This is an optimization exercise on Yosys and OpenROAD, whose aim is small area, a short achievable clock period and few clock cycles per item, not a production implementation. Not every run is shown, and edits may drop behaviour that the tests do not exercise. No functional check of the RTL was part of any run shown here.

### flow/config.mk
export PLATFORM = sky130hd
export DESIGN_NAME = mul_op
export DESIGN_NICKNAME = mul_op
export VERILOG_FILES = /design/flow/design.v
export SDC_FILE = /design/flow/constraint.sdc
export NUM_CORES = 4
export LEC_CHECK = 0
export CAP_MARGIN = 20
export CORE_MARGIN = 2
export CORE_UTILIZATION = 40
export SLEW_MARGIN = 20
### flow/constraint.sdc
create_clock -name core_clock -period 8.0 [get_ports {clk}]
set_input_delay 1.6000 -clock core_clock [delete_from_list [all_inputs] [get_ports {clk}]]
set_output_delay 1.6000 -clock core_clock [all_outputs]
set_load 0.01 [all_outputs]
### flow/design.v
module mul_op #(parameter INPUTS = 2,
		parameter OUTPUTS = 1,
		parameter DATA_IN_SIZE = 32,
		parameter DATA_OUT_SIZE = 32)
		(
		input clk,
		input rst,
		input [INPUTS * (DATA_IN_SIZE)- 1 : 0]data_in_bus,
		input [INPUTS - 1 : 0]valid_in_bus,
		output [INPUTS - 1 : 0] ready_in_bus,
		output [OUTPUTS * (DATA_OUT_SIZE) - 1 : 0]data_out_bus,
		output [OUTPUTS - 1 : 0]valid_out_bus,
		input 	[OUTPUTS - 1 : 0] ready_out_bus
);
  localparam L = 2;
  reg [L-1:0] v;
  wire ce = ~v[L-1] | ready_out_bus[0];
  assign ready_in_bus[0] = valid_in_bus[1] & ce;
  assign ready_in_bus[1] = valid_in_bus[0] & ce;
  wire join_valid = valid_in_bus[0] & valid_in_bus[1];
  always @(posedge clk, posedge rst)
    if (rst) v <= 0;
    else if (ce) v <= {v[L-2:0], join_valid};
  assign valid_out_bus[0] = v[L-1];
  wire [31:0] a_s = data_in_bus[31:0];
  wire [31:0] b_s = data_in_bus[63:32];
  wire one0;
  wire two0;
  wire neg0;
  wire pp0_0;
  wire pp0_1;
  wire pp0_2;
  wire pp0_3;
  wire pp0_4;
  wire pp0_5;
  wire pp0_6;
  wire pp0_7;
  wire pp0_8;
  wire pp0_9;
  wire pp0_10;
  wire pp0_11;
  wire pp0_12;
  wire pp0_13;
  wire pp0_14;
  wire pp0_15;
  wire pp0_16;
  wire pp0_17;
  wire pp0_18;
  wire pp0_19;
  wire pp0_20;
  wire pp0_21;
  wire pp0_22;
  wire pp0_23;
  wire pp0_24;
  wire pp0_25;
  wire pp0_26;
  wire pp0_27;
  wire pp0_28;
  wire pp0_29;
  wire pp0_30;
  wire pp0_31;
  wire one1;
  wire two1;
  wire neg1;
  wire pp1_0;
  wire pp1_1;
  wire pp1_2;
  wire pp1_3;
  wire pp1_4;
  wire pp1_5;
  wire pp1_6;
  wire pp1_7;
  wire pp1_8;
  wire pp1_9;
  wire pp1_10;
  wire pp1_11;
  wire pp1_12;
  wire pp1_13;
  wire pp1_14;
  wire pp1_15;
  wire pp1_16;
  wire pp1_17;
  wire pp1_18;
  wire pp1_19;
  wire pp1_20;
  wire pp1_21;
  wire pp1_22;
  wire pp1_23;
  wire pp1_24;
  wire pp1_25;
  wire pp1_26;
  wire pp1_27;
  wire pp1_28;
  wire pp1_29;
  wire one2;
  wire two2;
  wire neg2;
  wire pp2_0;
  wire pp2_1;
  wire pp2_2;
  wire pp2_3;
  wire pp2_4;
  wire pp2_5;
  wire pp2_6;
  wire pp2_7;
  wire pp2_8;
  wire pp2_9;
  wire pp2_10;
  wire pp2_11;
  wire pp2_12;
  wire pp2_13;
  wire pp2_14;
  wire pp2_15;
  wire pp2_16;
  wire pp2_17;
  wire pp2_18;
  wire pp2_19;
  wire pp2_20;
  wire pp2_21;
  wire pp2_22;
  wire pp2_23;
  wire pp2_24;
  wire pp2_25;
  wire pp2_26;
  wire pp2_27;
  wire one3;
  wire two3;
  wire neg3;
  wire pp3_0;
  wire pp3_1;
  wire pp3_2;
  wire pp3_3;
  wire pp3_4;
  wire pp3_5;
  wire pp3_6;
  wire pp3_7;
  wire pp3_8;
  wire pp3_9;
  wire pp3_10;
  wire pp3_11;
  wire pp3_12;
  wire pp3_13;
  wire pp3_14;
  wire pp3_15;
  wire pp3_16;
  wire pp3_17;
  wire pp3_18;
  wire pp3_19;
  wire pp3_20;
  wire pp3_21;
  wire pp3_22;
  wire pp3_23;
  wire pp3_24;
  wire pp3_25;
  wire one4;
  wire two4;
  wire neg4;
  wire pp4_0;
  wire pp4_1;
  wire pp4_2;
  wire pp4_3;
  wire pp4_4;
  wire pp4_5;
  wire pp4_6;
  wire pp4_7;
  wire pp4_8;
  wire pp4_9;
  wire pp4_10;
  wire pp4_11;
  wire pp4_12;
  wire pp4_13;
  wire pp4_14;
  wire pp4_15;
  wire pp4_16;
  wire pp4_17;
  wire pp4_18;
  wire pp4_19;
  wire pp4_20;
  wire pp4_21;
  wire pp4_22;
  wire pp4_23;
  wire one5;
  wire two5;
  wire neg5;
  wire pp5_0;
  wire pp5_1;
  wire pp5_2;
  wire pp5_3;
  wire pp5_4;
  wire pp5_5;
  wire pp5_6;
  wire pp5_7;
  wire pp5_8;
  wire pp5_9;
  wire pp5_10;
  wire pp5_11;
  wire pp5_12;
  wire pp5_13;
  wire pp5_14;
  wire pp5_15;
  wire pp5_16;
  wire pp5_17;
  wire pp5_18;
  wire pp5_19;
  wire pp5_20;
  wire pp5_21;
  wire one6;
  wire two6;
  wire neg6;
  wire pp6_0;
  wire pp6_1;
  wire pp6_2;
  wire pp6_3;
  wire pp6_4;
  wire pp6_5;
  wire pp6_6;
  wire pp6_7;
  wire pp6_8;
  wire pp6_9;
  wire pp6_10;
  wire pp6_11;
  wire pp6_12;
  wire pp6_13;
  wire pp6_14;
  wire pp6_15;
  wire pp6_16;
  wire pp6_17;
  wire pp6_18;
  wire pp6_19;
  wire one7;
  wire two7;
  wire neg7;
  wire pp7_0;
  wire pp7_1;
  wire pp7_2;
  wire pp7_3;
  wire pp7_4;
  wire pp7_5;
  wire pp7_6;
  wire pp7_7;
  wire pp7_8;
  wire pp7_9;
  wire pp7_10;
  wire pp7_11;
  wire pp7_12;
  wire pp7_13;
  wire pp7_14;
  wire pp7_15;
  wire pp7_16;
  wire pp7_17;
  wire one8;
  wire two8;
  wire neg8;
  wire pp8_0;
  wire pp8_1;
  wire pp8_2;
  wire pp8_3;
  wire pp8_4;
  wire pp8_5;
  wire pp8_6;
  wire pp8_7;
  wire pp8_8;
  wire pp8_9;
  wire pp8_10;
  wire pp8_11;
  wire pp8_12;
  wire pp8_13;
  wire pp8_14;
  wire pp8_15;
  wire one9;
  wire two9;
  wire neg9;
  wire pp9_0;
  wire pp9_1;
  wire pp9_2;
  wire pp9_3;
  wire pp9_4;
  wire pp9_5;
  wire pp9_6;
  wire pp9_7;
  wire pp9_8;
  wire pp9_9;
  wire pp9_10;
  wire pp9_11;
  wire pp9_12;
  wire pp9_13;
  wire one10;
  wire two10;
  wire neg10;
  wire pp10_0;
  wire pp10_1;
  wire pp10_2;
  wire pp10_3;
  wire pp10_4;
  wire pp10_5;
  wire pp10_6;
  wire pp10_7;
  wire pp10_8;
  wire pp10_9;
  wire pp10_10;
  wire pp10_11;
  wire one11;
  wire two11;
  wire neg11;
  wire pp11_0;
  wire pp11_1;
  wire pp11_2;
  wire pp11_3;
  wire pp11_4;
  wire pp11_5;
  wire pp11_6;
  wire pp11_7;
  wire pp11_8;
  wire pp11_9;
  wire one12;
  wire two12;
  wire neg12;
  wire pp12_0;
  wire pp12_1;
  wire pp12_2;
  wire pp12_3;
  wire pp12_4;
  wire pp12_5;
  wire pp12_6;
  wire pp12_7;
  wire one13;
  wire two13;
  wire neg13;
  wire pp13_0;
  wire pp13_1;
  wire pp13_2;
  wire pp13_3;
  wire pp13_4;
  wire pp13_5;
  wire one14;
  wire two14;
  wire neg14;
  wire pp14_0;
  wire pp14_1;
  wire pp14_2;
  wire pp14_3;
  wire one15;
  wire two15;
  wire neg15;
  wire pp15_0;
  wire pp15_1;
  wire s1;
  wire c2;
  wire s3;
  wire c4;
  wire s5;
  wire c6;
  wire s7;
  wire c8;
  wire s9;
  wire c10;
  wire s11;
  wire c12;
  wire s13;
  wire c14;
  wire s15;
  wire c16;
  wire s17;
  wire c18;
  wire s19;
  wire c20;
  wire s21;
  wire c22;
  wire s23;
  wire c24;
  wire s25;
  wire c26;
  wire s27;
  wire c28;
  wire s29;
  wire c30;
  wire s31;
  wire c32;
  wire s33;
  wire c34;
  wire s35;
  wire c36;
  wire s37;
  wire c38;
  wire s39;
  wire c40;
  wire s41;
  wire c42;
  wire s43;
  wire c44;
  wire s45;
  wire c46;
  wire s47;
  wire c48;
  wire s49;
  wire c50;
  wire s51;
  wire c52;
  wire s53;
  wire c54;
  wire s55;
  wire c56;
  wire s57;
  wire c58;
  wire s59;
  wire c60;
  wire s61;
  wire c62;
  wire s63;
  wire c64;
  wire s65;
  wire c66;
  wire s67;
  wire c68;
  wire s69;
  wire c70;
  wire s71;
  wire c72;
  wire s73;
  wire c74;
  wire s75;
  wire c76;
  wire s77;
  wire c78;
  wire s79;
  wire c80;
  wire s81;
  wire c82;
  wire s83;
  wire c84;
  wire s85;
  wire c86;
  wire s87;
  wire c88;
  wire s89;
  wire c90;
  wire s91;
  wire c92;
  wire s93;
  wire c94;
  wire s95;
  wire c96;
  wire s97;
  wire c98;
  wire s99;
  wire c100;
  wire s101;
  wire c102;
  wire s103;
  wire c104;
  wire s105;
  wire c106;
  wire s107;
  wire c108;
  wire s109;
  wire c110;
  wire s111;
  wire c112;
  wire s113;
  wire c114;
  wire s115;
  wire c116;
  wire s117;
  wire c118;
  wire s119;
  wire c120;
  wire s121;
  wire c122;
  wire s123;
  wire c124;
  wire s125;
  wire c126;
  wire s127;
  wire c128;
  wire s129;
  wire c130;
  wire s131;
  wire c132;
  wire s133;
  wire c134;
  wire s135;
  wire c136;
  wire s137;
  wire c138;
  wire s139;
  wire c140;
  wire s141;
  wire c142;
  wire s143;
  wire c144;
  wire s145;
  wire c146;
  wire s147;
  wire c148;
  wire s149;
  wire c150;
  wire s151;
  wire c152;
  wire s153;
  wire c154;
  wire s155;
  wire c156;
  wire s157;
  wire c158;
  wire s159;
  wire c160;
  wire s161;
  wire c162;
  wire s163;
  wire c164;
  wire s165;
  wire c166;
  wire s167;
  wire c168;
  wire s169;
  wire c170;
  wire s171;
  wire c172;
  wire s173;
  wire c174;
  wire s175;
  wire c176;
  wire s177;
  wire c178;
  wire s179;
  wire c180;
  wire s181;
  wire c182;
  wire s183;
  wire c184;
  wire s185;
  wire c186;
  wire s187;
  wire c188;
  wire s189;
  wire c190;
  wire s191;
  wire c192;
  wire s193;
  wire c194;
  wire s195;
  wire c196;
  wire s197;
  wire c198;
  wire s199;
  wire c200;
  wire s201;
  wire c202;
  wire s203;
  wire c204;
  wire s205;
  wire c206;
  wire s207;
  wire c208;
  wire s209;
  wire c210;
  wire s211;
  wire c212;
  wire s213;
  wire c214;
  wire s215;
  wire c216;
  wire s217;
  wire c218;
  wire s219;
  wire c220;
  wire s221;
  wire c222;
  wire s223;
  wire c224;
  wire s225;
  wire c226;
  wire s227;
  wire c228;
  wire s229;
  wire c230;
  wire s231;
  wire c232;
  wire s233;
  wire c234;
  wire s235;
  wire c236;
  wire s237;
  wire c238;
  wire s239;
  wire c240;
  wire s241;
  wire c242;
  wire s243;
  wire c244;
  wire s245;
  wire c246;
  wire s247;
  wire c248;
  wire s249;
  wire c250;
  wire s251;
  wire c252;
  wire s253;
  wire c254;
  wire s255;
  wire c256;
  wire s257;
  wire c258;
  wire s259;
  wire c260;
  wire s261;
  wire c262;
  wire s263;
  wire c264;
  reg [166:0] rL3;
  wire s265;
  wire c266;
  wire s267;
  wire c268;
  wire s269;
  wire c270;
  wire s271;
  wire c272;
  wire s273;
  wire c274;
  wire s275;
  wire c276;
  wire s277;
  wire c278;
  wire s279;
  wire c280;
  wire s281;
  wire c282;
  wire s283;
  wire c284;
  wire s285;
  wire c286;
  wire s287;
  wire c288;
  wire s289;
  wire c290;
  wire s291;
  wire c292;
  wire s293;
  wire c294;
  wire s295;
  wire c296;
  wire s297;
  wire c298;
  wire s299;
  wire c300;
  wire s301;
  wire c302;
  wire s303;
  wire c304;
  wire s305;
  wire c306;
  wire s307;
  wire c308;
  wire s309;
  wire c310;
  wire s311;
  wire c312;
  wire s313;
  wire c314;
  wire s315;
  wire c316;
  wire s317;
  wire c318;
  wire s319;
  wire c320;
  wire s321;
  wire c322;
  wire s323;
  wire c324;
  wire s325;
  wire c326;
  wire s327;
  wire c328;
  wire s329;
  wire c330;
  wire s331;
  wire c332;
  wire s333;
  wire c334;
  wire s335;
  wire c336;
  wire s337;
  wire c338;
  wire s339;
  wire c340;
  wire s341;
  wire c342;
  wire s343;
  wire c344;
  wire s345;
  wire c346;
  wire s347;
  wire c348;
  wire s349;
  wire c350;
  wire s351;
  wire c352;
  wire s353;
  wire c354;
  wire s355;
  wire c356;
  wire s357;
  wire c358;
  wire s359;
  wire c360;
  wire s361;
  wire c362;
  wire s363;
  wire c364;
  wire s365;
  wire c366;
  wire s367;
  wire c368;
  wire s369;
  wire c370;
  wire s371;
  wire c372;
  wire s373;
  wire c374;
  wire s375;
  wire c376;
  wire s377;
  wire c378;
  wire s379;
  wire c380;
  wire s381;
  wire c382;
  wire s383;
  wire c384;
  wire s385;
  wire c386;
  wire s387;
  wire c388;
  wire s389;
  wire c390;
  wire s391;
  wire c392;
  wire s393;
  wire c394;
  wire s395;
  wire c396;
  wire s397;
  wire c398;
  wire s399;
  wire c400;
  wire s401;
  wire c402;
  wire s403;
  wire c404;
  wire s405;
  wire c406;
  wire s407;
  wire c408;
  wire s409;
  wire c410;
  wire s411;
  wire c412;
  wire s413;
  wire c414;
  wire s415;
  wire c416;
  wire s417;
  wire c418;
  wire s419;
  wire c420;
  wire s421;
  wire c422;
  wire s423;
  wire c424;
  wire s425;
  wire c426;
  wire s427;
  wire c428;
  wire s429;
  wire c430;
  wire s431;
  wire c432;
  wire s433;
  wire c434;
  wire s435;
  wire c436;
  wire s437;
  wire c438;
  wire s439;
  wire c440;
  wire s441;
  wire c442;
  wire s443;
  wire c444;
  wire s445;
  wire c446;
  wire s447;
  wire c448;
  wire s449;
  wire c450;
  wire s451;
  wire c452;
  wire s453;
  wire c454;
  wire s455;
  wire c456;
  wire s457;
  wire c458;
  wire s459;
  wire c460;
  wire s461;
  wire c462;
  wire s463;
  wire c464;
  wire s465;
  wire c466;
  wire s467;
  wire c468;
  wire s469;
  wire c470;
  wire s471;
  wire c472;
  wire s473;
  wire c474;
  wire s475;
  wire c476;
  wire s477;
  wire c478;
  wire s479;
  wire c480;
  assign one0 = b_s[0] ^ 1'b0;
  assign two0 = (b_s[1] & ~b_s[0] & ~1'b0) | (~b_s[1] & b_s[0] & 1'b0);
  assign neg0 = b_s[1];
  assign pp0_0 = ((one0 & a_s[0]) | (two0 & 1'b0)) ^ neg0;
  assign pp0_1 = ((one0 & a_s[1]) | (two0 & a_s[0])) ^ neg0;
  assign pp0_2 = ((one0 & a_s[2]) | (two0 & a_s[1])) ^ neg0;
  assign pp0_3 = ((one0 & a_s[3]) | (two0 & a_s[2])) ^ neg0;
  assign pp0_4 = ((one0 & a_s[4]) | (two0 & a_s[3])) ^ neg0;
  assign pp0_5 = ((one0 & a_s[5]) | (two0 & a_s[4])) ^ neg0;
  assign pp0_6 = ((one0 & a_s[6]) | (two0 & a_s[5])) ^ neg0;
  assign pp0_7 = ((one0 & a_s[7]) | (two0 & a_s[6])) ^ neg0;
  assign pp0_8 = ((one0 & a_s[8]) | (two0 & a_s[7])) ^ neg0;
  assign pp0_9 = ((one0 & a_s[9]) | (two0 & a_s[8])) ^ neg0;
  assign pp0_10 = ((one0 & a_s[10]) | (two0 & a_s[9])) ^ neg0;
  assign pp0_11 = ((one0 & a_s[11]) | (two0 & a_s[10])) ^ neg0;
  assign pp0_12 = ((one0 & a_s[12]) | (two0 & a_s[11])) ^ neg0;
  assign pp0_13 = ((one0 & a_s[13]) | (two0 & a_s[12])) ^ neg0;
  assign pp0_14 = ((one0 & a_s[14]) | (two0 & a_s[13])) ^ neg0;
  assign pp0_15 = ((one0 & a_s[15]) | (two0 & a_s[14])) ^ neg0;
  assign pp0_16 = ((one0 & a_s[16]) | (two0 & a_s[15])) ^ neg0;
  assign pp0_17 = ((one0 & a_s[17]) | (two0 & a_s[16])) ^ neg0;
  assign pp0_18 = ((one0 & a_s[18]) | (two0 & a_s[17])) ^ neg0;
  assign pp0_19 = ((one0 & a_s[19]) | (two0 & a_s[18])) ^ neg0;
  assign pp0_20 = ((one0 & a_s[20]) | (two0 & a_s[19])) ^ neg0;
  assign pp0_21 = ((one0 & a_s[21]) | (two0 & a_s[20])) ^ neg0;
  assign pp0_22 = ((one0 & a_s[22]) | (two0 & a_s[21])) ^ neg0;
  assign pp0_23 = ((one0 & a_s[23]) | (two0 & a_s[22])) ^ neg0;
  assign pp0_24 = ((one0 & a_s[24]) | (two0 & a_s[23])) ^ neg0;
  assign pp0_25 = ((one0 & a_s[25]) | (two0 & a_s[24])) ^ neg0;
  assign pp0_26 = ((one0 & a_s[26]) | (two0 & a_s[25])) ^ neg0;
  assign pp0_27 = ((one0 & a_s[27]) | (two0 & a_s[26])) ^ neg0;
  assign pp0_28 = ((one0 & a_s[28]) | (two0 & a_s[27])) ^ neg0;
  assign pp0_29 = ((one0 & a_s[29]) | (two0 & a_s[28])) ^ neg0;
  assign pp0_30 = ((one0 & a_s[30]) | (two0 & a_s[29])) ^ neg0;
  assign pp0_31 = ((one0 & a_s[31]) | (two0 & a_s[30])) ^ neg0;
  assign one1 = b_s[2] ^ b_s[1];
  assign two1 = (b_s[3] & ~b_s[2] & ~b_s[1]) | (~b_s[3] & b_s[2] & b_s[1]);
  assign neg1 = b_s[3];
  assign pp1_0 = ((one1 & a_s[0]) | (two1 & 1'b0)) ^ neg1;
  assign pp1_1 = ((one1 & a_s[1]) | (two1 & a_s[0])) ^ neg1;
  assign pp1_2 = ((one1 & a_s[2]) | (two1 & a_s[1])) ^ neg1;
  assign pp1_3 = ((one1 & a_s[3]) | (two1 & a_s[2])) ^ neg1;
  assign pp1_4 = ((one1 & a_s[4]) | (two1 & a_s[3])) ^ neg1;
  assign pp1_5 = ((one1 & a_s[5]) | (two1 & a_s[4])) ^ neg1;
  assign pp1_6 = ((one1 & a_s[6]) | (two1 & a_s[5])) ^ neg1;
  assign pp1_7 = ((one1 & a_s[7]) | (two1 & a_s[6])) ^ neg1;
  assign pp1_8 = ((one1 & a_s[8]) | (two1 & a_s[7])) ^ neg1;
  assign pp1_9 = ((one1 & a_s[9]) | (two1 & a_s[8])) ^ neg1;
  assign pp1_10 = ((one1 & a_s[10]) | (two1 & a_s[9])) ^ neg1;
  assign pp1_11 = ((one1 & a_s[11]) | (two1 & a_s[10])) ^ neg1;
  assign pp1_12 = ((one1 & a_s[12]) | (two1 & a_s[11])) ^ neg1;
  assign pp1_13 = ((one1 & a_s[13]) | (two1 & a_s[12])) ^ neg1;
  assign pp1_14 = ((one1 & a_s[14]) | (two1 & a_s[13])) ^ neg1;
  assign pp1_15 = ((one1 & a_s[15]) | (two1 & a_s[14])) ^ neg1;
  assign pp1_16 = ((one1 & a_s[16]) | (two1 & a_s[15])) ^ neg1;
  assign pp1_17 = ((one1 & a_s[17]) | (two1 & a_s[16])) ^ neg1;
  assign pp1_18 = ((one1 & a_s[18]) | (two1 & a_s[17])) ^ neg1;
  assign pp1_19 = ((one1 & a_s[19]) | (two1 & a_s[18])) ^ neg1;
  assign pp1_20 = ((one1 & a_s[20]) | (two1 & a_s[19])) ^ neg1;
  assign pp1_21 = ((one1 & a_s[21]) | (two1 & a_s[20])) ^ neg1;
  assign pp1_22 = ((one1 & a_s[22]) | (two1 & a_s[21])) ^ neg1;
  assign pp1_23 = ((one1 & a_s[23]) | (two1 & a_s[22])) ^ neg1;
  assign pp1_24 = ((one1 & a_s[24]) | (two1 & a_s[23])) ^ neg1;
  assign pp1_25 = ((one1 & a_s[25]) | (two1 & a_s[24])) ^ neg1;
  assign pp1_26 = ((one1 & a_s[26]) | (two1 & a_s[25])) ^ neg1;
  assign pp1_27 = ((one1 & a_s[27]) | (two1 & a_s[26])) ^ neg1;
  assign pp1_28 = ((one1 & a_s[28]) | (two1 & a_s[27])) ^ neg1;
  assign pp1_29 = ((one1 & a_s[29]) | (two1 & a_s[28])) ^ neg1;
  assign one2 = b_s[4] ^ b_s[3];
  assign two2 = (b_s[5] & ~b_s[4] & ~b_s[3]) | (~b_s[5] & b_s[4] & b_s[3]);
  assign neg2 = b_s[5];
  assign pp2_0 = ((one2 & a_s[0]) | (two2 & 1'b0)) ^ neg2;
  assign pp2_1 = ((one2 & a_s[1]) | (two2 & a_s[0])) ^ neg2;
  assign pp2_2 = ((one2 & a_s[2]) | (two2 & a_s[1])) ^ neg2;
  assign pp2_3 = ((one2 & a_s[3]) | (two2 & a_s[2])) ^ neg2;
  assign pp2_4 = ((one2 & a_s[4]) | (two2 & a_s[3])) ^ neg2;
  assign pp2_5 = ((one2 & a_s[5]) | (two2 & a_s[4])) ^ neg2;
  assign pp2_6 = ((one2 & a_s[6]) | (two2 & a_s[5])) ^ neg2;
  assign pp2_7 = ((one2 & a_s[7]) | (two2 & a_s[6])) ^ neg2;
  assign pp2_8 = ((one2 & a_s[8]) | (two2 & a_s[7])) ^ neg2;
  assign pp2_9 = ((one2 & a_s[9]) | (two2 & a_s[8])) ^ neg2;
  assign pp2_10 = ((one2 & a_s[10]) | (two2 & a_s[9])) ^ neg2;
  assign pp2_11 = ((one2 & a_s[11]) | (two2 & a_s[10])) ^ neg2;
  assign pp2_12 = ((one2 & a_s[12]) | (two2 & a_s[11])) ^ neg2;
  assign pp2_13 = ((one2 & a_s[13]) | (two2 & a_s[12])) ^ neg2;
  assign pp2_14 = ((one2 & a_s[14]) | (two2 & a_s[13])) ^ neg2;
  assign pp2_15 = ((one2 & a_s[15]) | (two2 & a_s[14])) ^ neg2;
  assign pp2_16 = ((one2 & a_s[16]) | (two2 & a_s[15])) ^ neg2;
  assign pp2_17 = ((one2 & a_s[17]) | (two2 & a_s[16])) ^ neg2;
  assign pp2_18 = ((one2 & a_s[18]) | (two2 & a_s[17])) ^ neg2;
  assign pp2_19 = ((one2 & a_s[19]) | (two2 & a_s[18])) ^ neg2;
  assign pp2_20 = ((one2 & a_s[20]) | (two2 & a_s[19])) ^ neg2;
  assign pp2_21 = ((one2 & a_s[21]) | (two2 & a_s[20])) ^ neg2;
  assign pp2_22 = ((one2 & a_s[22]) | (two2 & a_s[21])) ^ neg2;
  assign pp2_23 = ((one2 & a_s[23]) | (two2 & a_s[22])) ^ neg2;
  assign pp2_24 = ((one2 & a_s[24]) | (two2 & a_s[23])) ^ neg2;
  assign pp2_25 = ((one2 & a_s[25]) | (two2 & a_s[24])) ^ neg2;
  assign pp2_26 = ((one2 & a_s[26]) | (two2 & a_s[25])) ^ neg2;
  assign pp2_27 = ((one2 & a_s[27]) | (two2 & a_s[26])) ^ neg2;
  assign one3 = b_s[6] ^ b_s[5];
  assign two3 = (b_s[7] & ~b_s[6] & ~b_s[5]) | (~b_s[7] & b_s[6] & b_s[5]);
  assign neg3 = b_s[7];
  assign pp3_0 = ((one3 & a_s[0]) | (two3 & 1'b0)) ^ neg3;
  assign pp3_1 = ((one3 & a_s[1]) | (two3 & a_s[0])) ^ neg3;
  assign pp3_2 = ((one3 & a_s[2]) | (two3 & a_s[1])) ^ neg3;
  assign pp3_3 = ((one3 & a_s[3]) | (two3 & a_s[2])) ^ neg3;
  assign pp3_4 = ((one3 & a_s[4]) | (two3 & a_s[3])) ^ neg3;
  assign pp3_5 = ((one3 & a_s[5]) | (two3 & a_s[4])) ^ neg3;
  assign pp3_6 = ((one3 & a_s[6]) | (two3 & a_s[5])) ^ neg3;
  assign pp3_7 = ((one3 & a_s[7]) | (two3 & a_s[6])) ^ neg3;
  assign pp3_8 = ((one3 & a_s[8]) | (two3 & a_s[7])) ^ neg3;
  assign pp3_9 = ((one3 & a_s[9]) | (two3 & a_s[8])) ^ neg3;
  assign pp3_10 = ((one3 & a_s[10]) | (two3 & a_s[9])) ^ neg3;
  assign pp3_11 = ((one3 & a_s[11]) | (two3 & a_s[10])) ^ neg3;
  assign pp3_12 = ((one3 & a_s[12]) | (two3 & a_s[11])) ^ neg3;
  assign pp3_13 = ((one3 & a_s[13]) | (two3 & a_s[12])) ^ neg3;
  assign pp3_14 = ((one3 & a_s[14]) | (two3 & a_s[13])) ^ neg3;
  assign pp3_15 = ((one3 & a_s[15]) | (two3 & a_s[14])) ^ neg3;
  assign pp3_16 = ((one3 & a_s[16]) | (two3 & a_s[15])) ^ neg3;
  assign pp3_17 = ((one3 & a_s[17]) | (two3 & a_s[16])) ^ neg3;
  assign pp3_18 = ((one3 & a_s[18]) | (two3 & a_s[17])) ^ neg3;
  assign pp3_19 = ((one3 & a_s[19]) | (two3 & a_s[18])) ^ neg3;
  assign pp3_20 = ((one3 & a_s[20]) | (two3 & a_s[19])) ^ neg3;
  assign pp3_21 = ((one3 & a_s[21]) | (two3 & a_s[20])) ^ neg3;
  assign pp3_22 = ((one3 & a_s[22]) | (two3 & a_s[21])) ^ neg3;
  assign pp3_23 = ((one3 & a_s[23]) | (two3 & a_s[22])) ^ neg3;
  assign pp3_24 = ((one3 & a_s[24]) | (two3 & a_s[23])) ^ neg3;
  assign pp3_25 = ((one3 & a_s[25]) | (two3 & a_s[24])) ^ neg3;
  assign one4 = b_s[8] ^ b_s[7];
  assign two4 = (b_s[9] & ~b_s[8] & ~b_s[7]) | (~b_s[9] & b_s[8] & b_s[7]);
  assign neg4 = b_s[9];
  assign pp4_0 = ((one4 & a_s[0]) | (two4 & 1'b0)) ^ neg4;
  assign pp4_1 = ((one4 & a_s[1]) | (two4 & a_s[0])) ^ neg4;
  assign pp4_2 = ((one4 & a_s[2]) | (two4 & a_s[1])) ^ neg4;
  assign pp4_3 = ((one4 & a_s[3]) | (two4 & a_s[2])) ^ neg4;
  assign pp4_4 = ((one4 & a_s[4]) | (two4 & a_s[3])) ^ neg4;
  assign pp4_5 = ((one4 & a_s[5]) | (two4 & a_s[4])) ^ neg4;
  assign pp4_6 = ((one4 & a_s[6]) | (two4 & a_s[5])) ^ neg4;
  assign pp4_7 = ((one4 & a_s[7]) | (two4 & a_s[6])) ^ neg4;
  assign pp4_8 = ((one4 & a_s[8]) | (two4 & a_s[7])) ^ neg4;
  assign pp4_9 = ((one4 & a_s[9]) | (two4 & a_s[8])) ^ neg4;
  assign pp4_10 = ((one4 & a_s[10]) | (two4 & a_s[9])) ^ neg4;
  assign pp4_11 = ((one4 & a_s[11]) | (two4 & a_s[10])) ^ neg4;
  assign pp4_12 = ((one4 & a_s[12]) | (two4 & a_s[11])) ^ neg4;
  assign pp4_13 = ((one4 & a_s[13]) | (two4 & a_s[12])) ^ neg4;
  assign pp4_14 = ((one4 & a_s[14]) | (two4 & a_s[13])) ^ neg4;
  assign pp4_15 = ((one4 & a_s[15]) | (two4 & a_s[14])) ^ neg4;
  assign pp4_16 = ((one4 & a_s[16]) | (two4 & a_s[15])) ^ neg4;
  assign pp4_17 = ((one4 & a_s[17]) | (two4 & a_s[16])) ^ neg4;
  assign pp4_18 = ((one4 & a_s[18]) | (two4 & a_s[17])) ^ neg4;
  assign pp4_19 = ((one4 & a_s[19]) | (two4 & a_s[18])) ^ neg4;
  assign pp4_20 = ((one4 & a_s[20]) | (two4 & a_s[19])) ^ neg4;
  assign pp4_21 = ((one4 & a_s[21]) | (two4 & a_s[20])) ^ neg4;
  assign pp4_22 = ((one4 & a_s[22]) | (two4 & a_s[21])) ^ neg4;
  assign pp4_23 = ((one4 & a_s[23]) | (two4 & a_s[22])) ^ neg4;
  assign one5 = b_s[10] ^ b_s[9];
  assign two5 = (b_s[11] & ~b_s[10] & ~b_s[9]) | (~b_s[11] & b_s[10] & b_s[9]);
  assign neg5 = b_s[11];
  assign pp5_0 = ((one5 & a_s[0]) | (two5 & 1'b0)) ^ neg5;
  assign pp5_1 = ((one5 & a_s[1]) | (two5 & a_s[0])) ^ neg5;
  assign pp5_2 = ((one5 & a_s[2]) | (two5 & a_s[1])) ^ neg5;
  assign pp5_3 = ((one5 & a_s[3]) | (two5 & a_s[2])) ^ neg5;
  assign pp5_4 = ((one5 & a_s[4]) | (two5 & a_s[3])) ^ neg5;
  assign pp5_5 = ((one5 & a_s[5]) | (two5 & a_s[4])) ^ neg5;
  assign pp5_6 = ((one5 & a_s[6]) | (two5 & a_s[5])) ^ neg5;
  assign pp5_7 = ((one5 & a_s[7]) | (two5 & a_s[6])) ^ neg5;
  assign pp5_8 = ((one5 & a_s[8]) | (two5 & a_s[7])) ^ neg5;
  assign pp5_9 = ((one5 & a_s[9]) | (two5 & a_s[8])) ^ neg5;
  assign pp5_10 = ((one5 & a_s[10]) | (two5 & a_s[9])) ^ neg5;
  assign pp5_11 = ((one5 & a_s[11]) | (two5 & a_s[10])) ^ neg5;
  assign pp5_12 = ((one5 & a_s[12]) | (two5 & a_s[11])) ^ neg5;
  assign pp5_13 = ((one5 & a_s[13]) | (two5 & a_s[12])) ^ neg5;
  assign pp5_14 = ((one5 & a_s[14]) | (two5 & a_s[13])) ^ neg5;
  assign pp5_15 = ((one5 & a_s[15]) | (two5 & a_s[14])) ^ neg5;
  assign pp5_16 = ((one5 & a_s[16]) | (two5 & a_s[15])) ^ neg5;
  assign pp5_17 = ((one5 & a_s[17]) | (two5 & a_s[16])) ^ neg5;
  assign pp5_18 = ((one5 & a_s[18]) | (two5 & a_s[17])) ^ neg5;
  assign pp5_19 = ((one5 & a_s[19]) | (two5 & a_s[18])) ^ neg5;
  assign pp5_20 = ((one5 & a_s[20]) | (two5 & a_s[19])) ^ neg5;
  assign pp5_21 = ((one5 & a_s[21]) | (two5 & a_s[20])) ^ neg5;
  assign one6 = b_s[12] ^ b_s[11];
  assign two6 = (b_s[13] & ~b_s[12] & ~b_s[11]) | (~b_s[13] & b_s[12] & b_s[11]);
  assign neg6 = b_s[13];
  assign pp6_0 = ((one6 & a_s[0]) | (two6 & 1'b0)) ^ neg6;
  assign pp6_1 = ((one6 & a_s[1]) | (two6 & a_s[0])) ^ neg6;
  assign pp6_2 = ((one6 & a_s[2]) | (two6 & a_s[1])) ^ neg6;
  assign pp6_3 = ((one6 & a_s[3]) | (two6 & a_s[2])) ^ neg6;
  assign pp6_4 = ((one6 & a_s[4]) | (two6 & a_s[3])) ^ neg6;
  assign pp6_5 = ((one6 & a_s[5]) | (two6 & a_s[4])) ^ neg6;
  assign pp6_6 = ((one6 & a_s[6]) | (two6 & a_s[5])) ^ neg6;
  assign pp6_7 = ((one6 & a_s[7]) | (two6 & a_s[6])) ^ neg6;
  assign pp6_8 = ((one6 & a_s[8]) | (two6 & a_s[7])) ^ neg6;
  assign pp6_9 = ((one6 & a_s[9]) | (two6 & a_s[8])) ^ neg6;
  assign pp6_10 = ((one6 & a_s[10]) | (two6 & a_s[9])) ^ neg6;
  assign pp6_11 = ((one6 & a_s[11]) | (two6 & a_s[10])) ^ neg6;
  assign pp6_12 = ((one6 & a_s[12]) | (two6 & a_s[11])) ^ neg6;
  assign pp6_13 = ((one6 & a_s[13]) | (two6 & a_s[12])) ^ neg6;
  assign pp6_14 = ((one6 & a_s[14]) | (two6 & a_s[13])) ^ neg6;
  assign pp6_15 = ((one6 & a_s[15]) | (two6 & a_s[14])) ^ neg6;
  assign pp6_16 = ((one6 & a_s[16]) | (two6 & a_s[15])) ^ neg6;
  assign pp6_17 = ((one6 & a_s[17]) | (two6 & a_s[16])) ^ neg6;
  assign pp6_18 = ((one6 & a_s[18]) | (two6 & a_s[17])) ^ neg6;
  assign pp6_19 = ((one6 & a_s[19]) | (two6 & a_s[18])) ^ neg6;
  assign one7 = b_s[14] ^ b_s[13];
  assign two7 = (b_s[15] & ~b_s[14] & ~b_s[13]) | (~b_s[15] & b_s[14] & b_s[13]);
  assign neg7 = b_s[15];
  assign pp7_0 = ((one7 & a_s[0]) | (two7 & 1'b0)) ^ neg7;
  assign pp7_1 = ((one7 & a_s[1]) | (two7 & a_s[0])) ^ neg7;
  assign pp7_2 = ((one7 & a_s[2]) | (two7 & a_s[1])) ^ neg7;
  assign pp7_3 = ((one7 & a_s[3]) | (two7 & a_s[2])) ^ neg7;
  assign pp7_4 = ((one7 & a_s[4]) | (two7 & a_s[3])) ^ neg7;
  assign pp7_5 = ((one7 & a_s[5]) | (two7 & a_s[4])) ^ neg7;
  assign pp7_6 = ((one7 & a_s[6]) | (two7 & a_s[5])) ^ neg7;
  assign pp7_7 = ((one7 & a_s[7]) | (two7 & a_s[6])) ^ neg7;
  assign pp7_8 = ((one7 & a_s[8]) | (two7 & a_s[7])) ^ neg7;
  assign pp7_9 = ((one7 & a_s[9]) | (two7 & a_s[8])) ^ neg7;
  assign pp7_10 = ((one7 & a_s[10]) | (two7 & a_s[9])) ^ neg7;
  assign pp7_11 = ((one7 & a_s[11]) | (two7 & a_s[10])) ^ neg7;
  assign pp7_12 = ((one7 & a_s[12]) | (two7 & a_s[11])) ^ neg7;
  assign pp7_13 = ((one7 & a_s[13]) | (two7 & a_s[12])) ^ neg7;
  assign pp7_14 = ((one7 & a_s[14]) | (two7 & a_s[13])) ^ neg7;
  assign pp7_15 = ((one7 & a_s[15]) | (two7 & a_s[14])) ^ neg7;
  assign pp7_16 = ((one7 & a_s[16]) | (two7 & a_s[15])) ^ neg7;
  assign pp7_17 = ((one7 & a_s[17]) | (two7 & a_s[16])) ^ neg7;
  assign one8 = b_s[16] ^ b_s[15];
  assign two8 = (b_s[17] & ~b_s[16] & ~b_s[15]) | (~b_s[17] & b_s[16] & b_s[15]);
  assign neg8 = b_s[17];
  assign pp8_0 = ((one8 & a_s[0]) | (two8 & 1'b0)) ^ neg8;
  assign pp8_1 = ((one8 & a_s[1]) | (two8 & a_s[0])) ^ neg8;
  assign pp8_2 = ((one8 & a_s[2]) | (two8 & a_s[1])) ^ neg8;
  assign pp8_3 = ((one8 & a_s[3]) | (two8 & a_s[2])) ^ neg8;
  assign pp8_4 = ((one8 & a_s[4]) | (two8 & a_s[3])) ^ neg8;
  assign pp8_5 = ((one8 & a_s[5]) | (two8 & a_s[4])) ^ neg8;
  assign pp8_6 = ((one8 & a_s[6]) | (two8 & a_s[5])) ^ neg8;
  assign pp8_7 = ((one8 & a_s[7]) | (two8 & a_s[6])) ^ neg8;
  assign pp8_8 = ((one8 & a_s[8]) | (two8 & a_s[7])) ^ neg8;
  assign pp8_9 = ((one8 & a_s[9]) | (two8 & a_s[8])) ^ neg8;
  assign pp8_10 = ((one8 & a_s[10]) | (two8 & a_s[9])) ^ neg8;
  assign pp8_11 = ((one8 & a_s[11]) | (two8 & a_s[10])) ^ neg8;
  assign pp8_12 = ((one8 & a_s[12]) | (two8 & a_s[11])) ^ neg8;
  assign pp8_13 = ((one8 & a_s[13]) | (two8 & a_s[12])) ^ neg8;
  assign pp8_14 = ((one8 & a_s[14]) | (two8 & a_s[13])) ^ neg8;
  assign pp8_15 = ((one8 & a_s[15]) | (two8 & a_s[14])) ^ neg8;
  assign one9 = b_s[18] ^ b_s[17];
  assign two9 = (b_s[19] & ~b_s[18] & ~b_s[17]) | (~b_s[19] & b_s[18] & b_s[17]);
  assign neg9 = b_s[19];
  assign pp9_0 = ((one9 & a_s[0]) | (two9 & 1'b0)) ^ neg9;
  assign pp9_1 = ((one9 & a_s[1]) | (two9 & a_s[0])) ^ neg9;
  assign pp9_2 = ((one9 & a_s[2]) | (two9 & a_s[1])) ^ neg9;
  assign pp9_3 = ((one9 & a_s[3]) | (two9 & a_s[2])) ^ neg9;
  assign pp9_4 = ((one9 & a_s[4]) | (two9 & a_s[3])) ^ neg9;
  assign pp9_5 = ((one9 & a_s[5]) | (two9 & a_s[4])) ^ neg9;
  assign pp9_6 = ((one9 & a_s[6]) | (two9 & a_s[5])) ^ neg9;
  assign pp9_7 = ((one9 & a_s[7]) | (two9 & a_s[6])) ^ neg9;
  assign pp9_8 = ((one9 & a_s[8]) | (two9 & a_s[7])) ^ neg9;
  assign pp9_9 = ((one9 & a_s[9]) | (two9 & a_s[8])) ^ neg9;
  assign pp9_10 = ((one9 & a_s[10]) | (two9 & a_s[9])) ^ neg9;
  assign pp9_11 = ((one9 & a_s[11]) | (two9 & a_s[10])) ^ neg9;
  assign pp9_12 = ((one9 & a_s[12]) | (two9 & a_s[11])) ^ neg9;
  assign pp9_13 = ((one9 & a_s[13]) | (two9 & a_s[12])) ^ neg9;
  assign one10 = b_s[20] ^ b_s[19];
  assign two10 = (b_s[21] & ~b_s[20] & ~b_s[19]) | (~b_s[21] & b_s[20] & b_s[19]);
  assign neg10 = b_s[21];
  assign pp10_0 = ((one10 & a_s[0]) | (two10 & 1'b0)) ^ neg10;
  assign pp10_1 = ((one10 & a_s[1]) | (two10 & a_s[0])) ^ neg10;
  assign pp10_2 = ((one10 & a_s[2]) | (two10 & a_s[1])) ^ neg10;
  assign pp10_3 = ((one10 & a_s[3]) | (two10 & a_s[2])) ^ neg10;
  assign pp10_4 = ((one10 & a_s[4]) | (two10 & a_s[3])) ^ neg10;
  assign pp10_5 = ((one10 & a_s[5]) | (two10 & a_s[4])) ^ neg10;
  assign pp10_6 = ((one10 & a_s[6]) | (two10 & a_s[5])) ^ neg10;
  assign pp10_7 = ((one10 & a_s[7]) | (two10 & a_s[6])) ^ neg10;
  assign pp10_8 = ((one10 & a_s[8]) | (two10 & a_s[7])) ^ neg10;
  assign pp10_9 = ((one10 & a_s[9]) | (two10 & a_s[8])) ^ neg10;
  assign pp10_10 = ((one10 & a_s[10]) | (two10 & a_s[9])) ^ neg10;
  assign pp10_11 = ((one10 & a_s[11]) | (two10 & a_s[10])) ^ neg10;
  assign one11 = b_s[22] ^ b_s[21];
  assign two11 = (b_s[23] & ~b_s[22] & ~b_s[21]) | (~b_s[23] & b_s[22] & b_s[21]);
  assign neg11 = b_s[23];
  assign pp11_0 = ((one11 & a_s[0]) | (two11 & 1'b0)) ^ neg11;
  assign pp11_1 = ((one11 & a_s[1]) | (two11 & a_s[0])) ^ neg11;
  assign pp11_2 = ((one11 & a_s[2]) | (two11 & a_s[1])) ^ neg11;
  assign pp11_3 = ((one11 & a_s[3]) | (two11 & a_s[2])) ^ neg11;
  assign pp11_4 = ((one11 & a_s[4]) | (two11 & a_s[3])) ^ neg11;
  assign pp11_5 = ((one11 & a_s[5]) | (two11 & a_s[4])) ^ neg11;
  assign pp11_6 = ((one11 & a_s[6]) | (two11 & a_s[5])) ^ neg11;
  assign pp11_7 = ((one11 & a_s[7]) | (two11 & a_s[6])) ^ neg11;
  assign pp11_8 = ((one11 & a_s[8]) | (two11 & a_s[7])) ^ neg11;
  assign pp11_9 = ((one11 & a_s[9]) | (two11 & a_s[8])) ^ neg11;
  assign one12 = b_s[24] ^ b_s[23];
  assign two12 = (b_s[25] & ~b_s[24] & ~b_s[23]) | (~b_s[25] & b_s[24] & b_s[23]);
  assign neg12 = b_s[25];
  assign pp12_0 = ((one12 & a_s[0]) | (two12 & 1'b0)) ^ neg12;
  assign pp12_1 = ((one12 & a_s[1]) | (two12 & a_s[0])) ^ neg12;
  assign pp12_2 = ((one12 & a_s[2]) | (two12 & a_s[1])) ^ neg12;
  assign pp12_3 = ((one12 & a_s[3]) | (two12 & a_s[2])) ^ neg12;
  assign pp12_4 = ((one12 & a_s[4]) | (two12 & a_s[3])) ^ neg12;
  assign pp12_5 = ((one12 & a_s[5]) | (two12 & a_s[4])) ^ neg12;
  assign pp12_6 = ((one12 & a_s[6]) | (two12 & a_s[5])) ^ neg12;
  assign pp12_7 = ((one12 & a_s[7]) | (two12 & a_s[6])) ^ neg12;
  assign one13 = b_s[26] ^ b_s[25];
  assign two13 = (b_s[27] & ~b_s[26] & ~b_s[25]) | (~b_s[27] & b_s[26] & b_s[25]);
  assign neg13 = b_s[27];
  assign pp13_0 = ((one13 & a_s[0]) | (two13 & 1'b0)) ^ neg13;
  assign pp13_1 = ((one13 & a_s[1]) | (two13 & a_s[0])) ^ neg13;
  assign pp13_2 = ((one13 & a_s[2]) | (two13 & a_s[1])) ^ neg13;
  assign pp13_3 = ((one13 & a_s[3]) | (two13 & a_s[2])) ^ neg13;
  assign pp13_4 = ((one13 & a_s[4]) | (two13 & a_s[3])) ^ neg13;
  assign pp13_5 = ((one13 & a_s[5]) | (two13 & a_s[4])) ^ neg13;
  assign one14 = b_s[28] ^ b_s[27];
  assign two14 = (b_s[29] & ~b_s[28] & ~b_s[27]) | (~b_s[29] & b_s[28] & b_s[27]);
  assign neg14 = b_s[29];
  assign pp14_0 = ((one14 & a_s[0]) | (two14 & 1'b0)) ^ neg14;
  assign pp14_1 = ((one14 & a_s[1]) | (two14 & a_s[0])) ^ neg14;
  assign pp14_2 = ((one14 & a_s[2]) | (two14 & a_s[1])) ^ neg14;
  assign pp14_3 = ((one14 & a_s[3]) | (two14 & a_s[2])) ^ neg14;
  assign one15 = b_s[30] ^ b_s[29];
  assign two15 = (b_s[31] & ~b_s[30] & ~b_s[29]) | (~b_s[31] & b_s[30] & b_s[29]);
  assign neg15 = b_s[31];
  assign pp15_0 = ((one15 & a_s[0]) | (two15 & 1'b0)) ^ neg15;
  assign pp15_1 = ((one15 & a_s[1]) | (two15 & a_s[0])) ^ neg15;
  assign s1 = pp0_24 ^ pp1_22;
  assign c2 = pp0_24 & pp1_22;
  assign s3 = pp0_25 ^ pp1_23;
  assign c4 = pp0_25 & pp1_23;
  assign s5 = pp0_26 ^ pp1_24 ^ pp2_22;
  assign c6 = (pp0_26 & pp1_24) | (pp0_26 & pp2_22) | (pp1_24 & pp2_22);
  assign s7 = pp3_20 ^ pp4_18;
  assign c8 = pp3_20 & pp4_18;
  assign s9 = pp0_27 ^ pp1_25 ^ pp2_23;
  assign c10 = (pp0_27 & pp1_25) | (pp0_27 & pp2_23) | (pp1_25 & pp2_23);
  assign s11 = pp3_21 ^ pp4_19;
  assign c12 = pp3_21 & pp4_19;
  assign s13 = pp0_28 ^ pp1_26 ^ pp2_24;
  assign c14 = (pp0_28 & pp1_26) | (pp0_28 & pp2_24) | (pp1_26 & pp2_24);
  assign s15 = pp3_22 ^ pp4_20 ^ pp5_18;
  assign c16 = (pp3_22 & pp4_20) | (pp3_22 & pp5_18) | (pp4_20 & pp5_18);
  assign s17 = pp6_16 ^ pp7_14;
  assign c18 = pp6_16 & pp7_14;
  assign s19 = pp0_29 ^ pp1_27 ^ pp2_25;
  assign c20 = (pp0_29 & pp1_27) | (pp0_29 & pp2_25) | (pp1_27 & pp2_25);
  assign s21 = pp3_23 ^ pp4_21 ^ pp5_19;
  assign c22 = (pp3_23 & pp4_21) | (pp3_23 & pp5_19) | (pp4_21 & pp5_19);
  assign s23 = pp6_17 ^ pp7_15;
  assign c24 = pp6_17 & pp7_15;
  assign s25 = pp0_30 ^ pp1_28 ^ pp2_26;
  assign c26 = (pp0_30 & pp1_28) | (pp0_30 & pp2_26) | (pp1_28 & pp2_26);
  assign s27 = pp3_24 ^ pp4_22 ^ pp5_20;
  assign c28 = (pp3_24 & pp4_22) | (pp3_24 & pp5_20) | (pp4_22 & pp5_20);
  assign s29 = pp6_18 ^ pp7_16 ^ pp8_14;
  assign c30 = (pp6_18 & pp7_16) | (pp6_18 & pp8_14) | (pp7_16 & pp8_14);
  assign s31 = pp9_12 ^ pp10_10;
  assign c32 = pp9_12 & pp10_10;
  assign s33 = pp0_31 ^ pp1_29 ^ pp2_27;
  assign c34 = (pp0_31 & pp1_29) | (pp0_31 & pp2_27) | (pp1_29 & pp2_27);
  assign s35 = pp3_25 ^ pp4_23 ^ pp5_21;
  assign c36 = (pp3_25 & pp4_23) | (pp3_25 & pp5_21) | (pp4_23 & pp5_21);
  assign s37 = pp6_19 ^ pp7_17 ^ pp8_15;
  assign c38 = (pp6_19 & pp7_17) | (pp6_19 & pp8_15) | (pp7_17 & pp8_15);
  assign s39 = pp9_13 ^ pp10_11;
  assign c40 = pp9_13 & pp10_11;
  assign s41 = pp0_16 ^ pp1_14;
  assign c42 = pp0_16 & pp1_14;
  assign s43 = pp0_17 ^ pp1_15;
  assign c44 = pp0_17 & pp1_15;
  assign s45 = pp0_18 ^ pp1_16 ^ pp2_14;
  assign c46 = (pp0_18 & pp1_16) | (pp0_18 & pp2_14) | (pp1_16 & pp2_14);
  assign s47 = pp3_12 ^ pp4_10;
  assign c48 = pp3_12 & pp4_10;
  assign s49 = pp0_19 ^ pp1_17 ^ pp2_15;
  assign c50 = (pp0_19 & pp1_17) | (pp0_19 & pp2_15) | (pp1_17 & pp2_15);
  assign s51 = pp3_13 ^ pp4_11;
  assign c52 = pp3_13 & pp4_11;
  assign s53 = pp0_20 ^ pp1_18 ^ pp2_16;
  assign c54 = (pp0_20 & pp1_18) | (pp0_20 & pp2_16) | (pp1_18 & pp2_16);
  assign s55 = pp3_14 ^ pp4_12 ^ pp5_10;
  assign c56 = (pp3_14 & pp4_12) | (pp3_14 & pp5_10) | (pp4_12 & pp5_10);
  assign s57 = pp6_8 ^ pp7_6;
  assign c58 = pp6_8 & pp7_6;
  assign s59 = pp0_21 ^ pp1_19 ^ pp2_17;
  assign c60 = (pp0_21 & pp1_19) | (pp0_21 & pp2_17) | (pp1_19 & pp2_17);
  assign s61 = pp3_15 ^ pp4_13 ^ pp5_11;
  assign c62 = (pp3_15 & pp4_13) | (pp3_15 & pp5_11) | (pp4_13 & pp5_11);
  assign s63 = pp6_9 ^ pp7_7;
  assign c64 = pp6_9 & pp7_7;
  assign s65 = pp0_22 ^ pp1_20 ^ pp2_18;
  assign c66 = (pp0_22 & pp1_20) | (pp0_22 & pp2_18) | (pp1_20 & pp2_18);
  assign s67 = pp3_16 ^ pp4_14 ^ pp5_12;
  assign c68 = (pp3_16 & pp4_14) | (pp3_16 & pp5_12) | (pp4_14 & pp5_12);
  assign s69 = pp6_10 ^ pp7_8 ^ pp8_6;
  assign c70 = (pp6_10 & pp7_8) | (pp6_10 & pp8_6) | (pp7_8 & pp8_6);
  assign s71 = pp9_4 ^ pp10_2;
  assign c72 = pp9_4 & pp10_2;
  assign s73 = pp0_23 ^ pp1_21 ^ pp2_19;
  assign c74 = (pp0_23 & pp1_21) | (pp0_23 & pp2_19) | (pp1_21 & pp2_19);
  assign s75 = pp3_17 ^ pp4_15 ^ pp5_13;
  assign c76 = (pp3_17 & pp4_15) | (pp3_17 & pp5_13) | (pp4_15 & pp5_13);
  assign s77 = pp6_11 ^ pp7_9 ^ pp8_7;
  assign c78 = (pp6_11 & pp7_9) | (pp6_11 & pp8_7) | (pp7_9 & pp8_7);
  assign s79 = pp9_5 ^ pp10_3;
  assign c80 = pp9_5 & pp10_3;
  assign s81 = s1 ^ pp2_20 ^ pp3_18;
  assign c82 = (s1 & pp2_20) | (s1 & pp3_18) | (pp2_20 & pp3_18);
  assign s83 = pp4_16 ^ pp5_14 ^ pp6_12;
  assign c84 = (pp4_16 & pp5_14) | (pp4_16 & pp6_12) | (pp5_14 & pp6_12);
  assign s85 = pp7_10 ^ pp8_8 ^ pp9_6;
  assign c86 = (pp7_10 & pp8_8) | (pp7_10 & pp9_6) | (pp8_8 & pp9_6);
  assign s87 = pp10_4 ^ pp11_2 ^ pp12_0;
  assign c88 = (pp10_4 & pp11_2) | (pp10_4 & pp12_0) | (pp11_2 & pp12_0);
  assign s89 = s3 ^ pp2_21 ^ pp3_19;
  assign c90 = (s3 & pp2_21) | (s3 & pp3_19) | (pp2_21 & pp3_19);
  assign s91 = pp4_17 ^ pp5_15 ^ pp6_13;
  assign c92 = (pp4_17 & pp5_15) | (pp4_17 & pp6_13) | (pp5_15 & pp6_13);
  assign s93 = pp7_11 ^ pp8_9 ^ pp9_7;
  assign c94 = (pp7_11 & pp8_9) | (pp7_11 & pp9_7) | (pp8_9 & pp9_7);
  assign s95 = pp10_5 ^ pp11_3 ^ pp12_1;
  assign c96 = (pp10_5 & pp11_3) | (pp10_5 & pp12_1) | (pp11_3 & pp12_1);
  assign s97 = s5 ^ s7 ^ pp5_16;
  assign c98 = (s5 & s7) | (s5 & pp5_16) | (s7 & pp5_16);
  assign s99 = pp6_14 ^ pp7_12 ^ pp8_10;
  assign c100 = (pp6_14 & pp7_12) | (pp6_14 & pp8_10) | (pp7_12 & pp8_10);
  assign s101 = pp9_8 ^ pp10_6 ^ pp11_4;
  assign c102 = (pp9_8 & pp10_6) | (pp9_8 & pp11_4) | (pp10_6 & pp11_4);
  assign s103 = pp12_2 ^ pp13_0 ^ neg13;
  assign c104 = (pp12_2 & pp13_0) | (pp12_2 & neg13) | (pp13_0 & neg13);
  assign s105 = s9 ^ s11 ^ pp5_17;
  assign c106 = (s9 & s11) | (s9 & pp5_17) | (s11 & pp5_17);
  assign s107 = pp6_15 ^ pp7_13 ^ pp8_11;
  assign c108 = (pp6_15 & pp7_13) | (pp6_15 & pp8_11) | (pp7_13 & pp8_11);
  assign s109 = pp9_9 ^ pp10_7 ^ pp11_5;
  assign c110 = (pp9_9 & pp10_7) | (pp9_9 & pp11_5) | (pp10_7 & pp11_5);
  assign s111 = pp12_3 ^ pp13_1 ^ c6;
  assign c112 = (pp12_3 & pp13_1) | (pp12_3 & c6) | (pp13_1 & c6);
  assign s113 = s13 ^ s15 ^ s17;
  assign c114 = (s13 & s15) | (s13 & s17) | (s15 & s17);
  assign s115 = pp8_12 ^ pp9_10 ^ pp10_8;
  assign c116 = (pp8_12 & pp9_10) | (pp8_12 & pp10_8) | (pp9_10 & pp10_8);
  assign s117 = pp11_6 ^ pp12_4 ^ pp13_2;
  assign c118 = (pp11_6 & pp12_4) | (pp11_6 & pp13_2) | (pp12_4 & pp13_2);
  assign s119 = pp14_0 ^ neg14 ^ c10;
  assign c120 = (pp14_0 & neg14) | (pp14_0 & c10) | (neg14 & c10);
  assign s121 = s19 ^ s21 ^ s23;
  assign c122 = (s19 & s21) | (s19 & s23) | (s21 & s23);
  assign s123 = pp8_13 ^ pp9_11 ^ pp10_9;
  assign c124 = (pp8_13 & pp9_11) | (pp8_13 & pp10_9) | (pp9_11 & pp10_9);
  assign s125 = pp11_7 ^ pp12_5 ^ pp13_3;
  assign c126 = (pp11_7 & pp12_5) | (pp11_7 & pp13_3) | (pp12_5 & pp13_3);
  assign s127 = pp14_1 ^ c14 ^ c16;
  assign c128 = (pp14_1 & c14) | (pp14_1 & c16) | (c14 & c16);
  assign s129 = s25 ^ s27 ^ s29;
  assign c130 = (s25 & s27) | (s25 & s29) | (s27 & s29);
  assign s131 = s31 ^ pp11_8 ^ pp12_6;
  assign c132 = (s31 & pp11_8) | (s31 & pp12_6) | (pp11_8 & pp12_6);
  assign s133 = pp13_4 ^ pp14_2 ^ pp15_0;
  assign c134 = (pp13_4 & pp14_2) | (pp13_4 & pp15_0) | (pp14_2 & pp15_0);
  assign s135 = neg15 ^ c20 ^ c22;
  assign c136 = (neg15 & c20) | (neg15 & c22) | (c20 & c22);
  assign s137 = s33 ^ s35 ^ s37;
  assign c138 = (s33 & s35) | (s33 & s37) | (s35 & s37);
  assign s139 = s39 ^ pp11_9 ^ pp12_7;
  assign c140 = (s39 & pp11_9) | (s39 & pp12_7) | (pp11_9 & pp12_7);
  assign s141 = pp13_5 ^ pp14_3 ^ pp15_1;
  assign c142 = (pp13_5 & pp14_3) | (pp13_5 & pp15_1) | (pp14_3 & pp15_1);
  assign s143 = c26 ^ c28 ^ c30;
  assign c144 = (c26 & c28) | (c26 & c30) | (c28 & c30);
  assign s145 = pp0_10 ^ pp1_8;
  assign c146 = pp0_10 & pp1_8;
  assign s147 = pp0_11 ^ pp1_9;
  assign c148 = pp0_11 & pp1_9;
  assign s149 = pp0_12 ^ pp1_10 ^ pp2_8;
  assign c150 = (pp0_12 & pp1_10) | (pp0_12 & pp2_8) | (pp1_10 & pp2_8);
  assign s151 = pp3_6 ^ pp4_4;
  assign c152 = pp3_6 & pp4_4;
  assign s153 = pp0_13 ^ pp1_11 ^ pp2_9;
  assign c154 = (pp0_13 & pp1_11) | (pp0_13 & pp2_9) | (pp1_11 & pp2_9);
  assign s155 = pp3_7 ^ pp4_5;
  assign c156 = pp3_7 & pp4_5;
  assign s157 = pp0_14 ^ pp1_12 ^ pp2_10;
  assign c158 = (pp0_14 & pp1_12) | (pp0_14 & pp2_10) | (pp1_12 & pp2_10);
  assign s159 = pp3_8 ^ pp4_6 ^ pp5_4;
  assign c160 = (pp3_8 & pp4_6) | (pp3_8 & pp5_4) | (pp4_6 & pp5_4);
  assign s161 = pp6_2 ^ pp7_0;
  assign c162 = pp6_2 & pp7_0;
  assign s163 = pp0_15 ^ pp1_13 ^ pp2_11;
  assign c164 = (pp0_15 & pp1_13) | (pp0_15 & pp2_11) | (pp1_13 & pp2_11);
  assign s165 = pp3_9 ^ pp4_7 ^ pp5_5;
  assign c166 = (pp3_9 & pp4_7) | (pp3_9 & pp5_5) | (pp4_7 & pp5_5);
  assign s167 = pp6_3 ^ pp7_1;
  assign c168 = pp6_3 & pp7_1;
  assign s169 = s41 ^ pp2_12 ^ pp3_10;
  assign c170 = (s41 & pp2_12) | (s41 & pp3_10) | (pp2_12 & pp3_10);
  assign s171 = pp4_8 ^ pp5_6 ^ pp6_4;
  assign c172 = (pp4_8 & pp5_6) | (pp4_8 & pp6_4) | (pp5_6 & pp6_4);
  assign s173 = pp7_2 ^ pp8_0 ^ neg8;
  assign c174 = (pp7_2 & pp8_0) | (pp7_2 & neg8) | (pp8_0 & neg8);
  assign s175 = s43 ^ pp2_13 ^ pp3_11;
  assign c176 = (s43 & pp2_13) | (s43 & pp3_11) | (pp2_13 & pp3_11);
  assign s177 = pp4_9 ^ pp5_7 ^ pp6_5;
  assign c178 = (pp4_9 & pp5_7) | (pp4_9 & pp6_5) | (pp5_7 & pp6_5);
  assign s179 = pp7_3 ^ pp8_1 ^ c42;
  assign c180 = (pp7_3 & pp8_1) | (pp7_3 & c42) | (pp8_1 & c42);
  assign s181 = s45 ^ s47 ^ pp5_8;
  assign c182 = (s45 & s47) | (s45 & pp5_8) | (s47 & pp5_8);
  assign s183 = pp6_6 ^ pp7_4 ^ pp8_2;
  assign c184 = (pp6_6 & pp7_4) | (pp6_6 & pp8_2) | (pp7_4 & pp8_2);
  assign s185 = pp9_0 ^ neg9 ^ c44;
  assign c186 = (pp9_0 & neg9) | (pp9_0 & c44) | (neg9 & c44);
  assign s187 = s49 ^ s51 ^ pp5_9;
  assign c188 = (s49 & s51) | (s49 & pp5_9) | (s51 & pp5_9);
  assign s189 = pp6_7 ^ pp7_5 ^ pp8_3;
  assign c190 = (pp6_7 & pp7_5) | (pp6_7 & pp8_3) | (pp7_5 & pp8_3);
  assign s191 = pp9_1 ^ c46 ^ c48;
  assign c192 = (pp9_1 & c46) | (pp9_1 & c48) | (c46 & c48);
  assign s193 = s53 ^ s55 ^ s57;
  assign c194 = (s53 & s55) | (s53 & s57) | (s55 & s57);
  assign s195 = pp8_4 ^ pp9_2 ^ pp10_0;
  assign c196 = (pp8_4 & pp9_2) | (pp8_4 & pp10_0) | (pp9_2 & pp10_0);
  assign s197 = neg10 ^ c50 ^ c52;
  assign c198 = (neg10 & c50) | (neg10 & c52) | (c50 & c52);
  assign s199 = s59 ^ s61 ^ s63;
  assign c200 = (s59 & s61) | (s59 & s63) | (s61 & s63);
  assign s201 = pp8_5 ^ pp9_3 ^ pp10_1;
  assign c202 = (pp8_5 & pp9_3) | (pp8_5 & pp10_1) | (pp9_3 & pp10_1);
  assign s203 = c54 ^ c56 ^ c58;
  assign c204 = (c54 & c56) | (c54 & c58) | (c56 & c58);
  assign s205 = s65 ^ s67 ^ s69;
  assign c206 = (s65 & s67) | (s65 & s69) | (s67 & s69);
  assign s207 = s71 ^ pp11_0 ^ neg11;
  assign c208 = (s71 & pp11_0) | (s71 & neg11) | (pp11_0 & neg11);
  assign s209 = c60 ^ c62 ^ c64;
  assign c210 = (c60 & c62) | (c60 & c64) | (c62 & c64);
  assign s211 = s73 ^ s75 ^ s77;
  assign c212 = (s73 & s75) | (s73 & s77) | (s75 & s77);
  assign s213 = s79 ^ pp11_1 ^ c66;
  assign c214 = (s79 & pp11_1) | (s79 & c66) | (pp11_1 & c66);
  assign s215 = c68 ^ c70 ^ c72;
  assign c216 = (c68 & c70) | (c68 & c72) | (c70 & c72);
  assign s217 = s81 ^ s83 ^ s85;
  assign c218 = (s81 & s83) | (s81 & s85) | (s83 & s85);
  assign s219 = s87 ^ neg12 ^ c74;
  assign c220 = (s87 & neg12) | (s87 & c74) | (neg12 & c74);
  assign s221 = c76 ^ c78 ^ c80;
  assign c222 = (c76 & c78) | (c76 & c80) | (c78 & c80);
  assign s223 = s89 ^ s91 ^ s93;
  assign c224 = (s89 & s91) | (s89 & s93) | (s91 & s93);
  assign s225 = s95 ^ c2 ^ c82;
  assign c226 = (s95 & c2) | (s95 & c82) | (c2 & c82);
  assign s227 = c84 ^ c86 ^ c88;
  assign c228 = (c84 & c86) | (c84 & c88) | (c86 & c88);
  assign s229 = s97 ^ s99 ^ s101;
  assign c230 = (s97 & s99) | (s97 & s101) | (s99 & s101);
  assign s231 = s103 ^ c4 ^ c90;
  assign c232 = (s103 & c4) | (s103 & c90) | (c4 & c90);
  assign s233 = c92 ^ c94 ^ c96;
  assign c234 = (c92 & c94) | (c92 & c96) | (c94 & c96);
  assign s235 = s105 ^ s107 ^ s109;
  assign c236 = (s105 & s107) | (s105 & s109) | (s107 & s109);
  assign s237 = s111 ^ c8 ^ c98;
  assign c238 = (s111 & c8) | (s111 & c98) | (c8 & c98);
  assign s239 = c100 ^ c102 ^ c104;
  assign c240 = (c100 & c102) | (c100 & c104) | (c102 & c104);
  assign s241 = s113 ^ s115 ^ s117;
  assign c242 = (s113 & s115) | (s113 & s117) | (s115 & s117);
  assign s243 = s119 ^ c12 ^ c106;
  assign c244 = (s119 & c12) | (s119 & c106) | (c12 & c106);
  assign s245 = c108 ^ c110 ^ c112;
  assign c246 = (c108 & c110) | (c108 & c112) | (c110 & c112);
  assign s247 = s121 ^ s123 ^ s125;
  assign c248 = (s121 & s123) | (s121 & s125) | (s123 & s125);
  assign s249 = s127 ^ c18 ^ c114;
  assign c250 = (s127 & c18) | (s127 & c114) | (c18 & c114);
  assign s251 = c116 ^ c118 ^ c120;
  assign c252 = (c116 & c118) | (c116 & c120) | (c118 & c120);
  assign s253 = s129 ^ s131 ^ s133;
  assign c254 = (s129 & s131) | (s129 & s133) | (s131 & s133);
  assign s255 = s135 ^ c24 ^ c122;
  assign c256 = (s135 & c24) | (s135 & c122) | (c24 & c122);
  assign s257 = c124 ^ c126 ^ c128;
  assign c258 = (c124 & c126) | (c124 & c128) | (c126 & c128);
  assign s259 = s137 ^ s139 ^ s141;
  assign c260 = (s137 & s139) | (s137 & s141) | (s139 & s141);
  assign s261 = s143 ^ c32 ^ c130;
  assign c262 = (s143 & c32) | (s143 & c130) | (c32 & c130);
  assign s263 = c132 ^ c134 ^ c136;
  assign c264 = (c132 & c134) | (c132 & c136) | (c134 & c136);
  assign s265 = rL3[15] ^ rL3[16];
  assign c266 = rL3[15] & rL3[16];
  assign s267 = rL3[20] ^ rL3[21];
  assign c268 = rL3[20] & rL3[21];
  assign s269 = rL3[24] ^ rL3[25] ^ rL3[26];
  assign c270 = (rL3[24] & rL3[25]) | (rL3[24] & rL3[26]) | (rL3[25] & rL3[26]);
  assign s271 = rL3[27] ^ rL3[28];
  assign c272 = rL3[27] & rL3[28];
  assign s273 = rL3[30] ^ rL3[31] ^ rL3[32];
  assign c274 = (rL3[30] & rL3[31]) | (rL3[30] & rL3[32]) | (rL3[31] & rL3[32]);
  assign s275 = rL3[33] ^ rL3[34];
  assign c276 = rL3[33] & rL3[34];
  assign s277 = rL3[35] ^ rL3[36] ^ rL3[37];
  assign c278 = (rL3[35] & rL3[36]) | (rL3[35] & rL3[37]) | (rL3[36] & rL3[37]);
  assign s279 = rL3[38] ^ rL3[39] ^ rL3[40];
  assign c280 = (rL3[38] & rL3[39]) | (rL3[38] & rL3[40]) | (rL3[39] & rL3[40]);
  assign s281 = rL3[41] ^ rL3[42] ^ rL3[43];
  assign c282 = (rL3[41] & rL3[42]) | (rL3[41] & rL3[43]) | (rL3[42] & rL3[43]);
  assign s283 = rL3[44] ^ rL3[45] ^ rL3[46];
  assign c284 = (rL3[44] & rL3[45]) | (rL3[44] & rL3[46]) | (rL3[45] & rL3[46]);
  assign s285 = rL3[47] ^ rL3[48] ^ rL3[49];
  assign c286 = (rL3[47] & rL3[48]) | (rL3[47] & rL3[49]) | (rL3[48] & rL3[49]);
  assign s287 = rL3[50] ^ rL3[51] ^ rL3[52];
  assign c288 = (rL3[50] & rL3[51]) | (rL3[50] & rL3[52]) | (rL3[51] & rL3[52]);
  assign s289 = rL3[53] ^ rL3[54] ^ rL3[55];
  assign c290 = (rL3[53] & rL3[54]) | (rL3[53] & rL3[55]) | (rL3[54] & rL3[55]);
  assign s291 = rL3[56] ^ rL3[57] ^ rL3[58];
  assign c292 = (rL3[56] & rL3[57]) | (rL3[56] & rL3[58]) | (rL3[57] & rL3[58]);
  assign s293 = rL3[59] ^ rL3[60] ^ rL3[61];
  assign c294 = (rL3[59] & rL3[60]) | (rL3[59] & rL3[61]) | (rL3[60] & rL3[61]);
  assign s295 = rL3[62] ^ rL3[63] ^ rL3[64];
  assign c296 = (rL3[62] & rL3[63]) | (rL3[62] & rL3[64]) | (rL3[63] & rL3[64]);
  assign s297 = rL3[65] ^ rL3[66] ^ rL3[67];
  assign c298 = (rL3[65] & rL3[66]) | (rL3[65] & rL3[67]) | (rL3[66] & rL3[67]);
  assign s299 = rL3[68] ^ rL3[69] ^ rL3[70];
  assign c300 = (rL3[68] & rL3[69]) | (rL3[68] & rL3[70]) | (rL3[69] & rL3[70]);
  assign s301 = rL3[71] ^ rL3[72] ^ rL3[73];
  assign c302 = (rL3[71] & rL3[72]) | (rL3[71] & rL3[73]) | (rL3[72] & rL3[73]);
  assign s303 = rL3[74] ^ rL3[75] ^ rL3[76];
  assign c304 = (rL3[74] & rL3[75]) | (rL3[74] & rL3[76]) | (rL3[75] & rL3[76]);
  assign s305 = rL3[77] ^ rL3[78] ^ rL3[79];
  assign c306 = (rL3[77] & rL3[78]) | (rL3[77] & rL3[79]) | (rL3[78] & rL3[79]);
  assign s307 = rL3[80] ^ rL3[81] ^ rL3[82];
  assign c308 = (rL3[80] & rL3[81]) | (rL3[80] & rL3[82]) | (rL3[81] & rL3[82]);
  assign s309 = rL3[83] ^ rL3[84] ^ rL3[85];
  assign c310 = (rL3[83] & rL3[84]) | (rL3[83] & rL3[85]) | (rL3[84] & rL3[85]);
  assign s311 = rL3[86] ^ rL3[87] ^ rL3[88];
  assign c312 = (rL3[86] & rL3[87]) | (rL3[86] & rL3[88]) | (rL3[87] & rL3[88]);
  assign s313 = rL3[89] ^ rL3[90] ^ rL3[91];
  assign c314 = (rL3[89] & rL3[90]) | (rL3[89] & rL3[91]) | (rL3[90] & rL3[91]);
  assign s315 = rL3[92] ^ rL3[93] ^ rL3[94];
  assign c316 = (rL3[92] & rL3[93]) | (rL3[92] & rL3[94]) | (rL3[93] & rL3[94]);
  assign s317 = rL3[95] ^ rL3[96] ^ rL3[97];
  assign c318 = (rL3[95] & rL3[96]) | (rL3[95] & rL3[97]) | (rL3[96] & rL3[97]);
  assign s319 = rL3[98] ^ rL3[99] ^ rL3[100];
  assign c320 = (rL3[98] & rL3[99]) | (rL3[98] & rL3[100]) | (rL3[99] & rL3[100]);
  assign s321 = rL3[101] ^ rL3[102] ^ rL3[103];
  assign c322 = (rL3[101] & rL3[102]) | (rL3[101] & rL3[103]) | (rL3[102] & rL3[103]);
  assign s323 = rL3[104] ^ rL3[105] ^ rL3[106];
  assign c324 = (rL3[104] & rL3[105]) | (rL3[104] & rL3[106]) | (rL3[105] & rL3[106]);
  assign s325 = rL3[107] ^ rL3[108] ^ rL3[109];
  assign c326 = (rL3[107] & rL3[108]) | (rL3[107] & rL3[109]) | (rL3[108] & rL3[109]);
  assign s327 = rL3[110] ^ rL3[111] ^ rL3[112];
  assign c328 = (rL3[110] & rL3[111]) | (rL3[110] & rL3[112]) | (rL3[111] & rL3[112]);
  assign s329 = rL3[113] ^ rL3[114] ^ rL3[115];
  assign c330 = (rL3[113] & rL3[114]) | (rL3[113] & rL3[115]) | (rL3[114] & rL3[115]);
  assign s331 = rL3[116] ^ rL3[117] ^ rL3[118];
  assign c332 = (rL3[116] & rL3[117]) | (rL3[116] & rL3[118]) | (rL3[117] & rL3[118]);
  assign s333 = rL3[119] ^ rL3[120] ^ rL3[121];
  assign c334 = (rL3[119] & rL3[120]) | (rL3[119] & rL3[121]) | (rL3[120] & rL3[121]);
  assign s335 = rL3[122] ^ rL3[123] ^ rL3[124];
  assign c336 = (rL3[122] & rL3[123]) | (rL3[122] & rL3[124]) | (rL3[123] & rL3[124]);
  assign s337 = rL3[125] ^ rL3[126] ^ rL3[127];
  assign c338 = (rL3[125] & rL3[126]) | (rL3[125] & rL3[127]) | (rL3[126] & rL3[127]);
  assign s339 = rL3[128] ^ rL3[129] ^ rL3[130];
  assign c340 = (rL3[128] & rL3[129]) | (rL3[128] & rL3[130]) | (rL3[129] & rL3[130]);
  assign s341 = rL3[131] ^ rL3[132] ^ rL3[133];
  assign c342 = (rL3[131] & rL3[132]) | (rL3[131] & rL3[133]) | (rL3[132] & rL3[133]);
  assign s343 = rL3[134] ^ rL3[135] ^ rL3[136];
  assign c344 = (rL3[134] & rL3[135]) | (rL3[134] & rL3[136]) | (rL3[135] & rL3[136]);
  assign s345 = rL3[137] ^ rL3[138] ^ rL3[139];
  assign c346 = (rL3[137] & rL3[138]) | (rL3[137] & rL3[139]) | (rL3[138] & rL3[139]);
  assign s347 = rL3[140] ^ rL3[141] ^ rL3[142];
  assign c348 = (rL3[140] & rL3[141]) | (rL3[140] & rL3[142]) | (rL3[141] & rL3[142]);
  assign s349 = rL3[143] ^ rL3[144] ^ rL3[145];
  assign c350 = (rL3[143] & rL3[144]) | (rL3[143] & rL3[145]) | (rL3[144] & rL3[145]);
  assign s351 = rL3[146] ^ rL3[147] ^ rL3[148];
  assign c352 = (rL3[146] & rL3[147]) | (rL3[146] & rL3[148]) | (rL3[147] & rL3[148]);
  assign s353 = rL3[149] ^ rL3[150] ^ rL3[151];
  assign c354 = (rL3[149] & rL3[150]) | (rL3[149] & rL3[151]) | (rL3[150] & rL3[151]);
  assign s355 = rL3[152] ^ rL3[153] ^ rL3[154];
  assign c356 = (rL3[152] & rL3[153]) | (rL3[152] & rL3[154]) | (rL3[153] & rL3[154]);
  assign s357 = rL3[155] ^ rL3[156] ^ rL3[157];
  assign c358 = (rL3[155] & rL3[156]) | (rL3[155] & rL3[157]) | (rL3[156] & rL3[157]);
  assign s359 = rL3[158] ^ rL3[159] ^ rL3[160];
  assign c360 = (rL3[158] & rL3[159]) | (rL3[158] & rL3[160]) | (rL3[159] & rL3[160]);
  assign s361 = rL3[161] ^ rL3[162] ^ rL3[163];
  assign c362 = (rL3[161] & rL3[162]) | (rL3[161] & rL3[163]) | (rL3[162] & rL3[163]);
  assign s363 = rL3[164] ^ rL3[165] ^ rL3[166];
  assign c364 = (rL3[164] & rL3[165]) | (rL3[164] & rL3[166]) | (rL3[165] & rL3[166]);
  assign s365 = rL3[8] ^ rL3[9];
  assign c366 = rL3[8] & rL3[9];
  assign s367 = rL3[12] ^ rL3[13];
  assign c368 = rL3[12] & rL3[13];
  assign s369 = s265 ^ rL3[17] ^ rL3[18];
  assign c370 = (s265 & rL3[17]) | (s265 & rL3[18]) | (rL3[17] & rL3[18]);
  assign s371 = s267 ^ rL3[22] ^ rL3[23];
  assign c372 = (s267 & rL3[22]) | (s267 & rL3[23]) | (rL3[22] & rL3[23]);
  assign s373 = s269 ^ s271 ^ rL3[29];
  assign c374 = (s269 & s271) | (s269 & rL3[29]) | (s271 & rL3[29]);
  assign s375 = s273 ^ s275 ^ c270;
  assign c376 = (s273 & s275) | (s273 & c270) | (s275 & c270);
  assign s377 = s277 ^ s279 ^ c274;
  assign c378 = (s277 & s279) | (s277 & c274) | (s279 & c274);
  assign s379 = s281 ^ s283 ^ c278;
  assign c380 = (s281 & s283) | (s281 & c278) | (s283 & c278);
  assign s381 = s285 ^ s287 ^ c282;
  assign c382 = (s285 & s287) | (s285 & c282) | (s287 & c282);
  assign s383 = s289 ^ s291 ^ c286;
  assign c384 = (s289 & s291) | (s289 & c286) | (s291 & c286);
  assign s385 = s293 ^ s295 ^ c290;
  assign c386 = (s293 & s295) | (s293 & c290) | (s295 & c290);
  assign s387 = s297 ^ s299 ^ c294;
  assign c388 = (s297 & s299) | (s297 & c294) | (s299 & c294);
  assign s389 = s301 ^ s303 ^ c298;
  assign c390 = (s301 & s303) | (s301 & c298) | (s303 & c298);
  assign s391 = s305 ^ s307 ^ c302;
  assign c392 = (s305 & s307) | (s305 & c302) | (s307 & c302);
  assign s393 = s309 ^ s311 ^ c306;
  assign c394 = (s309 & s311) | (s309 & c306) | (s311 & c306);
  assign s395 = s313 ^ s315 ^ c310;
  assign c396 = (s313 & s315) | (s313 & c310) | (s315 & c310);
  assign s397 = s317 ^ s319 ^ c314;
  assign c398 = (s317 & s319) | (s317 & c314) | (s319 & c314);
  assign s399 = s321 ^ s323 ^ c318;
  assign c400 = (s321 & s323) | (s321 & c318) | (s323 & c318);
  assign s401 = s325 ^ s327 ^ c322;
  assign c402 = (s325 & s327) | (s325 & c322) | (s327 & c322);
  assign s403 = s329 ^ s331 ^ c326;
  assign c404 = (s329 & s331) | (s329 & c326) | (s331 & c326);
  assign s405 = s333 ^ s335 ^ c330;
  assign c406 = (s333 & s335) | (s333 & c330) | (s335 & c330);
  assign s407 = s337 ^ s339 ^ c334;
  assign c408 = (s337 & s339) | (s337 & c334) | (s339 & c334);
  assign s409 = s341 ^ s343 ^ c338;
  assign c410 = (s341 & s343) | (s341 & c338) | (s343 & c338);
  assign s411 = s345 ^ s347 ^ c342;
  assign c412 = (s345 & s347) | (s345 & c342) | (s347 & c342);
  assign s413 = s349 ^ s351 ^ c346;
  assign c414 = (s349 & s351) | (s349 & c346) | (s351 & c346);
  assign s415 = s353 ^ s355 ^ c350;
  assign c416 = (s353 & s355) | (s353 & c350) | (s355 & c350);
  assign s417 = s357 ^ s359 ^ c354;
  assign c418 = (s357 & s359) | (s357 & c354) | (s359 & c354);
  assign s419 = s361 ^ s363 ^ c358;
  assign c420 = (s361 & s363) | (s361 & c358) | (s363 & c358);
  assign s421 = rL3[3] ^ rL3[4];
  assign c422 = rL3[3] & rL3[4];
  assign s423 = rL3[6] ^ rL3[7];
  assign c424 = rL3[6] & rL3[7];
  assign s425 = s365 ^ rL3[10] ^ rL3[11];
  assign c426 = (s365 & rL3[10]) | (s365 & rL3[11]) | (rL3[10] & rL3[11]);
  assign s427 = s367 ^ rL3[14] ^ c366;
  assign c428 = (s367 & rL3[14]) | (s367 & c366) | (rL3[14] & c366);
  assign s429 = s369 ^ rL3[19] ^ c368;
  assign c430 = (s369 & rL3[19]) | (s369 & c368) | (rL3[19] & c368);
  assign s431 = s371 ^ c266 ^ c370;
  assign c432 = (s371 & c266) | (s371 & c370) | (c266 & c370);
  assign s433 = s373 ^ c268 ^ c372;
  assign c434 = (s373 & c268) | (s373 & c372) | (c268 & c372);
  assign s435 = s375 ^ c272 ^ c374;
  assign c436 = (s375 & c272) | (s375 & c374) | (c272 & c374);
  assign s437 = s377 ^ c276 ^ c376;
  assign c438 = (s377 & c276) | (s377 & c376) | (c276 & c376);
  assign s439 = s379 ^ c280 ^ c378;
  assign c440 = (s379 & c280) | (s379 & c378) | (c280 & c378);
  assign s441 = s381 ^ c284 ^ c380;
  assign c442 = (s381 & c284) | (s381 & c380) | (c284 & c380);
  assign s443 = s383 ^ c288 ^ c382;
  assign c444 = (s383 & c288) | (s383 & c382) | (c288 & c382);
  assign s445 = s385 ^ c292 ^ c384;
  assign c446 = (s385 & c292) | (s385 & c384) | (c292 & c384);
  assign s447 = s387 ^ c296 ^ c386;
  assign c448 = (s387 & c296) | (s387 & c386) | (c296 & c386);
  assign s449 = s389 ^ c300 ^ c388;
  assign c450 = (s389 & c300) | (s389 & c388) | (c300 & c388);
  assign s451 = s391 ^ c304 ^ c390;
  assign c452 = (s391 & c304) | (s391 & c390) | (c304 & c390);
  assign s453 = s393 ^ c308 ^ c392;
  assign c454 = (s393 & c308) | (s393 & c392) | (c308 & c392);
  assign s455 = s395 ^ c312 ^ c394;
  assign c456 = (s395 & c312) | (s395 & c394) | (c312 & c394);
  assign s457 = s397 ^ c316 ^ c396;
  assign c458 = (s397 & c316) | (s397 & c396) | (c316 & c396);
  assign s459 = s399 ^ c320 ^ c398;
  assign c460 = (s399 & c320) | (s399 & c398) | (c320 & c398);
  assign s461 = s401 ^ c324 ^ c400;
  assign c462 = (s401 & c324) | (s401 & c400) | (c324 & c400);
  assign s463 = s403 ^ c328 ^ c402;
  assign c464 = (s403 & c328) | (s403 & c402) | (c328 & c402);
  assign s465 = s405 ^ c332 ^ c404;
  assign c466 = (s405 & c332) | (s405 & c404) | (c332 & c404);
  assign s467 = s407 ^ c336 ^ c406;
  assign c468 = (s407 & c336) | (s407 & c406) | (c336 & c406);
  assign s469 = s409 ^ c340 ^ c408;
  assign c470 = (s409 & c340) | (s409 & c408) | (c340 & c408);
  assign s471 = s411 ^ c344 ^ c410;
  assign c472 = (s411 & c344) | (s411 & c410) | (c344 & c410);
  assign s473 = s413 ^ c348 ^ c412;
  assign c474 = (s413 & c348) | (s413 & c412) | (c348 & c412);
  assign s475 = s415 ^ c352 ^ c414;
  assign c476 = (s415 & c352) | (s415 & c414) | (c352 & c414);
  assign s477 = s417 ^ c356 ^ c416;
  assign c478 = (s417 & c356) | (s417 & c416) | (c356 & c416);
  assign s479 = s419 ^ c360 ^ c418;
  assign c480 = (s419 & c360) | (s419 & c418) | (c360 & c418);
  wire [31:0] x0 = {s479, s477, s475, s473, s471, s469, s467, s465, s463, s461, s459, s457, s455, s453, s451, s449, s447, s445, s443, s441, s439, s437, s435, s433, s431, s429, s427, s425, s423, s421, rL3[2], rL3[0]};
  wire [31:0] x1 = {c478, c476, c474, c472, c470, c468, c466, c464, c462, c460, c458, c456, c454, c452, c450, c448, c446, c444, c442, c440, c438, c436, c434, c432, c430, c428, c426, c424, c422, rL3[5], 1'b0, rL3[1]};
  wire [31:0] prod = x0 + x1;
  always @(posedge clk) if (ce) begin
    rL3[0] <= pp0_0;
    rL3[1] <= neg0;
    rL3[2] <= pp0_1;
    rL3[3] <= pp0_2;
    rL3[4] <= pp1_0;
    rL3[5] <= neg1;
    rL3[6] <= pp0_3;
    rL3[7] <= pp1_1;
    rL3[8] <= pp0_4;
    rL3[9] <= pp1_2;
    rL3[10] <= pp2_0;
    rL3[11] <= neg2;
    rL3[12] <= pp0_5;
    rL3[13] <= pp1_3;
    rL3[14] <= pp2_1;
    rL3[15] <= pp0_6;
    rL3[16] <= pp1_4;
    rL3[17] <= pp2_2;
    rL3[18] <= pp3_0;
    rL3[19] <= neg3;
    rL3[20] <= pp0_7;
    rL3[21] <= pp1_5;
    rL3[22] <= pp2_3;
    rL3[23] <= pp3_1;
    rL3[24] <= pp0_8;
    rL3[25] <= pp1_6;
    rL3[26] <= pp2_4;
    rL3[27] <= pp3_2;
    rL3[28] <= pp4_0;
    rL3[29] <= neg4;
    rL3[30] <= pp0_9;
    rL3[31] <= pp1_7;
    rL3[32] <= pp2_5;
    rL3[33] <= pp3_3;
    rL3[34] <= pp4_1;
    rL3[35] <= s145;
    rL3[36] <= pp2_6;
    rL3[37] <= pp3_4;
    rL3[38] <= pp4_2;
    rL3[39] <= pp5_0;
    rL3[40] <= neg5;
    rL3[41] <= s147;
    rL3[42] <= pp2_7;
    rL3[43] <= pp3_5;
    rL3[44] <= pp4_3;
    rL3[45] <= pp5_1;
    rL3[46] <= c146;
    rL3[47] <= s149;
    rL3[48] <= s151;
    rL3[49] <= pp5_2;
    rL3[50] <= pp6_0;
    rL3[51] <= neg6;
    rL3[52] <= c148;
    rL3[53] <= s153;
    rL3[54] <= s155;
    rL3[55] <= pp5_3;
    rL3[56] <= pp6_1;
    rL3[57] <= c150;
    rL3[58] <= c152;
    rL3[59] <= s157;
    rL3[60] <= s159;
    rL3[61] <= s161;
    rL3[62] <= neg7;
    rL3[63] <= c154;
    rL3[64] <= c156;
    rL3[65] <= s163;
    rL3[66] <= s165;
    rL3[67] <= s167;
    rL3[68] <= c158;
    rL3[69] <= c160;
    rL3[70] <= c162;
    rL3[71] <= s169;
    rL3[72] <= s171;
    rL3[73] <= s173;
    rL3[74] <= c164;
    rL3[75] <= c166;
    rL3[76] <= c168;
    rL3[77] <= s175;
    rL3[78] <= s177;
    rL3[79] <= s179;
    rL3[80] <= c170;
    rL3[81] <= c172;
    rL3[82] <= c174;
    rL3[83] <= s181;
    rL3[84] <= s183;
    rL3[85] <= s185;
    rL3[86] <= c176;
    rL3[87] <= c178;
    rL3[88] <= c180;
    rL3[89] <= s187;
    rL3[90] <= s189;
    rL3[91] <= s191;
    rL3[92] <= c182;
    rL3[93] <= c184;
    rL3[94] <= c186;
    rL3[95] <= s193;
    rL3[96] <= s195;
    rL3[97] <= s197;
    rL3[98] <= c188;
    rL3[99] <= c190;
    rL3[100] <= c192;
    rL3[101] <= s199;
    rL3[102] <= s201;
    rL3[103] <= s203;
    rL3[104] <= c194;
    rL3[105] <= c196;
    rL3[106] <= c198;
    rL3[107] <= s205;
    rL3[108] <= s207;
    rL3[109] <= s209;
    rL3[110] <= c200;
    rL3[111] <= c202;
    rL3[112] <= c204;
    rL3[113] <= s211;
    rL3[114] <= s213;
    rL3[115] <= s215;
    rL3[116] <= c206;
    rL3[117] <= c208;
    rL3[118] <= c210;
    rL3[119] <= s217;
    rL3[120] <= s219;
    rL3[121] <= s221;
    rL3[122] <= c212;
    rL3[123] <= c214;
    rL3[124] <= c216;
    rL3[125] <= s223;
    rL3[126] <= s225;
    rL3[127] <= s227;
    rL3[128] <= c218;
    rL3[129] <= c220;
    rL3[130] <= c222;
    rL3[131] <= s229;
    rL3[132] <= s231;
    rL3[133] <= s233;
    rL3[134] <= c224;
    rL3[135] <= c226;
    rL3[136] <= c228;
    rL3[137] <= s235;
    rL3[138] <= s237;
    rL3[139] <= s239;
    rL3[140] <= c230;
    rL3[141] <= c232;
    rL3[142] <= c234;
    rL3[143] <= s241;
    rL3[144] <= s243;
    rL3[145] <= s245;
    rL3[146] <= c236;
    rL3[147] <= c238;
    rL3[148] <= c240;
    rL3[149] <= s247;
    rL3[150] <= s249;
    rL3[151] <= s251;
    rL3[152] <= c242;
    rL3[153] <= c244;
    rL3[154] <= c246;
    rL3[155] <= s253;
    rL3[156] <= s255;
    rL3[157] <= s257;
    rL3[158] <= c248;
    rL3[159] <= c250;
    rL3[160] <= c252;
    rL3[161] <= s259;
    rL3[162] <= s261;
    rL3[163] <= s263;
    rL3[164] <= c254;
    rL3[165] <= c256;
    rL3[166] <= c258;
  end
  reg [31:0] p_reg;
  always @(posedge clk) if (ce) p_reg <= prod;
  assign data_out_bus[31:0] = p_reg;
endmodule
### flow/run.sh
#!/bin/bash
# synth_recipe.tcl (not shown) runs the flow's synth.tcl, then flattens the netlist and writes it again
# the make line also repeats each setting of config.mk as NAME=value (left out here)
make -C /OpenROAD-flow-scripts/flow DESIGN_CONFIG=/design/flow/config.mk WORK_HOME=/design/flow/orfs CLKGATE_MAP_FILE= SYNTH_SCRIPT=/design/flow/synth_recipe.tcl finish
==> run_1/floorplan.png <==
Pins as bars on the die edge. Tap cells in grey.
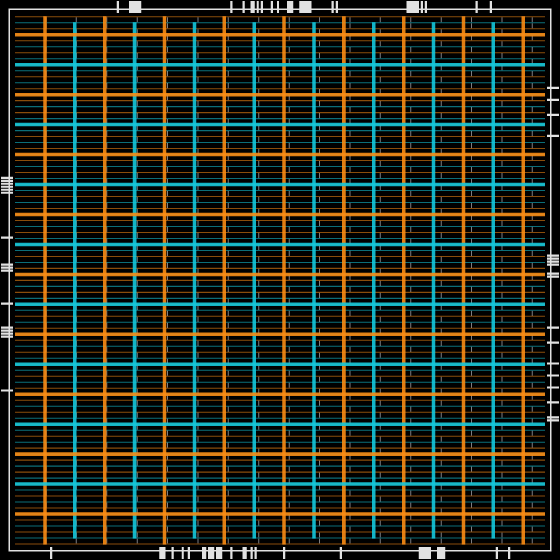
legend:
  VDD:
    colour: cyan
  VSS:
    colour: orange
signal pins: 104
met5 straps: 17
met4 straps: 17
tap cells: 765
met1 rails: 89

==> run_1/gates.png <==
Bar = 50 um.
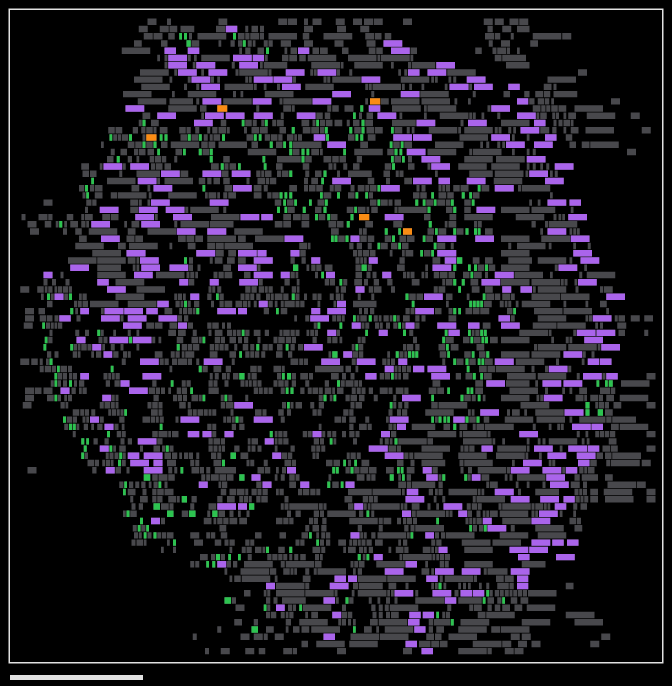
legend:
  nor cells:
    colour: green
    cells: 315
  mux cells:
    colour: orange
    cells: 5
    where: top centre
  fa/ha/maj cells:
    colour: purple
    cells: 321
    where: all over the die
share of the final layout cell area in multi-input gates: 59.2%
post-route insts no fill: 3507
most common cell after layout, fill and taps aside: inv_1

==> run_1/layers.png <==
Two of the layers only.
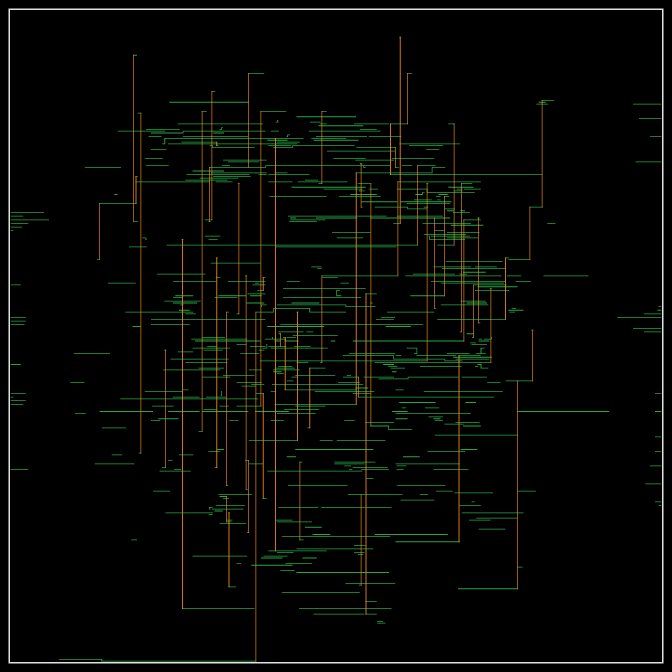
legend:
  M4:
    colour: orange
    wire_length: 2750 um
  M3:
    colour: green
    wire_length: 5470 um
via count of the routed design: 20500
Total Routing Usage GR: 23.7%
wire per inst: 20.6 um
total wirelength of the detailed-routed design: 72300 um

==> run_1/congestion_map.png <==
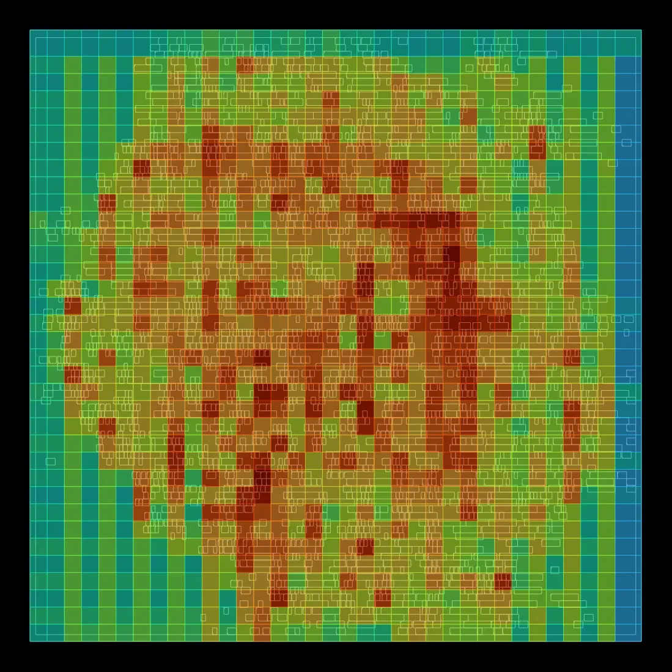
global routing met3 resource utilization: 2.60%
met2 capacity usage during global routing: 38.1%
Post-Route Utilization: 43.9%

==> flow_summary.html, run 1 <==
<table>
<tr><th>Metric</th><th>Value</th></tr>
<tr><th colspan="2">Outcome</th></tr>
<tr><td>Outcome</td><td>finished clean</td></tr>
<tr><th colspan="2">STA</th></tr>
<tr><td>Crit path time final</td><td>4820 ps</td></tr>
<tr><td>Worst hold slack</td><td>444 ps</td></tr>
<tr><td>Worst Max-Slew Pin Slew</td><td>1100 ps</td></tr>
<tr><td>Worst-case headroom to the max-slew limit</td><td>26.5%</td></tr>
<tr><td>Final worst setup slack</td><td>3180 ps</td></tr>
<tr><td>Layout Skew</td><td>22.1 ps</td></tr>
<tr><th colspan="2">Clock tree</th></tr>
<tr><td>Clock tree from TritonCTS</td><td>built</td></tr>
<tr><td>Root Driver</td><td>clkbuf_16</td></tr>
<tr><td># Post-CTS Setup Buffers</td><td>0</td></tr>
<tr><td>Clock insertion delay at the later pin of the skew report</td><td>560 ps</td></tr>
<tr><td>Number of buffers added to fix hold violations after cts</td><td>0</td></tr>
<tr><th colspan="2">Routing</th></tr>
<tr><td>Detailed route wirelength on metal2</td><td>33400 um</td></tr>
<tr><td>Wire length on met1</td><td>30700 um</td></tr>
<tr><td>First-pass iteration count of the detailed router</td><td>6</td></tr>
<tr><th colspan="2">Worst setup path</th></tr>
<tr><td>Worst path bufs/invs</td><td>1</td></tr>
<tr><td>Data arrival time of the critical path</td><td>5120 ps</td></tr>
<tr><td>Total number of cells along the worst setup path</td><td>8</td></tr>
<tr><td>Maximum fanout along the worst path</td><td>22</td></tr>
<tr><td>Most common cell on crit path</td><td>fa_1</td></tr>
<tr><td>Critical path startpoint</td><td>data_in_bus[51]</td></tr>
<tr><td>CP endpoint kind</td><td>register</td></tr>
<tr><td>Depth of the worst register-to-register path</td><td>14</td></tr>
<tr><td>Required time worst endpoint</td><td>8290 ps</td></tr>
<tr><td>R2R Path Start</td><td>rL3[45]</td></tr>
<tr><th colspan="2">Finish</th></tr>
<tr><td>Layout filler cell count</td><td>5587</td></tr>
<tr><td>Final net count</td><td>3041</td></tr>
<tr><td>Final non-filler cell area</td><td>25300 sq um</td></tr>
<tr><th colspan="2">Synth</th></tr>
<tr><td>Leading cell type by number of instances after synthesis</td><td>inv_1</td></tr>
<tr><td>Simple-Gate Fraction of Synth Area</td><td>11.8%</td></tr>
<tr><td>Post-synth top area cell</td><td>edfxtp_1</td></tr>
<tr><td>Gate count of the mapped netlist</td><td>2856</td></tr>
<tr><td>Async SR Flop Fraction</td><td>0.995%</td></tr>
<tr><td>Post-synthesis mux area share</td><td>0.237%</td></tr>
<tr><td>Avg Inst Size Synth</td><td>8.14 sq um</td></tr>
<tr><td>Synth Flop Type</td><td>edfxtp_1</td></tr>
<tr><th colspan="2">Floorplanning</th></tr>
<tr><td>Starting Density</td><td>40.4%</td></tr>
<tr><td>Height of the die</td><td>245 um</td></tr>
<tr><td>Die ar.</td><td>60100 sq um</td></tr>
<tr><td>Area inside the core boundary</td><td>57600 sq um</td></tr>
<tr><th colspan="2">Flow run</th></tr>
<tr><td>Number of violations of the max-capacitance limit</td><td>0</td></tr>
<tr><th colspan="2">GRT</th></tr>
<tr><td>Number of antenna violations at the first check in global routing</td><td>1</td></tr>
<tr><td>Maximum number of pins on one net before global-route repair</td><td>109</td></tr>
<tr><th colspan="2">Worst hold path</th></tr>
<tr><td>Worst min-delay path category</td><td>reg -&gt; reg</td></tr>
<tr><th colspan="2">Placement</th></tr>
<tr><td>Dpl cell area</td><td>24400 sq um</td></tr>
<tr><td>Routability Congestion</td><td>0.867</td></tr>
<tr><td>Count of port buffers added during placement</td><td>103</td></tr>
</table>
run 1: metal layers:
layer  vias up  GRT usage (%)
met5         -              0
met4         0           8.70
met3       128           2.60
met2       956           38.1
met1      9859           33.1
li1       9560              -
run 1: layout by cell type, fill, tap and decap left out, drive strengths merged, types with 5 or more instances in the layout:
cell type      synthesis  routed
inv                  299     299
a21oi                295     295
nor2                 293     293
nand2                286     286
o21ai                210     210
edfxtp               199     199
fa                   191     191
a211oi                98      98
o22ai                 95      95
xnor2                 90      90
clkdlybuf4s50          0      86
maj3                  70      70
a221oi                65      65
buf                   71      63
ha                    60      60
a22oi                 49      49
xor2                  44      44
clkbuf               241      31
nand3                 21      21
and2                  21      21
o31ai                 20      20
o211ai                17      17
nand2b                14      14
clkinv                 0      11
a21o                  10      10
nor2b                  9       9
o21bai                 8       8
o21a                   7       7
nor3                   7       7
a31oi                  7       7
nor3b                  6       6
o311a                  6       6
o221ai                 6       6
nand3b                 5       5
bufinv                 0       5
run 1: layout make-up:
type	instances	area (sq um)	share of cell area (%)
Inverter	299	1120	4.44
Sequential cell	201	6030	23.9
Antenna cell	1	2.50	0.00991
Clock inverter	17	213	0.842
Timing Repair Buffer	149	1300	5.16
Clock buffer	31	691	2.73
Tap cell	765	957	3.79
Multi-Input combinational cell	2044	14900	59.2
run 1: worst min-delay path by stage:
| stage | startpoint | cells past startpoint | to |
|---|---|---|---|
| after floorplan | v[0] | 2 | v[1] |
| after global routing | v[0] | 2 | v[1] |
| final | v[0] | 2 | v[1] |
| after detailed placement | v[0] | 2 | v[1] |
| after CTS | v[0] | 2 | v[1] |
| after global placement | v[0] | 2 | v[1] |
run 1: metrics by stage:
stage               instances
finish                   3507
global route             3507
CTS                      3506
detailed placement       3458
global placement         3458
floorplan                2856
run 1: worst register-to-register path: stages, from the launching register on:
cell	delay, ps
edfxtp_1	430
inv_1	80
fa_1	500
inv_1	50
fa_1	430
fa_1	490
ha_1	370
a211oi_1	260
o21bai_1	140
a31o_2	260
a221oi_1	630
a41o_1	430
or3b_4	210
a311oi_2	110
xnor2_1	150
--- run 2 (diff from run 1) ---
--- a/flow/config.mk
+++ b/flow/config.mk
@@ -10,2 +10,3 @@
 export CORE_UTILIZATION = 40
+export SETUP_SLACK_MARGIN = 4
 export SLEW_MARGIN = 20
==> run_2/layers.png <==
Two of the layers only.
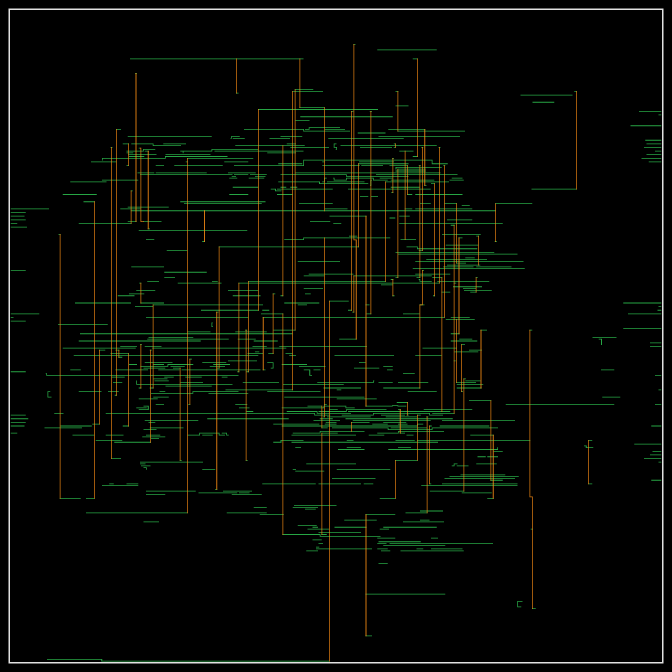
legend:
  M4:
    colour: orange
    wire_length: 3460 um
  M3:
    colour: green
    wire_length: 6690 um
total wirelength of the detailed-routed design: 77200 um
wire per inst: 21.7 um
via count of the routed design: 21000

==> run_2/critical_path.png <==
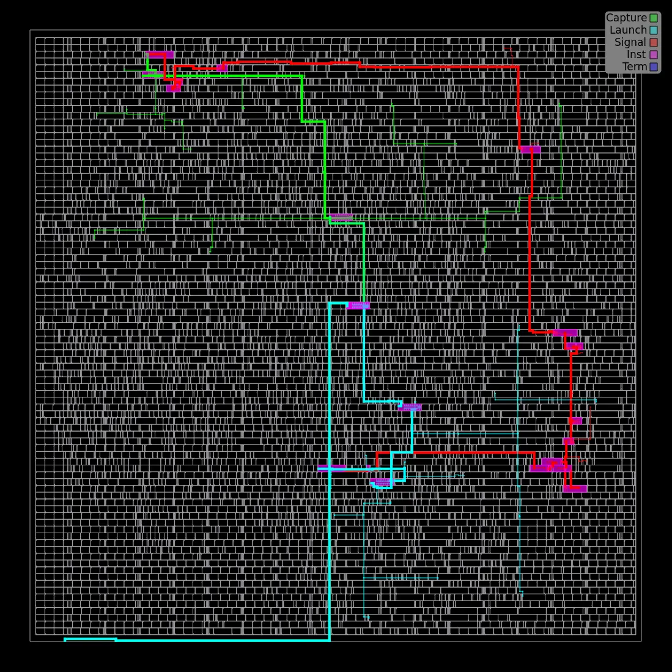
final worst setup slack: 3740 ps
Post-Route Utilization: 46.6%

==> flow_summary.html, run 2 <==
<table>
<tr><th>Metric</th><th>Value</th></tr>
<tr><th colspan="2">GRT</th></tr>
<tr><td>Number of antenna violations at the first check in global routing</td><td>0 (was 1)</td></tr>
<tr><td>Total Routing Usage GR</td><td>24.8% (was 23.7%)</td></tr>
<tr><td>Maximum number of pins on one net before global-route repair</td><td>85 (was 109)</td></tr>
<tr><th colspan="2">Worst setup path</th></tr>
<tr><td>Critical path startpoint</td><td>rL3[42] (was data_in_bus[51])</td></tr>
<tr><td>Maximum fanout along the worst path</td><td>5 (was 22)</td></tr>
<tr><td>Launching element type of the critical path</td><td>register (was input port)</td></tr>
<tr><td>R2R Path Start</td><td>rL3[42] (was rL3[45])</td></tr>
<tr><td>Total number of cells along the worst setup path</td><td>15 (was 8)</td></tr>
<tr><td>Required time worst endpoint</td><td>8300 ps (was 8290 ps)</td></tr>
<tr><td>Data arrival time of the critical path</td><td>4560 ps (was 5120 ps)</td></tr>
<tr><td>Depth of the worst register-to-register path</td><td>15 (was 14)</td></tr>
<tr><td>Worst path bufs/invs</td><td>3 (was 1)</td></tr>
<tr><td>CP endpoint kind</td><td>register (unchanged)</td></tr>
<tr><th colspan="2">Routing</th></tr>
<tr><td>Wire length on met1</td><td>31700 um (was 30700 um)</td></tr>
<tr><td>First-pass iteration count of the detailed router</td><td>9 (was 6)</td></tr>
<tr><td>Detailed route wirelength on metal2</td><td>35400 um (was 33400 um)</td></tr>
<tr><td>Uppermost layer routed</td><td>met4 (unchanged)</td></tr>
<tr><th colspan="2">Placement</th></tr>
<tr><td>Routability Congestion</td><td>0.878 (was 0.867)</td></tr>
<tr><td>Count of placed standard cells including taps</td><td>3453 (was 3458)</td></tr>
<tr><td>Count of port buffers added during placement</td><td>103 (unchanged)</td></tr>
<tr><th colspan="2">Synth</th></tr>
<tr><td>Avg Inst Size Synth</td><td>8.14 sq um (unchanged)</td></tr>
<tr><td>Async SR Flop Fraction</td><td>0.995% (unchanged)</td></tr>
<tr><td>Leading cell type by number of instances after synthesis</td><td>inv_1 (unchanged)</td></tr>
<tr><td>Post-synth top area cell</td><td>edfxtp_1 (unchanged)</td></tr>
<tr><td>Synth Flop Type</td><td>edfxtp_1 (unchanged)</td></tr>
<tr><td>Gate count of the mapped netlist</td><td>2856 (unchanged)</td></tr>
<tr><th colspan="2">Finish</th></tr>
<tr><td>Most common cell after layout, fill and taps aside</td><td>a21oi_1 (was inv_1)</td></tr>
<tr><td>Multi-input combinational cell area</td><td>15500 sq um (was 14900 sq um)</td></tr>
<tr><td>Flip-flop and latch area</td><td>6030 sq um (unchanged)</td></tr>
<tr><td>Area growth from synthesis to layout</td><td>15.3% (was 8.61%)</td></tr>
<tr><td>Post-route insts no fill</td><td>3567 (was 3507)</td></tr>
<tr><td>Layout filler cell count</td><td>5416 (was 5587)</td></tr>
<tr><td>N_diodes</td><td>0 (was 1)</td></tr>
<tr><td>Final net count</td><td>3103 (was 3041)</td></tr>
<tr><td>Leading cell types in the layout, fill and taps excluded</td><td>290 x a21oi_1, 284 x nor2_1, 278 x nand2_1, 270 x inv_1, 199 x edfxtp_1 (was 298 x inv_1, 295 x a21oi_1, 291 x nor2_1, 286 x nand2_1, 207 x o21ai_0)</td></tr>
<tr><th colspan="2">Worst hold path</th></tr>
<tr><td>Worst min-delay path category</td><td>reg -&gt; reg (unchanged)</td></tr>
<tr><th colspan="2">STA</th></tr>
<tr><td>Worst Max-Slew Pin Slew</td><td>1000 ps (was 1100 ps)</td></tr>
<tr><td>Crit path time final</td><td>4260 ps (was 4820 ps)</td></tr>
<tr><td>Layout Skew</td><td>38.1 ps (was 22.1 ps)</td></tr>
<tr><td>Maximum clock frequency</td><td>235 MHz (was 207 MHz)</td></tr>
<tr><td>Worst-case headroom to the max-slew limit</td><td>33.2% (was 26.5%)</td></tr>
<tr><th colspan="2">Clock tree</th></tr>
<tr><td>Clock insertion delay at the later pin of the skew report</td><td>560 ps (about the same)</td></tr>
<tr><td>Root Driver</td><td>clkbuf_16 (unchanged)</td></tr>
<tr><td>Clock tree from TritonCTS</td><td>built (unchanged)</td></tr>
<tr><th colspan="2">Flow run</th></tr>
<tr><td>Number of violations of the max-capacitance limit</td><td>0 (unchanged)</td></tr>
<tr><th colspan="2">Floorplanning</th></tr>
<tr><td>Area inside the core boundary</td><td>57600 sq um (unchanged)</td></tr>
<tr><td>Die ar.</td><td>60100 sq um (unchanged)</td></tr>
<tr><td>Starting Density</td><td>40.4% (unchanged)</td></tr>
<tr><td>Height of the die</td><td>245 um (unchanged)</td></tr>
<tr><th colspan="2">Outcome</th></tr>
<tr><td>Outcome</td><td>finished clean (unchanged)</td></tr>
</table>
## run 2: layout make-up
cell class	instances	share of cell area [%]
well taps	765	3.57
flip-flops and latches	201	22.5
clock inverters	17	0.751
clock buffers	30	2.56
repair inverters	1	0.0187
repair buffers	208	8.43
inverters	299	4.40
multi-input cells	2046	57.8
## run 2: how the worst min path moves through the flow
stage	start	endpoint	slack [ps]	cells after the start
3_5_place_dp	v[0]	v[1]	440	2
2_1_floorplan	v[0]	v[1]	410	2
3_3_place_gp	v[0]	v[1]	420	2
4_1_cts	v[0]	v[1]	450	2
6_report	v[0]	v[1]	440	2
5_1_grt	v[0]	v[1]	490	2
## run 2: logic make-up after synthesis
family                   after synthesis  share of synthesized area (%)
XOR/XNOR                             135                           5.14
buffers and inverters                611                           9.89
AND/OR/NAND/NOR                      669                           11.8
multiplexers                           5                          0.237
flip-flops                           201                           25.9
AO/OA/AOI/OAI                        914                           24.4
adder cells (fa/ha/maj)              321                           22.7
## run 2: layer usage
layer | global-route usage (%) | vias up
li1 | - | 9692
met1 | 33.7 | 10100
met2 | 39.6 | 1021
met3 | 4.14 | 190
met4 | 9.51 | 0
met5 | 0 | -
## run 2: tightest hold or removal path: stages (launching register included)
cell	delay, ps
dfrtp_1	320
inv_1	40
nand2_1	40
## run 2: per-stage QoR
stage	hold WS, ps	instance area, sq um	worst slack (ps)	utilization, %
2_1_floorplan	411	23900	3030	-
3_3_place_gp	421	24500	2670	42.5
3_5_place_dp	435	24500	2600	42.5
4_1_cts	449	26500	3720	45.9
5_1_grt	493	26800	3610	46.6
6_report	443	26800	3740	46.6
## run 2: what timing repair did
action                                  in CTS  in global routing
pin swaps                                   17                 23
cloned                                       8                  5
endpoints found under the setup margin     175                 62
buffers inserted                            43                 11
hold endpoints to repair                     0                  0
hold buffers                                 0                  0
gates resized for setup                    194                103
--- run 3 (diff from run 2) ---
--- a/flow/design.v
+++ b/flow/design.v
@@ -14,5 +14,4 @@
 );
-  localparam L = 2;
-  reg [L-1:0] v;
-  wire ce = ~v[L-1] | ready_out_bus[0];
+  reg v;
+  wire ce = ~v | ready_out_bus[0];
   assign ready_in_bus[0] = valid_in_bus[1] & ce;
@@ -22,4 +21,4 @@
     if (rst) v <= 0;
-    else if (ce) v <= {v[L-2:0], join_valid};
-  assign valid_out_bus[0] = v[L-1];
+    else if (ce) v <= join_valid;
+  assign valid_out_bus[0] = v;
   wire [31:0] a_s = data_in_bus[31:0];
@@ -610,3 +609,2 @@
   wire c264;
-  reg [166:0] rL3;
   wire s265;
@@ -1411,112 +1409,112 @@
   assign c264 = (c132 & c134) | (c132 & c136) | (c134 & c136);
-  assign s265 = rL3[15] ^ rL3[16];
-  assign c266 = rL3[15] & rL3[16];
-  assign s267 = rL3[20] ^ rL3[21];
-  assign c268 = rL3[20] & rL3[21];
-  assign s269 = rL3[24] ^ rL3[25] ^ rL3[26];
-  assign c270 = (rL3[24] & rL3[25]) | (rL3[24] & rL3[26]) | (rL3[25] & rL3[26]);
-  assign s271 = rL3[27] ^ rL3[28];
-  assign c272 = rL3[27] & rL3[28];
-  assign s273 = rL3[30] ^ rL3[31] ^ rL3[32];
-  assign c274 = (rL3[30] & rL3[31]) | (rL3[30] & rL3[32]) | (rL3[31] & rL3[32]);
-  assign s275 = rL3[33] ^ rL3[34];
-  assign c276 = rL3[33] & rL3[34];
-  assign s277 = rL3[35] ^ rL3[36] ^ rL3[37];
-  assign c278 = (rL3[35] & rL3[36]) | (rL3[35] & rL3[37]) | (rL3[36] & rL3[37]);
-  assign s279 = rL3[38] ^ rL3[39] ^ rL3[40];
-  assign c280 = (rL3[38] & rL3[39]) | (rL3[38] & rL3[40]) | (rL3[39] & rL3[40]);
-  assign s281 = rL3[41] ^ rL3[42] ^ rL3[43];
-  assign c282 = (rL3[41] & rL3[42]) | (rL3[41] & rL3[43]) | (rL3[42] & rL3[43]);
-  assign s283 = rL3[44] ^ rL3[45] ^ rL3[46];
-  assign c284 = (rL3[44] & rL3[45]) | (rL3[44] & rL3[46]) | (rL3[45] & rL3[46]);
-  assign s285 = rL3[47] ^ rL3[48] ^ rL3[49];
-  assign c286 = (rL3[47] & rL3[48]) | (rL3[47] & rL3[49]) | (rL3[48] & rL3[49]);
-  assign s287 = rL3[50] ^ rL3[51] ^ rL3[52];
-  assign c288 = (rL3[50] & rL3[51]) | (rL3[50] & rL3[52]) | (rL3[51] & rL3[52]);
-  assign s289 = rL3[53] ^ rL3[54] ^ rL3[55];
-  assign c290 = (rL3[53] & rL3[54]) | (rL3[53] & rL3[55]) | (rL3[54] & rL3[55]);
-  assign s291 = rL3[56] ^ rL3[57] ^ rL3[58];
-  assign c292 = (rL3[56] & rL3[57]) | (rL3[56] & rL3[58]) | (rL3[57] & rL3[58]);
-  assign s293 = rL3[59] ^ rL3[60] ^ rL3[61];
-  assign c294 = (rL3[59] & rL3[60]) | (rL3[59] & rL3[61]) | (rL3[60] & rL3[61]);
-  assign s295 = rL3[62] ^ rL3[63] ^ rL3[64];
-  assign c296 = (rL3[62] & rL3[63]) | (rL3[62] & rL3[64]) | (rL3[63] & rL3[64]);
-  assign s297 = rL3[65] ^ rL3[66] ^ rL3[67];
-  assign c298 = (rL3[65] & rL3[66]) | (rL3[65] & rL3[67]) | (rL3[66] & rL3[67]);
-  assign s299 = rL3[68] ^ rL3[69] ^ rL3[70];
-  assign c300 = (rL3[68] & rL3[69]) | (rL3[68] & rL3[70]) | (rL3[69] & rL3[70]);
-  assign s301 = rL3[71] ^ rL3[72] ^ rL3[73];
-  assign c302 = (rL3[71] & rL3[72]) | (rL3[71] & rL3[73]) | (rL3[72] & rL3[73]);
-  assign s303 = rL3[74] ^ rL3[75] ^ rL3[76];
-  assign c304 = (rL3[74] & rL3[75]) | (rL3[74] & rL3[76]) | (rL3[75] & rL3[76]);
-  assign s305 = rL3[77] ^ rL3[78] ^ rL3[79];
-  assign c306 = (rL3[77] & rL3[78]) | (rL3[77] & rL3[79]) | (rL3[78] & rL3[79]);
-  assign s307 = rL3[80] ^ rL3[81] ^ rL3[82];
-  assign c308 = (rL3[80] & rL3[81]) | (rL3[80] & rL3[82]) | (rL3[81] & rL3[82]);
-  assign s309 = rL3[83] ^ rL3[84] ^ rL3[85];
-  assign c310 = (rL3[83] & rL3[84]) | (rL3[83] & rL3[85]) | (rL3[84] & rL3[85]);
-  assign s311 = rL3[86] ^ rL3[87] ^ rL3[88];
-  assign c312 = (rL3[86] & rL3[87]) | (rL3[86] & rL3[88]) | (rL3[87] & rL3[88]);
-  assign s313 = rL3[89] ^ rL3[90] ^ rL3[91];
-  assign c314 = (rL3[89] & rL3[90]) | (rL3[89] & rL3[91]) | (rL3[90] & rL3[91]);
-  assign s315 = rL3[92] ^ rL3[93] ^ rL3[94];
-  assign c316 = (rL3[92] & rL3[93]) | (rL3[92] & rL3[94]) | (rL3[93] & rL3[94]);
-  assign s317 = rL3[95] ^ rL3[96] ^ rL3[97];
-  assign c318 = (rL3[95] & rL3[96]) | (rL3[95] & rL3[97]) | (rL3[96] & rL3[97]);
-  assign s319 = rL3[98] ^ rL3[99] ^ rL3[100];
-  assign c320 = (rL3[98] & rL3[99]) | (rL3[98] & rL3[100]) | (rL3[99] & rL3[100]);
-  assign s321 = rL3[101] ^ rL3[102] ^ rL3[103];
-  assign c322 = (rL3[101] & rL3[102]) | (rL3[101] & rL3[103]) | (rL3[102] & rL3[103]);
-  assign s323 = rL3[104] ^ rL3[105] ^ rL3[106];
-  assign c324 = (rL3[104] & rL3[105]) | (rL3[104] & rL3[106]) | (rL3[105] & rL3[106]);
-  assign s325 = rL3[107] ^ rL3[108] ^ rL3[109];
-  assign c326 = (rL3[107] & rL3[108]) | (rL3[107] & rL3[109]) | (rL3[108] & rL3[109]);
-  assign s327 = rL3[110] ^ rL3[111] ^ rL3[112];
-  assign c328 = (rL3[110] & rL3[111]) | (rL3[110] & rL3[112]) | (rL3[111] & rL3[112]);
-  assign s329 = rL3[113] ^ rL3[114] ^ rL3[115];
-  assign c330 = (rL3[113] & rL3[114]) | (rL3[113] & rL3[115]) | (rL3[114] & rL3[115]);
-  assign s331 = rL3[116] ^ rL3[117] ^ rL3[118];
-  assign c332 = (rL3[116] & rL3[117]) | (rL3[116] & rL3[118]) | (rL3[117] & rL3[118]);
-  assign s333 = rL3[119] ^ rL3[120] ^ rL3[121];
-  assign c334 = (rL3[119] & rL3[120]) | (rL3[119] & rL3[121]) | (rL3[120] & rL3[121]);
-  assign s335 = rL3[122] ^ rL3[123] ^ rL3[124];
-  assign c336 = (rL3[122] & rL3[123]) | (rL3[122] & rL3[124]) | (rL3[123] & rL3[124]);
-  assign s337 = rL3[125] ^ rL3[126] ^ rL3[127];
-  assign c338 = (rL3[125] & rL3[126]) | (rL3[125] & rL3[127]) | (rL3[126] & rL3[127]);
-  assign s339 = rL3[128] ^ rL3[129] ^ rL3[130];
-  assign c340 = (rL3[128] & rL3[129]) | (rL3[128] & rL3[130]) | (rL3[129] & rL3[130]);
-  assign s341 = rL3[131] ^ rL3[132] ^ rL3[133];
-  assign c342 = (rL3[131] & rL3[132]) | (rL3[131] & rL3[133]) | (rL3[132] & rL3[133]);
-  assign s343 = rL3[134] ^ rL3[135] ^ rL3[136];
-  assign c344 = (rL3[134] & rL3[135]) | (rL3[134] & rL3[136]) | (rL3[135] & rL3[136]);
-  assign s345 = rL3[137] ^ rL3[138] ^ rL3[139];
-  assign c346 = (rL3[137] & rL3[138]) | (rL3[137] & rL3[139]) | (rL3[138] & rL3[139]);
-  assign s347 = rL3[140] ^ rL3[141] ^ rL3[142];
-  assign c348 = (rL3[140] & rL3[141]) | (rL3[140] & rL3[142]) | (rL3[141] & rL3[142]);
-  assign s349 = rL3[143] ^ rL3[144] ^ rL3[145];
-  assign c350 = (rL3[143] & rL3[144]) | (rL3[143] & rL3[145]) | (rL3[144] & rL3[145]);
-  assign s351 = rL3[146] ^ rL3[147] ^ rL3[148];
-  assign c352 = (rL3[146] & rL3[147]) | (rL3[146] & rL3[148]) | (rL3[147] & rL3[148]);
-  assign s353 = rL3[149] ^ rL3[150] ^ rL3[151];
-  assign c354 = (rL3[149] & rL3[150]) | (rL3[149] & rL3[151]) | (rL3[150] & rL3[151]);
-  assign s355 = rL3[152] ^ rL3[153] ^ rL3[154];
-  assign c356 = (rL3[152] & rL3[153]) | (rL3[152] & rL3[154]) | (rL3[153] & rL3[154]);
-  assign s357 = rL3[155] ^ rL3[156] ^ rL3[157];
-  assign c358 = (rL3[155] & rL3[156]) | (rL3[155] & rL3[157]) | (rL3[156] & rL3[157]);
-  assign s359 = rL3[158] ^ rL3[159] ^ rL3[160];
-  assign c360 = (rL3[158] & rL3[159]) | (rL3[158] & rL3[160]) | (rL3[159] & rL3[160]);
-  assign s361 = rL3[161] ^ rL3[162] ^ rL3[163];
-  assign c362 = (rL3[161] & rL3[162]) | (rL3[161] & rL3[163]) | (rL3[162] & rL3[163]);
-  assign s363 = rL3[164] ^ rL3[165] ^ rL3[166];
-  assign c364 = (rL3[164] & rL3[165]) | (rL3[164] & rL3[166]) | (rL3[165] & rL3[166]);
-  assign s365 = rL3[8] ^ rL3[9];
-  assign c366 = rL3[8] & rL3[9];
-  assign s367 = rL3[12] ^ rL3[13];
-  assign c368 = rL3[12] & rL3[13];
-  assign s369 = s265 ^ rL3[17] ^ rL3[18];
-  assign c370 = (s265 & rL3[17]) | (s265 & rL3[18]) | (rL3[17] & rL3[18]);
-  assign s371 = s267 ^ rL3[22] ^ rL3[23];
-  assign c372 = (s267 & rL3[22]) | (s267 & rL3[23]) | (rL3[22] & rL3[23]);
-  assign s373 = s269 ^ s271 ^ rL3[29];
-  assign c374 = (s269 & s271) | (s269 & rL3[29]) | (s271 & rL3[29]);
+  assign s265 = pp0_6 ^ pp1_4;
+  assign c266 = pp0_6 & pp1_4;
+  assign s267 = pp0_7 ^ pp1_5;
+  assign c268 = pp0_7 & pp1_5;
+  assign s269 = pp0_8 ^ pp1_6 ^ pp2_4;
+  assign c270 = (pp0_8 & pp1_6) | (pp0_8 & pp2_4) | (pp1_6 & pp2_4);
+  assign s271 = pp3_2 ^ pp4_0;
+  assign c272 = pp3_2 & pp4_0;
+  assign s273 = pp0_9 ^ pp1_7 ^ pp2_5;
+  assign c274 = (pp0_9 & pp1_7) | (pp0_9 & pp2_5) | (pp1_7 & pp2_5);
+  assign s275 = pp3_3 ^ pp4_1;
+  assign c276 = pp3_3 & pp4_1;
+  assign s277 = s145 ^ pp2_6 ^ pp3_4;
+  assign c278 = (s145 & pp2_6) | (s145 & pp3_4) | (pp2_6 & pp3_4);
+  assign s279 = pp4_2 ^ pp5_0 ^ neg5;
+  assign c280 = (pp4_2 & pp5_0) | (pp4_2 & neg5) | (pp5_0 & neg5);
+  assign s281 = s147 ^ pp2_7 ^ pp3_5;
+  assign c282 = (s147 & pp2_7) | (s147 & pp3_5) | (pp2_7 & pp3_5);
+  assign s283 = pp4_3 ^ pp5_1 ^ c146;
+  assign c284 = (pp4_3 & pp5_1) | (pp4_3 & c146) | (pp5_1 & c146);
+  assign s285 = s149 ^ s151 ^ pp5_2;
+  assign c286 = (s149 & s151) | (s149 & pp5_2) | (s151 & pp5_2);
+  assign s287 = pp6_0 ^ neg6 ^ c148;
+  assign c288 = (pp6_0 & neg6) | (pp6_0 & c148) | (neg6 & c148);
+  assign s289 = s153 ^ s155 ^ pp5_3;
+  assign c290 = (s153 & s155) | (s153 & pp5_3) | (s155 & pp5_3);
+  assign s291 = pp6_1 ^ c150 ^ c152;
+  assign c292 = (pp6_1 & c150) | (pp6_1 & c152) | (c150 & c152);
+  assign s293 = s157 ^ s159 ^ s161;
+  assign c294 = (s157 & s159) | (s157 & s161) | (s159 & s161);
+  assign s295 = neg7 ^ c154 ^ c156;
+  assign c296 = (neg7 & c154) | (neg7 & c156) | (c154 & c156);
+  assign s297 = s163 ^ s165 ^ s167;
+  assign c298 = (s163 & s165) | (s163 & s167) | (s165 & s167);
+  assign s299 = c158 ^ c160 ^ c162;
+  assign c300 = (c158 & c160) | (c158 & c162) | (c160 & c162);
+  assign s301 = s169 ^ s171 ^ s173;
+  assign c302 = (s169 & s171) | (s169 & s173) | (s171 & s173);
+  assign s303 = c164 ^ c166 ^ c168;
+  assign c304 = (c164 & c166) | (c164 & c168) | (c166 & c168);
+  assign s305 = s175 ^ s177 ^ s179;
+  assign c306 = (s175 & s177) | (s175 & s179) | (s177 & s179);
+  assign s307 = c170 ^ c172 ^ c174;
+  assign c308 = (c170 & c172) | (c170 & c174) | (c172 & c174);
+  assign s309 = s181 ^ s183 ^ s185;
+  assign c310 = (s181 & s183) | (s181 & s185) | (s183 & s185);
+  assign s311 = c176 ^ c178 ^ c180;
+  assign c312 = (c176 & c178) | (c176 & c180) | (c178 & c180);
+  assign s313 = s187 ^ s189 ^ s191;
+  assign c314 = (s187 & s189) | (s187 & s191) | (s189 & s191);
+  assign s315 = c182 ^ c184 ^ c186;
+  assign c316 = (c182 & c184) | (c182 & c186) | (c184 & c186);
+  assign s317 = s193 ^ s195 ^ s197;
+  assign c318 = (s193 & s195) | (s193 & s197) | (s195 & s197);
+  assign s319 = c188 ^ c190 ^ c192;
+  assign c320 = (c188 & c190) | (c188 & c192) | (c190 & c192);
+  assign s321 = s199 ^ s201 ^ s203;
+  assign c322 = (s199 & s201) | (s199 & s203) | (s201 & s203);
+  assign s323 = c194 ^ c196 ^ c198;
+  assign c324 = (c194 & c196) | (c194 & c198) | (c196 & c198);
+  assign s325 = s205 ^ s207 ^ s209;
+  assign c326 = (s205 & s207) | (s205 & s209) | (s207 & s209);
+  assign s327 = c200 ^ c202 ^ c204;
+  assign c328 = (c200 & c202) | (c200 & c204) | (c202 & c204);
+  assign s329 = s211 ^ s213 ^ s215;
+  assign c330 = (s211 & s213) | (s211 & s215) | (s213 & s215);
+  assign s331 = c206 ^ c208 ^ c210;
+  assign c332 = (c206 & c208) | (c206 & c210) | (c208 & c210);
+  assign s333 = s217 ^ s219 ^ s221;
+  assign c334 = (s217 & s219) | (s217 & s221) | (s219 & s221);
+  assign s335 = c212 ^ c214 ^ c216;
+  assign c336 = (c212 & c214) | (c212 & c216) | (c214 & c216);
+  assign s337 = s223 ^ s225 ^ s227;
+  assign c338 = (s223 & s225) | (s223 & s227) | (s225 & s227);
+  assign s339 = c218 ^ c220 ^ c222;
+  assign c340 = (c218 & c220) | (c218 & c222) | (c220 & c222);
+  assign s341 = s229 ^ s231 ^ s233;
+  assign c342 = (s229 & s231) | (s229 & s233) | (s231 & s233);
+  assign s343 = c224 ^ c226 ^ c228;
+  assign c344 = (c224 & c226) | (c224 & c228) | (c226 & c228);
+  assign s345 = s235 ^ s237 ^ s239;
+  assign c346 = (s235 & s237) | (s235 & s239) | (s237 & s239);
+  assign s347 = c230 ^ c232 ^ c234;
+  assign c348 = (c230 & c232) | (c230 & c234) | (c232 & c234);
+  assign s349 = s241 ^ s243 ^ s245;
+  assign c350 = (s241 & s243) | (s241 & s245) | (s243 & s245);
+  assign s351 = c236 ^ c238 ^ c240;
+  assign c352 = (c236 & c238) | (c236 & c240) | (c238 & c240);
+  assign s353 = s247 ^ s249 ^ s251;
+  assign c354 = (s247 & s249) | (s247 & s251) | (s249 & s251);
+  assign s355 = c242 ^ c244 ^ c246;
+  assign c356 = (c242 & c244) | (c242 & c246) | (c244 & c246);
+  assign s357 = s253 ^ s255 ^ s257;
+  assign c358 = (s253 & s255) | (s253 & s257) | (s255 & s257);
+  assign s359 = c248 ^ c250 ^ c252;
+  assign c360 = (c248 & c250) | (c248 & c252) | (c250 & c252);
+  assign s361 = s259 ^ s261 ^ s263;
+  assign c362 = (s259 & s261) | (s259 & s263) | (s261 & s263);
+  assign s363 = c254 ^ c256 ^ c258;
+  assign c364 = (c254 & c256) | (c254 & c258) | (c256 & c258);
+  assign s365 = pp0_4 ^ pp1_2;
+  assign c366 = pp0_4 & pp1_2;
+  assign s367 = pp0_5 ^ pp1_3;
+  assign c368 = pp0_5 & pp1_3;
+  assign s369 = s265 ^ pp2_2 ^ pp3_0;
+  assign c370 = (s265 & pp2_2) | (s265 & pp3_0) | (pp2_2 & pp3_0);
+  assign s371 = s267 ^ pp2_3 ^ pp3_1;
+  assign c372 = (s267 & pp2_3) | (s267 & pp3_1) | (pp2_3 & pp3_1);
+  assign s373 = s269 ^ s271 ^ neg4;
+  assign c374 = (s269 & s271) | (s269 & neg4) | (s271 & neg4);
   assign s375 = s273 ^ s275 ^ c270;
@@ -1567,12 +1565,12 @@
   assign c420 = (s361 & s363) | (s361 & c358) | (s363 & c358);
-  assign s421 = rL3[3] ^ rL3[4];
-  assign c422 = rL3[3] & rL3[4];
-  assign s423 = rL3[6] ^ rL3[7];
-  assign c424 = rL3[6] & rL3[7];
-  assign s425 = s365 ^ rL3[10] ^ rL3[11];
-  assign c426 = (s365 & rL3[10]) | (s365 & rL3[11]) | (rL3[10] & rL3[11]);
-  assign s427 = s367 ^ rL3[14] ^ c366;
-  assign c428 = (s367 & rL3[14]) | (s367 & c366) | (rL3[14] & c366);
-  assign s429 = s369 ^ rL3[19] ^ c368;
-  assign c430 = (s369 & rL3[19]) | (s369 & c368) | (rL3[19] & c368);
+  assign s421 = pp0_2 ^ pp1_0;
+  assign c422 = pp0_2 & pp1_0;
+  assign s423 = pp0_3 ^ pp1_1;
+  assign c424 = pp0_3 & pp1_1;
+  assign s425 = s365 ^ pp2_0 ^ neg2;
+  assign c426 = (s365 & pp2_0) | (s365 & neg2) | (pp2_0 & neg2);
+  assign s427 = s367 ^ pp2_1 ^ c366;
+  assign c428 = (s367 & pp2_1) | (s367 & c366) | (pp2_1 & c366);
+  assign s429 = s369 ^ neg3 ^ c368;
+  assign c430 = (s369 & neg3) | (s369 & c368) | (neg3 & c368);
   assign s431 = s371 ^ c266 ^ c370;
@@ -1627,174 +1625,5 @@
   assign c480 = (s419 & c360) | (s419 & c418) | (c360 & c418);
-  wire [31:0] x0 = {s479, s477, s475, s473, s471, s469, s467, s465, s463, s461, s459, s457, s455, s453, s451, s449, s447, s445, s443, s441, s439, s437, s435, s433, s431, s429, s427, s425, s423, s421, rL3[2], rL3[0]};
-  wire [31:0] x1 = {c478, c476, c474, c472, c470, c468, c466, c464, c462, c460, c458, c456, c454, c452, c450, c448, c446, c444, c442, c440, c438, c436, c434, c432, c430, c428, c426, c424, c422, rL3[5], 1'b0, rL3[1]};
+  wire [31:0] x0 = {s479, s477, s475, s473, s471, s469, s467, s465, s463, s461, s459, s457, s455, s453, s451, s449, s447, s445, s443, s441, s439, s437, s435, s433, s431, s429, s427, s425, s423, s421, pp0_1, pp0_0};
+  wire [31:0] x1 = {c478, c476, c474, c472, c470, c468, c466, c464, c462, c460, c458, c456, c454, c452, c450, c448, c446, c444, c442, c440, c438, c436, c434, c432, c430, c428, c426, c424, c422, neg1, 1'b0, neg0};
   wire [31:0] prod = x0 + x1;
-  always @(posedge clk) if (ce) begin
-    rL3[0] <= pp0_0;
-    rL3[1] <= neg0;
-    rL3[2] <= pp0_1;
-    rL3[3] <= pp0_2;
-    rL3[4] <= pp1_0;
-    rL3[5] <= neg1;
-    rL3[6] <= pp0_3;
-    rL3[7] <= pp1_1;
-    rL3[8] <= pp0_4;
-    rL3[9] <= pp1_2;
-    rL3[10] <= pp2_0;
-    rL3[11] <= neg2;
-    rL3[12] <= pp0_5;
-    rL3[13] <= pp1_3;
-    rL3[14] <= pp2_1;
-    rL3[15] <= pp0_6;
-    rL3[16] <= pp1_4;
-    rL3[17] <= pp2_2;
-    rL3[18] <= pp3_0;
-    rL3[19] <= neg3;
-    rL3[20] <= pp0_7;
-    rL3[21] <= pp1_5;
-    rL3[22] <= pp2_3;
-    rL3[23] <= pp3_1;
-    rL3[24] <= pp0_8;
-    rL3[25] <= pp1_6;
-    rL3[26] <= pp2_4;
-    rL3[27] <= pp3_2;
-    rL3[28] <= pp4_0;
-    rL3[29] <= neg4;
-    rL3[30] <= pp0_9;
-    rL3[31] <= pp1_7;
-    rL3[32] <= pp2_5;
-    rL3[33] <= pp3_3;
-    rL3[34] <= pp4_1;
-    rL3[35] <= s145;
-    rL3[36] <= pp2_6;
-    rL3[37] <= pp3_4;
-    rL3[38] <= pp4_2;
-    rL3[39] <= pp5_0;
-    rL3[40] <= neg5;
-    rL3[41] <= s147;
-    rL3[42] <= pp2_7;
-    rL3[43] <= pp3_5;
-    rL3[44] <= pp4_3;
-    rL3[45] <= pp5_1;
-    rL3[46] <= c146;
-    rL3[47] <= s149;
-    rL3[48] <= s151;
-    rL3[49] <= pp5_2;
-    rL3[50] <= pp6_0;
-    rL3[51] <= neg6;
-    rL3[52] <= c148;
-    rL3[53] <= s153;
-    rL3[54] <= s155;
-    rL3[55] <= pp5_3;
-    rL3[56] <= pp6_1;
-    rL3[57] <= c150;
-    rL3[58] <= c152;
-    rL3[59] <= s157;
-    rL3[60] <= s159;
-    rL3[61] <= s161;
-    rL3[62] <= neg7;
-    rL3[63] <= c154;
-    rL3[64] <= c156;
-    rL3[65] <= s163;
-    rL3[66] <= s165;
-    rL3[67] <= s167;
-    rL3[68] <= c158;
-    rL3[69] <= c160;
-    rL3[70] <= c162;
-    rL3[71] <= s169;
-    rL3[72] <= s171;
-    rL3[73] <= s173;
-    rL3[74] <= c164;
-    rL3[75] <= c166;
-    rL3[76] <= c168;
-    rL3[77] <= s175;
-    rL3[78] <= s177;
-    rL3[79] <= s179;
-    rL3[80] <= c170;
-    rL3[81] <= c172;
-    rL3[82] <= c174;
-    rL3[83] <= s181;
-    rL3[84] <= s183;
-    rL3[85] <= s185;
-    rL3[86] <= c176;
-    rL3[87] <= c178;
-    rL3[88] <= c180;
-    rL3[89] <= s187;
-    rL3[90] <= s189;
-    rL3[91] <= s191;
-    rL3[92] <= c182;
-    rL3[93] <= c184;
-    rL3[94] <= c186;
-    rL3[95] <= s193;
-    rL3[96] <= s195;
-    rL3[97] <= s197;
-    rL3[98] <= c188;
-    rL3[99] <= c190;
-    rL3[100] <= c192;
-    rL3[101] <= s199;
-    rL3[102] <= s201;
-    rL3[103] <= s203;
-    rL3[104] <= c194;
-    rL3[105] <= c196;
-    rL3[106] <= c198;
-    rL3[107] <= s205;
-    rL3[108] <= s207;
-    rL3[109] <= s209;
-    rL3[110] <= c200;
-    rL3[111] <= c202;
-    rL3[112] <= c204;
-    rL3[113] <= s211;
-    rL3[114] <= s213;
-    rL3[115] <= s215;
-    rL3[116] <= c206;
-    rL3[117] <= c208;
-    rL3[118] <= c210;
-    rL3[119] <= s217;
-    rL3[120] <= s219;
-    rL3[121] <= s221;
-    rL3[122] <= c212;
-    rL3[123] <= c214;
-    rL3[124] <= c216;
-    rL3[125] <= s223;
-    rL3[126] <= s225;
-    rL3[127] <= s227;
-    rL3[128] <= c218;
-    rL3[129] <= c220;
-    rL3[130] <= c222;
-    rL3[131] <= s229;
-    rL3[132] <= s231;
-    rL3[133] <= s233;
-    rL3[134] <= c224;
-    rL3[135] <= c226;
-    rL3[136] <= c228;
-    rL3[137] <= s235;
-    rL3[138] <= s237;
-    rL3[139] <= s239;
-    rL3[140] <= c230;
-    rL3[141] <= c232;
-    rL3[142] <= c234;
-    rL3[143] <= s241;
-    rL3[144] <= s243;
-    rL3[145] <= s245;
-    rL3[146] <= c236;
-    rL3[147] <= c238;
-    rL3[148] <= c240;
-    rL3[149] <= s247;
-    rL3[150] <= s249;
-    rL3[151] <= s251;
-    rL3[152] <= c242;
-    rL3[153] <= c244;
-    rL3[154] <= c246;
-    rL3[155] <= s253;
-    rL3[156] <= s255;
-    rL3[157] <= s257;
-    rL3[158] <= c248;
-    rL3[159] <= c250;
-    rL3[160] <= c252;
-    rL3[161] <= s259;
-    rL3[162] <= s261;
-    rL3[163] <= s263;
-    rL3[164] <= c254;
-    rL3[165] <= c256;
-    rL3[166] <= c258;
-  end
   reg [31:0] p_reg;
--- a/flow/config.mk
+++ b/flow/config.mk
@@ -10,3 +10,2 @@
 export CORE_UTILIZATION = 40
-export SETUP_SLACK_MARGIN = 4
 export SLEW_MARGIN = 20
==> run_3/gates.png <==
Bar = 50 um.
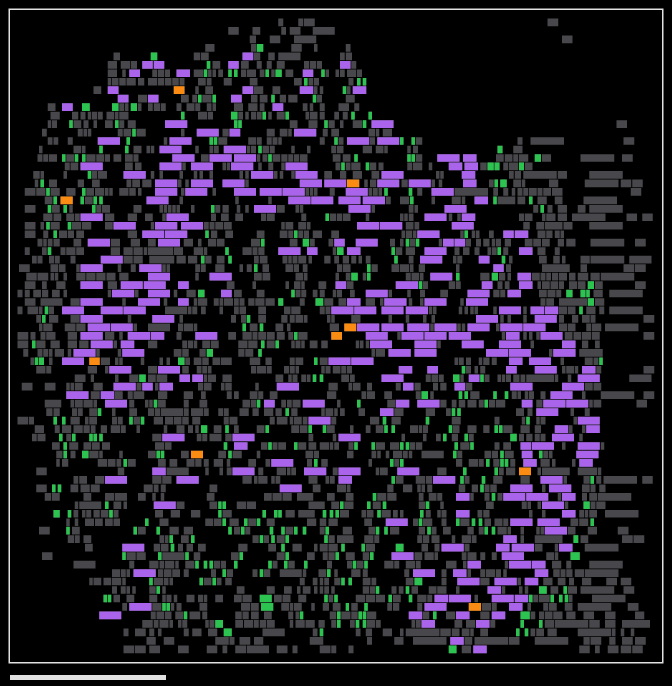
legend:
  nor cells:
    colour: green
    cells: 330
    where: all over the die
  fa/ha/maj cells:
    colour: purple
    cells: 287
  mux cells:
    colour: orange
    cells: 9

==> run_3/critical_path.png <==
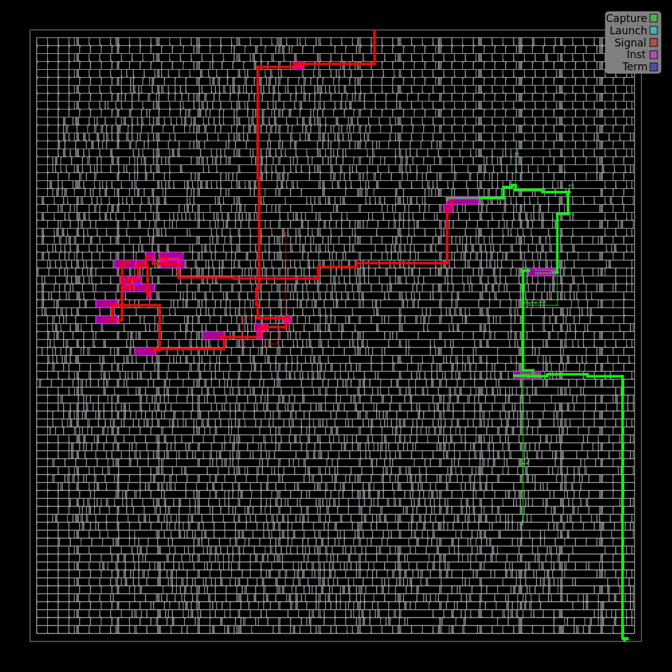
post-route insts no fill: 2912
total negative slack: 0 ps
final worst setup slack: 335 ps
crit path time final: 7660 ps

==> flow_summary.html, run 3 <==
<table>
<tr><th>Metric</th><th>Value</th></tr>
<tr><th colspan="2">Floorplanning</th></tr>
<tr><td>Area inside the core boundary</td><td>41800 sq um (was 57600 sq um)</td></tr>
<tr><td>Height of the die</td><td>209 um (was 245 um)</td></tr>
<tr><td>Die ar.</td><td>43800 sq um (was 60100 sq um)</td></tr>
<tr><th colspan="2">Placement</th></tr>
<tr><td>Routability Congestion</td><td>1.01 (was 0.878)</td></tr>
<tr><td>Count of placed standard cells including taps</td><td>2904 (was 3453)</td></tr>
<tr><td>Count of port buffers added during placement</td><td>103 (unchanged)</td></tr>
<tr><th colspan="2">Flow run</th></tr>
<tr><td>Number of violations of the max-capacitance limit</td><td>0 (unchanged)</td></tr>
<tr><th colspan="2">Synth</th></tr>
<tr><td>Avg Inst Size Synth</td><td>7.11 sq um (was 8.14 sq um)</td></tr>
<tr><td>Leading cell type by number of instances after synthesis</td><td>nor2_1 (was inv_1)</td></tr>
<tr><td>Async SR Flop Fraction</td><td>3.03% (was 0.995%)</td></tr>
<tr><td>Post-synth top area cell</td><td>fa_1 (was edfxtp_1)</td></tr>
<tr><th colspan="2">Clock tree</th></tr>
<tr><td>Root Driver</td><td>clkbuf_16 (unchanged)</td></tr>
<tr><td>Clock tree from TritonCTS</td><td>built (unchanged)</td></tr>
<tr><td># Post-CTS Setup Buffers</td><td>0 (was 43)</td></tr>
<tr><th colspan="2">Worst setup path</th></tr>
<tr><td>R2R Path Start</td><td>v (was rL3[42])</td></tr>
<tr><td>Most common cell on crit path</td><td>fa_1</td></tr>
<tr><td>Depth of the worst register-to-register path</td><td>1 (was 15)</td></tr>
<tr><td>CP endpoint kind</td><td>register (unchanged)</td></tr>
<tr><td>Required time worst endpoint</td><td>8040 ps (was 8300 ps)</td></tr>
<tr><th colspan="2">GRT</th></tr>
<tr><td>Total Routing Usage GR</td><td>29.5% (was 24.8%)</td></tr>
<tr><td>Maximum number of pins on one net before global-route repair</td><td>71 (was 85)</td></tr>
<tr><th colspan="2">STA</th></tr>
<tr><td>Worst-case headroom to the max-slew limit</td><td>43.8% (was 33.2%)</td></tr>
<tr><td>Layout Skew</td><td>3.55 ps (was 38.1 ps)</td></tr>
<tr><td>Maximum clock frequency</td><td>130 MHz (was 235 MHz)</td></tr>
<tr><td>Worst hold slack</td><td>1050 ps (was 443 ps)</td></tr>
<tr><td>Worst Max-Slew Pin Slew</td><td>843 ps (was 1000 ps)</td></tr>
<tr><th colspan="2">Outcome</th></tr>
<tr><td>Outcome</td><td>finished clean (unchanged)</td></tr>
<tr><th colspan="2">Worst hold path</th></tr>
<tr><td>Worst hold path startpoint</td><td>v (was v[0])</td></tr>
<tr><td>Worst min-delay path category</td><td>reg -&gt; reg (unchanged)</td></tr>
<tr><th colspan="2">Finish</th></tr>
<tr><td>Layout filler cell count</td><td>4226 (was 5416)</td></tr>
<tr><td>Post-Route Utilization</td><td>45.8% (was 46.6%)</td></tr>
<tr><th colspan="2">Routing</th></tr>
<tr><td>Total wirelength of the detailed-routed design</td><td>65200 um (was 77200 um)</td></tr>
<tr><td>Via count of the routed design</td><td>17900 (was 21000)</td></tr>
</table>
[run 3: kinds of logic (layout without fill, tap and decap cells)]
| family | count (synthesis) | after routing | share of synthesized area, % |
|---|---|---|---|
| AO/OA/AOI/OAI | 838 | 838 | 32.0 |
| XOR/XNOR | 127 | 127 | 6.76 |
| adder cells (fa/ha/maj) | 287 | 287 | 29.1 |
| buffers and inverters | 495 | 494 | 11.1 |
| flip-flops | 33 | 33 | 5.84 |
| multiplexers | 9 | 9 | 0.579 |
| AND/OR/NAND/NOR | 585 | 585 | 14.7 |
[run 3: layout make-up]
| class | count | area (sq um) | area share [%] |
|---|---|---|---|
| Clock buffer | 6 | 129 | 0.674 |
| Multi-Input combinational cell | 1846 | 14100 | 73.6 |
| Sequential cell | 33 | 986 | 5.15 |
| Tap cell | 539 | 674 | 3.53 |
| Clock inverter | 2 | 10.0 | 0.0523 |
| Inverter | 205 | 769 | 4.02 |
| Timing Repair Buffer | 281 | 2480 | 13.0 |
[run 3: what timing repair did]
| action | 4_1_cts | 5_1_grt |
|---|---|---|
| resized for setup | 0 | 18 |
| endpoints found under the setup margin | 0 | 6 |
| hold buffers | 0 | 0 |
[run 3: metrics by stage]
stage | setup WS, ps | instance area, sq um
after global routing | 39.2 | 19100
after floorplan | 502 | 16900
after CTS | 84.4 | 19100
after global placement | -71.9 | 18900
final | 335 | 19100
after detailed placement | -190 | 18900
[run 3: critical path, delay by kind of cell]
family                     cells  cell delay, ps
xor gates and xnor gates       8            1690
and+or+nand+nor                2             390
AOI/OAI and AO/OA              2             320
buffers and inverters          2             740
adders and majority gates      6            2950
[run 3: routing by layer]
metal	track usage (%)	vias up	routed length [um]	part of all wire, %
li1	-	8271	-	-
met1	40.1	8578	27100	42
met2	46.4	938	29000	44
met3	4.59	142	5830	8.9
met4	13.2	2	3230	5.0
met5	0	-	11	0.017
--- run 4 (diff from run 3) ---
--- a/flow/config.mk
+++ b/flow/config.mk
@@ -10,2 +10,3 @@
 export CORE_UTILIZATION = 40
+export SETUP_SLACK_MARGIN = 3
 export SLEW_MARGIN = 20
==> run_4/floorplan.png <==
Pins as bars on the die edge. Tap cells in grey.
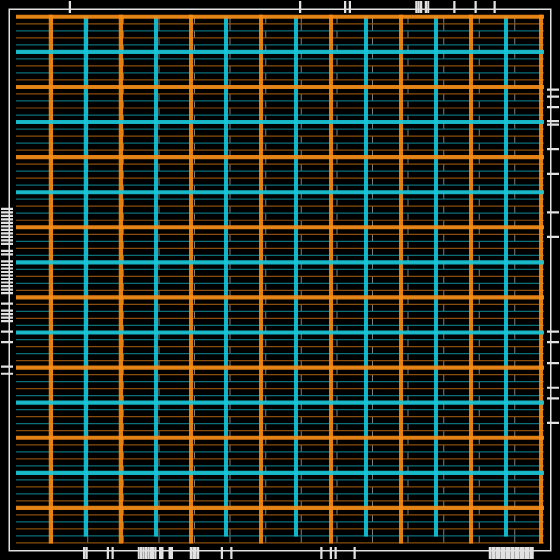
legend:
  VDD:
    colour: cyan
  VSS:
    colour: orange
met4 straps: 15
tap cells: 539

==> run_4/gates.png <==
Bar = 50 um.
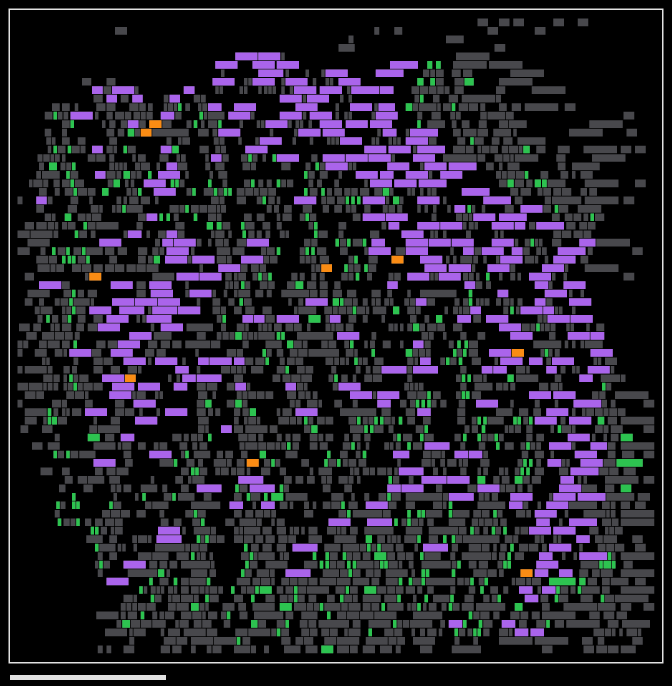
legend:
  fa/ha/maj cells:
    colour: purple
    cells: 287
    where: all over the die
  nor cells:
    colour: green
    cells: 334
    where: all over the die
  mux cells:
    colour: orange
    cells: 9
post-route insts no fill: 3023
most common cell after layout, fill and taps aside: nor2_1
share of the final layout cell area in multi-input gates: 70.6%

==> flow_summary.html, run 4 <==
<table>
<tr><th>Metric</th><th>Value</th></tr>
<tr><th colspan="2">Worst setup path</th></tr>
<tr><td>Setup CP Type</td><td>in -&gt; reg (unchanged)</td></tr>
<tr><td>Most common cell on crit path</td><td>xnor2_1 (was fa_1)</td></tr>
<tr><td>Data arrival time of the critical path</td><td>6990 ps (was 7700 ps)</td></tr>
<tr><td>Launching element type of the critical path</td><td>input port (unchanged)</td></tr>
<tr><td>Cell family with the largest share of critical-path delay</td><td>adder cells (unchanged)</td></tr>
<tr><td>Worst path bufs/invs</td><td>4 (was 2)</td></tr>
<tr><td>Required time worst endpoint</td><td>8040 ps (about the same)</td></tr>
<tr><td>CP endpoint kind</td><td>register (unchanged)</td></tr>
<tr><td>Maximum fanout along the worst path</td><td>6 (unchanged)</td></tr>
<tr><th colspan="2">Placement</th></tr>
<tr><td>Count of port buffers added during placement</td><td>103 (unchanged)</td></tr>
<tr><td>Placement Setup Slack</td><td>2.39 ps (was -190 ps)</td></tr>
<tr><td>Routability Congestion</td><td>0.946 (was 1.01)</td></tr>
<tr><th colspan="2">Finish</th></tr>
<tr><td>Flip-flop and latch area</td><td>986 sq um (unchanged)</td></tr>
<tr><td>Multi-input combinational cell area</td><td>15400 sq um (was 14100 sq um)</td></tr>
<tr><td>N_diodes</td><td>0 (unchanged)</td></tr>
<tr><td>Final net count</td><td>2800 (was 2689)</td></tr>
<tr><td>Layout filler cell count</td><td>3965 (was 4226)</td></tr>
<tr><td>Area growth from synthesis to layout</td><td>29.0% (was 13.4%)</td></tr>
<tr><td>Leading cell types in the layout, fill and taps excluded</td><td>274 x nor2_1, 238 x a21oi_1, 212 x buf_4, 190 x inv_1, 173 x nand2_1 (was 284 x nor2_1, 253 x a21oi_1, 201 x inv_1, 188 x fa_1, 180 x nand2_1)</td></tr>
<tr><th colspan="2">Floorplanning</th></tr>
<tr><td>Row count</td><td>75 (unchanged)</td></tr>
<tr><td>Die ar.</td><td>43800 sq um (unchanged)</td></tr>
<tr><td>Height of the die</td><td>209 um (unchanged)</td></tr>
<tr><td>Area inside the core boundary</td><td>41800 sq um (unchanged)</td></tr>
<tr><td>Starting Density</td><td>40.4% (unchanged)</td></tr>
<tr><th colspan="2">Clock tree</th></tr>
<tr><td>Number of buffers added to fix hold violations after cts</td><td>0 (unchanged)</td></tr>
<tr><td>Clock insertion delay at the later pin of the skew report</td><td>290 ps (about the same)</td></tr>
<tr><td>Root Driver</td><td>clkbuf_16 (unchanged)</td></tr>
<tr><td>Clock tree from TritonCTS</td><td>built (unchanged)</td></tr>
<tr><td>Maximum level of the CTS H-tree</td><td>2 (unchanged)</td></tr>
<tr><th colspan="2">STA</th></tr>
<tr><td>Worst-case headroom to the max-slew limit</td><td>47.4% (was 43.8%)</td></tr>
<tr><td>Layout Skew</td><td>7.48 ps (was 3.55 ps)</td></tr>
<tr><td>Worst Max-Slew Pin Slew</td><td>789 ps (was 843 ps)</td></tr>
<tr><td>Number of hold violations in the final report</td><td>0 (unchanged)</td></tr>
<tr><td>Maximum clock frequency</td><td>144 MHz (was 130 MHz)</td></tr>
<tr><td>Worst hold slack</td><td>851 ps (was 1050 ps)</td></tr>
<tr><td>Crit path time final</td><td>6950 ps (was 7660 ps)</td></tr>
<tr><td>Total negative slack</td><td>0 ps (unchanged)</td></tr>
<tr><td>Final worst setup slack</td><td>1050 ps (was 335 ps)</td></tr>
<tr><th colspan="2">Synth</th></tr>
<tr><td>Adder-cell share of the synthesized area</td><td>29.1% (unchanged)</td></tr>
<tr><td>Gate count of the mapped netlist</td><td>2374 (unchanged)</td></tr>
<tr><td>Avg Inst Size Synth</td><td>7.11 sq um (unchanged)</td></tr>
<tr><td>Async SR Flop Fraction</td><td>3.03% (unchanged)</td></tr>
<tr><td>Post-synthesis mux area share</td><td>0.579% (unchanged)</td></tr>
<tr><td>Post-synth top area cell</td><td>fa_1 (unchanged)</td></tr>
<tr><td>Synth Flop Type</td><td>edfxtp_1 (unchanged)</td></tr>
<tr><td>Simple-Gate Fraction of Synth Area</td><td>14.7% (unchanged)</td></tr>
<tr><td>Synthesized-area fraction occupied by xor and xnor cells</td><td>6.76% (unchanged)</td></tr>
<tr><td>Cell types with the largest area share after synthesis</td><td>fa_1 22%, a21oi_1 7.5%, nor2_1 6.4%, edfxtp_1 5.7%, a221oi_1 5.6% (unchanged)</td></tr>
<tr><td>Leading cell type by number of instances after synthesis</td><td>nor2_1 (unchanged)</td></tr>
<tr><td>Dominant combinational cell family by area after synthesis</td><td>compound AO/OA/AOI/OAI gates (unchanged)</td></tr>
<tr><td>Fraction of the mapped netlist area in compound gates</td><td>32.0% (unchanged)</td></tr>
<tr><th colspan="2">Outcome</th></tr>
<tr><td>Outcome</td><td>finished clean (unchanged)</td></tr>
<tr><th colspan="2">Flow run</th></tr>
<tr><td>Number of violations of the max-capacitance limit</td><td>0 (unchanged)</td></tr>
<tr><th colspan="2">Routing</th></tr>
<tr><td>Total wirelength of the detailed-routed design</td><td>68900 um (was 65200 um)</td></tr>
<tr><td>Vias per cell</td><td>6.17 (was 6.16)</td></tr>
<tr><td>Number of nets with antenna violations after detailed routing</td><td>0 (unchanged)</td></tr>
<tr><td>Via count of the routed design</td><td>18700 (was 17900)</td></tr>
<tr><td>First-pass iteration count of the detailed router</td><td>6 (unchanged)</td></tr>
<tr><td>Wire per inst</td><td>22.8 um (was 22.4 um)</td></tr>
<tr><th colspan="2">GRT</th></tr>
<tr><td>Total Routing Usage GR</td><td>30.9% (was 29.5%)</td></tr>
<tr><td>Maximum number of pins on one net before global-route repair</td><td>58 (was 71)</td></tr>
<tr><td>Number of antenna violations at the first check in global routing</td><td>0 (was 1)</td></tr>
<tr><th colspan="2">Worst hold path</th></tr>
<tr><td>Worst min-delay path category</td><td>reg -&gt; reg (unchanged)</td></tr>
</table>
run 4: cell counts after synthesis:
No cell type changed its count.
run 4: path summary, 6_finish.rpt:
path	start	to	cells after the start
max in group asynchronous	rst	v	2
max reg2reg	v	p_reg[23]	1
min reg2reg	v	v	2
min in group asynchronous	rst	v	2
min	v	v	2
max	data_in_bus[34]	p_reg[31]	21
run 4: routing by layer:
layer | routed length [um] | vias to the layer above | part of all wire, % | GRT usage [%]
met4 | 3660 | 0 | 5.3 | 15.0
met2 | 31500 | 959 | 46 | 50.2
met1 | 28700 | 9052 | 42 | 41.7
met3 | 5000 | 149 | 7.3 | 2.59
met5 | 0 | - | 0 | 0
li1 | - | 8506 | - | -
run 4: per-stage QoR:
| stage | area [sq um] | util (%) | cells |
|---|---|---|---|
| after global placement | 19300 | 46.2 | 2900 |
| after floorplan | 17600 | - | 2374 |
| after detailed placement | 19300 | 46.2 | 2900 |
| after global routing | 21800 | 52.1 | 3023 |
| final | 21800 | 52.1 | 3023 |
| after CTS | 21200 | 50.9 | 2999 |
run 4: cell type report:
type	count	share of cell area (%)
tap	539	3.10
sequential	33	4.53
multi-input combinational	1851	70.6
clock buffer	8	0.673
timing repair buffer	387	17.4
inverter	205	3.63
run 4: kinds of logic after synthesis:
family                   after synthesis
multiplexers                           9
flip-flops                            33
adder cells (fa/ha/maj)              287
AO/OA/AOI/OAI                        838
AND/OR/NAND/NOR                      585
XOR/XNOR                             127
buffers and inverters                495
run 4: timing repair:
item,in CTS,in global routing
resized for setup,356,86
cloned,12,2
setup buffers,79,22
setup endpoints to repair,28,26
pin swaps,98,56
## Run 5: large edit since run 4, in outline
flow/design.v: 1632 -> 1614 lines; modules unchanged: 0
  mul_op: edited, 1632 -> 1604 lines
  mul_fa: new, 4 lines
  mul_bsel: new, 3 lines
  mul_xor: new, 3 lines
==> module mul_fa as of run 5 <==
module mul_fa (input a, input b, input c, output s, output co);
  assign s = a ^ b ^ c;
  assign co = (a & b) | (a & c) | (b & c);
endmodule
==> module mul_bsel as of run 5 <==
module mul_bsel (input one, input two, input neg, input a, input am, output p);
  assign p = ((one & a) | (two & am)) ^ neg;
endmodule
==> module mul_xor as of run 5 <==
module mul_xor (input a, input b, output y);
  assign y = a ^ b;
endmodule
--- a/flow/config.mk
+++ b/flow/config.mk
@@ -9,4 +9,5 @@
 export CORE_MARGIN = 2
 export CORE_UTILIZATION = 40
-export SETUP_SLACK_MARGIN = 3
+export SETUP_SLACK_MARGIN = 4
 export SLEW_MARGIN = 20
+export SYNTH_HIERARCHICAL = 1
==> run_5/floorplan.png <==
Pins as bars on the die edge. Tap cells in grey.
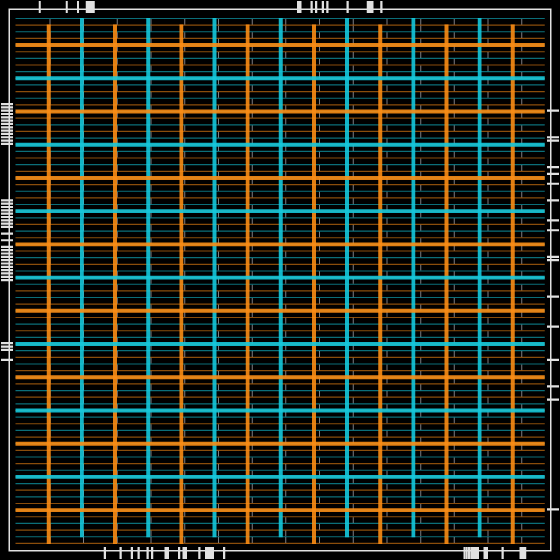
legend:
  VSS:
    colour: orange
  VDD:
    colour: cyan
rows: 79
met5 straps: 15

==> run_5/gates.png <==
Bar = 50 um.
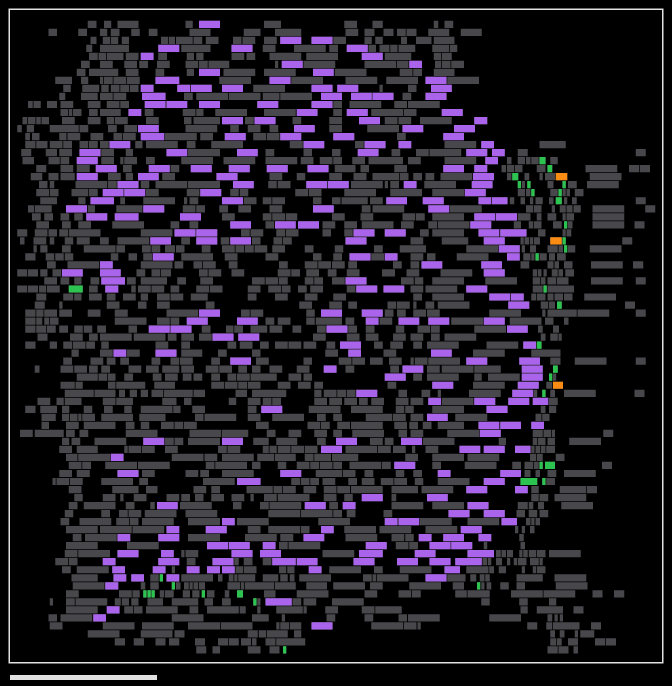
legend:
  nor cells:
    colour: green
    cells: 34
    where: all over the die
  fa/ha/maj cells:
    colour: purple
    cells: 256
  mux cells:
    colour: orange
    cells: 3

==> flow_summary.html, run 5 <==
<table>
<tr><th>Metric</th><th>Value</th></tr>
<tr><th colspan="2">Floorplanning</th></tr>
<tr><td>Die ar.</td><td>48900 sq um (was 43800 sq um)</td></tr>
<tr><td>Area inside the core boundary</td><td>46600 sq um (was 41800 sq um)</td></tr>
<tr><td>Number of ports placed on the die boundary</td><td>104 (unchanged)</td></tr>
<tr><td>Horizontal die dimension</td><td>221 um (was 209 um)</td></tr>
<tr><td>Row count</td><td>79 (was 75)</td></tr>
<tr><td>Starting Density</td><td>40.5% (was 40.4%)</td></tr>
<tr><td>Height of the die</td><td>221 um (was 209 um)</td></tr>
<tr><th colspan="2">GRT</th></tr>
<tr><td>Total Routing Usage GR</td><td>23.0% (was 30.9%)</td></tr>
<tr><td>Via count of the first global-routing pass</td><td>13800 (was 17600)</td></tr>
<tr><td>Wire length of the first global-routing pass</td><td>85900 um (was 105000 um)</td></tr>
<tr><td>Residual overflow from global routing</td><td>0 (unchanged)</td></tr>
<tr><td>Maximum number of pins on one net before global-route repair</td><td>77 (was 58)</td></tr>
<tr><td>Number of antenna violations at the first check in global routing</td><td>2 (was 0)</td></tr>
<tr><th colspan="2">Routing</th></tr>
<tr><td>Wire per inst</td><td>25.7 um (was 22.8 um)</td></tr>
<tr><td>Via count of the routed design</td><td>12600 (was 18700)</td></tr>
<tr><td>First-pass iteration count of the detailed router</td><td>4 (was 6)</td></tr>
<tr><td>Uppermost layer routed</td><td>met5 (was met4)</td></tr>
<tr><td>Number of remaining DRC errors</td><td>0 (unchanged)</td></tr>
<tr><td>Iter 0 DRT Violations</td><td>921 (was 2167)</td></tr>
<tr><td>Vias per cell</td><td>5.69 (was 6.17)</td></tr>
<tr><td>Wire length on met1</td><td>24700 um (was 28700 um)</td></tr>
<tr><td>Total wirelength of the detailed-routed design</td><td>56700 um (was 68900 um)</td></tr>
<tr><td>Detailed route wirelength on metal2</td><td>28100 um (was 31500 um)</td></tr>
<tr><td>Number of nets with antenna violations after detailed routing</td><td>0 (unchanged)</td></tr>
<tr><td>Total met3 wirelength after detailed routing</td><td>2340 um (was 5000 um)</td></tr>
<tr><th colspan="2">Worst setup path</th></tr>
<tr><td>Cells along the critical path</td><td>fa_1 &gt; fa_1 &gt; fa_1 &gt; ha_1 &gt; a21oi_1 &gt; o21ai_0 &gt; a2111oi_1 &gt; o21bai_1 &gt; a211oi_1 &gt; xnor2_1 (was buf_8 &gt; buf_8 &gt; buf_4 &gt; nor2_4 &gt; a211oi_1 &gt; o21ai_2 &gt; fa_2 &gt; fa_1 &gt; fa_1 &gt; fa_1 &gt; fa_1 &gt; inv_2 &gt; fa_2 &gt; xor2_2 &gt; xnor2_1 &gt; xnor2_1 &gt; xnor2_1 &gt; xnor2_1 &gt; xnor3_1 &gt; xnor3_2 &gt; xnor2_1)</td></tr>
<tr><td>Worst path bufs/invs</td><td>0 (was 4)</td></tr>
<tr><td>Cell family with the largest share of critical-path delay</td><td>adder cells (unchanged)</td></tr>
<tr><td>Maximum fanout along the worst path</td><td>6 (unchanged)</td></tr>
<tr><td>Data arrival time of the critical path</td><td>4270 ps (was 6990 ps)</td></tr>
<tr><td>Launching element type of the critical path</td><td>register (was input port)</td></tr>
<tr><td>Setup CP Type</td><td>reg -&gt; reg (was in -&gt; reg)</td></tr>
<tr><td>Highest cell delay on the worst timing path</td><td>610 ps (was 600 ps)</td></tr>
<tr><td>CP endpoint kind</td><td>register (unchanged)</td></tr>
<tr><td>Most common cell on crit path</td><td>fa_1 (was xnor2_1)</td></tr>
<tr><td>Max stage delay cell, worst path</td><td>fa_1 (unchanged)</td></tr>
<tr><td>Required time worst endpoint</td><td>8290 ps (was 8040 ps)</td></tr>
<tr><th colspan="2">Synth</th></tr>
<tr><td>Synthesized flop and latch total</td><td>201 (was 33)</td></tr>
<tr><td>Top post-synthesis cells by count</td><td>291 x xnor2_1, 272 x a22oi_2, 199 x edfxtp_1 (was 288 x nor2_1, 253 x a21oi_1, 236 x clkbuf_1)</td></tr>
<tr><td>Part of the Yosys area used for sequential elements</td><td>32.0% (was 5.84%)</td></tr>
<tr><td>Gate count of the mapped netlist</td><td>1360 (was 2374)</td></tr>
<tr><td>Warnings, synthesis</td><td>7 (was 1)</td></tr>
<tr><td>Cell types with the largest area share after synthesis</td><td>edfxtp_1 32%, fa_1 21%, a22oi_2 18%, xnor2_1 14%, ha_1 4.0% (was fa_1 22%, a21oi_1 7.5%, nor2_1 6.4%, edfxtp_1 5.7%, a221oi_1 5.6%)</td></tr>
<tr><td>Synth Flop Type</td><td>edfxtp_1 (unchanged)</td></tr>
<tr><td>Count of cell types in the netlist</td><td>63 (was 66)</td></tr>
<tr><td>Proportion of netlist area held by the largest area contributor</td><td>31.7% (was 22.3%)</td></tr>
<tr><td>EDFF count, synth</td><td>199 (was 32)</td></tr>
<tr><td>Mapped cell area</td><td>18800 sq um (was 16900 sq um)</td></tr>
<tr><td>Leading cell type by number of instances after synthesis</td><td>xnor2_1 (was nor2_1)</td></tr>
<tr><td>Post-synth top area cell</td><td>edfxtp_1 (was fa_1)</td></tr>
<tr><td>Async SR Flop Fraction</td><td>0.995% (was 3.03%)</td></tr>
<tr><td>Avg Inst Size Synth</td><td>13.9 sq um (was 7.11 sq um)</td></tr>
<tr><th colspan="2">Clock tree</th></tr>
<tr><td>Number of buffers created by CTS</td><td>25 (was 5)</td></tr>
<tr><td>Number of buffers added to fix hold violations after cts</td><td>0 (unchanged)</td></tr>
<tr><td>Maximum level of the CTS H-tree</td><td>1 (was 2)</td></tr>
<tr><td>Root Driver</td><td>clkbuf_16 (unchanged)</td></tr>
<tr><td>Clock insertion delay at the later pin of the skew report</td><td>560 ps (was 290 ps)</td></tr>
<tr><td>Clock tree from TritonCTS</td><td>built (unchanged)</td></tr>
<tr><td>Number of clock sinks</td><td>201 (was 33)</td></tr>
<tr><td>Clock buffer depth</td><td>3 (was 2)</td></tr>
<tr><td>Clock edge transition at the registers on the reported setup and hold paths</td><td>60 ps (about the same)</td></tr>
<tr><th colspan="2">STA</th></tr>
<tr><td>Crit path time final</td><td>3980 ps (was 6950 ps)</td></tr>
<tr><td>Final cycle utilization of the critical path</td><td>49.7% (was 86.9%)</td></tr>
<tr><td>Worst Max-Slew Pin Slew</td><td>1090 ps (was 789 ps)</td></tr>
<tr><td>Layout Skew</td><td>11.3 ps (was 7.48 ps)</td></tr>
<tr><td>Final Setup Violations</td><td>0 (unchanged)</td></tr>
<tr><td>Maximum clock frequency</td><td>251 MHz (was 144 MHz)</td></tr>
<tr><td>Worst hold slack</td><td>435 ps (was 851 ps)</td></tr>
<tr><td>Worst-case headroom to the max-slew limit</td><td>27.1% (was 47.4%)</td></tr>
<tr><td>Number of hold violations in the final report</td><td>0 (unchanged)</td></tr>
<tr><td>Final Max Tran Viols</td><td>0 (unchanged)</td></tr>
<tr><td>Total negative slack</td><td>0 ps (unchanged)</td></tr>
<tr><td>Unrepaired setup endpoints after global routing</td><td>true (unchanged)</td></tr>
<tr><th colspan="2">Finish</th></tr>
<tr><td>Post-Route Utilization</td><td>49.6% (was 52.1%)</td></tr>
<tr><td>Leading cell types in the layout, fill and taps excluded</td><td>285 x xnor2_1, 272 x a22oi_2, 199 x edfxtp_1, 187 x fa_1, 68 x clkdlybuf4s50_1 (was 274 x nor2_1, 238 x a21oi_1, 212 x buf_4, 190 x inv_1, 173 x nand2_1)</td></tr>
<tr><td>N_diodes</td><td>0 (unchanged)</td></tr>
<tr><td>Flip-flop count of the largest register, all copies and words added</td><td>167 (was 32)</td></tr>
<tr><td>Layout filler cell count</td><td>4089 (was 3965)</td></tr>
<tr><td>Most common cell after layout, fill and taps aside</td><td>xnor2_1 (was nor2_1)</td></tr>
<tr><td>Area growth from synthesis to layout</td><td>22.4% (was 29.0%)</td></tr>
<tr><td>Final net count</td><td>1911 (was 2800)</td></tr>
<tr><td>Share of cells above drive strength 1</td><td>31.9% (was 22.5%)</td></tr>
<tr><th colspan="2">Placement</th></tr>
<tr><td>Routability Congestion</td><td>0.864 (was 0.946)</td></tr>
<tr><td>Post-detailed-placement half-perimeter wirelength</td><td>38000 um (was 50400 um)</td></tr>
<tr><td>Count of port buffers added during placement</td><td>103 (unchanged)</td></tr>
<tr><th colspan="2">Flow run</th></tr>
<tr><td>Number of violations of the max-capacitance limit</td><td>0 (unchanged)</td></tr>
<tr><th colspan="2">Worst hold path</th></tr>
<tr><td>Worst min-delay path category</td><td>reg -&gt; reg (unchanged)</td></tr>
<tr><th colspan="2">Outcome</th></tr>
<tr><td>Outcome</td><td>finished clean (unchanged)</td></tr>
</table>
run 5: final cells by class:
class                           count  area (sq um)  share of cell area, %
Inverter                           12          45.0                  0.195
Tap cell                          607           759                   3.29
Multi-Input combinational cell   1151         13400                   58.1
Timing Repair Buffer              195          2050                   8.88
Sequential cell                   201          6030                   26.1
Clock inverter                     16           149                  0.645
Clock buffer                       29           641                   2.78
run 5: cell families after synthesis:
kind of cell	count (synthesis)	share of synthesized area, %
mux	3	0.173
simple gates	128	3.66
compound gates	406	23.0
fa+ha+maj	256	24.8
flops	201	32.0
buf+inv	26	0.604
other cells	1	0.0199
xor+xnor	339	15.8
run 5: per-module statistics from Yosys, one instance, submodules excluded:
module | times used | flops+latches | cell area [sq um] | cells inside
mul_op | 1 | 201 | 8890 | 591
mul_bsel | 272 | 0 | 21.3 | 2
mul_fa | 196 | 0 | 20.0 | 1
mul_xor | 29 | 0 | 8.76 | 1
run 5: per-stage QoR:
stage	cells	cell area, sq um	worst slack (ps)
after detailed placement	2117	21200	2440
after global placement	2116	21200	2510
after CTS	2202	22700	3940
after floorplan	1375	19200	3030
after global routing	2211	23100	3890
final	2211	23100	4020
run 5: path summary, 6_finish.rpt:
path / end / cells after the start / slack [ps] / startpoint
max: p_reg[30] / 10 / 4020 / rc3[125]
min: v[1] / 2 / 430 / v[0]
max reg2reg: p_reg[30] / 10 / 4020 / rc3[125]
min reg2reg: v[1] / 2 / 430 / v[0]
max in group asynchronous: v[0] / 2 / 6700 / rst
min in group asynchronous: v[1] / 2 / 1190 / rst
run 5: routing by layer:
layer | up-vias | track usage [%]
met5 | - | 0
met3 | 83 | 2.63
met1 | 6611 | 30.7
li1 | 5571 | -
met4 | 2 | 6.58
met2 | 321 | 39.6
run 5: repair_timing:
item,CTS,global route
pin swaps,17,18
cloned,5,4
resized for setup,107,68
buffers inserted,35,5
setup endpoints to repair,81,37
run 5: worst register-to-register path: stages (launching register included):
cell and delay, ps:
edfxtp_1 440, fa_1 610, fa_1 450, fa_1 480, ha_1 400, a21oi_1 200, o21ai_0 210, a2111oi_1 390
o21bai_1 160, a211oi_1 250, xnor2_1 110
--- run 6 (diff from run 5) ---
--- a/flow/config.mk
+++ b/flow/config.mk
@@ -10,3 +10,3 @@
 export CORE_UTILIZATION = 40
-export SETUP_SLACK_MARGIN = 4
+export SETUP_SLACK_MARGIN = 4.5
 export SLEW_MARGIN = 20
==> run_6/floorplan.png <==
Pins as bars on the die edge. Tap cells in grey.
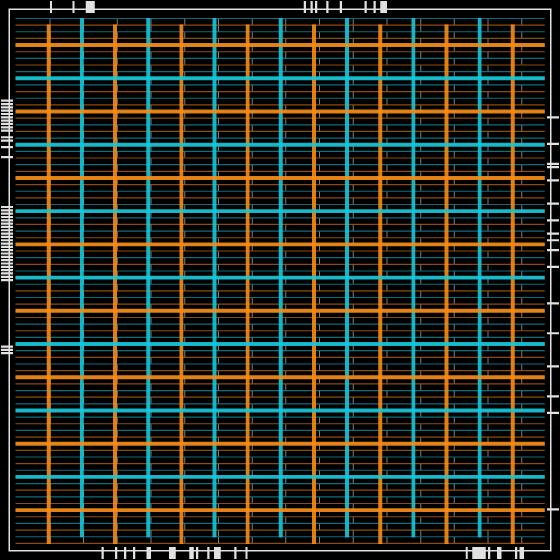
legend:
  VSS:
    colour: orange
  VDD:
    colour: cyan
met4 straps: 15
met1 rails: 80
horizontal die dimension: 221 um
area inside the core boundary: 46600 sq um
height of the die: 221 um

==> run_6/gates.png <==
Bar = 50 um.
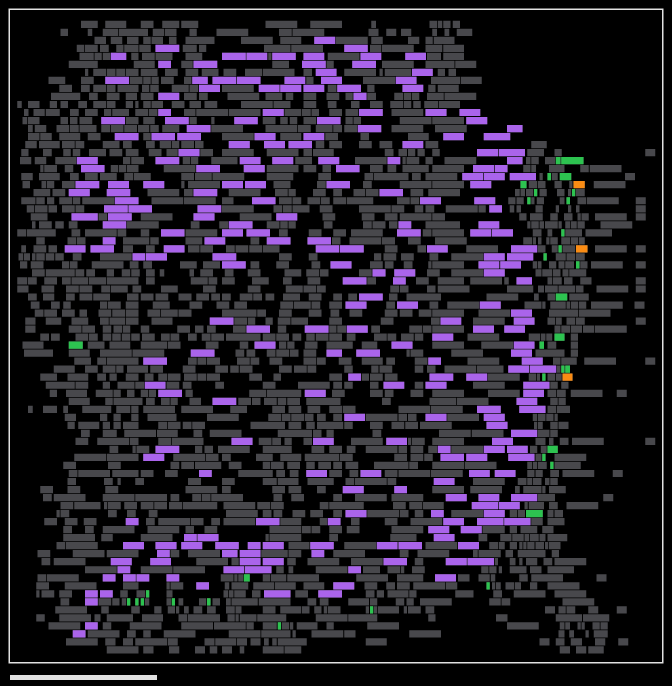
legend:
  nor cells:
    colour: green
    cells: 34
    where: all over the die
  fa/ha/maj cells:
    colour: purple
    cells: 256
  mux cells:
    colour: orange
    cells: 3

==> flow_summary.html, run 6 <==
<table>
<tr><th>Metric</th><th>Value</th></tr>
<tr><th colspan="2">Worst hold path</th></tr>
<tr><td>Worst min-delay path category</td><td>reg -&gt; reg (unchanged)</td></tr>
<tr><th colspan="2">GRT</th></tr>
<tr><td>Total Routing Usage GR</td><td>24.6% (was 23.0%)</td></tr>
<tr><td>Number of antenna violations at the first check in global routing</td><td>2 (unchanged)</td></tr>
<tr><td>Via count of the first global-routing pass</td><td>13900 (was 13800)</td></tr>
<tr><td>Wire length of the first global-routing pass</td><td>90700 um (was 85900 um)</td></tr>
<tr><td>Maximum number of pins on one net before global-route repair</td><td>80 (was 77)</td></tr>
<tr><td>Residual overflow from global routing</td><td>0 (unchanged)</td></tr>
<tr><th colspan="2">Placement</th></tr>
<tr><td>Post-detailed-placement half-perimeter wirelength</td><td>38800 um (was 38000 um)</td></tr>
<tr><td>Placement Setup Slack</td><td>2490 ps (was 2440 ps)</td></tr>
<tr><td>Count of port buffers added during placement</td><td>103 (unchanged)</td></tr>
<tr><td>Routability Congestion</td><td>0.840 (was 0.864)</td></tr>
<tr><th colspan="2">Finish</th></tr>
<tr><td>Area growth from synthesis to layout</td><td>38.1% (was 22.4%)</td></tr>
<tr><td>Final net count</td><td>2054 (was 1911)</td></tr>
<tr><td>Flip-flop count of the largest register, all copies and words added</td><td>167 (unchanged)</td></tr>
<tr><td>Most common cell after layout, fill and taps aside</td><td>a22oi_2 (was xnor2_1)</td></tr>
<tr><td>Post-Route Utilization</td><td>55.9% (was 49.6%)</td></tr>
<tr><td>Leading cell types in the layout, fill and taps excluded</td><td>272 x a22oi_2, 244 x xnor2_1, 199 x edfxtp_1, 143 x buf_4, 127 x fa_1 (was 285 x xnor2_1, 272 x a22oi_2, 199 x edfxtp_1, 187 x fa_1, 68 x clkdlybuf4s50_1)</td></tr>
<tr><td>N_diodes</td><td>0 (unchanged)</td></tr>
<tr><td>Share of cells above drive strength 1</td><td>48.9% (was 31.9%)</td></tr>
<tr><th colspan="2">STA</th></tr>
<tr><td>Unrepaired setup endpoints after global routing</td><td>true (unchanged)</td></tr>
<tr><td>Final Setup Violations</td><td>0 (unchanged)</td></tr>
<tr><td>Number of hold violations in the final report</td><td>0 (unchanged)</td></tr>
<tr><td>Worst hold slack</td><td>438 ps (was 435 ps)</td></tr>
<tr><td>Crit path time final</td><td>3830 ps (was 3980 ps)</td></tr>
<tr><td>Total negative slack</td><td>0 ps (unchanged)</td></tr>
<tr><td>Final worst setup slack</td><td>4170 ps (was 4020 ps)</td></tr>
<tr><td>Worst-case headroom to the max-slew limit</td><td>31.8% (was 27.1%)</td></tr>
<tr><td>Worst Max-Slew Pin Slew</td><td>1020 ps (was 1090 ps)</td></tr>
<tr><td>Layout Skew</td><td>31.6 ps (was 11.3 ps)</td></tr>
<tr><td>Maximum clock frequency</td><td>261 MHz (was 251 MHz)</td></tr>
<tr><td>Final Max Tran Viols</td><td>0 (unchanged)</td></tr>
<tr><td>Final cycle utilization of the critical path</td><td>47.8% (was 49.7%)</td></tr>
<tr><th colspan="2">Clock tree</th></tr>
<tr><td>Clock insertion delay at the later pin of the skew report</td><td>580 ps (was 560 ps)</td></tr>
<tr><td>Clock tree from TritonCTS</td><td>built (unchanged)</td></tr>
<tr><td>Number of buffers added to fix hold violations after cts</td><td>0 (unchanged)</td></tr>
<tr><td>Clock buffer depth</td><td>3 (unchanged)</td></tr>
<tr><td>Maximum level of the CTS H-tree</td><td>1 (unchanged)</td></tr>
<tr><td>Root Driver</td><td>clkbuf_16 (unchanged)</td></tr>
<tr><td>Number of buffers created by CTS</td><td>26 (was 25)</td></tr>
<tr><td>Clock edge transition at the registers on the reported setup and hold paths</td><td>60 ps (about the same)</td></tr>
<tr><td>Number of clock sinks</td><td>201 (unchanged)</td></tr>
<tr><th colspan="2">Synth</th></tr>
<tr><td>Mapped cell area</td><td>18800 sq um (unchanged)</td></tr>
<tr><td>Leading cell type by number of instances after synthesis</td><td>xnor2_1 (unchanged)</td></tr>
<tr><td>EDFF count, synth</td><td>199 (unchanged)</td></tr>
<tr><td>Synth Flop Type</td><td>edfxtp_1 (unchanged)</td></tr>
<tr><td>Count of cell types in the netlist</td><td>63 (unchanged)</td></tr>
<tr><td>Avg Inst Size Synth</td><td>13.9 sq um (unchanged)</td></tr>
<tr><td>Cell types with the largest area share after synthesis</td><td>edfxtp_1 32%, fa_1 21%, a22oi_2 18%, xnor2_1 14%, ha_1 4.0% (unchanged)</td></tr>
<tr><td>Post-synth top area cell</td><td>edfxtp_1 (unchanged)</td></tr>
<tr><td>Part of the Yosys area used for sequential elements</td><td>32.0% (unchanged)</td></tr>
<tr><td>Synthesized flop and latch total</td><td>201 (unchanged)</td></tr>
<tr><td>Top post-synthesis cells by count</td><td>291 x xnor2_1, 272 x a22oi_2, 199 x edfxtp_1 (unchanged)</td></tr>
<tr><td>Async SR Flop Fraction</td><td>0.995% (unchanged)</td></tr>
<tr><td>Gate count of the mapped netlist</td><td>1360 (unchanged)</td></tr>
<tr><td>Proportion of netlist area held by the largest area contributor</td><td>31.7% (unchanged)</td></tr>
<tr><td>Warnings, synthesis</td><td>7 (unchanged)</td></tr>
<tr><th colspan="2">Worst setup path</th></tr>
<tr><td>CP endpoint kind</td><td>register (unchanged)</td></tr>
<tr><td>Maximum fanout along the worst path</td><td>4 (was 6)</td></tr>
<tr><td>Setup CP Type</td><td>reg -&gt; reg (unchanged)</td></tr>
<tr><td>Required time worst endpoint</td><td>8390 ps (was 8290 ps)</td></tr>
<tr><td>Launching element type of the critical path</td><td>register (unchanged)</td></tr>
<tr><td>Data arrival time of the critical path</td><td>4210 ps (was 4270 ps)</td></tr>
<tr><th colspan="2">Floorplanning</th></tr>
<tr><td>Starting Density</td><td>40.5% (unchanged)</td></tr>
<tr><td>Row count</td><td>79 (unchanged)</td></tr>
<tr><td>Number of ports placed on the die boundary</td><td>104 (unchanged)</td></tr>
<tr><td>Die ar.</td><td>48900 sq um (unchanged)</td></tr>
<tr><th colspan="2">Routing</th></tr>
<tr><td>Vias per cell</td><td>5.68 (was 5.69)</td></tr>
<tr><td>Total met3 wirelength after detailed routing</td><td>2960 um (was 2340 um)</td></tr>
<tr><td>Wire length on met1</td><td>25900 um (was 24700 um)</td></tr>
<tr><td>Uppermost layer routed</td><td>met5 (unchanged)</td></tr>
<tr><td>Number of nets with antenna violations after detailed routing</td><td>0 (unchanged)</td></tr>
<tr><td>Total wirelength of the detailed-routed design</td><td>61400 um (was 56700 um)</td></tr>
<tr><td>Wire per inst</td><td>26.1 um (was 25.7 um)</td></tr>
<tr><td>Detailed route wirelength on metal2</td><td>30700 um (was 28100 um)</td></tr>
<tr><td>Iter 0 DRT Violations</td><td>839 (was 921)</td></tr>
<tr><td>Number of remaining DRC errors</td><td>0 (unchanged)</td></tr>
<tr><td>First-pass iteration count of the detailed router</td><td>6 (was 4)</td></tr>
<tr><td>Via count of the routed design</td><td>13400 (was 12600)</td></tr>
<tr><th colspan="2">Flow run</th></tr>
<tr><td>Number of violations of the max-capacitance limit</td><td>0 (unchanged)</td></tr>
<tr><th colspan="2">Outcome</th></tr>
<tr><td>Outcome</td><td>finished clean (unchanged)</td></tr>
</table>
-- run 6: cell counts after synthesis --
Identical to the previous run, type by type.
-- run 6: final cells by class --
cell class / instances / area, sq um
fill: 3744 / 20500
inverter: 12 / 45.0
clock buffer: 28 / 658
timing repair buffer: 338 / 3890
clock inverter: 16 / 206
tap: 607 / 759
sequential: 201 / 6030
multi-input combinational: 1150 / 14400
-- run 6: worst paths after layout --
kind,start,to,slack [ps],cells after the start
max,rc3[55],p_reg[26],4170,12
min reg2reg,v[0],v[1],440,2
max in group asynchronous,rst,v[0],6720,2
min,v[0],v[1],440,2
max reg2reg,rc3[55],p_reg[26],4170,12
min in group asynchronous,rst,v[1],1170,2
-- run 6: metal layers --
layer / vias up / track usage [%]
li1: 5880 / -
met5: - / 0
met4: 4 / 6.49
met3: 105 / 3.08
met2: 417 / 42.1
met1: 6961 / 32.9
-- run 6: critical path, stage by stage, from the launching register on --
cell and delay, ps:
edfxtp_1 400, fa_1 590, fa_1 450, fa_1 540, ha_4 310, and3_4 180, buf_6 100, a31oi_4 70
buf_6 150, a2111oi_4 350, buf_6 190, nor4_4 40, a311oi_2 240
-- run 6: stage by stage --
stage	instance area (sq um)	instances
3_5_place_dp	21400	2109
2_1_floorplan	19400	1375
5_1_grt	26000	2352
4_1_cts	25000	2289
3_3_place_gp	21400	2109
6_report	26000	2352
-- run 6: Yosys stat by module (local to each module, per instance) --
module,copies in the design,cell area [sq um],cells
mul_bsel,272,21.3,2
mul_fa,196,20.0,1
mul_xor,29,8.76,1
mul_op,1,8890,591
-- run 6: kinds of logic (layout without fill, tap and decap cells) --
kind of cell,after synthesis,count (layout),synth area share [%]
fa+ha+maj,256,256,24.8
simple gates,128,130,3.66
xor+xnor,339,339,15.8
buf+inv,26,394,0.604
flops,201,201,32.0
compound gates,406,406,23.0
mux,3,3,0.173
other cells,1,16,0.0199
-- run 6: what timing repair did --
| item | in CTS | in global routing |
|---|---|---|
| cloned | 17 | 0 |
| setup buffers | 119 | 63 |
| endpoints found under the setup margin | 212 | 51 |
| pin swaps | 95 | 107 |
| endpoints found under the hold margin | 0 | 0 |
| resized for setup | 392 | 132 |
--- run 7 (diff from run 6) ---
==> flow/flow/run.sh (new file) <==
#!/bin/bash
# The standard layout, with resizing free to change a cell's footprint (so the
# port buffers and other cells can be swapped for faster ones) and port
# buffers that are plain buffers rather than delay cells.
set -euo pipefail
bash standard.sh MATCH_CELL_FOOTPRINT=0 BUFFER_PORTS_ARGS="-buffer_cell sky130_fd_sc_hd__buf_2" finish > standard.log 2>&1
==> flow/standard.sh (new file) <==
#!/bin/bash
# synth_recipe.tcl (not shown) runs the flow's synth.tcl, then flattens the netlist and writes it again
# the make line also repeats each setting of config.mk as NAME=value (left out here)
make -C /OpenROAD-flow-scripts/flow DESIGN_CONFIG=/design/flow/config.mk WORK_HOME=/design/flow/orfs CLKGATE_MAP_FILE= SYNTH_SCRIPT=/design/flow/synth_recipe.tcl "${@:-finish}"
--- a/flow/config.mk
+++ b/flow/config.mk
@@ -10,3 +10,3 @@
 export CORE_UTILIZATION = 40
-export SETUP_SLACK_MARGIN = 4.5
+export SETUP_SLACK_MARGIN = 4
 export SLEW_MARGIN = 20
removed: flow/run.sh
==> run_7/critical_path.png <==
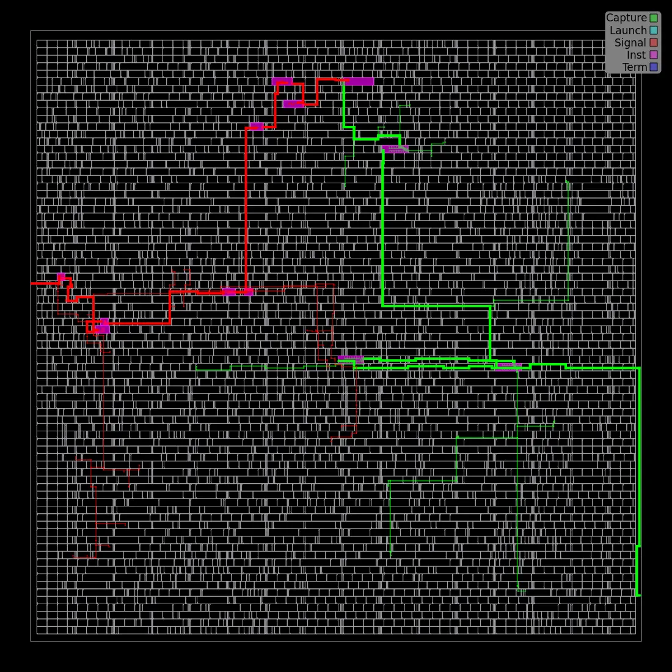
crit path time final: 3960 ps
post-route insts no fill: 2184

==> run_7/port_trees.png <==
Bar = 50 um.
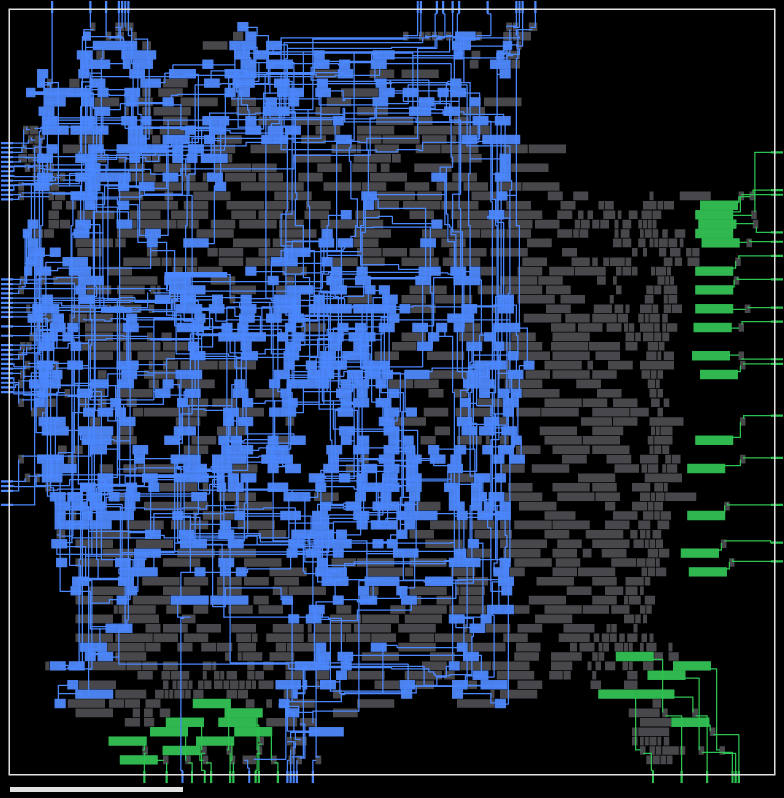
legend:
  data_out_bus:
    colour: green
    bits: 32
    direction: output
    end_cells: 32
    wire: 540 um
  data_in_bus:
    colour: blue
    bits: 64
    direction: input
    end_cells: 625
    wire: 17700 um
count of port buffers added during placement: 103
number of ports placed on the die boundary: 104

==> flow_summary.html, run 7 <==
<table>
<tr><th>Metric</th><th>Value</th></tr>
<tr><th colspan="2">Routing</th></tr>
<tr><td>Number of nets with antenna violations after detailed routing</td><td>0 (unchanged)</td></tr>
<tr><td>Total met3 wirelength after detailed routing</td><td>3300 um (was 2960 um)</td></tr>
<tr><td>Iter 0 DRT Violations</td><td>856 (was 839)</td></tr>
<tr><td>Number of remaining DRC errors</td><td>0 (unchanged)</td></tr>
<tr><td>Via count of the routed design</td><td>12600 (was 13400)</td></tr>
<tr><td>Wire length on met1</td><td>23300 um (was 25900 um)</td></tr>
<tr><td>Uppermost layer routed</td><td>met5 (unchanged)</td></tr>
<tr><td>Total wirelength of the detailed-routed design</td><td>55100 um (was 61400 um)</td></tr>
<tr><td>First-pass iteration count of the detailed router</td><td>5 (was 6)</td></tr>
<tr><td>Vias per cell</td><td>5.77 (was 5.68)</td></tr>
<tr><td>Wire per inst</td><td>25.2 um (was 26.1 um)</td></tr>
<tr><td>Detailed route wirelength on metal2</td><td>26300 um (was 30700 um)</td></tr>
<tr><th colspan="2">GRT</th></tr>
<tr><td>Wire length of the first global-routing pass</td><td>83300 um (was 90700 um)</td></tr>
<tr><td>Maximum number of pins on one net before global-route repair</td><td>78 (was 80)</td></tr>
<tr><td>Total Routing Usage GR</td><td>22.5% (was 24.6%)</td></tr>
<tr><td>Met1 routing resource usage after global routing</td><td>30.0% (was 32.9%)</td></tr>
<tr><td>Via count of the first global-routing pass</td><td>13100 (was 13900)</td></tr>
<tr><td>Met2 capacity usage during global routing</td><td>36.8% (was 42.1%)</td></tr>
<tr><td>Global routing met3 resource utilization</td><td>4.30% (was 3.08%)</td></tr>
<tr><td>Layer carrying the most global-route usage</td><td>met2 (unchanged)</td></tr>
<tr><td>Residual overflow from global routing</td><td>0 (unchanged)</td></tr>
<tr><td>Number of antenna violations at the first check in global routing</td><td>2 (unchanged)</td></tr>
<tr><th colspan="2">Clock tree</th></tr>
<tr><td>Clock buffer depth</td><td>3 (unchanged)</td></tr>
<tr><td>Maximum level of the CTS H-tree</td><td>1 (unchanged)</td></tr>
<tr><td>Clock insertion delay at the later pin of the skew report</td><td>540 ps (was 580 ps)</td></tr>
<tr><td>Clock tree from TritonCTS</td><td>built (unchanged)</td></tr>
<tr><td># Post-CTS Setup Buffers</td><td>14 (was 119)</td></tr>
<tr><td>Number of buffers added to fix hold violations after cts</td><td>0 (unchanged)</td></tr>
<tr><td>Number of clock sinks</td><td>201 (unchanged)</td></tr>
<tr><td>Root Driver</td><td>clkbuf_16 (unchanged)</td></tr>
<tr><td>Number of buffers created by CTS</td><td>24 (was 26)</td></tr>
<tr><td>CTS resizes</td><td>46 (was 392)</td></tr>
<tr><td>Clock edge transition at the registers on the reported setup and hold paths</td><td>60 ps (about the same)</td></tr>
<tr><th colspan="2">Synth</th></tr>
<tr><td>Warnings, synthesis</td><td>7 (unchanged)</td></tr>
<tr><td>Async SR Flop Fraction</td><td>0.995% (unchanged)</td></tr>
<tr><td>EDFF count, synth</td><td>199 (unchanged)</td></tr>
<tr><td>Cell types with the largest area share after synthesis</td><td>edfxtp_1 32%, fa_1 21%, a22oi_2 18%, xnor2_1 14%, ha_1 4.0% (unchanged)</td></tr>
<tr><td>Top post-synthesis cells by count</td><td>291 x xnor2_1, 272 x a22oi_2, 199 x edfxtp_1 (unchanged)</td></tr>
<tr><td>Synthesized flop and latch total</td><td>201 (unchanged)</td></tr>
<tr><td>Part of the Yosys area used for sequential elements</td><td>32.0% (unchanged)</td></tr>
<tr><td>Post-synth top area cell</td><td>edfxtp_1 (unchanged)</td></tr>
<tr><td>Proportion of netlist area held by the largest area contributor</td><td>31.7% (unchanged)</td></tr>
<tr><td>Avg Inst Size Synth</td><td>13.9 sq um (unchanged)</td></tr>
<tr><td>Gate count of the mapped netlist</td><td>1360 (unchanged)</td></tr>
<tr><td>Synth Flop Type</td><td>edfxtp_1 (unchanged)</td></tr>
<tr><td>Mapped cell area</td><td>18800 sq um (unchanged)</td></tr>
<tr><td>Count of cell types in the netlist</td><td>63 (unchanged)</td></tr>
<tr><td>Leading cell type by number of instances after synthesis</td><td>xnor2_1 (unchanged)</td></tr>
<tr><th colspan="2">Outcome</th></tr>
<tr><td>Outcome</td><td>finished clean (unchanged)</td></tr>
<tr><th colspan="2">Worst setup path</th></tr>
<tr><td>Highest cell delay on the worst timing path</td><td>460 ps (was 590 ps)</td></tr>
<tr><td>Required time worst endpoint</td><td>8270 ps (was 8390 ps)</td></tr>
<tr><td>Depth of the worst register-to-register path</td><td>10 (was 12)</td></tr>
<tr><td>Data arrival time of the critical path</td><td>4240 ps (was 4210 ps)</td></tr>
<tr><td>Most common cell on crit path</td><td>fa_1</td></tr>
<tr><td>Reg-to-reg setup timing slack</td><td>4100 ps (was 4170 ps)</td></tr>
<tr><td>Max stage delay cell, worst path</td><td>fa_1 (unchanged)</td></tr>
<tr><td>Cells along the critical path</td><td>clkbuf_4 &gt; nor2b_4 &gt; buf_4 &gt; a22oi_2 &gt; xnor2_1 &gt; ha_1 &gt; fa_1 &gt; fa_1 (was fa_1 &gt; fa_1 &gt; fa_1 &gt; ha_4 &gt; and3_4 &gt; buf_6 &gt; a31oi_4 &gt; buf_6 &gt; a2111oi_4 &gt; buf_6 &gt; nor4_4 &gt; a311oi_2)</td></tr>
<tr><td>R2R Path Start</td><td>rc3[125] (was rc3[55])</td></tr>
<tr><td>Setup CP Type</td><td>in -&gt; reg (was reg -&gt; reg)</td></tr>
<tr><td>Reg-to-Reg End</td><td>p_reg[30] (was p_reg[26])</td></tr>
<tr><td>CP endpoint kind</td><td>register (unchanged)</td></tr>
<tr><td>Launching element type of the critical path</td><td>input port (was register)</td></tr>
<tr><td>Maximum fanout along the worst path</td><td>33 (was 4)</td></tr>
<tr><th colspan="2">Floorplanning</th></tr>
<tr><td>Row count</td><td>79 (unchanged)</td></tr>
<tr><td>Die ar.</td><td>48900 sq um (unchanged)</td></tr>
<tr><td>Height of the die</td><td>221 um (unchanged)</td></tr>
<tr><td>Horizontal die dimension</td><td>221 um (unchanged)</td></tr>
<tr><td>Starting Density</td><td>40.5% (unchanged)</td></tr>
<tr><td>Area inside the core boundary</td><td>46600 sq um (unchanged)</td></tr>
<tr><th colspan="2">Finish</th></tr>
<tr><td>Most common cell after layout, fill and taps aside</td><td>xnor2_1 (was a22oi_2)</td></tr>
<tr><td>Layout filler cell count</td><td>4137 (was 3744)</td></tr>
<tr><td>Flip-flop count of the largest register, all copies and words added</td><td>167 (unchanged)</td></tr>
<tr><td>Leading cell types in the layout, fill and taps excluded</td><td>291 x xnor2_1, 272 x a22oi_2, 199 x edfxtp_1, 188 x fa_1, 90 x buf_2 (was 272 x a22oi_2, 244 x xnor2_1, 199 x edfxtp_1, 143 x buf_4, 127 x fa_1)</td></tr>
<tr><td>Final net count</td><td>1886 (was 2054)</td></tr>
<tr><td>Share of cells above drive strength 1</td><td>35.5% (was 48.9%)</td></tr>
<tr><td>Area growth from synthesis to layout</td><td>17.3% (was 38.1%)</td></tr>
<tr><th colspan="2">Worst hold path</th></tr>
<tr><td>Worst min-delay path category</td><td>reg -&gt; reg (unchanged)</td></tr>
<tr><td>Number of instances on the worst hold path</td><td>2 (unchanged)</td></tr>
<tr><td>End point of the worst hold path</td><td>v[1] (unchanged)</td></tr>
<tr><td>Worst hold path startpoint</td><td>v[0] (unchanged)</td></tr>
<tr><th colspan="2">STA</th></tr>
<tr><td>Worst-case headroom to the max-slew limit</td><td>31.6% (was 31.8%)</td></tr>
<tr><td>Maximum clock frequency</td><td>252 MHz (was 261 MHz)</td></tr>
<tr><td>Total negative slack</td><td>0 ps (unchanged)</td></tr>
<tr><td>Unrepaired setup endpoints after global routing</td><td>true (unchanged)</td></tr>
<tr><td>Final Max Tran Viols</td><td>0 (unchanged)</td></tr>
<tr><td>Layout Skew</td><td>15.6 ps (was 31.6 ps)</td></tr>
<tr><td>Final Setup Violations</td><td>0 (unchanged)</td></tr>
<tr><td>Final cycle utilization of the critical path</td><td>49.6% (was 47.8%)</td></tr>
<tr><td>Number of hold violations in the final report</td><td>0 (unchanged)</td></tr>
<tr><td>Worst Max-Slew Pin Slew</td><td>1030 ps (was 1020 ps)</td></tr>
<tr><th colspan="2">Placement</th></tr>
<tr><td>Post-detailed-placement half-perimeter wirelength</td><td>38000 um (was 38800 um)</td></tr>
<tr><td>Routability Congestion</td><td>0.844 (was 0.840)</td></tr>
<tr><th colspan="2">Flow run</th></tr>
<tr><td>Number of violations of the max-capacitance limit</td><td>0 (unchanged)</td></tr>
</table>
## run 7: cell counts after synthesis
No cell type changed its count.
## run 7: stage by stage
stage	setup slack, ps	hold slack [ps]	cell area [sq um]	util [%]	instances
2_1_floorplan	3030	411	19200	-	1375
3_3_place_gp	2730	421	20600	44.3	2101
3_5_place_dp	2660	439	20600	44.3	2101
4_1_cts	3920	455	21700	46.7	2160
5_1_grt	3940	470	22100	47.5	2183
6_report	4040	451	22100	47.5	2184
## run 7: critical path, delay by kind of cell
family | cells | cell delay [ps]
adders and majority gates | 3 | 1150
buffers and inverters | 2 | 680
and+or+nand+nor | 1 | 380
AOI/OAI and AO/OA | 1 | 90
xor gates and xnor gates | 1 | 310
## run 7: final cells by class
| cell class | instances | area [sq um] | share of cell area (%) |
|---|---|---|---|
| clock buffer | 27 | 633 | 2.86 |
| inverter | 12 | 45.0 | 0.204 |
| clock inverter | 14 | 88.8 | 0.402 |
| tap | 607 | 759 | 3.43 |
| sequential | 201 | 6030 | 27.2 |
| timing repair buffer | 170 | 1220 | 5.51 |
| multi-input combinational | 1152 | 13300 | 60.3 |
| antenna | 1 | 2.50 | 0.0113 |
## run 7: kinds of logic (layout without fill, tap and decap cells)
family	count (synthesis)	after routing	synth area share (%)
other cells	1	17	0.0199
flops	201	201	32.0
compound gates	406	407	23.0
buf+inv	26	223	0.604
mux	3	3	0.173
xor+xnor	339	340	15.8
simple gates	128	130	3.66
fa+ha+maj	256	256	24.8
## run 7: worst max-delay path by stage
| stage | startpoint | to | slack [ps] | cells past startpoint |
|---|---|---|---|---|
| finish | data_in_bus[32] | rc3[127] | 4040 | 8 |
| global route | rc3[30] | p_reg[26] | 3940 | 10 |
| CTS | data_in_bus[57] | rc3[157] | 3920 | 8 |
| detailed placement | data_in_bus[39] | rc3[157] | 2660 | 8 |
| global placement | data_in_bus[35] | rc3[145] | 2730 | 9 |
| floorplan | ready_out_bus[0] | ready_in_bus[0] | 3030 | 2 |
## run 7: modules after synthesis (local to each module, per instance)
| module | flip-flops and latches | times used |
|---|---|---|
| mul_fa | 0 | 196 |
| mul_op | 201 | 1 |
| mul_bsel | 0 | 272 |
| mul_xor | 0 | 29 |
--- run 8 (diff from run 7) ---
--- a/flow/design.v
+++ b/flow/design.v
@@ -14,15 +14,30 @@
 );
+  reg fa, fb;
+  reg [31:0] a_s, b_s;
+  reg sv;             
+  wire ce = ~sv;      
+  wire fire = fa & fb & ce;
+  assign ready_in_bus[0] = ~fa | fire;
+  assign ready_in_bus[1] = ~fb | fire;
+  always @(posedge clk, posedge rst)
+    if (rst) begin fa <= 1'b0; fb <= 1'b0; end
+    else begin
+      if (ready_in_bus[0]) fa <= valid_in_bus[0];
+      if (ready_in_bus[1]) fb <= valid_in_bus[1];
+    end
+  always @(posedge clk) begin
+    if (ready_in_bus[0]) a_s <= data_in_bus[31:0];
+    if (ready_in_bus[1]) b_s <= data_in_bus[63:32];
+  end
   reg [1:0] v;
-  wire ce = ~v[1] | ready_out_bus[0];
-  assign ready_in_bus[0] = valid_in_bus[1] & ce;
-  assign ready_in_bus[1] = valid_in_bus[0] & ce;
-  wire join_valid = valid_in_bus[0] & valid_in_bus[1];
   always @(posedge clk, posedge rst)
     if (rst) v <= 0;
-    else if (ce) v <= {v[0:0], join_valid};
-  assign valid_out_bus[0] = v[1];
-  reg [31:0] p_reg;
-  assign data_out_bus[31:0] = p_reg;
-  wire [31:0] a_s = data_in_bus[31:0];
-  wire [31:0] b_s = data_in_bus[63:32];
+    else if (ce) v <= {v[0:0], fire};
+  reg [31:0] s_reg, p_reg;
+  always @(posedge clk, posedge rst)
+    if (rst) sv <= 1'b0;
+    else sv <= sv ? ~ready_out_bus[0] : (v[1] & ~ready_out_bus[0]);
+  always @(posedge clk) if (ce) s_reg <= p_reg;
+  assign valid_out_bus[0] = sv | v[1];
+  assign data_out_bus[31:0] = sv ? s_reg : p_reg;
   wire one0;
==> flow/run.sh (new file) <==
#!/bin/bash
# synth_recipe.tcl (not shown) runs the flow's synth.tcl, then flattens the netlist and writes it again
# the make line also repeats each setting of config.mk as NAME=value (left out here)
make -C /OpenROAD-flow-scripts/flow DESIGN_CONFIG=/design/flow/config.mk WORK_HOME=/design/flow/orfs CLKGATE_MAP_FILE= SYNTH_SCRIPT=/design/flow/synth_recipe.tcl finish
--- a/flow/config.mk
+++ b/flow/config.mk
@@ -10,3 +10,3 @@
 export CORE_UTILIZATION = 40
-export SETUP_SLACK_MARGIN = 4
+export SETUP_SLACK_MARGIN = 5
 export SLEW_MARGIN = 20
removed: flow/flow/run.sh
removed: flow/standard.sh
==> run_8/critical_path.png <==
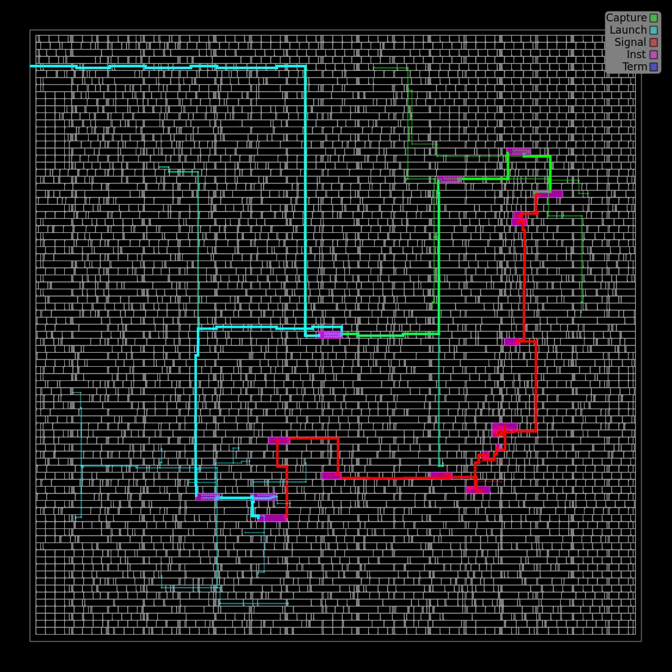
crit path time final: 3780 ps
final worst setup slack: 4220 ps
Post-Route Utilization: 52.4%
post-route insts no fill: 2502

==> run_8/floorplan.png <==
Pins as bars on the die edge. Tap cells in grey.
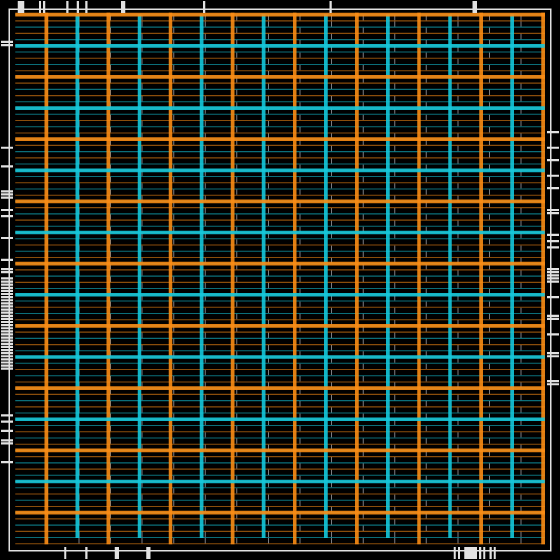
legend:
  VSS:
    colour: orange
  VDD:
    colour: cyan
met4 straps: 17
met5 straps: 17
height of the die: 236 um
area inside the core boundary: 53500 sq um
horizontal die dimension: 236 um

==> flow_summary.html, run 8 <==
<table>
<tr><th>Metric</th><th>Value</th></tr>
<tr><th colspan="2">GRT</th></tr>
<tr><td>Number of antenna violations at the first check in global routing</td><td>0 (was 2)</td></tr>
<tr><td>Total Routing Usage GR</td><td>23.6% (was 22.5%)</td></tr>
<tr><td>Via count of the first global-routing pass</td><td>15100 (was 13100)</td></tr>
<tr><td>Met2 capacity usage during global routing</td><td>38.7% (was 36.8%)</td></tr>
<tr><td>Layer carrying the most global-route usage</td><td>met2 (unchanged)</td></tr>
<tr><td>Met1 routing resource usage after global routing</td><td>31.8% (was 30.0%)</td></tr>
<tr><td>Maximum number of pins on one net before global-route repair</td><td>180 (was 78)</td></tr>
<tr><td>Global routing met3 resource utilization</td><td>3.55% (was 4.30%)</td></tr>
<tr><td>Wire length of the first global-routing pass</td><td>97400 um (was 83300 um)</td></tr>
<tr><td>Residual overflow from global routing</td><td>0 (unchanged)</td></tr>
<tr><th colspan="2">Worst setup path</th></tr>
<tr><td>R2R Path Start</td><td>rc3[53] (was rc3[125])</td></tr>
<tr><td>Highest cell delay on the worst timing path</td><td>570 ps (was 460 ps)</td></tr>
<tr><td>Required time worst endpoint</td><td>8290 ps (was 8270 ps)</td></tr>
<tr><td>CP endpoint kind</td><td>register (unchanged)</td></tr>
<tr><td>Launching element type of the critical path</td><td>register (was input port)</td></tr>
<tr><td>Reg-to-Reg End</td><td>p_reg[29] (was p_reg[30])</td></tr>
<tr><td>Worst path bufs/invs</td><td>0 (was 2)</td></tr>
<tr><td>Most common cell on crit path</td><td>fa_2 (was fa_1)</td></tr>
<tr><td>Depth of the worst register-to-register path</td><td>11 (was 10)</td></tr>
<tr><td>Cells along the critical path</td><td>fa_2 &gt; fa_1 &gt; fa_2 &gt; ha_4 &gt; nand4_1 &gt; nor2_1 &gt; nand3_1 &gt; o221ai_4 &gt; o21ai_4 &gt; o311ai_2 &gt; xnor2_1 (was clkbuf_4 &gt; nor2b_4 &gt; buf_4 &gt; a22oi_2 &gt; xnor2_1 &gt; ha_1 &gt; fa_1 &gt; fa_1)</td></tr>
<tr><td>Setup CP Type</td><td>reg -&gt; reg (was in -&gt; reg)</td></tr>
<tr><td>Maximum fanout along the worst path</td><td>6 (was 33)</td></tr>
<tr><td>Data arrival time of the critical path</td><td>4070 ps (was 4240 ps)</td></tr>
<tr><td>Cell family with the largest share of critical-path delay</td><td>adder cells (unchanged)</td></tr>
<tr><td>Max stage delay cell, worst path</td><td>fa_1 (unchanged)</td></tr>
<tr><td>Reg-to-reg setup timing slack</td><td>4220 ps (was 4100 ps)</td></tr>
<tr><th colspan="2">STA</th></tr>
<tr><td>Maximum clock frequency</td><td>265 MHz (was 252 MHz)</td></tr>
<tr><td>Worst-case headroom to the max-slew limit</td><td>25.7% (was 31.6%)</td></tr>
<tr><td>Final Setup Violations</td><td>0 (unchanged)</td></tr>
<tr><td>Final cycle utilization of the critical path</td><td>47.2% (was 49.6%)</td></tr>
<tr><td>Unrepaired setup endpoints after global routing</td><td>true (unchanged)</td></tr>
<tr><td>Worst Max-Slew Pin Slew</td><td>1110 ps (was 1030 ps)</td></tr>
<tr><td>Layout Skew</td><td>20.9 ps (was 15.6 ps)</td></tr>
<tr><td>Final Max Tran Viols</td><td>0 (unchanged)</td></tr>
<tr><td>Total negative slack</td><td>0 ps (unchanged)</td></tr>
<tr><td>Number of hold violations in the final report</td><td>0 (unchanged)</td></tr>
<tr><th colspan="2">Placement</th></tr>
<tr><td>Post-detailed-placement half-perimeter wirelength</td><td>39000 um (was 38000 um)</td></tr>
<tr><td>Dpl cell area</td><td>24400 sq um (was 20600 sq um)</td></tr>
<tr><td>Count of port buffers added during placement</td><td>103 (unchanged)</td></tr>
<tr><td>Count of placed standard cells including taps</td><td>2298 (was 2101)</td></tr>
<tr><td>Routability Congestion</td><td>0.837 (was 0.844)</td></tr>
<tr><th colspan="2">Synth</th></tr>
<tr><td>Post-synth top area cell</td><td>edfxtp_1 (unchanged)</td></tr>
<tr><td>Proportion of netlist area held by the largest area contributor</td><td>36.7% (was 31.7%)</td></tr>
<tr><td>EDFF count, synth</td><td>263 (was 199)</td></tr>
<tr><td>Top post-synthesis cells by count</td><td>293 x xnor2_1, 272 x a22oi_2, 263 x edfxtp_1 (was 291 x xnor2_1, 272 x a22oi_2, 199 x edfxtp_1)</td></tr>
<tr><td>Mapped cell area</td><td>21500 sq um (was 18800 sq um)</td></tr>
<tr><td>Leading cell type by number of instances after synthesis</td><td>xnor2_1 (unchanged)</td></tr>
<tr><td>Fraction of the mapped netlist area in compound gates</td><td>19.3% (was 23.0%)</td></tr>
<tr><td>Simple-Gate Fraction of Synth Area</td><td>2.40% (was 3.66%)</td></tr>
<tr><td>Warnings, synthesis</td><td>7 (unchanged)</td></tr>
<tr><td>Part of the Yosys area used for sequential elements</td><td>40.3% (was 32.0%)</td></tr>
<tr><td>Synthesized flop and latch total</td><td>300 (was 201)</td></tr>
<tr><td>Async SR Flop Fraction</td><td>1.67% (was 0.995%)</td></tr>
<tr><td>Synthesized-area fraction occupied by xor and xnor cells</td><td>14.1% (was 15.8%)</td></tr>
<tr><td>Avg Inst Size Synth</td><td>14.9 sq um (was 13.9 sq um)</td></tr>
<tr><td>Post-synthesis mux area share</td><td>1.73% (was 0.173%)</td></tr>
<tr><td>Cell types with the largest area share after synthesis</td><td>edfxtp_1 37%, fa_1 18%, a22oi_2 16%, xnor2_1 12%, ha_1 3.5% (was edfxtp_1 32%, fa_1 21%, a22oi_2 18%, xnor2_1 14%, ha_1 4.0%)</td></tr>
<tr><td>Count of cell types in the netlist</td><td>57 (was 63)</td></tr>
<tr><td>Dominant combinational cell family by area after synthesis</td><td>adder cells (unchanged)</td></tr>
<tr><td>Gate count of the mapped netlist</td><td>1446 (was 1360)</td></tr>
<tr><td>Synth Flop Type</td><td>edfxtp_1 (unchanged)</td></tr>
<tr><td>Adder-cell share of the synthesized area</td><td>21.7% (was 24.8%)</td></tr>
<tr><th colspan="2">Clock tree</th></tr>
<tr><td>Clock edge transition at the registers on the reported setup and hold paths</td><td>70 ps (was 60 ps)</td></tr>
<tr><td>Clock tree from TritonCTS</td><td>built (unchanged)</td></tr>
<tr><td>Clock buffer depth</td><td>3 (unchanged)</td></tr>
<tr><td>Number of buffers created by CTS</td><td>36 (was 24)</td></tr>
<tr><td>Clock insertion delay at the later pin of the skew report</td><td>560 ps (was 540 ps)</td></tr>
<tr><td>Root Driver</td><td>clkbuf_16 (unchanged)</td></tr>
<tr><td>Number of clock sinks</td><td>300 (was 201)</td></tr>
<tr><td>Number of buffers added to fix hold violations after cts</td><td>0 (unchanged)</td></tr>
<tr><td>Maximum level of the CTS H-tree</td><td>2 (was 1)</td></tr>
<tr><th colspan="2">Worst hold path</th></tr>
<tr><td>Worst min-delay path category</td><td>reg -&gt; reg (unchanged)</td></tr>
<tr><td>Worst hold path startpoint</td><td>s_reg[23] (was v[0])</td></tr>
<tr><td>Number of instances on the worst hold path</td><td>1 (was 2)</td></tr>
<tr><td>End point of the worst hold path</td><td>s_reg[23] (was v[1])</td></tr>
<tr><th colspan="2">Floorplanning</th></tr>
<tr><td>Starting Density</td><td>40.2% (was 40.5%)</td></tr>
<tr><td>Number of ports placed on the die boundary</td><td>104 (unchanged)</td></tr>
<tr><td>Die ar.</td><td>55700 sq um (was 48900 sq um)</td></tr>
<tr><td>Row count</td><td>85 (was 79)</td></tr>
<tr><th colspan="2">Routing</th></tr>
<tr><td>First-pass iteration count of the detailed router</td><td>7 (was 5)</td></tr>
<tr><td>Number of nets with antenna violations after detailed routing</td><td>0 (unchanged)</td></tr>
<tr><td>Number of remaining DRC errors</td><td>0 (unchanged)</td></tr>
<tr><td>Iter 0 DRT Violations</td><td>819 (was 856)</td></tr>
<tr><td>Wire length on met1</td><td>28200 um (was 23300 um)</td></tr>
<tr><td>Via count of the routed design</td><td>14000 (was 12600)</td></tr>
<tr><td>Detailed route wirelength on metal2</td><td>31000 um (was 26300 um)</td></tr>
<tr><td>Uppermost layer routed</td><td>met4 (was met5)</td></tr>
<tr><td>Total wirelength of the detailed-routed design</td><td>65400 um (was 55100 um)</td></tr>
<tr><td>Wire per inst</td><td>26.1 um (was 25.2 um)</td></tr>
<tr><td>Vias per cell</td><td>5.59 (was 5.77)</td></tr>
<tr><td>Total met3 wirelength after detailed routing</td><td>4030 um (was 3300 um)</td></tr>
<tr><th colspan="2">Finish</th></tr>
<tr><td>Most common cell after layout, fill and taps aside</td><td>xnor2_1 (unchanged)</td></tr>
<tr><td>Leading cell types in the layout, fill and taps excluded</td><td>282 x xnor2_1, 272 x a22oi_2, 263 x edfxtp_1, 129 x fa_1, 111 x buf_4 (was 291 x xnor2_1, 272 x a22oi_2, 199 x edfxtp_1, 188 x fa_1, 90 x buf_2)</td></tr>
<tr><td>Final net count</td><td>2104 (was 1886)</td></tr>
<tr><td>Share of cells above drive strength 1</td><td>42.4% (was 35.5%)</td></tr>
<tr><td>Area growth from synthesis to layout</td><td>30.2% (was 17.3%)</td></tr>
<tr><td>Final non-filler cell area</td><td>28000 sq um (was 22100 sq um)</td></tr>
<tr><td>Flip-flop count of the largest register, all copies and words added</td><td>167 (unchanged)</td></tr>
<tr><th colspan="2">Flow run</th></tr>
<tr><td>Number of violations of the max-capacitance limit</td><td>0 (unchanged)</td></tr>
<tr><th colspan="2">Outcome</th></tr>
<tr><td>Outcome</td><td>finished clean (unchanged)</td></tr>
</table>
==> run 8: changes by cell type in the layout (fill, tap and decap cells not counted), sizes merged, moves of 10 or more <==
| cell | before | now |
|---|---|---|
| clkdlybuf4s50 | 0 | 68 |
| dfxtp | 0 | 32 |
| edfxtp | 199 | 263 |
| bufbuf | 0 | 12 |
| mux2 | 2 | 33 |
| nand2 | 30 | 18 |
| buf | 161 | 208 |
| clkbuf | 36 | 46 |
==> run 8: logic make-up after synthesis <==
logic type | after synthesis
fa+ha+maj | 256
flops | 300
simple gates | 94
buf+inv | 28
compound gates | 388
other cells | 1
xor+xnor | 346
mux | 33
==> run 8: metrics by stage <==
stage	setup slack (ps)	hold slack [ps]
final	4220	477
after global routing	4120	501
after CTS	4210	475
after detailed placement	3920	462
after global placement	4030	456
after floorplan	3580	448
==> run 8: Yosys stat by module (local to each module, per instance) <==
module    cells  times used  flops+latches  area, sq um
mul_op      677           1            300        11600
mul_bsel      2         272              0         21.3
mul_fa        1         196              0         20.0
mul_xor       1          29              0         8.76
==> run 8: worst max path at each step <==
| stage | from | end | slack (ps) | cells after the start |
|---|---|---|---|---|
| after global routing | rc3[37] | p_reg[30] | 4120 | 12 |
| after CTS | rc3[65] | p_reg[30] | 4210 | 11 |
| final | rc3[53] | p_reg[29] | 4220 | 11 |
| after detailed placement | b_s[21] | rc3[157] | 3920 | 6 |
| after global placement | b_s[21] | rc3[157] | 4030 | 6 |
| after floorplan | b_s[1] | rc3[145] | 3580 | 6 |
==> run 8: area by class of cell <==
cell class                 count  area [sq um]
inverter                      15          60.1
fill                        4410         25500
tap                          696           871
antenna                        1          2.50
timing repair buffer         293          3390
clock buffer                  41           920
clock inverter                23           210
sequential                   300          8670
multi-input combinational   1133         13900
==> run 8: repair_timing <==
action	in CTS	in global routing
gates cloned	13	3
setup buffers	85	38
pin swaps	30	34
gates resized for setup	292	94
setup endpoints to repair	128	79
==> run 8: worst reg2reg max path: cells and delay by family (launching register included) <==
kind            cells  cell delay (ps)
compound gates      3              600
simple gates        3              460
fa+ha+maj           4             1890
xor+xnor            1              110
flops               1              430
## Run 9: large edit since run 8, in outline
flow/design.v: 1629 -> 1581 lines; modules unchanged: 3
  mul_op: edited, 1619 -> 1571 lines
==> run_9/gates.png <==
Bar = 50 um.
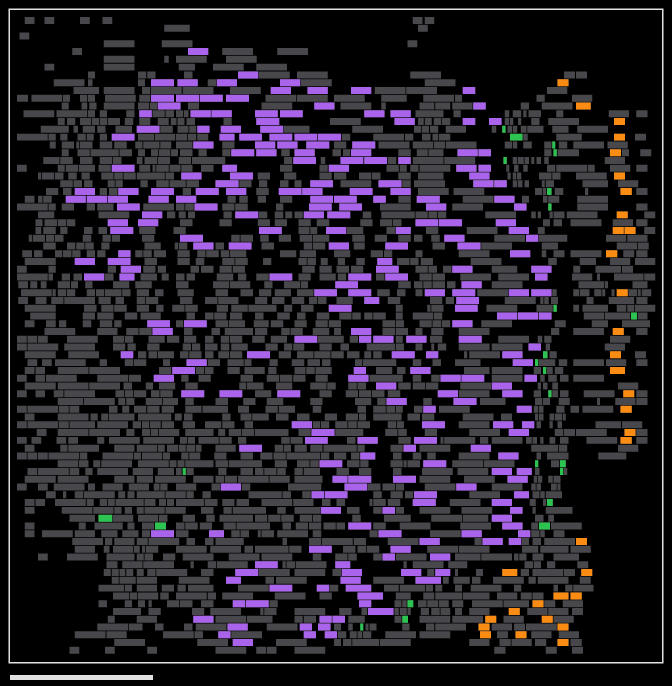
legend:
  nor cells:
    colour: green
    cells: 24
  mux cells:
    colour: orange
    cells: 33
    where: a vertical strip on the right
  fa/ha/maj cells:
    colour: purple
    cells: 256
most common cell after layout, fill and taps aside: a22oi_2
share of the final layout cell area in multi-input gates: 51.5%

==> run_9/congestion_map.png <==
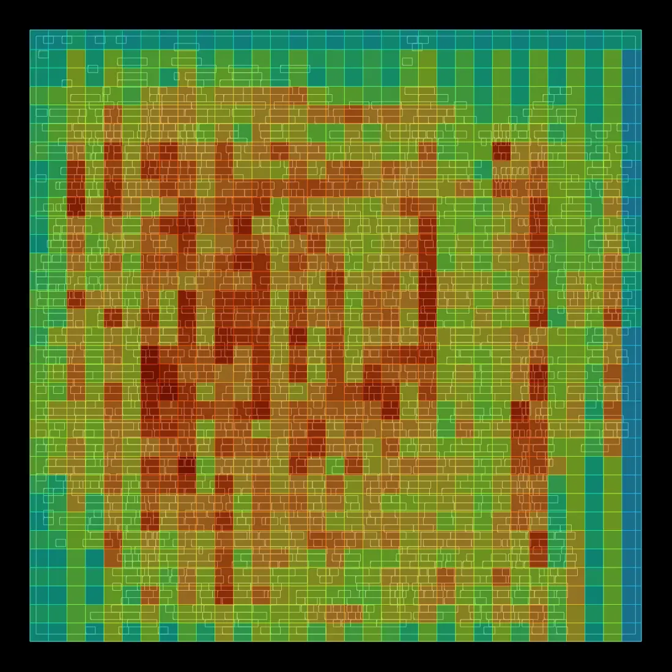
Total Routing Usage GR: 23.7%
layer carrying the most global-route usage: met2
met1 routing resource usage after global routing: 32.7%
met2 capacity usage during global routing: 39.7%

==> flow_summary.html, run 9 <==
<table>
<tr><th>Metric</th><th>Value</th></tr>
<tr><th colspan="2">Synth</th></tr>
<tr><td>Cell types with the largest area share after synthesis</td><td>edfxtp_1 32%, fa_1 20%, a22oi_2 17%, xnor2_1 13%, ha_1 3.7% (was edfxtp_1 37%, fa_1 18%, a22oi_2 16%, xnor2_1 12%, ha_1 3.5%)</td></tr>
<tr><td>Avg Inst Size Synth</td><td>14.4 sq um (was 14.9 sq um)</td></tr>
<tr><td>Dominant combinational cell family by area after synthesis</td><td>adder cells (unchanged)</td></tr>
<tr><td>Post-synth top area cell</td><td>edfxtp_1 (unchanged)</td></tr>
<tr><td>Gate count of the mapped netlist</td><td>1398 (was 1446)</td></tr>
<tr><td>Simple-Gate Fraction of Synth Area</td><td>2.57% (was 2.40%)</td></tr>
<tr><td>Synthesized flop and latch total</td><td>252 (was 300)</td></tr>
<tr><td>Leading cell type by number of instances after synthesis</td><td>xnor2_1 (unchanged)</td></tr>
<tr><td>Mapped cell area</td><td>20100 sq um (was 21500 sq um)</td></tr>
<tr><th colspan="2">STA</th></tr>
<tr><td>Worst-case headroom to the max-slew limit</td><td>40.1% (was 25.7%)</td></tr>
<tr><td>Maximum clock frequency</td><td>278 MHz (was 265 MHz)</td></tr>
<tr><td>Total negative slack</td><td>0 ps (unchanged)</td></tr>
<tr><th colspan="2">Finish</th></tr>
<tr><td>Area growth from synthesis to layout</td><td>38.2% (was 30.2%)</td></tr>
<tr><td>N_diodes</td><td>0 (was 1)</td></tr>
<tr><td>Layout filler cell count</td><td>4058 (was 4410)</td></tr>
<tr><td>Flip-flop and latch area</td><td>7230 sq um (was 8670 sq um)</td></tr>
<tr><td>Multi-input combinational cell area</td><td>14300 sq um (was 13900 sq um)</td></tr>
<tr><th colspan="2">Worst setup path</th></tr>
<tr><td>Cells along the critical path</td><td>fa_1 &gt; fa_1 &gt; ha_4 &gt; and3_4 &gt; a221o_1 &gt; a221oi_4 &gt; nor2_4 &gt; a21oi_4 &gt; o31ai_1 &gt; xor2_1 (was fa_2 &gt; fa_1 &gt; fa_2 &gt; ha_4 &gt; nand4_1 &gt; nor2_1 &gt; nand3_1 &gt; o221ai_4 &gt; o21ai_4 &gt; o311ai_2 &gt; xnor2_1)</td></tr>
<tr><td>Maximum fanout along the worst path</td><td>5 (was 6)</td></tr>
<tr><td>Launching element type of the critical path</td><td>register (unchanged)</td></tr>
<tr><td>Most common cell on crit path</td><td>fa_1 (was fa_2)</td></tr>
<tr><td>Cell family with the largest share of critical-path delay</td><td>adder cells (unchanged)</td></tr>
<tr><td>CP endpoint kind</td><td>register (unchanged)</td></tr>
<tr><td>Critical path startpoint</td><td>rc4[27] (was rc3[53])</td></tr>
<tr><td>Data arrival time of the critical path</td><td>3900 ps (was 4070 ps)</td></tr>
<tr><td>Required time worst endpoint</td><td>8300 ps (was 8290 ps)</td></tr>
<tr><td>Highest cell delay on the worst timing path</td><td>580 ps (was 570 ps)</td></tr>
<tr><th colspan="2">GRT</th></tr>
<tr><td>Maximum number of pins on one net before global-route repair</td><td>72 (was 180)</td></tr>
<tr><th colspan="2">Outcome</th></tr>
<tr><td>Outcome</td><td>finished clean (unchanged)</td></tr>
<tr><th colspan="2">Routing</th></tr>
<tr><td>Vias per cell</td><td>5.47 (was 5.59)</td></tr>
<tr><td>Iter 0 DRT Violations</td><td>873 (was 819)</td></tr>
<tr><td>Number of nets with antenna violations after detailed routing</td><td>0 (unchanged)</td></tr>
<tr><th colspan="2">Floorplanning</th></tr>
<tr><td>Area inside the core boundary</td><td>49900 sq um (was 53500 sq um)</td></tr>
<tr><td>Starting Density</td><td>40.3% (was 40.2%)</td></tr>
<tr><td>Row count</td><td>82 (was 85)</td></tr>
<tr><td>Die ar.</td><td>52000 sq um (was 55700 sq um)</td></tr>
<tr><th colspan="2">Worst hold path</th></tr>
<tr><td>Worst min-delay path category</td><td>reg -&gt; reg (unchanged)</td></tr>
<tr><th colspan="2">Clock tree</th></tr>
<tr><td>Number of clock sinks</td><td>252 (was 300)</td></tr>
<tr><td>Number of buffers created by CTS</td><td>29 (was 36)</td></tr>
<tr><th colspan="2">Placement</th></tr>
<tr><td>Post-detailed-placement half-perimeter wirelength</td><td>37800 um (was 39000 um)</td></tr>
</table>
==> run 9: kinds of logic after synthesis <==
family	count (synthesis)
AO/OA/AOI/OAI	388
XOR/XNOR	346
adder cells (fa/ha/maj)	256
flip-flops	252
AND/OR/NAND/NOR	94
multiplexers	33
buffers and inverters	28
other	1
==> run 9: final cells by class <==
cell class / instances / area share (%)
Sequential cell: 252 / 26.0
Multi-Input combinational cell: 1137 / 51.5
Tap cell: 672 / 3.03
Clock buffer: 32 / 2.66
Clock inverter: 22 / 0.830
Timing Repair Buffer: 361 / 15.7
Inverter: 15 / 0.216
==> run 9: what timing repair did <==
action / CTS / global route
resized for setup: 428 / 66
setup buffers: 146 / 41
endpoints found under the setup margin: 195 / 112
gates cloned: 29 / 0
pin swaps: 126 / 71
==> run 9: per-layer routing <==
layer,up-vias,global-route usage (%),wire length [um]
met5,-,0,0
met4,0,6.05,1590
met3,88,3.09,2960
met2,388,39.7,30100
met1,7085,32.7,27000
li1,6061,-,-
==> run 9: modules after synthesis (local to each module, per instance) <==
module    copies in the design  cells  cell area, sq um
mul_xor                     29      1              8.76
mul_fa                     196      1              20.0
mul_bsel                   272      2              21.3
mul_op                       1    629             10100
==> run 9: final timing paths <==
check | depth (start not counted) | to | slack [ps]
setup reg to reg | 10 | p_reg[27] | 4410
min in group asynchronous | 2 | v[1] | 1240
hold / removal | 1 | s_reg[15] | 480
setup / recovery | 10 | p_reg[27] | 4410
hold reg to reg | 1 | s_reg[15] | 480
max in group asynchronous | 2 | sv | 6570
==> run 9: metrics by stage <==
step | worst slack [ps] | utilization, % | cells
2_1_floorplan | 3110 | - | 1413
3_3_place_gp | 3570 | 45.7 | 2220
3_5_place_dp | 3460 | 45.8 | 2221
4_1_cts | 4420 | 54.4 | 2450
5_1_grt | 4330 | 55.6 | 2491
6_report | 4410 | 55.6 | 2491
## Run 10: large edit since run 9, in outline
flow/design.v: 1581 -> 1028 lines; modules unchanged: 2
  mul_op: edited, 1571 -> 999 lines
  mul_benc: new, 5 lines
  mul_row: new, 7 lines
  mul_fx: new, 6 lines
  mul_ha: new, 4 lines
  removed: mul_bsel
==> module mul_ha as of run 10 <==
module mul_ha (input a, input b, output s, output co);
  assign s = a ^ b;
  assign co = a & b;
endmodule
==> module mul_benc as of run 10 <==
module mul_benc (input [2:0] b, output [2:0] sel);
  assign sel[0] = b[1] ^ b[0];
  assign sel[1] = (b[2] & ~b[1] & ~b[0]) | (~b[2] & b[1] & b[0]);
  assign sel[2] = b[2];
endmodule
==> module mul_row as of run 10 <==
module mul_row #(parameter W = 32) (input [2:0] sel, input [W-1:0] a, output [W-1:0] p);
  wire one = sel[0];
  wire two = sel[1];
  wire neg = sel[2];
  wire [W-1:0] a1 = {a[W-2:0], 1'b0};
  assign p = (({W{one}} & a) | ({W{two}} & a1)) ^ {W{neg}};
endmodule
==> module mul_fx as of run 10 <==
module mul_fx (input a, input b, input c, output s, output co);
  wire ab;
  mul_xor x0 (.a(a), .b(b), .y(ab));
  mul_xor x1 (.a(ab), .b(c), .y(s));
  assign co = (a & b) | (a & c) | (b & c);
endmodule
--- a/flow/config.mk
+++ b/flow/config.mk
@@ -9,5 +9,5 @@
 export CORE_MARGIN = 2
 export CORE_UTILIZATION = 40
-export SETUP_SLACK_MARGIN = 5
+export SETUP_SLACK_MARGIN = 4
 export SLEW_MARGIN = 20
 export SYNTH_HIERARCHICAL = 1
==> run_10/critical_path.png <==
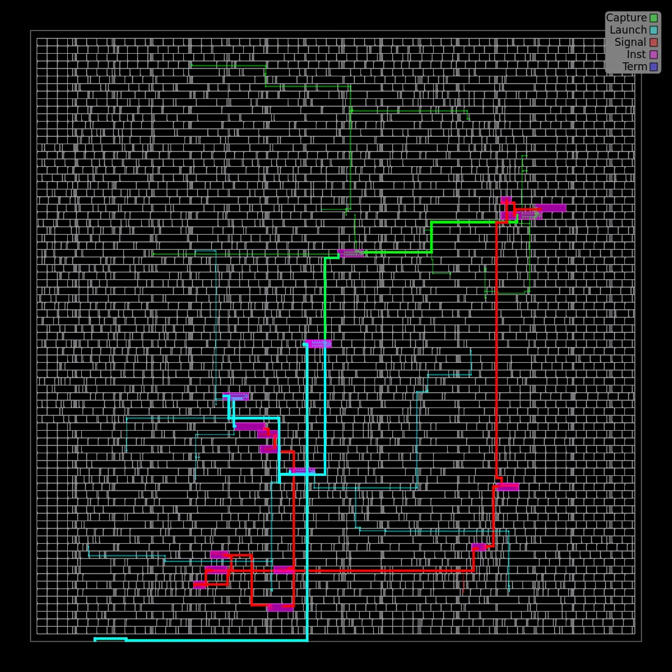
post-route insts no fill: 2162
final worst setup slack: 3890 ps
crit path time final: 4110 ps
Post-Route Utilization: 47.3%

==> run_10/congestion_map.png <==
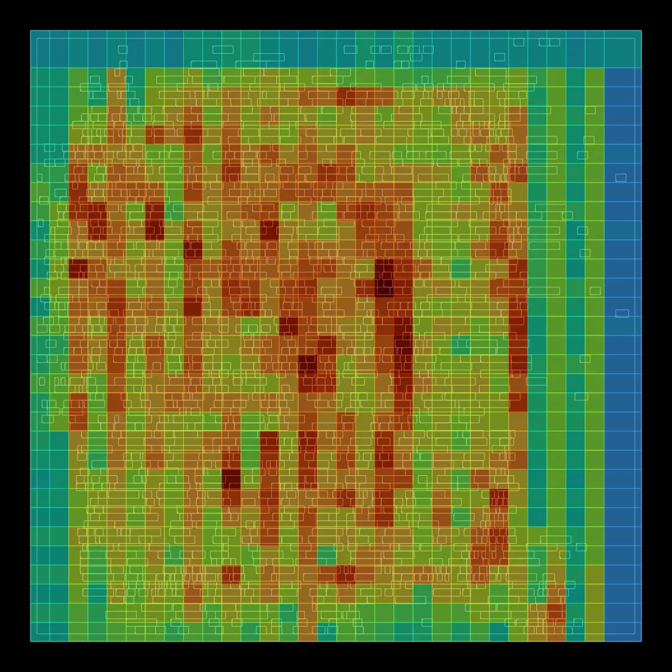
Total Routing Usage GR: 21.9%
met2 capacity usage during global routing: 35.7%
global routing met3 resource utilization: 4.04%
wire per inst: 24.1 um

==> flow_summary.html, run 10 <==
<table>
<tr><th>Metric</th><th>Value</th></tr>
<tr><th colspan="2">Floorplanning</th></tr>
<tr><td>Die ar.</td><td>48600 sq um (was 52000 sq um)</td></tr>
<tr><td>Number of ports placed on the die boundary</td><td>104 (unchanged)</td></tr>
<tr><td>Height of the die</td><td>220 um (was 228 um)</td></tr>
<tr><td>Horizontal die dimension</td><td>220 um (was 228 um)</td></tr>
<tr><th colspan="2">Worst setup path</th></tr>
<tr><td>Maximum fanout along the worst path</td><td>2 (was 5)</td></tr>
<tr><td>Setup CP Type</td><td>reg -&gt; reg (unchanged)</td></tr>
<tr><td>Required time worst endpoint</td><td>8260 ps (was 8300 ps)</td></tr>
<tr><td>Data arrival time of the critical path</td><td>4370 ps (was 3900 ps)</td></tr>
<tr><td>Critical path startpoint</td><td>rc3[37] (was rc4[27])</td></tr>
<tr><th colspan="2">STA</th></tr>
<tr><td>Number of hold violations in the final report</td><td>0 (unchanged)</td></tr>
<tr><td>Worst hold slack</td><td>453 ps (was 482 ps)</td></tr>
<tr><td>Worst-case headroom to the max-slew limit</td><td>26.7% (was 40.1%)</td></tr>
<tr><td>Final cycle utilization of the critical path</td><td>51.4% (was 44.9%)</td></tr>
<tr><td>Layout Skew</td><td>28.0 ps (was 29.1 ps)</td></tr>
<tr><td>Unrepaired setup endpoints after global routing</td><td>true (unchanged)</td></tr>
<tr><td>Maximum clock frequency</td><td>243 MHz (was 278 MHz)</td></tr>
<tr><td>Final Setup Violations</td><td>0 (unchanged)</td></tr>
<tr><td>Worst Max-Slew Pin Slew</td><td>1100 ps (was 898 ps)</td></tr>
<tr><th colspan="2">Synth</th></tr>
<tr><td>Avg Inst Size Synth</td><td>13.2 sq um (was 14.4 sq um)</td></tr>
<tr><td>Warnings, synthesis</td><td>7 (unchanged)</td></tr>
<tr><td>Synth Flop Type</td><td>edfxtp_1 (unchanged)</td></tr>
<tr><td>EDFF count, synth</td><td>199 (was 215)</td></tr>
<tr><td>Gate count of the mapped netlist</td><td>1414 (was 1398)</td></tr>
<tr><td>Cell types with the largest area share after synthesis</td><td>edfxtp_1 32%, fa_1 21%, xnor2_1 13%, a22oi_2 8.7%, a22oi_1 4.9% (was edfxtp_1 32%, fa_1 20%, a22oi_2 17%, xnor2_1 13%, ha_1 3.7%)</td></tr>
<tr><td>Async SR Flop Fraction</td><td>0.995% (was 1.98%)</td></tr>
<tr><th colspan="2">Routing</th></tr>
<tr><td>Vias per cell</td><td>5.61 (was 5.47)</td></tr>
<tr><td>Iter 0 DRT Violations</td><td>879 (was 873)</td></tr>
<tr><td>Total wirelength of the detailed-routed design</td><td>52100 um (was 61600 um)</td></tr>
<tr><td>Number of remaining DRC errors</td><td>0 (unchanged)</td></tr>
<tr><th colspan="2">Worst hold path</th></tr>
<tr><td>Number of instances on the worst hold path</td><td>2 (was 1)</td></tr>
<tr><td>Worst hold path startpoint</td><td>v[0] (was s_reg[15])</td></tr>
<tr><td>Worst min-delay path category</td><td>reg -&gt; reg (unchanged)</td></tr>
<tr><th colspan="2">GRT</th></tr>
<tr><td>Number of antenna violations at the first check in global routing</td><td>0 (unchanged)</td></tr>
<tr><td>Residual overflow from global routing</td><td>0 (unchanged)</td></tr>
<tr><td>Via count of the first global-routing pass</td><td>12900 (was 14400)</td></tr>
<tr><th colspan="2">Outcome</th></tr>
<tr><td>Outcome</td><td>finished clean (unchanged)</td></tr>
<tr><th colspan="2">Clock tree</th></tr>
<tr><td>Clock edge transition at the registers on the reported setup and hold paths</td><td>60 ps (about the same)</td></tr>
<tr><td>Clock tree from TritonCTS</td><td>built (unchanged)</td></tr>
<tr><td>Maximum level of the CTS H-tree</td><td>1 (unchanged)</td></tr>
<tr><td>Clock insertion delay at the later pin of the skew report</td><td>550 ps (was 580 ps)</td></tr>
<tr><th colspan="2">Placement</th></tr>
<tr><td>Placement Setup Slack</td><td>2250 ps (was 3460 ps)</td></tr>
<tr><td>Count of port buffers added during placement</td><td>103 (unchanged)</td></tr>
<tr><td>Routability Congestion</td><td>0.854 (was 0.841)</td></tr>
<tr><th colspan="2">Finish</th></tr>
<tr><td>Share of cells above drive strength 1</td><td>23.1% (was 48.8%)</td></tr>
<tr><td>Area growth from synthesis to layout</td><td>17.2% (was 38.2%)</td></tr>
</table>
==> run 10: cell count changes after synthesis, moves of 13 or more <==
cell,before,now
dfxtp_1,32,0
buf_6,0,30
buf_4,1,35
o21ai_0,31,18
buf_2,2,21
nand2_1,18,52
a22oi_1,1,123
mux2_2,33,0
a22oi_2,272,131
edfxtp_1,215,199
o22ai_2,0,16
nand3b_1,13,0
==> run 10: stage by stage <==
stage / cell area (sq um) / utilization [%]
2_1_floorplan: 18800 / -
3_3_place_gp: 20000 / 43.2
3_5_place_dp: 20000 / 43.2
4_1_cts: 21700 / 46.8
5_1_grt: 21900 / 47.3
6_report: 21900 / 47.3
==> run 10: kinds of logic (layout without fill, tap and decap cells) <==
family,Yosys count,count (layout),share of synthesized area (%)
adders and majority gates,256,256,24.9
AOI/OAI and AO/OA,371,371,18.5
other,1,3,0.0200
DFF,201,201,32.2
buffers and inverters,115,252,5.06
and+or+nand+nor,128,130,3.29
muxes,1,1,0.0534
xor gates and xnor gates,341,341,15.9
==> run 10: final timing paths <==
check	end	slack (ps)
worst min-delay path	v[1]	450
min in group asynchronous	v[0]	1220
worst max register to register	p_reg[25]	3890
worst max-delay path	p_reg[25]	3890
worst min register to register	v[1]	450
max in group asynchronous	v[1]	6670
==> run 10: final cells by class <==
class | instances | share of cell area, %
repair buffers | 201 | 9.38
multi-input cells | 1102 | 56.1
clock buffers | 28 | 2.80
clock inverters | 15 | 0.638
well taps | 607 | 3.46
inverters | 8 | 0.137
flip-flops and latches | 201 | 27.5
==> run 10: per-module statistics from Yosys, one instance, submodules excluded, a selection <==
module    cells  copies in the design
mul_benc      5                    16
mul_fa        1                   196
mul_ha        1                    29
mul_op      453                     1
mul_xor       1                    29
==> run 10: repair_timing <==
action / 4_1_cts / 5_1_grt
endpoints found under the hold margin: 0 / 0
buffers inserted: 37 / 9
resized for setup: 141 / 50
hold buffers: 0 / 0
setup endpoints to repair: 114 / 41
gates cloned: 6 / 2
pin swaps: 35 / 15
==> run 10: routing by layer <==
layer / global-route usage (%) / vias to the layer above / wire length (um) / part of all wire, %
met4: 6.67 / 0 / 1550 / 3.0
met2: 35.7 / 404 / 24800 / 48
met5: 0 / - / 0 / 0
li1: - / 5405 / - / -
met3: 4.04 / 80 / 3610 / 6.9
met1: 29.8 / 6233 / 22200 / 43
==> run 11: too many edits to list; what changed since run 10 <==
flow/design.v: 1028 -> 1028 lines; modules unchanged: 6
  mul_op: edited, 999 -> 999 lines
==> flow/flow/run.sh (new file) <==
#!/bin/bash
# The standard layout, with resizing free to change a cell's footprint (so the
# port buffers and other cells can be swapped for faster ones) and port
# buffers that are plain buffers rather than delay cells.
set -euo pipefail
bash standard.sh MATCH_CELL_FOOTPRINT=0 BUFFER_PORTS_ARGS="-buffer_cell sky130_fd_sc_hd__buf_2" finish > standard.log 2>&1
==> flow/standard.sh (new file) <==
#!/bin/bash
# synth_recipe.tcl (not shown) runs the flow's synth.tcl, then flattens the netlist and writes it again
# the make line also repeats each setting of config.mk as NAME=value (left out here)
make -C /OpenROAD-flow-scripts/flow DESIGN_CONFIG=/design/flow/config.mk WORK_HOME=/design/flow/orfs CLKGATE_MAP_FILE= SYNTH_SCRIPT=/design/flow/synth_recipe.tcl "${@:-finish}"
--- a/flow/config.mk
+++ b/flow/config.mk
@@ -9,5 +9,5 @@
 export CORE_MARGIN = 2
 export CORE_UTILIZATION = 40
-export SETUP_SLACK_MARGIN = 4
+export SETUP_SLACK_MARGIN = 4.5
 export SLEW_MARGIN = 20
 export SYNTH_HIERARCHICAL = 1
removed: flow/run.sh
==> run_11/critical_path.png <==
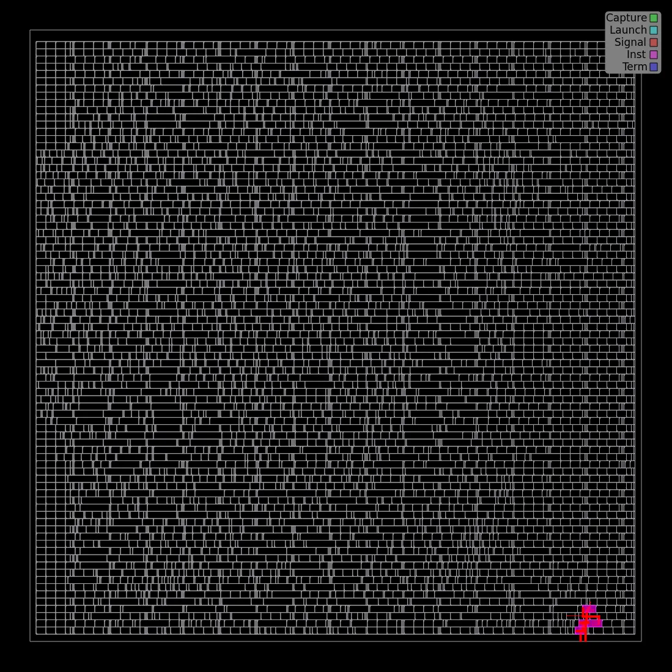
Post-Route Utilization: 47.7%
post-route insts no fill: 2656
final worst setup slack: 4300 ps
crit path time final: 3700 ps

==> run_11/gates.png <==
Bar = 50 um.
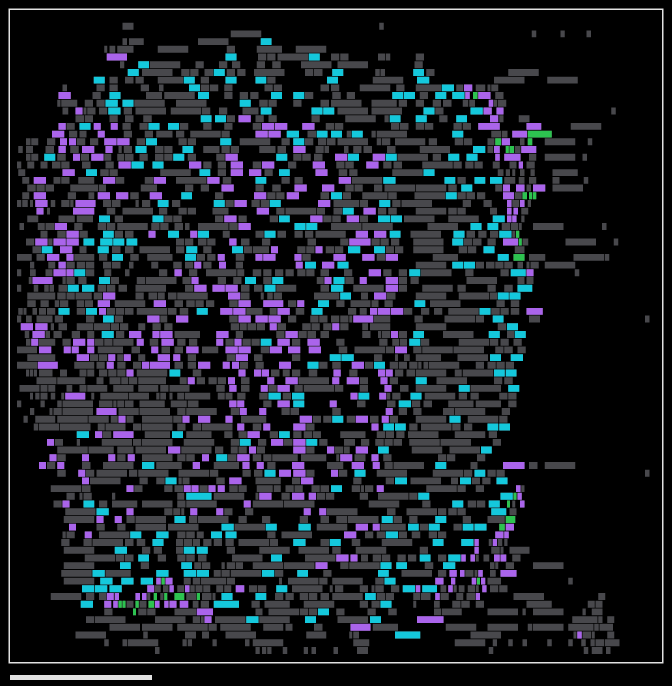
legend:
  nor cells:
    colour: green
    cells: 27
    where: all over the die
  aoi and oai cells:
    colour: purple
    cells: 349
    where: all over the die
  fa/ha/maj cells:
    colour: cyan
    cells: 256
most common cell after layout, fill and taps aside: xor2_1
share of the final layout cell area in multi-input gates: 59.4%

==> flow_summary.html, run 11 <==
<table>
<tr><th>Metric</th><th>Value</th></tr>
<tr><th colspan="2">Outcome</th></tr>
<tr><td>Outcome</td><td>finished clean (unchanged)</td></tr>
<tr><th colspan="2">Worst hold path</th></tr>
<tr><td>Worst hold path startpoint</td><td>v[0] (unchanged)</td></tr>
<tr><td>Worst min-delay path category</td><td>reg -&gt; reg (unchanged)</td></tr>
<tr><th colspan="2">Routing</th></tr>
<tr><td>Iter 0 DRT Violations</td><td>1080 (was 879)</td></tr>
<tr><td>Via count of the routed design</td><td>14700 (was 12100)</td></tr>
<tr><td>Number of nets with antenna violations after detailed routing</td><td>0 (unchanged)</td></tr>
<tr><td>Vias per cell</td><td>5.53 (was 5.61)</td></tr>
<tr><td>First-pass iteration count of the detailed router</td><td>5 (was 8)</td></tr>
<tr><td>Total wirelength of the detailed-routed design</td><td>57900 um (was 52100 um)</td></tr>
<tr><td>Number of remaining DRC errors</td><td>0 (unchanged)</td></tr>
<tr><td>Wire per inst</td><td>21.8 um (was 24.1 um)</td></tr>
<tr><th colspan="2">Worst setup path</th></tr>
<tr><td>Data arrival time of the critical path</td><td>2100 ps (was 4370 ps)</td></tr>
<tr><td>Reg-to-Reg End</td><td>p_reg[25] (unchanged)</td></tr>
<tr><td>Maximum fanout along the worst path</td><td>3 (was 2)</td></tr>
<tr><td>Reg-to-reg setup timing slack</td><td>4340 ps (was 3890 ps)</td></tr>
<tr><td>R2R Path Start</td><td>rc3[24] (was rc3[37])</td></tr>
<tr><td>Setup CP Type</td><td>in -&gt; out (was reg -&gt; reg)</td></tr>
<tr><td>End of the critical path</td><td>ready_in_bus[0] (was p_reg[25])</td></tr>
<tr><td>Depth of the worst register-to-register path</td><td>12 (was 11)</td></tr>
<tr><td>CP endpoint kind</td><td>output pin (was register)</td></tr>
<tr><td>Critical path startpoint</td><td>ready_out_bus[0] (was rc3[37])</td></tr>
<tr><td>Required time worst endpoint</td><td>6400 ps (was 8260 ps)</td></tr>
<tr><td>Launching element type of the critical path</td><td>input port (was register)</td></tr>
<tr><th colspan="2">Finish</th></tr>
<tr><td>Flip-flop and latch area</td><td>6030 sq um (unchanged)</td></tr>
<tr><td>Final non-filler cell area</td><td>24000 sq um (was 21900 sq um)</td></tr>
<tr><td>Multi-input combinational cell area</td><td>14200 sq um (was 12300 sq um)</td></tr>
<tr><td>Final net count</td><td>2095 (was 1863)</td></tr>
<tr><td>Leading cell types in the layout, fill and taps excluded</td><td>430 x xor2_1, 272 x xnor2_1, 199 x edfxtp_1, 196 x maj3_2, 133 x a22oi_2 (was 278 x xnor2_1, 199 x edfxtp_1, 193 x fa_1, 131 x a22oi_2, 123 x a22oi_1)</td></tr>
<tr><td>Area growth from synthesis to layout</td><td>17.2% (about the same)</td></tr>
<tr><td>Share of cells above drive strength 1</td><td>35.1% (was 23.1%)</td></tr>
<tr><td>Flip-flop count of the largest register, all copies and words added</td><td>167 (unchanged)</td></tr>
<tr><td>Layout filler cell count</td><td>4658 (was 4111)</td></tr>
<tr><th colspan="2">STA</th></tr>
<tr><td>Number of hold violations in the final report</td><td>0 (unchanged)</td></tr>
<tr><td>Total negative slack</td><td>0 ps (unchanged)</td></tr>
<tr><td>Final cycle utilization of the critical path</td><td>46.3% (was 51.4%)</td></tr>
<tr><td>Maximum clock frequency</td><td>270 MHz (was 243 MHz)</td></tr>
<tr><td>Layout Skew</td><td>18.7 ps (was 28.0 ps)</td></tr>
<tr><td>Worst Max-Slew Pin Slew</td><td>1000 ps (was 1100 ps)</td></tr>
<tr><td>Final Setup Violations</td><td>0 (unchanged)</td></tr>
<tr><td>Worst-case headroom to the max-slew limit</td><td>33.2% (was 26.7%)</td></tr>
<tr><td>Final Max Tran Viols</td><td>0 (unchanged)</td></tr>
<tr><td>Unrepaired setup endpoints after global routing</td><td>true (unchanged)</td></tr>
<tr><th colspan="2">GRT</th></tr>
<tr><td>Maximum number of pins on one net before global-route repair</td><td>78 (was 80)</td></tr>
<tr><td>Number of antenna violations at the first check in global routing</td><td>4 (was 0)</td></tr>
<tr><td>Wire length of the first global-routing pass</td><td>86800 um (was 79200 um)</td></tr>
<tr><td>Via count of the first global-routing pass</td><td>14600 (was 12900)</td></tr>
<tr><td>Residual overflow from global routing</td><td>0 (unchanged)</td></tr>
<tr><td>Total Routing Usage GR</td><td>21.2% (was 21.9%)</td></tr>
<tr><th colspan="2">Clock tree</th></tr>
<tr><td>Number of buffers added to fix hold violations after cts</td><td>0 (unchanged)</td></tr>
<tr><td>Number of clock sinks</td><td>201 (unchanged)</td></tr>
<tr><td>Root Driver</td><td>clkbuf_16 (unchanged)</td></tr>
<tr><td>Clock insertion delay at the later pin of the skew report</td><td>560 ps (was 550 ps)</td></tr>
<tr><td>Maximum level of the CTS H-tree</td><td>1 (unchanged)</td></tr>
<tr><td>Clock tree from TritonCTS</td><td>built (unchanged)</td></tr>
<tr><td>Number of buffers created by CTS</td><td>24 (unchanged)</td></tr>
<tr><td>Clock buffer depth</td><td>3 (unchanged)</td></tr>
<tr><td>Clock edge transition at the registers on the reported setup and hold paths</td><td>50 ps (was 60 ps)</td></tr>
<tr><th colspan="2">Placement</th></tr>
<tr><td>Dpl cell area</td><td>21200 sq um (was 20000 sq um)</td></tr>
<tr><td>Post-detailed-placement half-perimeter wirelength</td><td>38600 um (was 36500 um)</td></tr>
<tr><td>Count of port buffers added during placement</td><td>103 (unchanged)</td></tr>
<tr><td>Routability Congestion</td><td>0.865 (was 0.854)</td></tr>
<tr><th colspan="2">Synth</th></tr>
<tr><td>Avg Inst Size Synth</td><td>11.3 sq um (was 13.2 sq um)</td></tr>
<tr><td>Async SR Flop Fraction</td><td>0.995% (unchanged)</td></tr>
<tr><td>Gate count of the mapped netlist</td><td>1806 (was 1414)</td></tr>
<tr><td>Top post-synthesis cells by count</td><td>448 x xor2_1, 285 x xnor2_1, 199 x edfxtp_1 (was 285 x xnor2_1, 199 x edfxtp_1, 196 x fa_1)</td></tr>
<tr><td>Part of the Yosys area used for sequential elements</td><td>29.5% (was 32.2%)</td></tr>
<tr><td>Warnings, synthesis</td><td>7 (unchanged)</td></tr>
<tr><td>Synthesized flop and latch total</td><td>201 (unchanged)</td></tr>
<tr><td>EDFF count, synth</td><td>199 (unchanged)</td></tr>
<tr><td>Post-synth top area cell</td><td>edfxtp_1 (unchanged)</td></tr>
<tr><td>Leading cell type by number of instances after synthesis</td><td>xor2_1 (was xnor2_1)</td></tr>
<tr><td>Synth Flop Type</td><td>edfxtp_1 (unchanged)</td></tr>
<tr><td>Count of cell types in the netlist</td><td>60 (unchanged)</td></tr>
<tr><td>Cell types with the largest area share after synthesis</td><td>edfxtp_1 29%, xor2_1 19%, xnor2_1 12%, maj3_2 11%, a22oi_2 8.0% (was edfxtp_1 32%, fa_1 21%, xnor2_1 13%, a22oi_2 8.7%, a22oi_1 4.9%)</td></tr>
<tr><td>Proportion of netlist area held by the largest area contributor</td><td>29.2% (was 31.9%)</td></tr>
<tr><td>Mapped cell area</td><td>20500 sq um (was 18700 sq um)</td></tr>
<tr><th colspan="2">Floorplanning</th></tr>
<tr><td>Row count</td><td>82 (was 79)</td></tr>
<tr><td>Area inside the core boundary</td><td>50300 sq um (was 46400 sq um)</td></tr>
<tr><td>Horizontal die dimension</td><td>230 um (was 220 um)</td></tr>
<tr><td>Starting Density</td><td>40.7% (was 40.4%)</td></tr>
<tr><td>Die ar.</td><td>53000 sq um (was 48600 sq um)</td></tr>
<tr><td>Number of ports placed on the die boundary</td><td>104 (unchanged)</td></tr>
<tr><td>Height of the die</td><td>230 um (was 220 um)</td></tr>
<tr><th colspan="2">Flow run</th></tr>
<tr><td>Number of violations of the max-capacitance limit</td><td>0 (unchanged)</td></tr>
</table>
## run 11: cell count changes after synthesis, sizes merged
cell  previous run  this run
xor2            56       448
fa             196         0
maj3             0       196
## run 11: worst min path at each step
stage	endpoint	slack, ps	cells after the start
final	v[1]	450	2
after global routing	v[1]	490	2
after detailed placement	v[1]	450	2
after CTS	v[1]	460	2
after floorplan	v[1]	410	2
after global placement	v[1]	420	2
## run 11: critical path, cell delays in order
cell	delay, ps
buf_8	90
nand2b_4	130
and2_4	160
buf_6	110
## run 11: modules after synthesis (local to each module, per instance), excerpt
module	cells inside	flip-flops and latches	area [sq um]	times used
mul_fx	1	0	11.3	196
mul_ha	1	0	12.5	29
mul_xor	1	0	8.76	421
mul_op	453	201	7760	1
mul_benc	5	0	38.8	16
## run 11: layout make-up
type,instances,share of cell area [%]
Tap cell,672,3.51
Antenna cell,2,0.0209
Clock buffer,29,2.58
Clock inverter,13,0.527
Sequential cell,201,25.1
Multi-Input combinational cell,1498,59.4
Timing Repair Buffer,233,8.71
Inverter,8,0.125
## run 11: kinds of logic (layout without fill, tap and decap cells)
group / Yosys count / after routing / share of synthesized area, %
fa+ha+maj: 256 / 256 / 14.5
buf+inv: 115 / 283 / 4.63
simple gates: 128 / 130 / 3.02
compound gates: 371 / 373 / 17.0
xor+xnor: 733 / 735 / 31.4
mux: 1 / 1 / 0.0489
flops: 201 / 201 / 29.5
other cells: 1 / 5 / 0.0183
## run 11: repair_timing
item,4_1_cts,5_1_grt
resized for setup,118,66
setup buffers,50,38
endpoints found under the setup margin,134,44
cloned,9,7
pin swaps,33,41
hold endpoints to repair,0,0
## run 11: through the flow
step / hold WS (ps) / setup WS, ps / instances
floorplan: 411 / 3030 / 1808
global placement: 420 / 3230 / 2508
detailed placement: 445 / 3150 / 2508
CTS: 459 / 4290 / 2609
global route: 486 / 4260 / 2655
finish: 454 / 4300 / 2656
## run 11: metal layers
layer  GRT usage, %  part of all wire [%]
met2           35.7                    48
met3           2.16                   4.5
met4           7.18                   3.1
met1           28.2                    44
met5              0                 0.036

## separate check: timing with driven ports
How much do the figures lean on ideal ports? The routed layouts below were timed once more, with nothing changed but the port constraints. Step 1: set_driving_cell puts a clkbuf_16 on clk and a buf_2 on each other input, an assumption about the parent block. Step 2 adds t to the input delays and takes it off the output delays; t is the mean of the earliest and latest rising clock arrival at the registers after step 1. Input paths then give back, and output paths get back, about the clock's delay inside the block. Three values: no drivers, after step 1, after step 2; two values: the first two.
| run | t, ns | setup slack, ns | latest minus earliest clock arrival (ns) |
|---|---|---|---|
| run 1 | 0.607 | 3.177 / 3.185 / 2.579 | 0.023 / 0.023 |
| run 2 | 0.609 | 3.737 / 3.737 / 3.449 | 0.048 / 0.047 |
| run 3 | 0.325 | 0.335 / 0.334 / 0.009 | 0.007 / 0.006 |
| run 4 | 0.333 | 1.050 / 1.048 / 0.715 | 0.010 / 0.010 |
| run 5 | 0.604 | 4.021 / 4.021 / 3.498 | 0.014 / 0.014 |
| run 6 | 0.618 | 4.174 / 4.174 / 3.682 | 0.032 / 0.032 |
| run 7 | 0.583 | 4.035 / 4.059 / 3.476 | 0.015 / 0.016 |
| run 8 | 0.613 | 4.224 / 4.224 / 4.224 | 0.022 / 0.022 |
| run 9 | 0.626 | 4.406 / 4.406 / 4.406 | 0.031 / 0.032 |
| run 10 | 0.585 | 3.887 / 3.887 / 3.488 | 0.032 / 0.032 |
| run 11 | 0.603 | 4.299 / 4.259 / 3.933 | 0.021 / 0.021 |
After both steps every run listed still meets setup and hold. The setup slack of run 1, which loses most, moves by +0.008 ns with the drivers and by -0.598 ns with both steps.
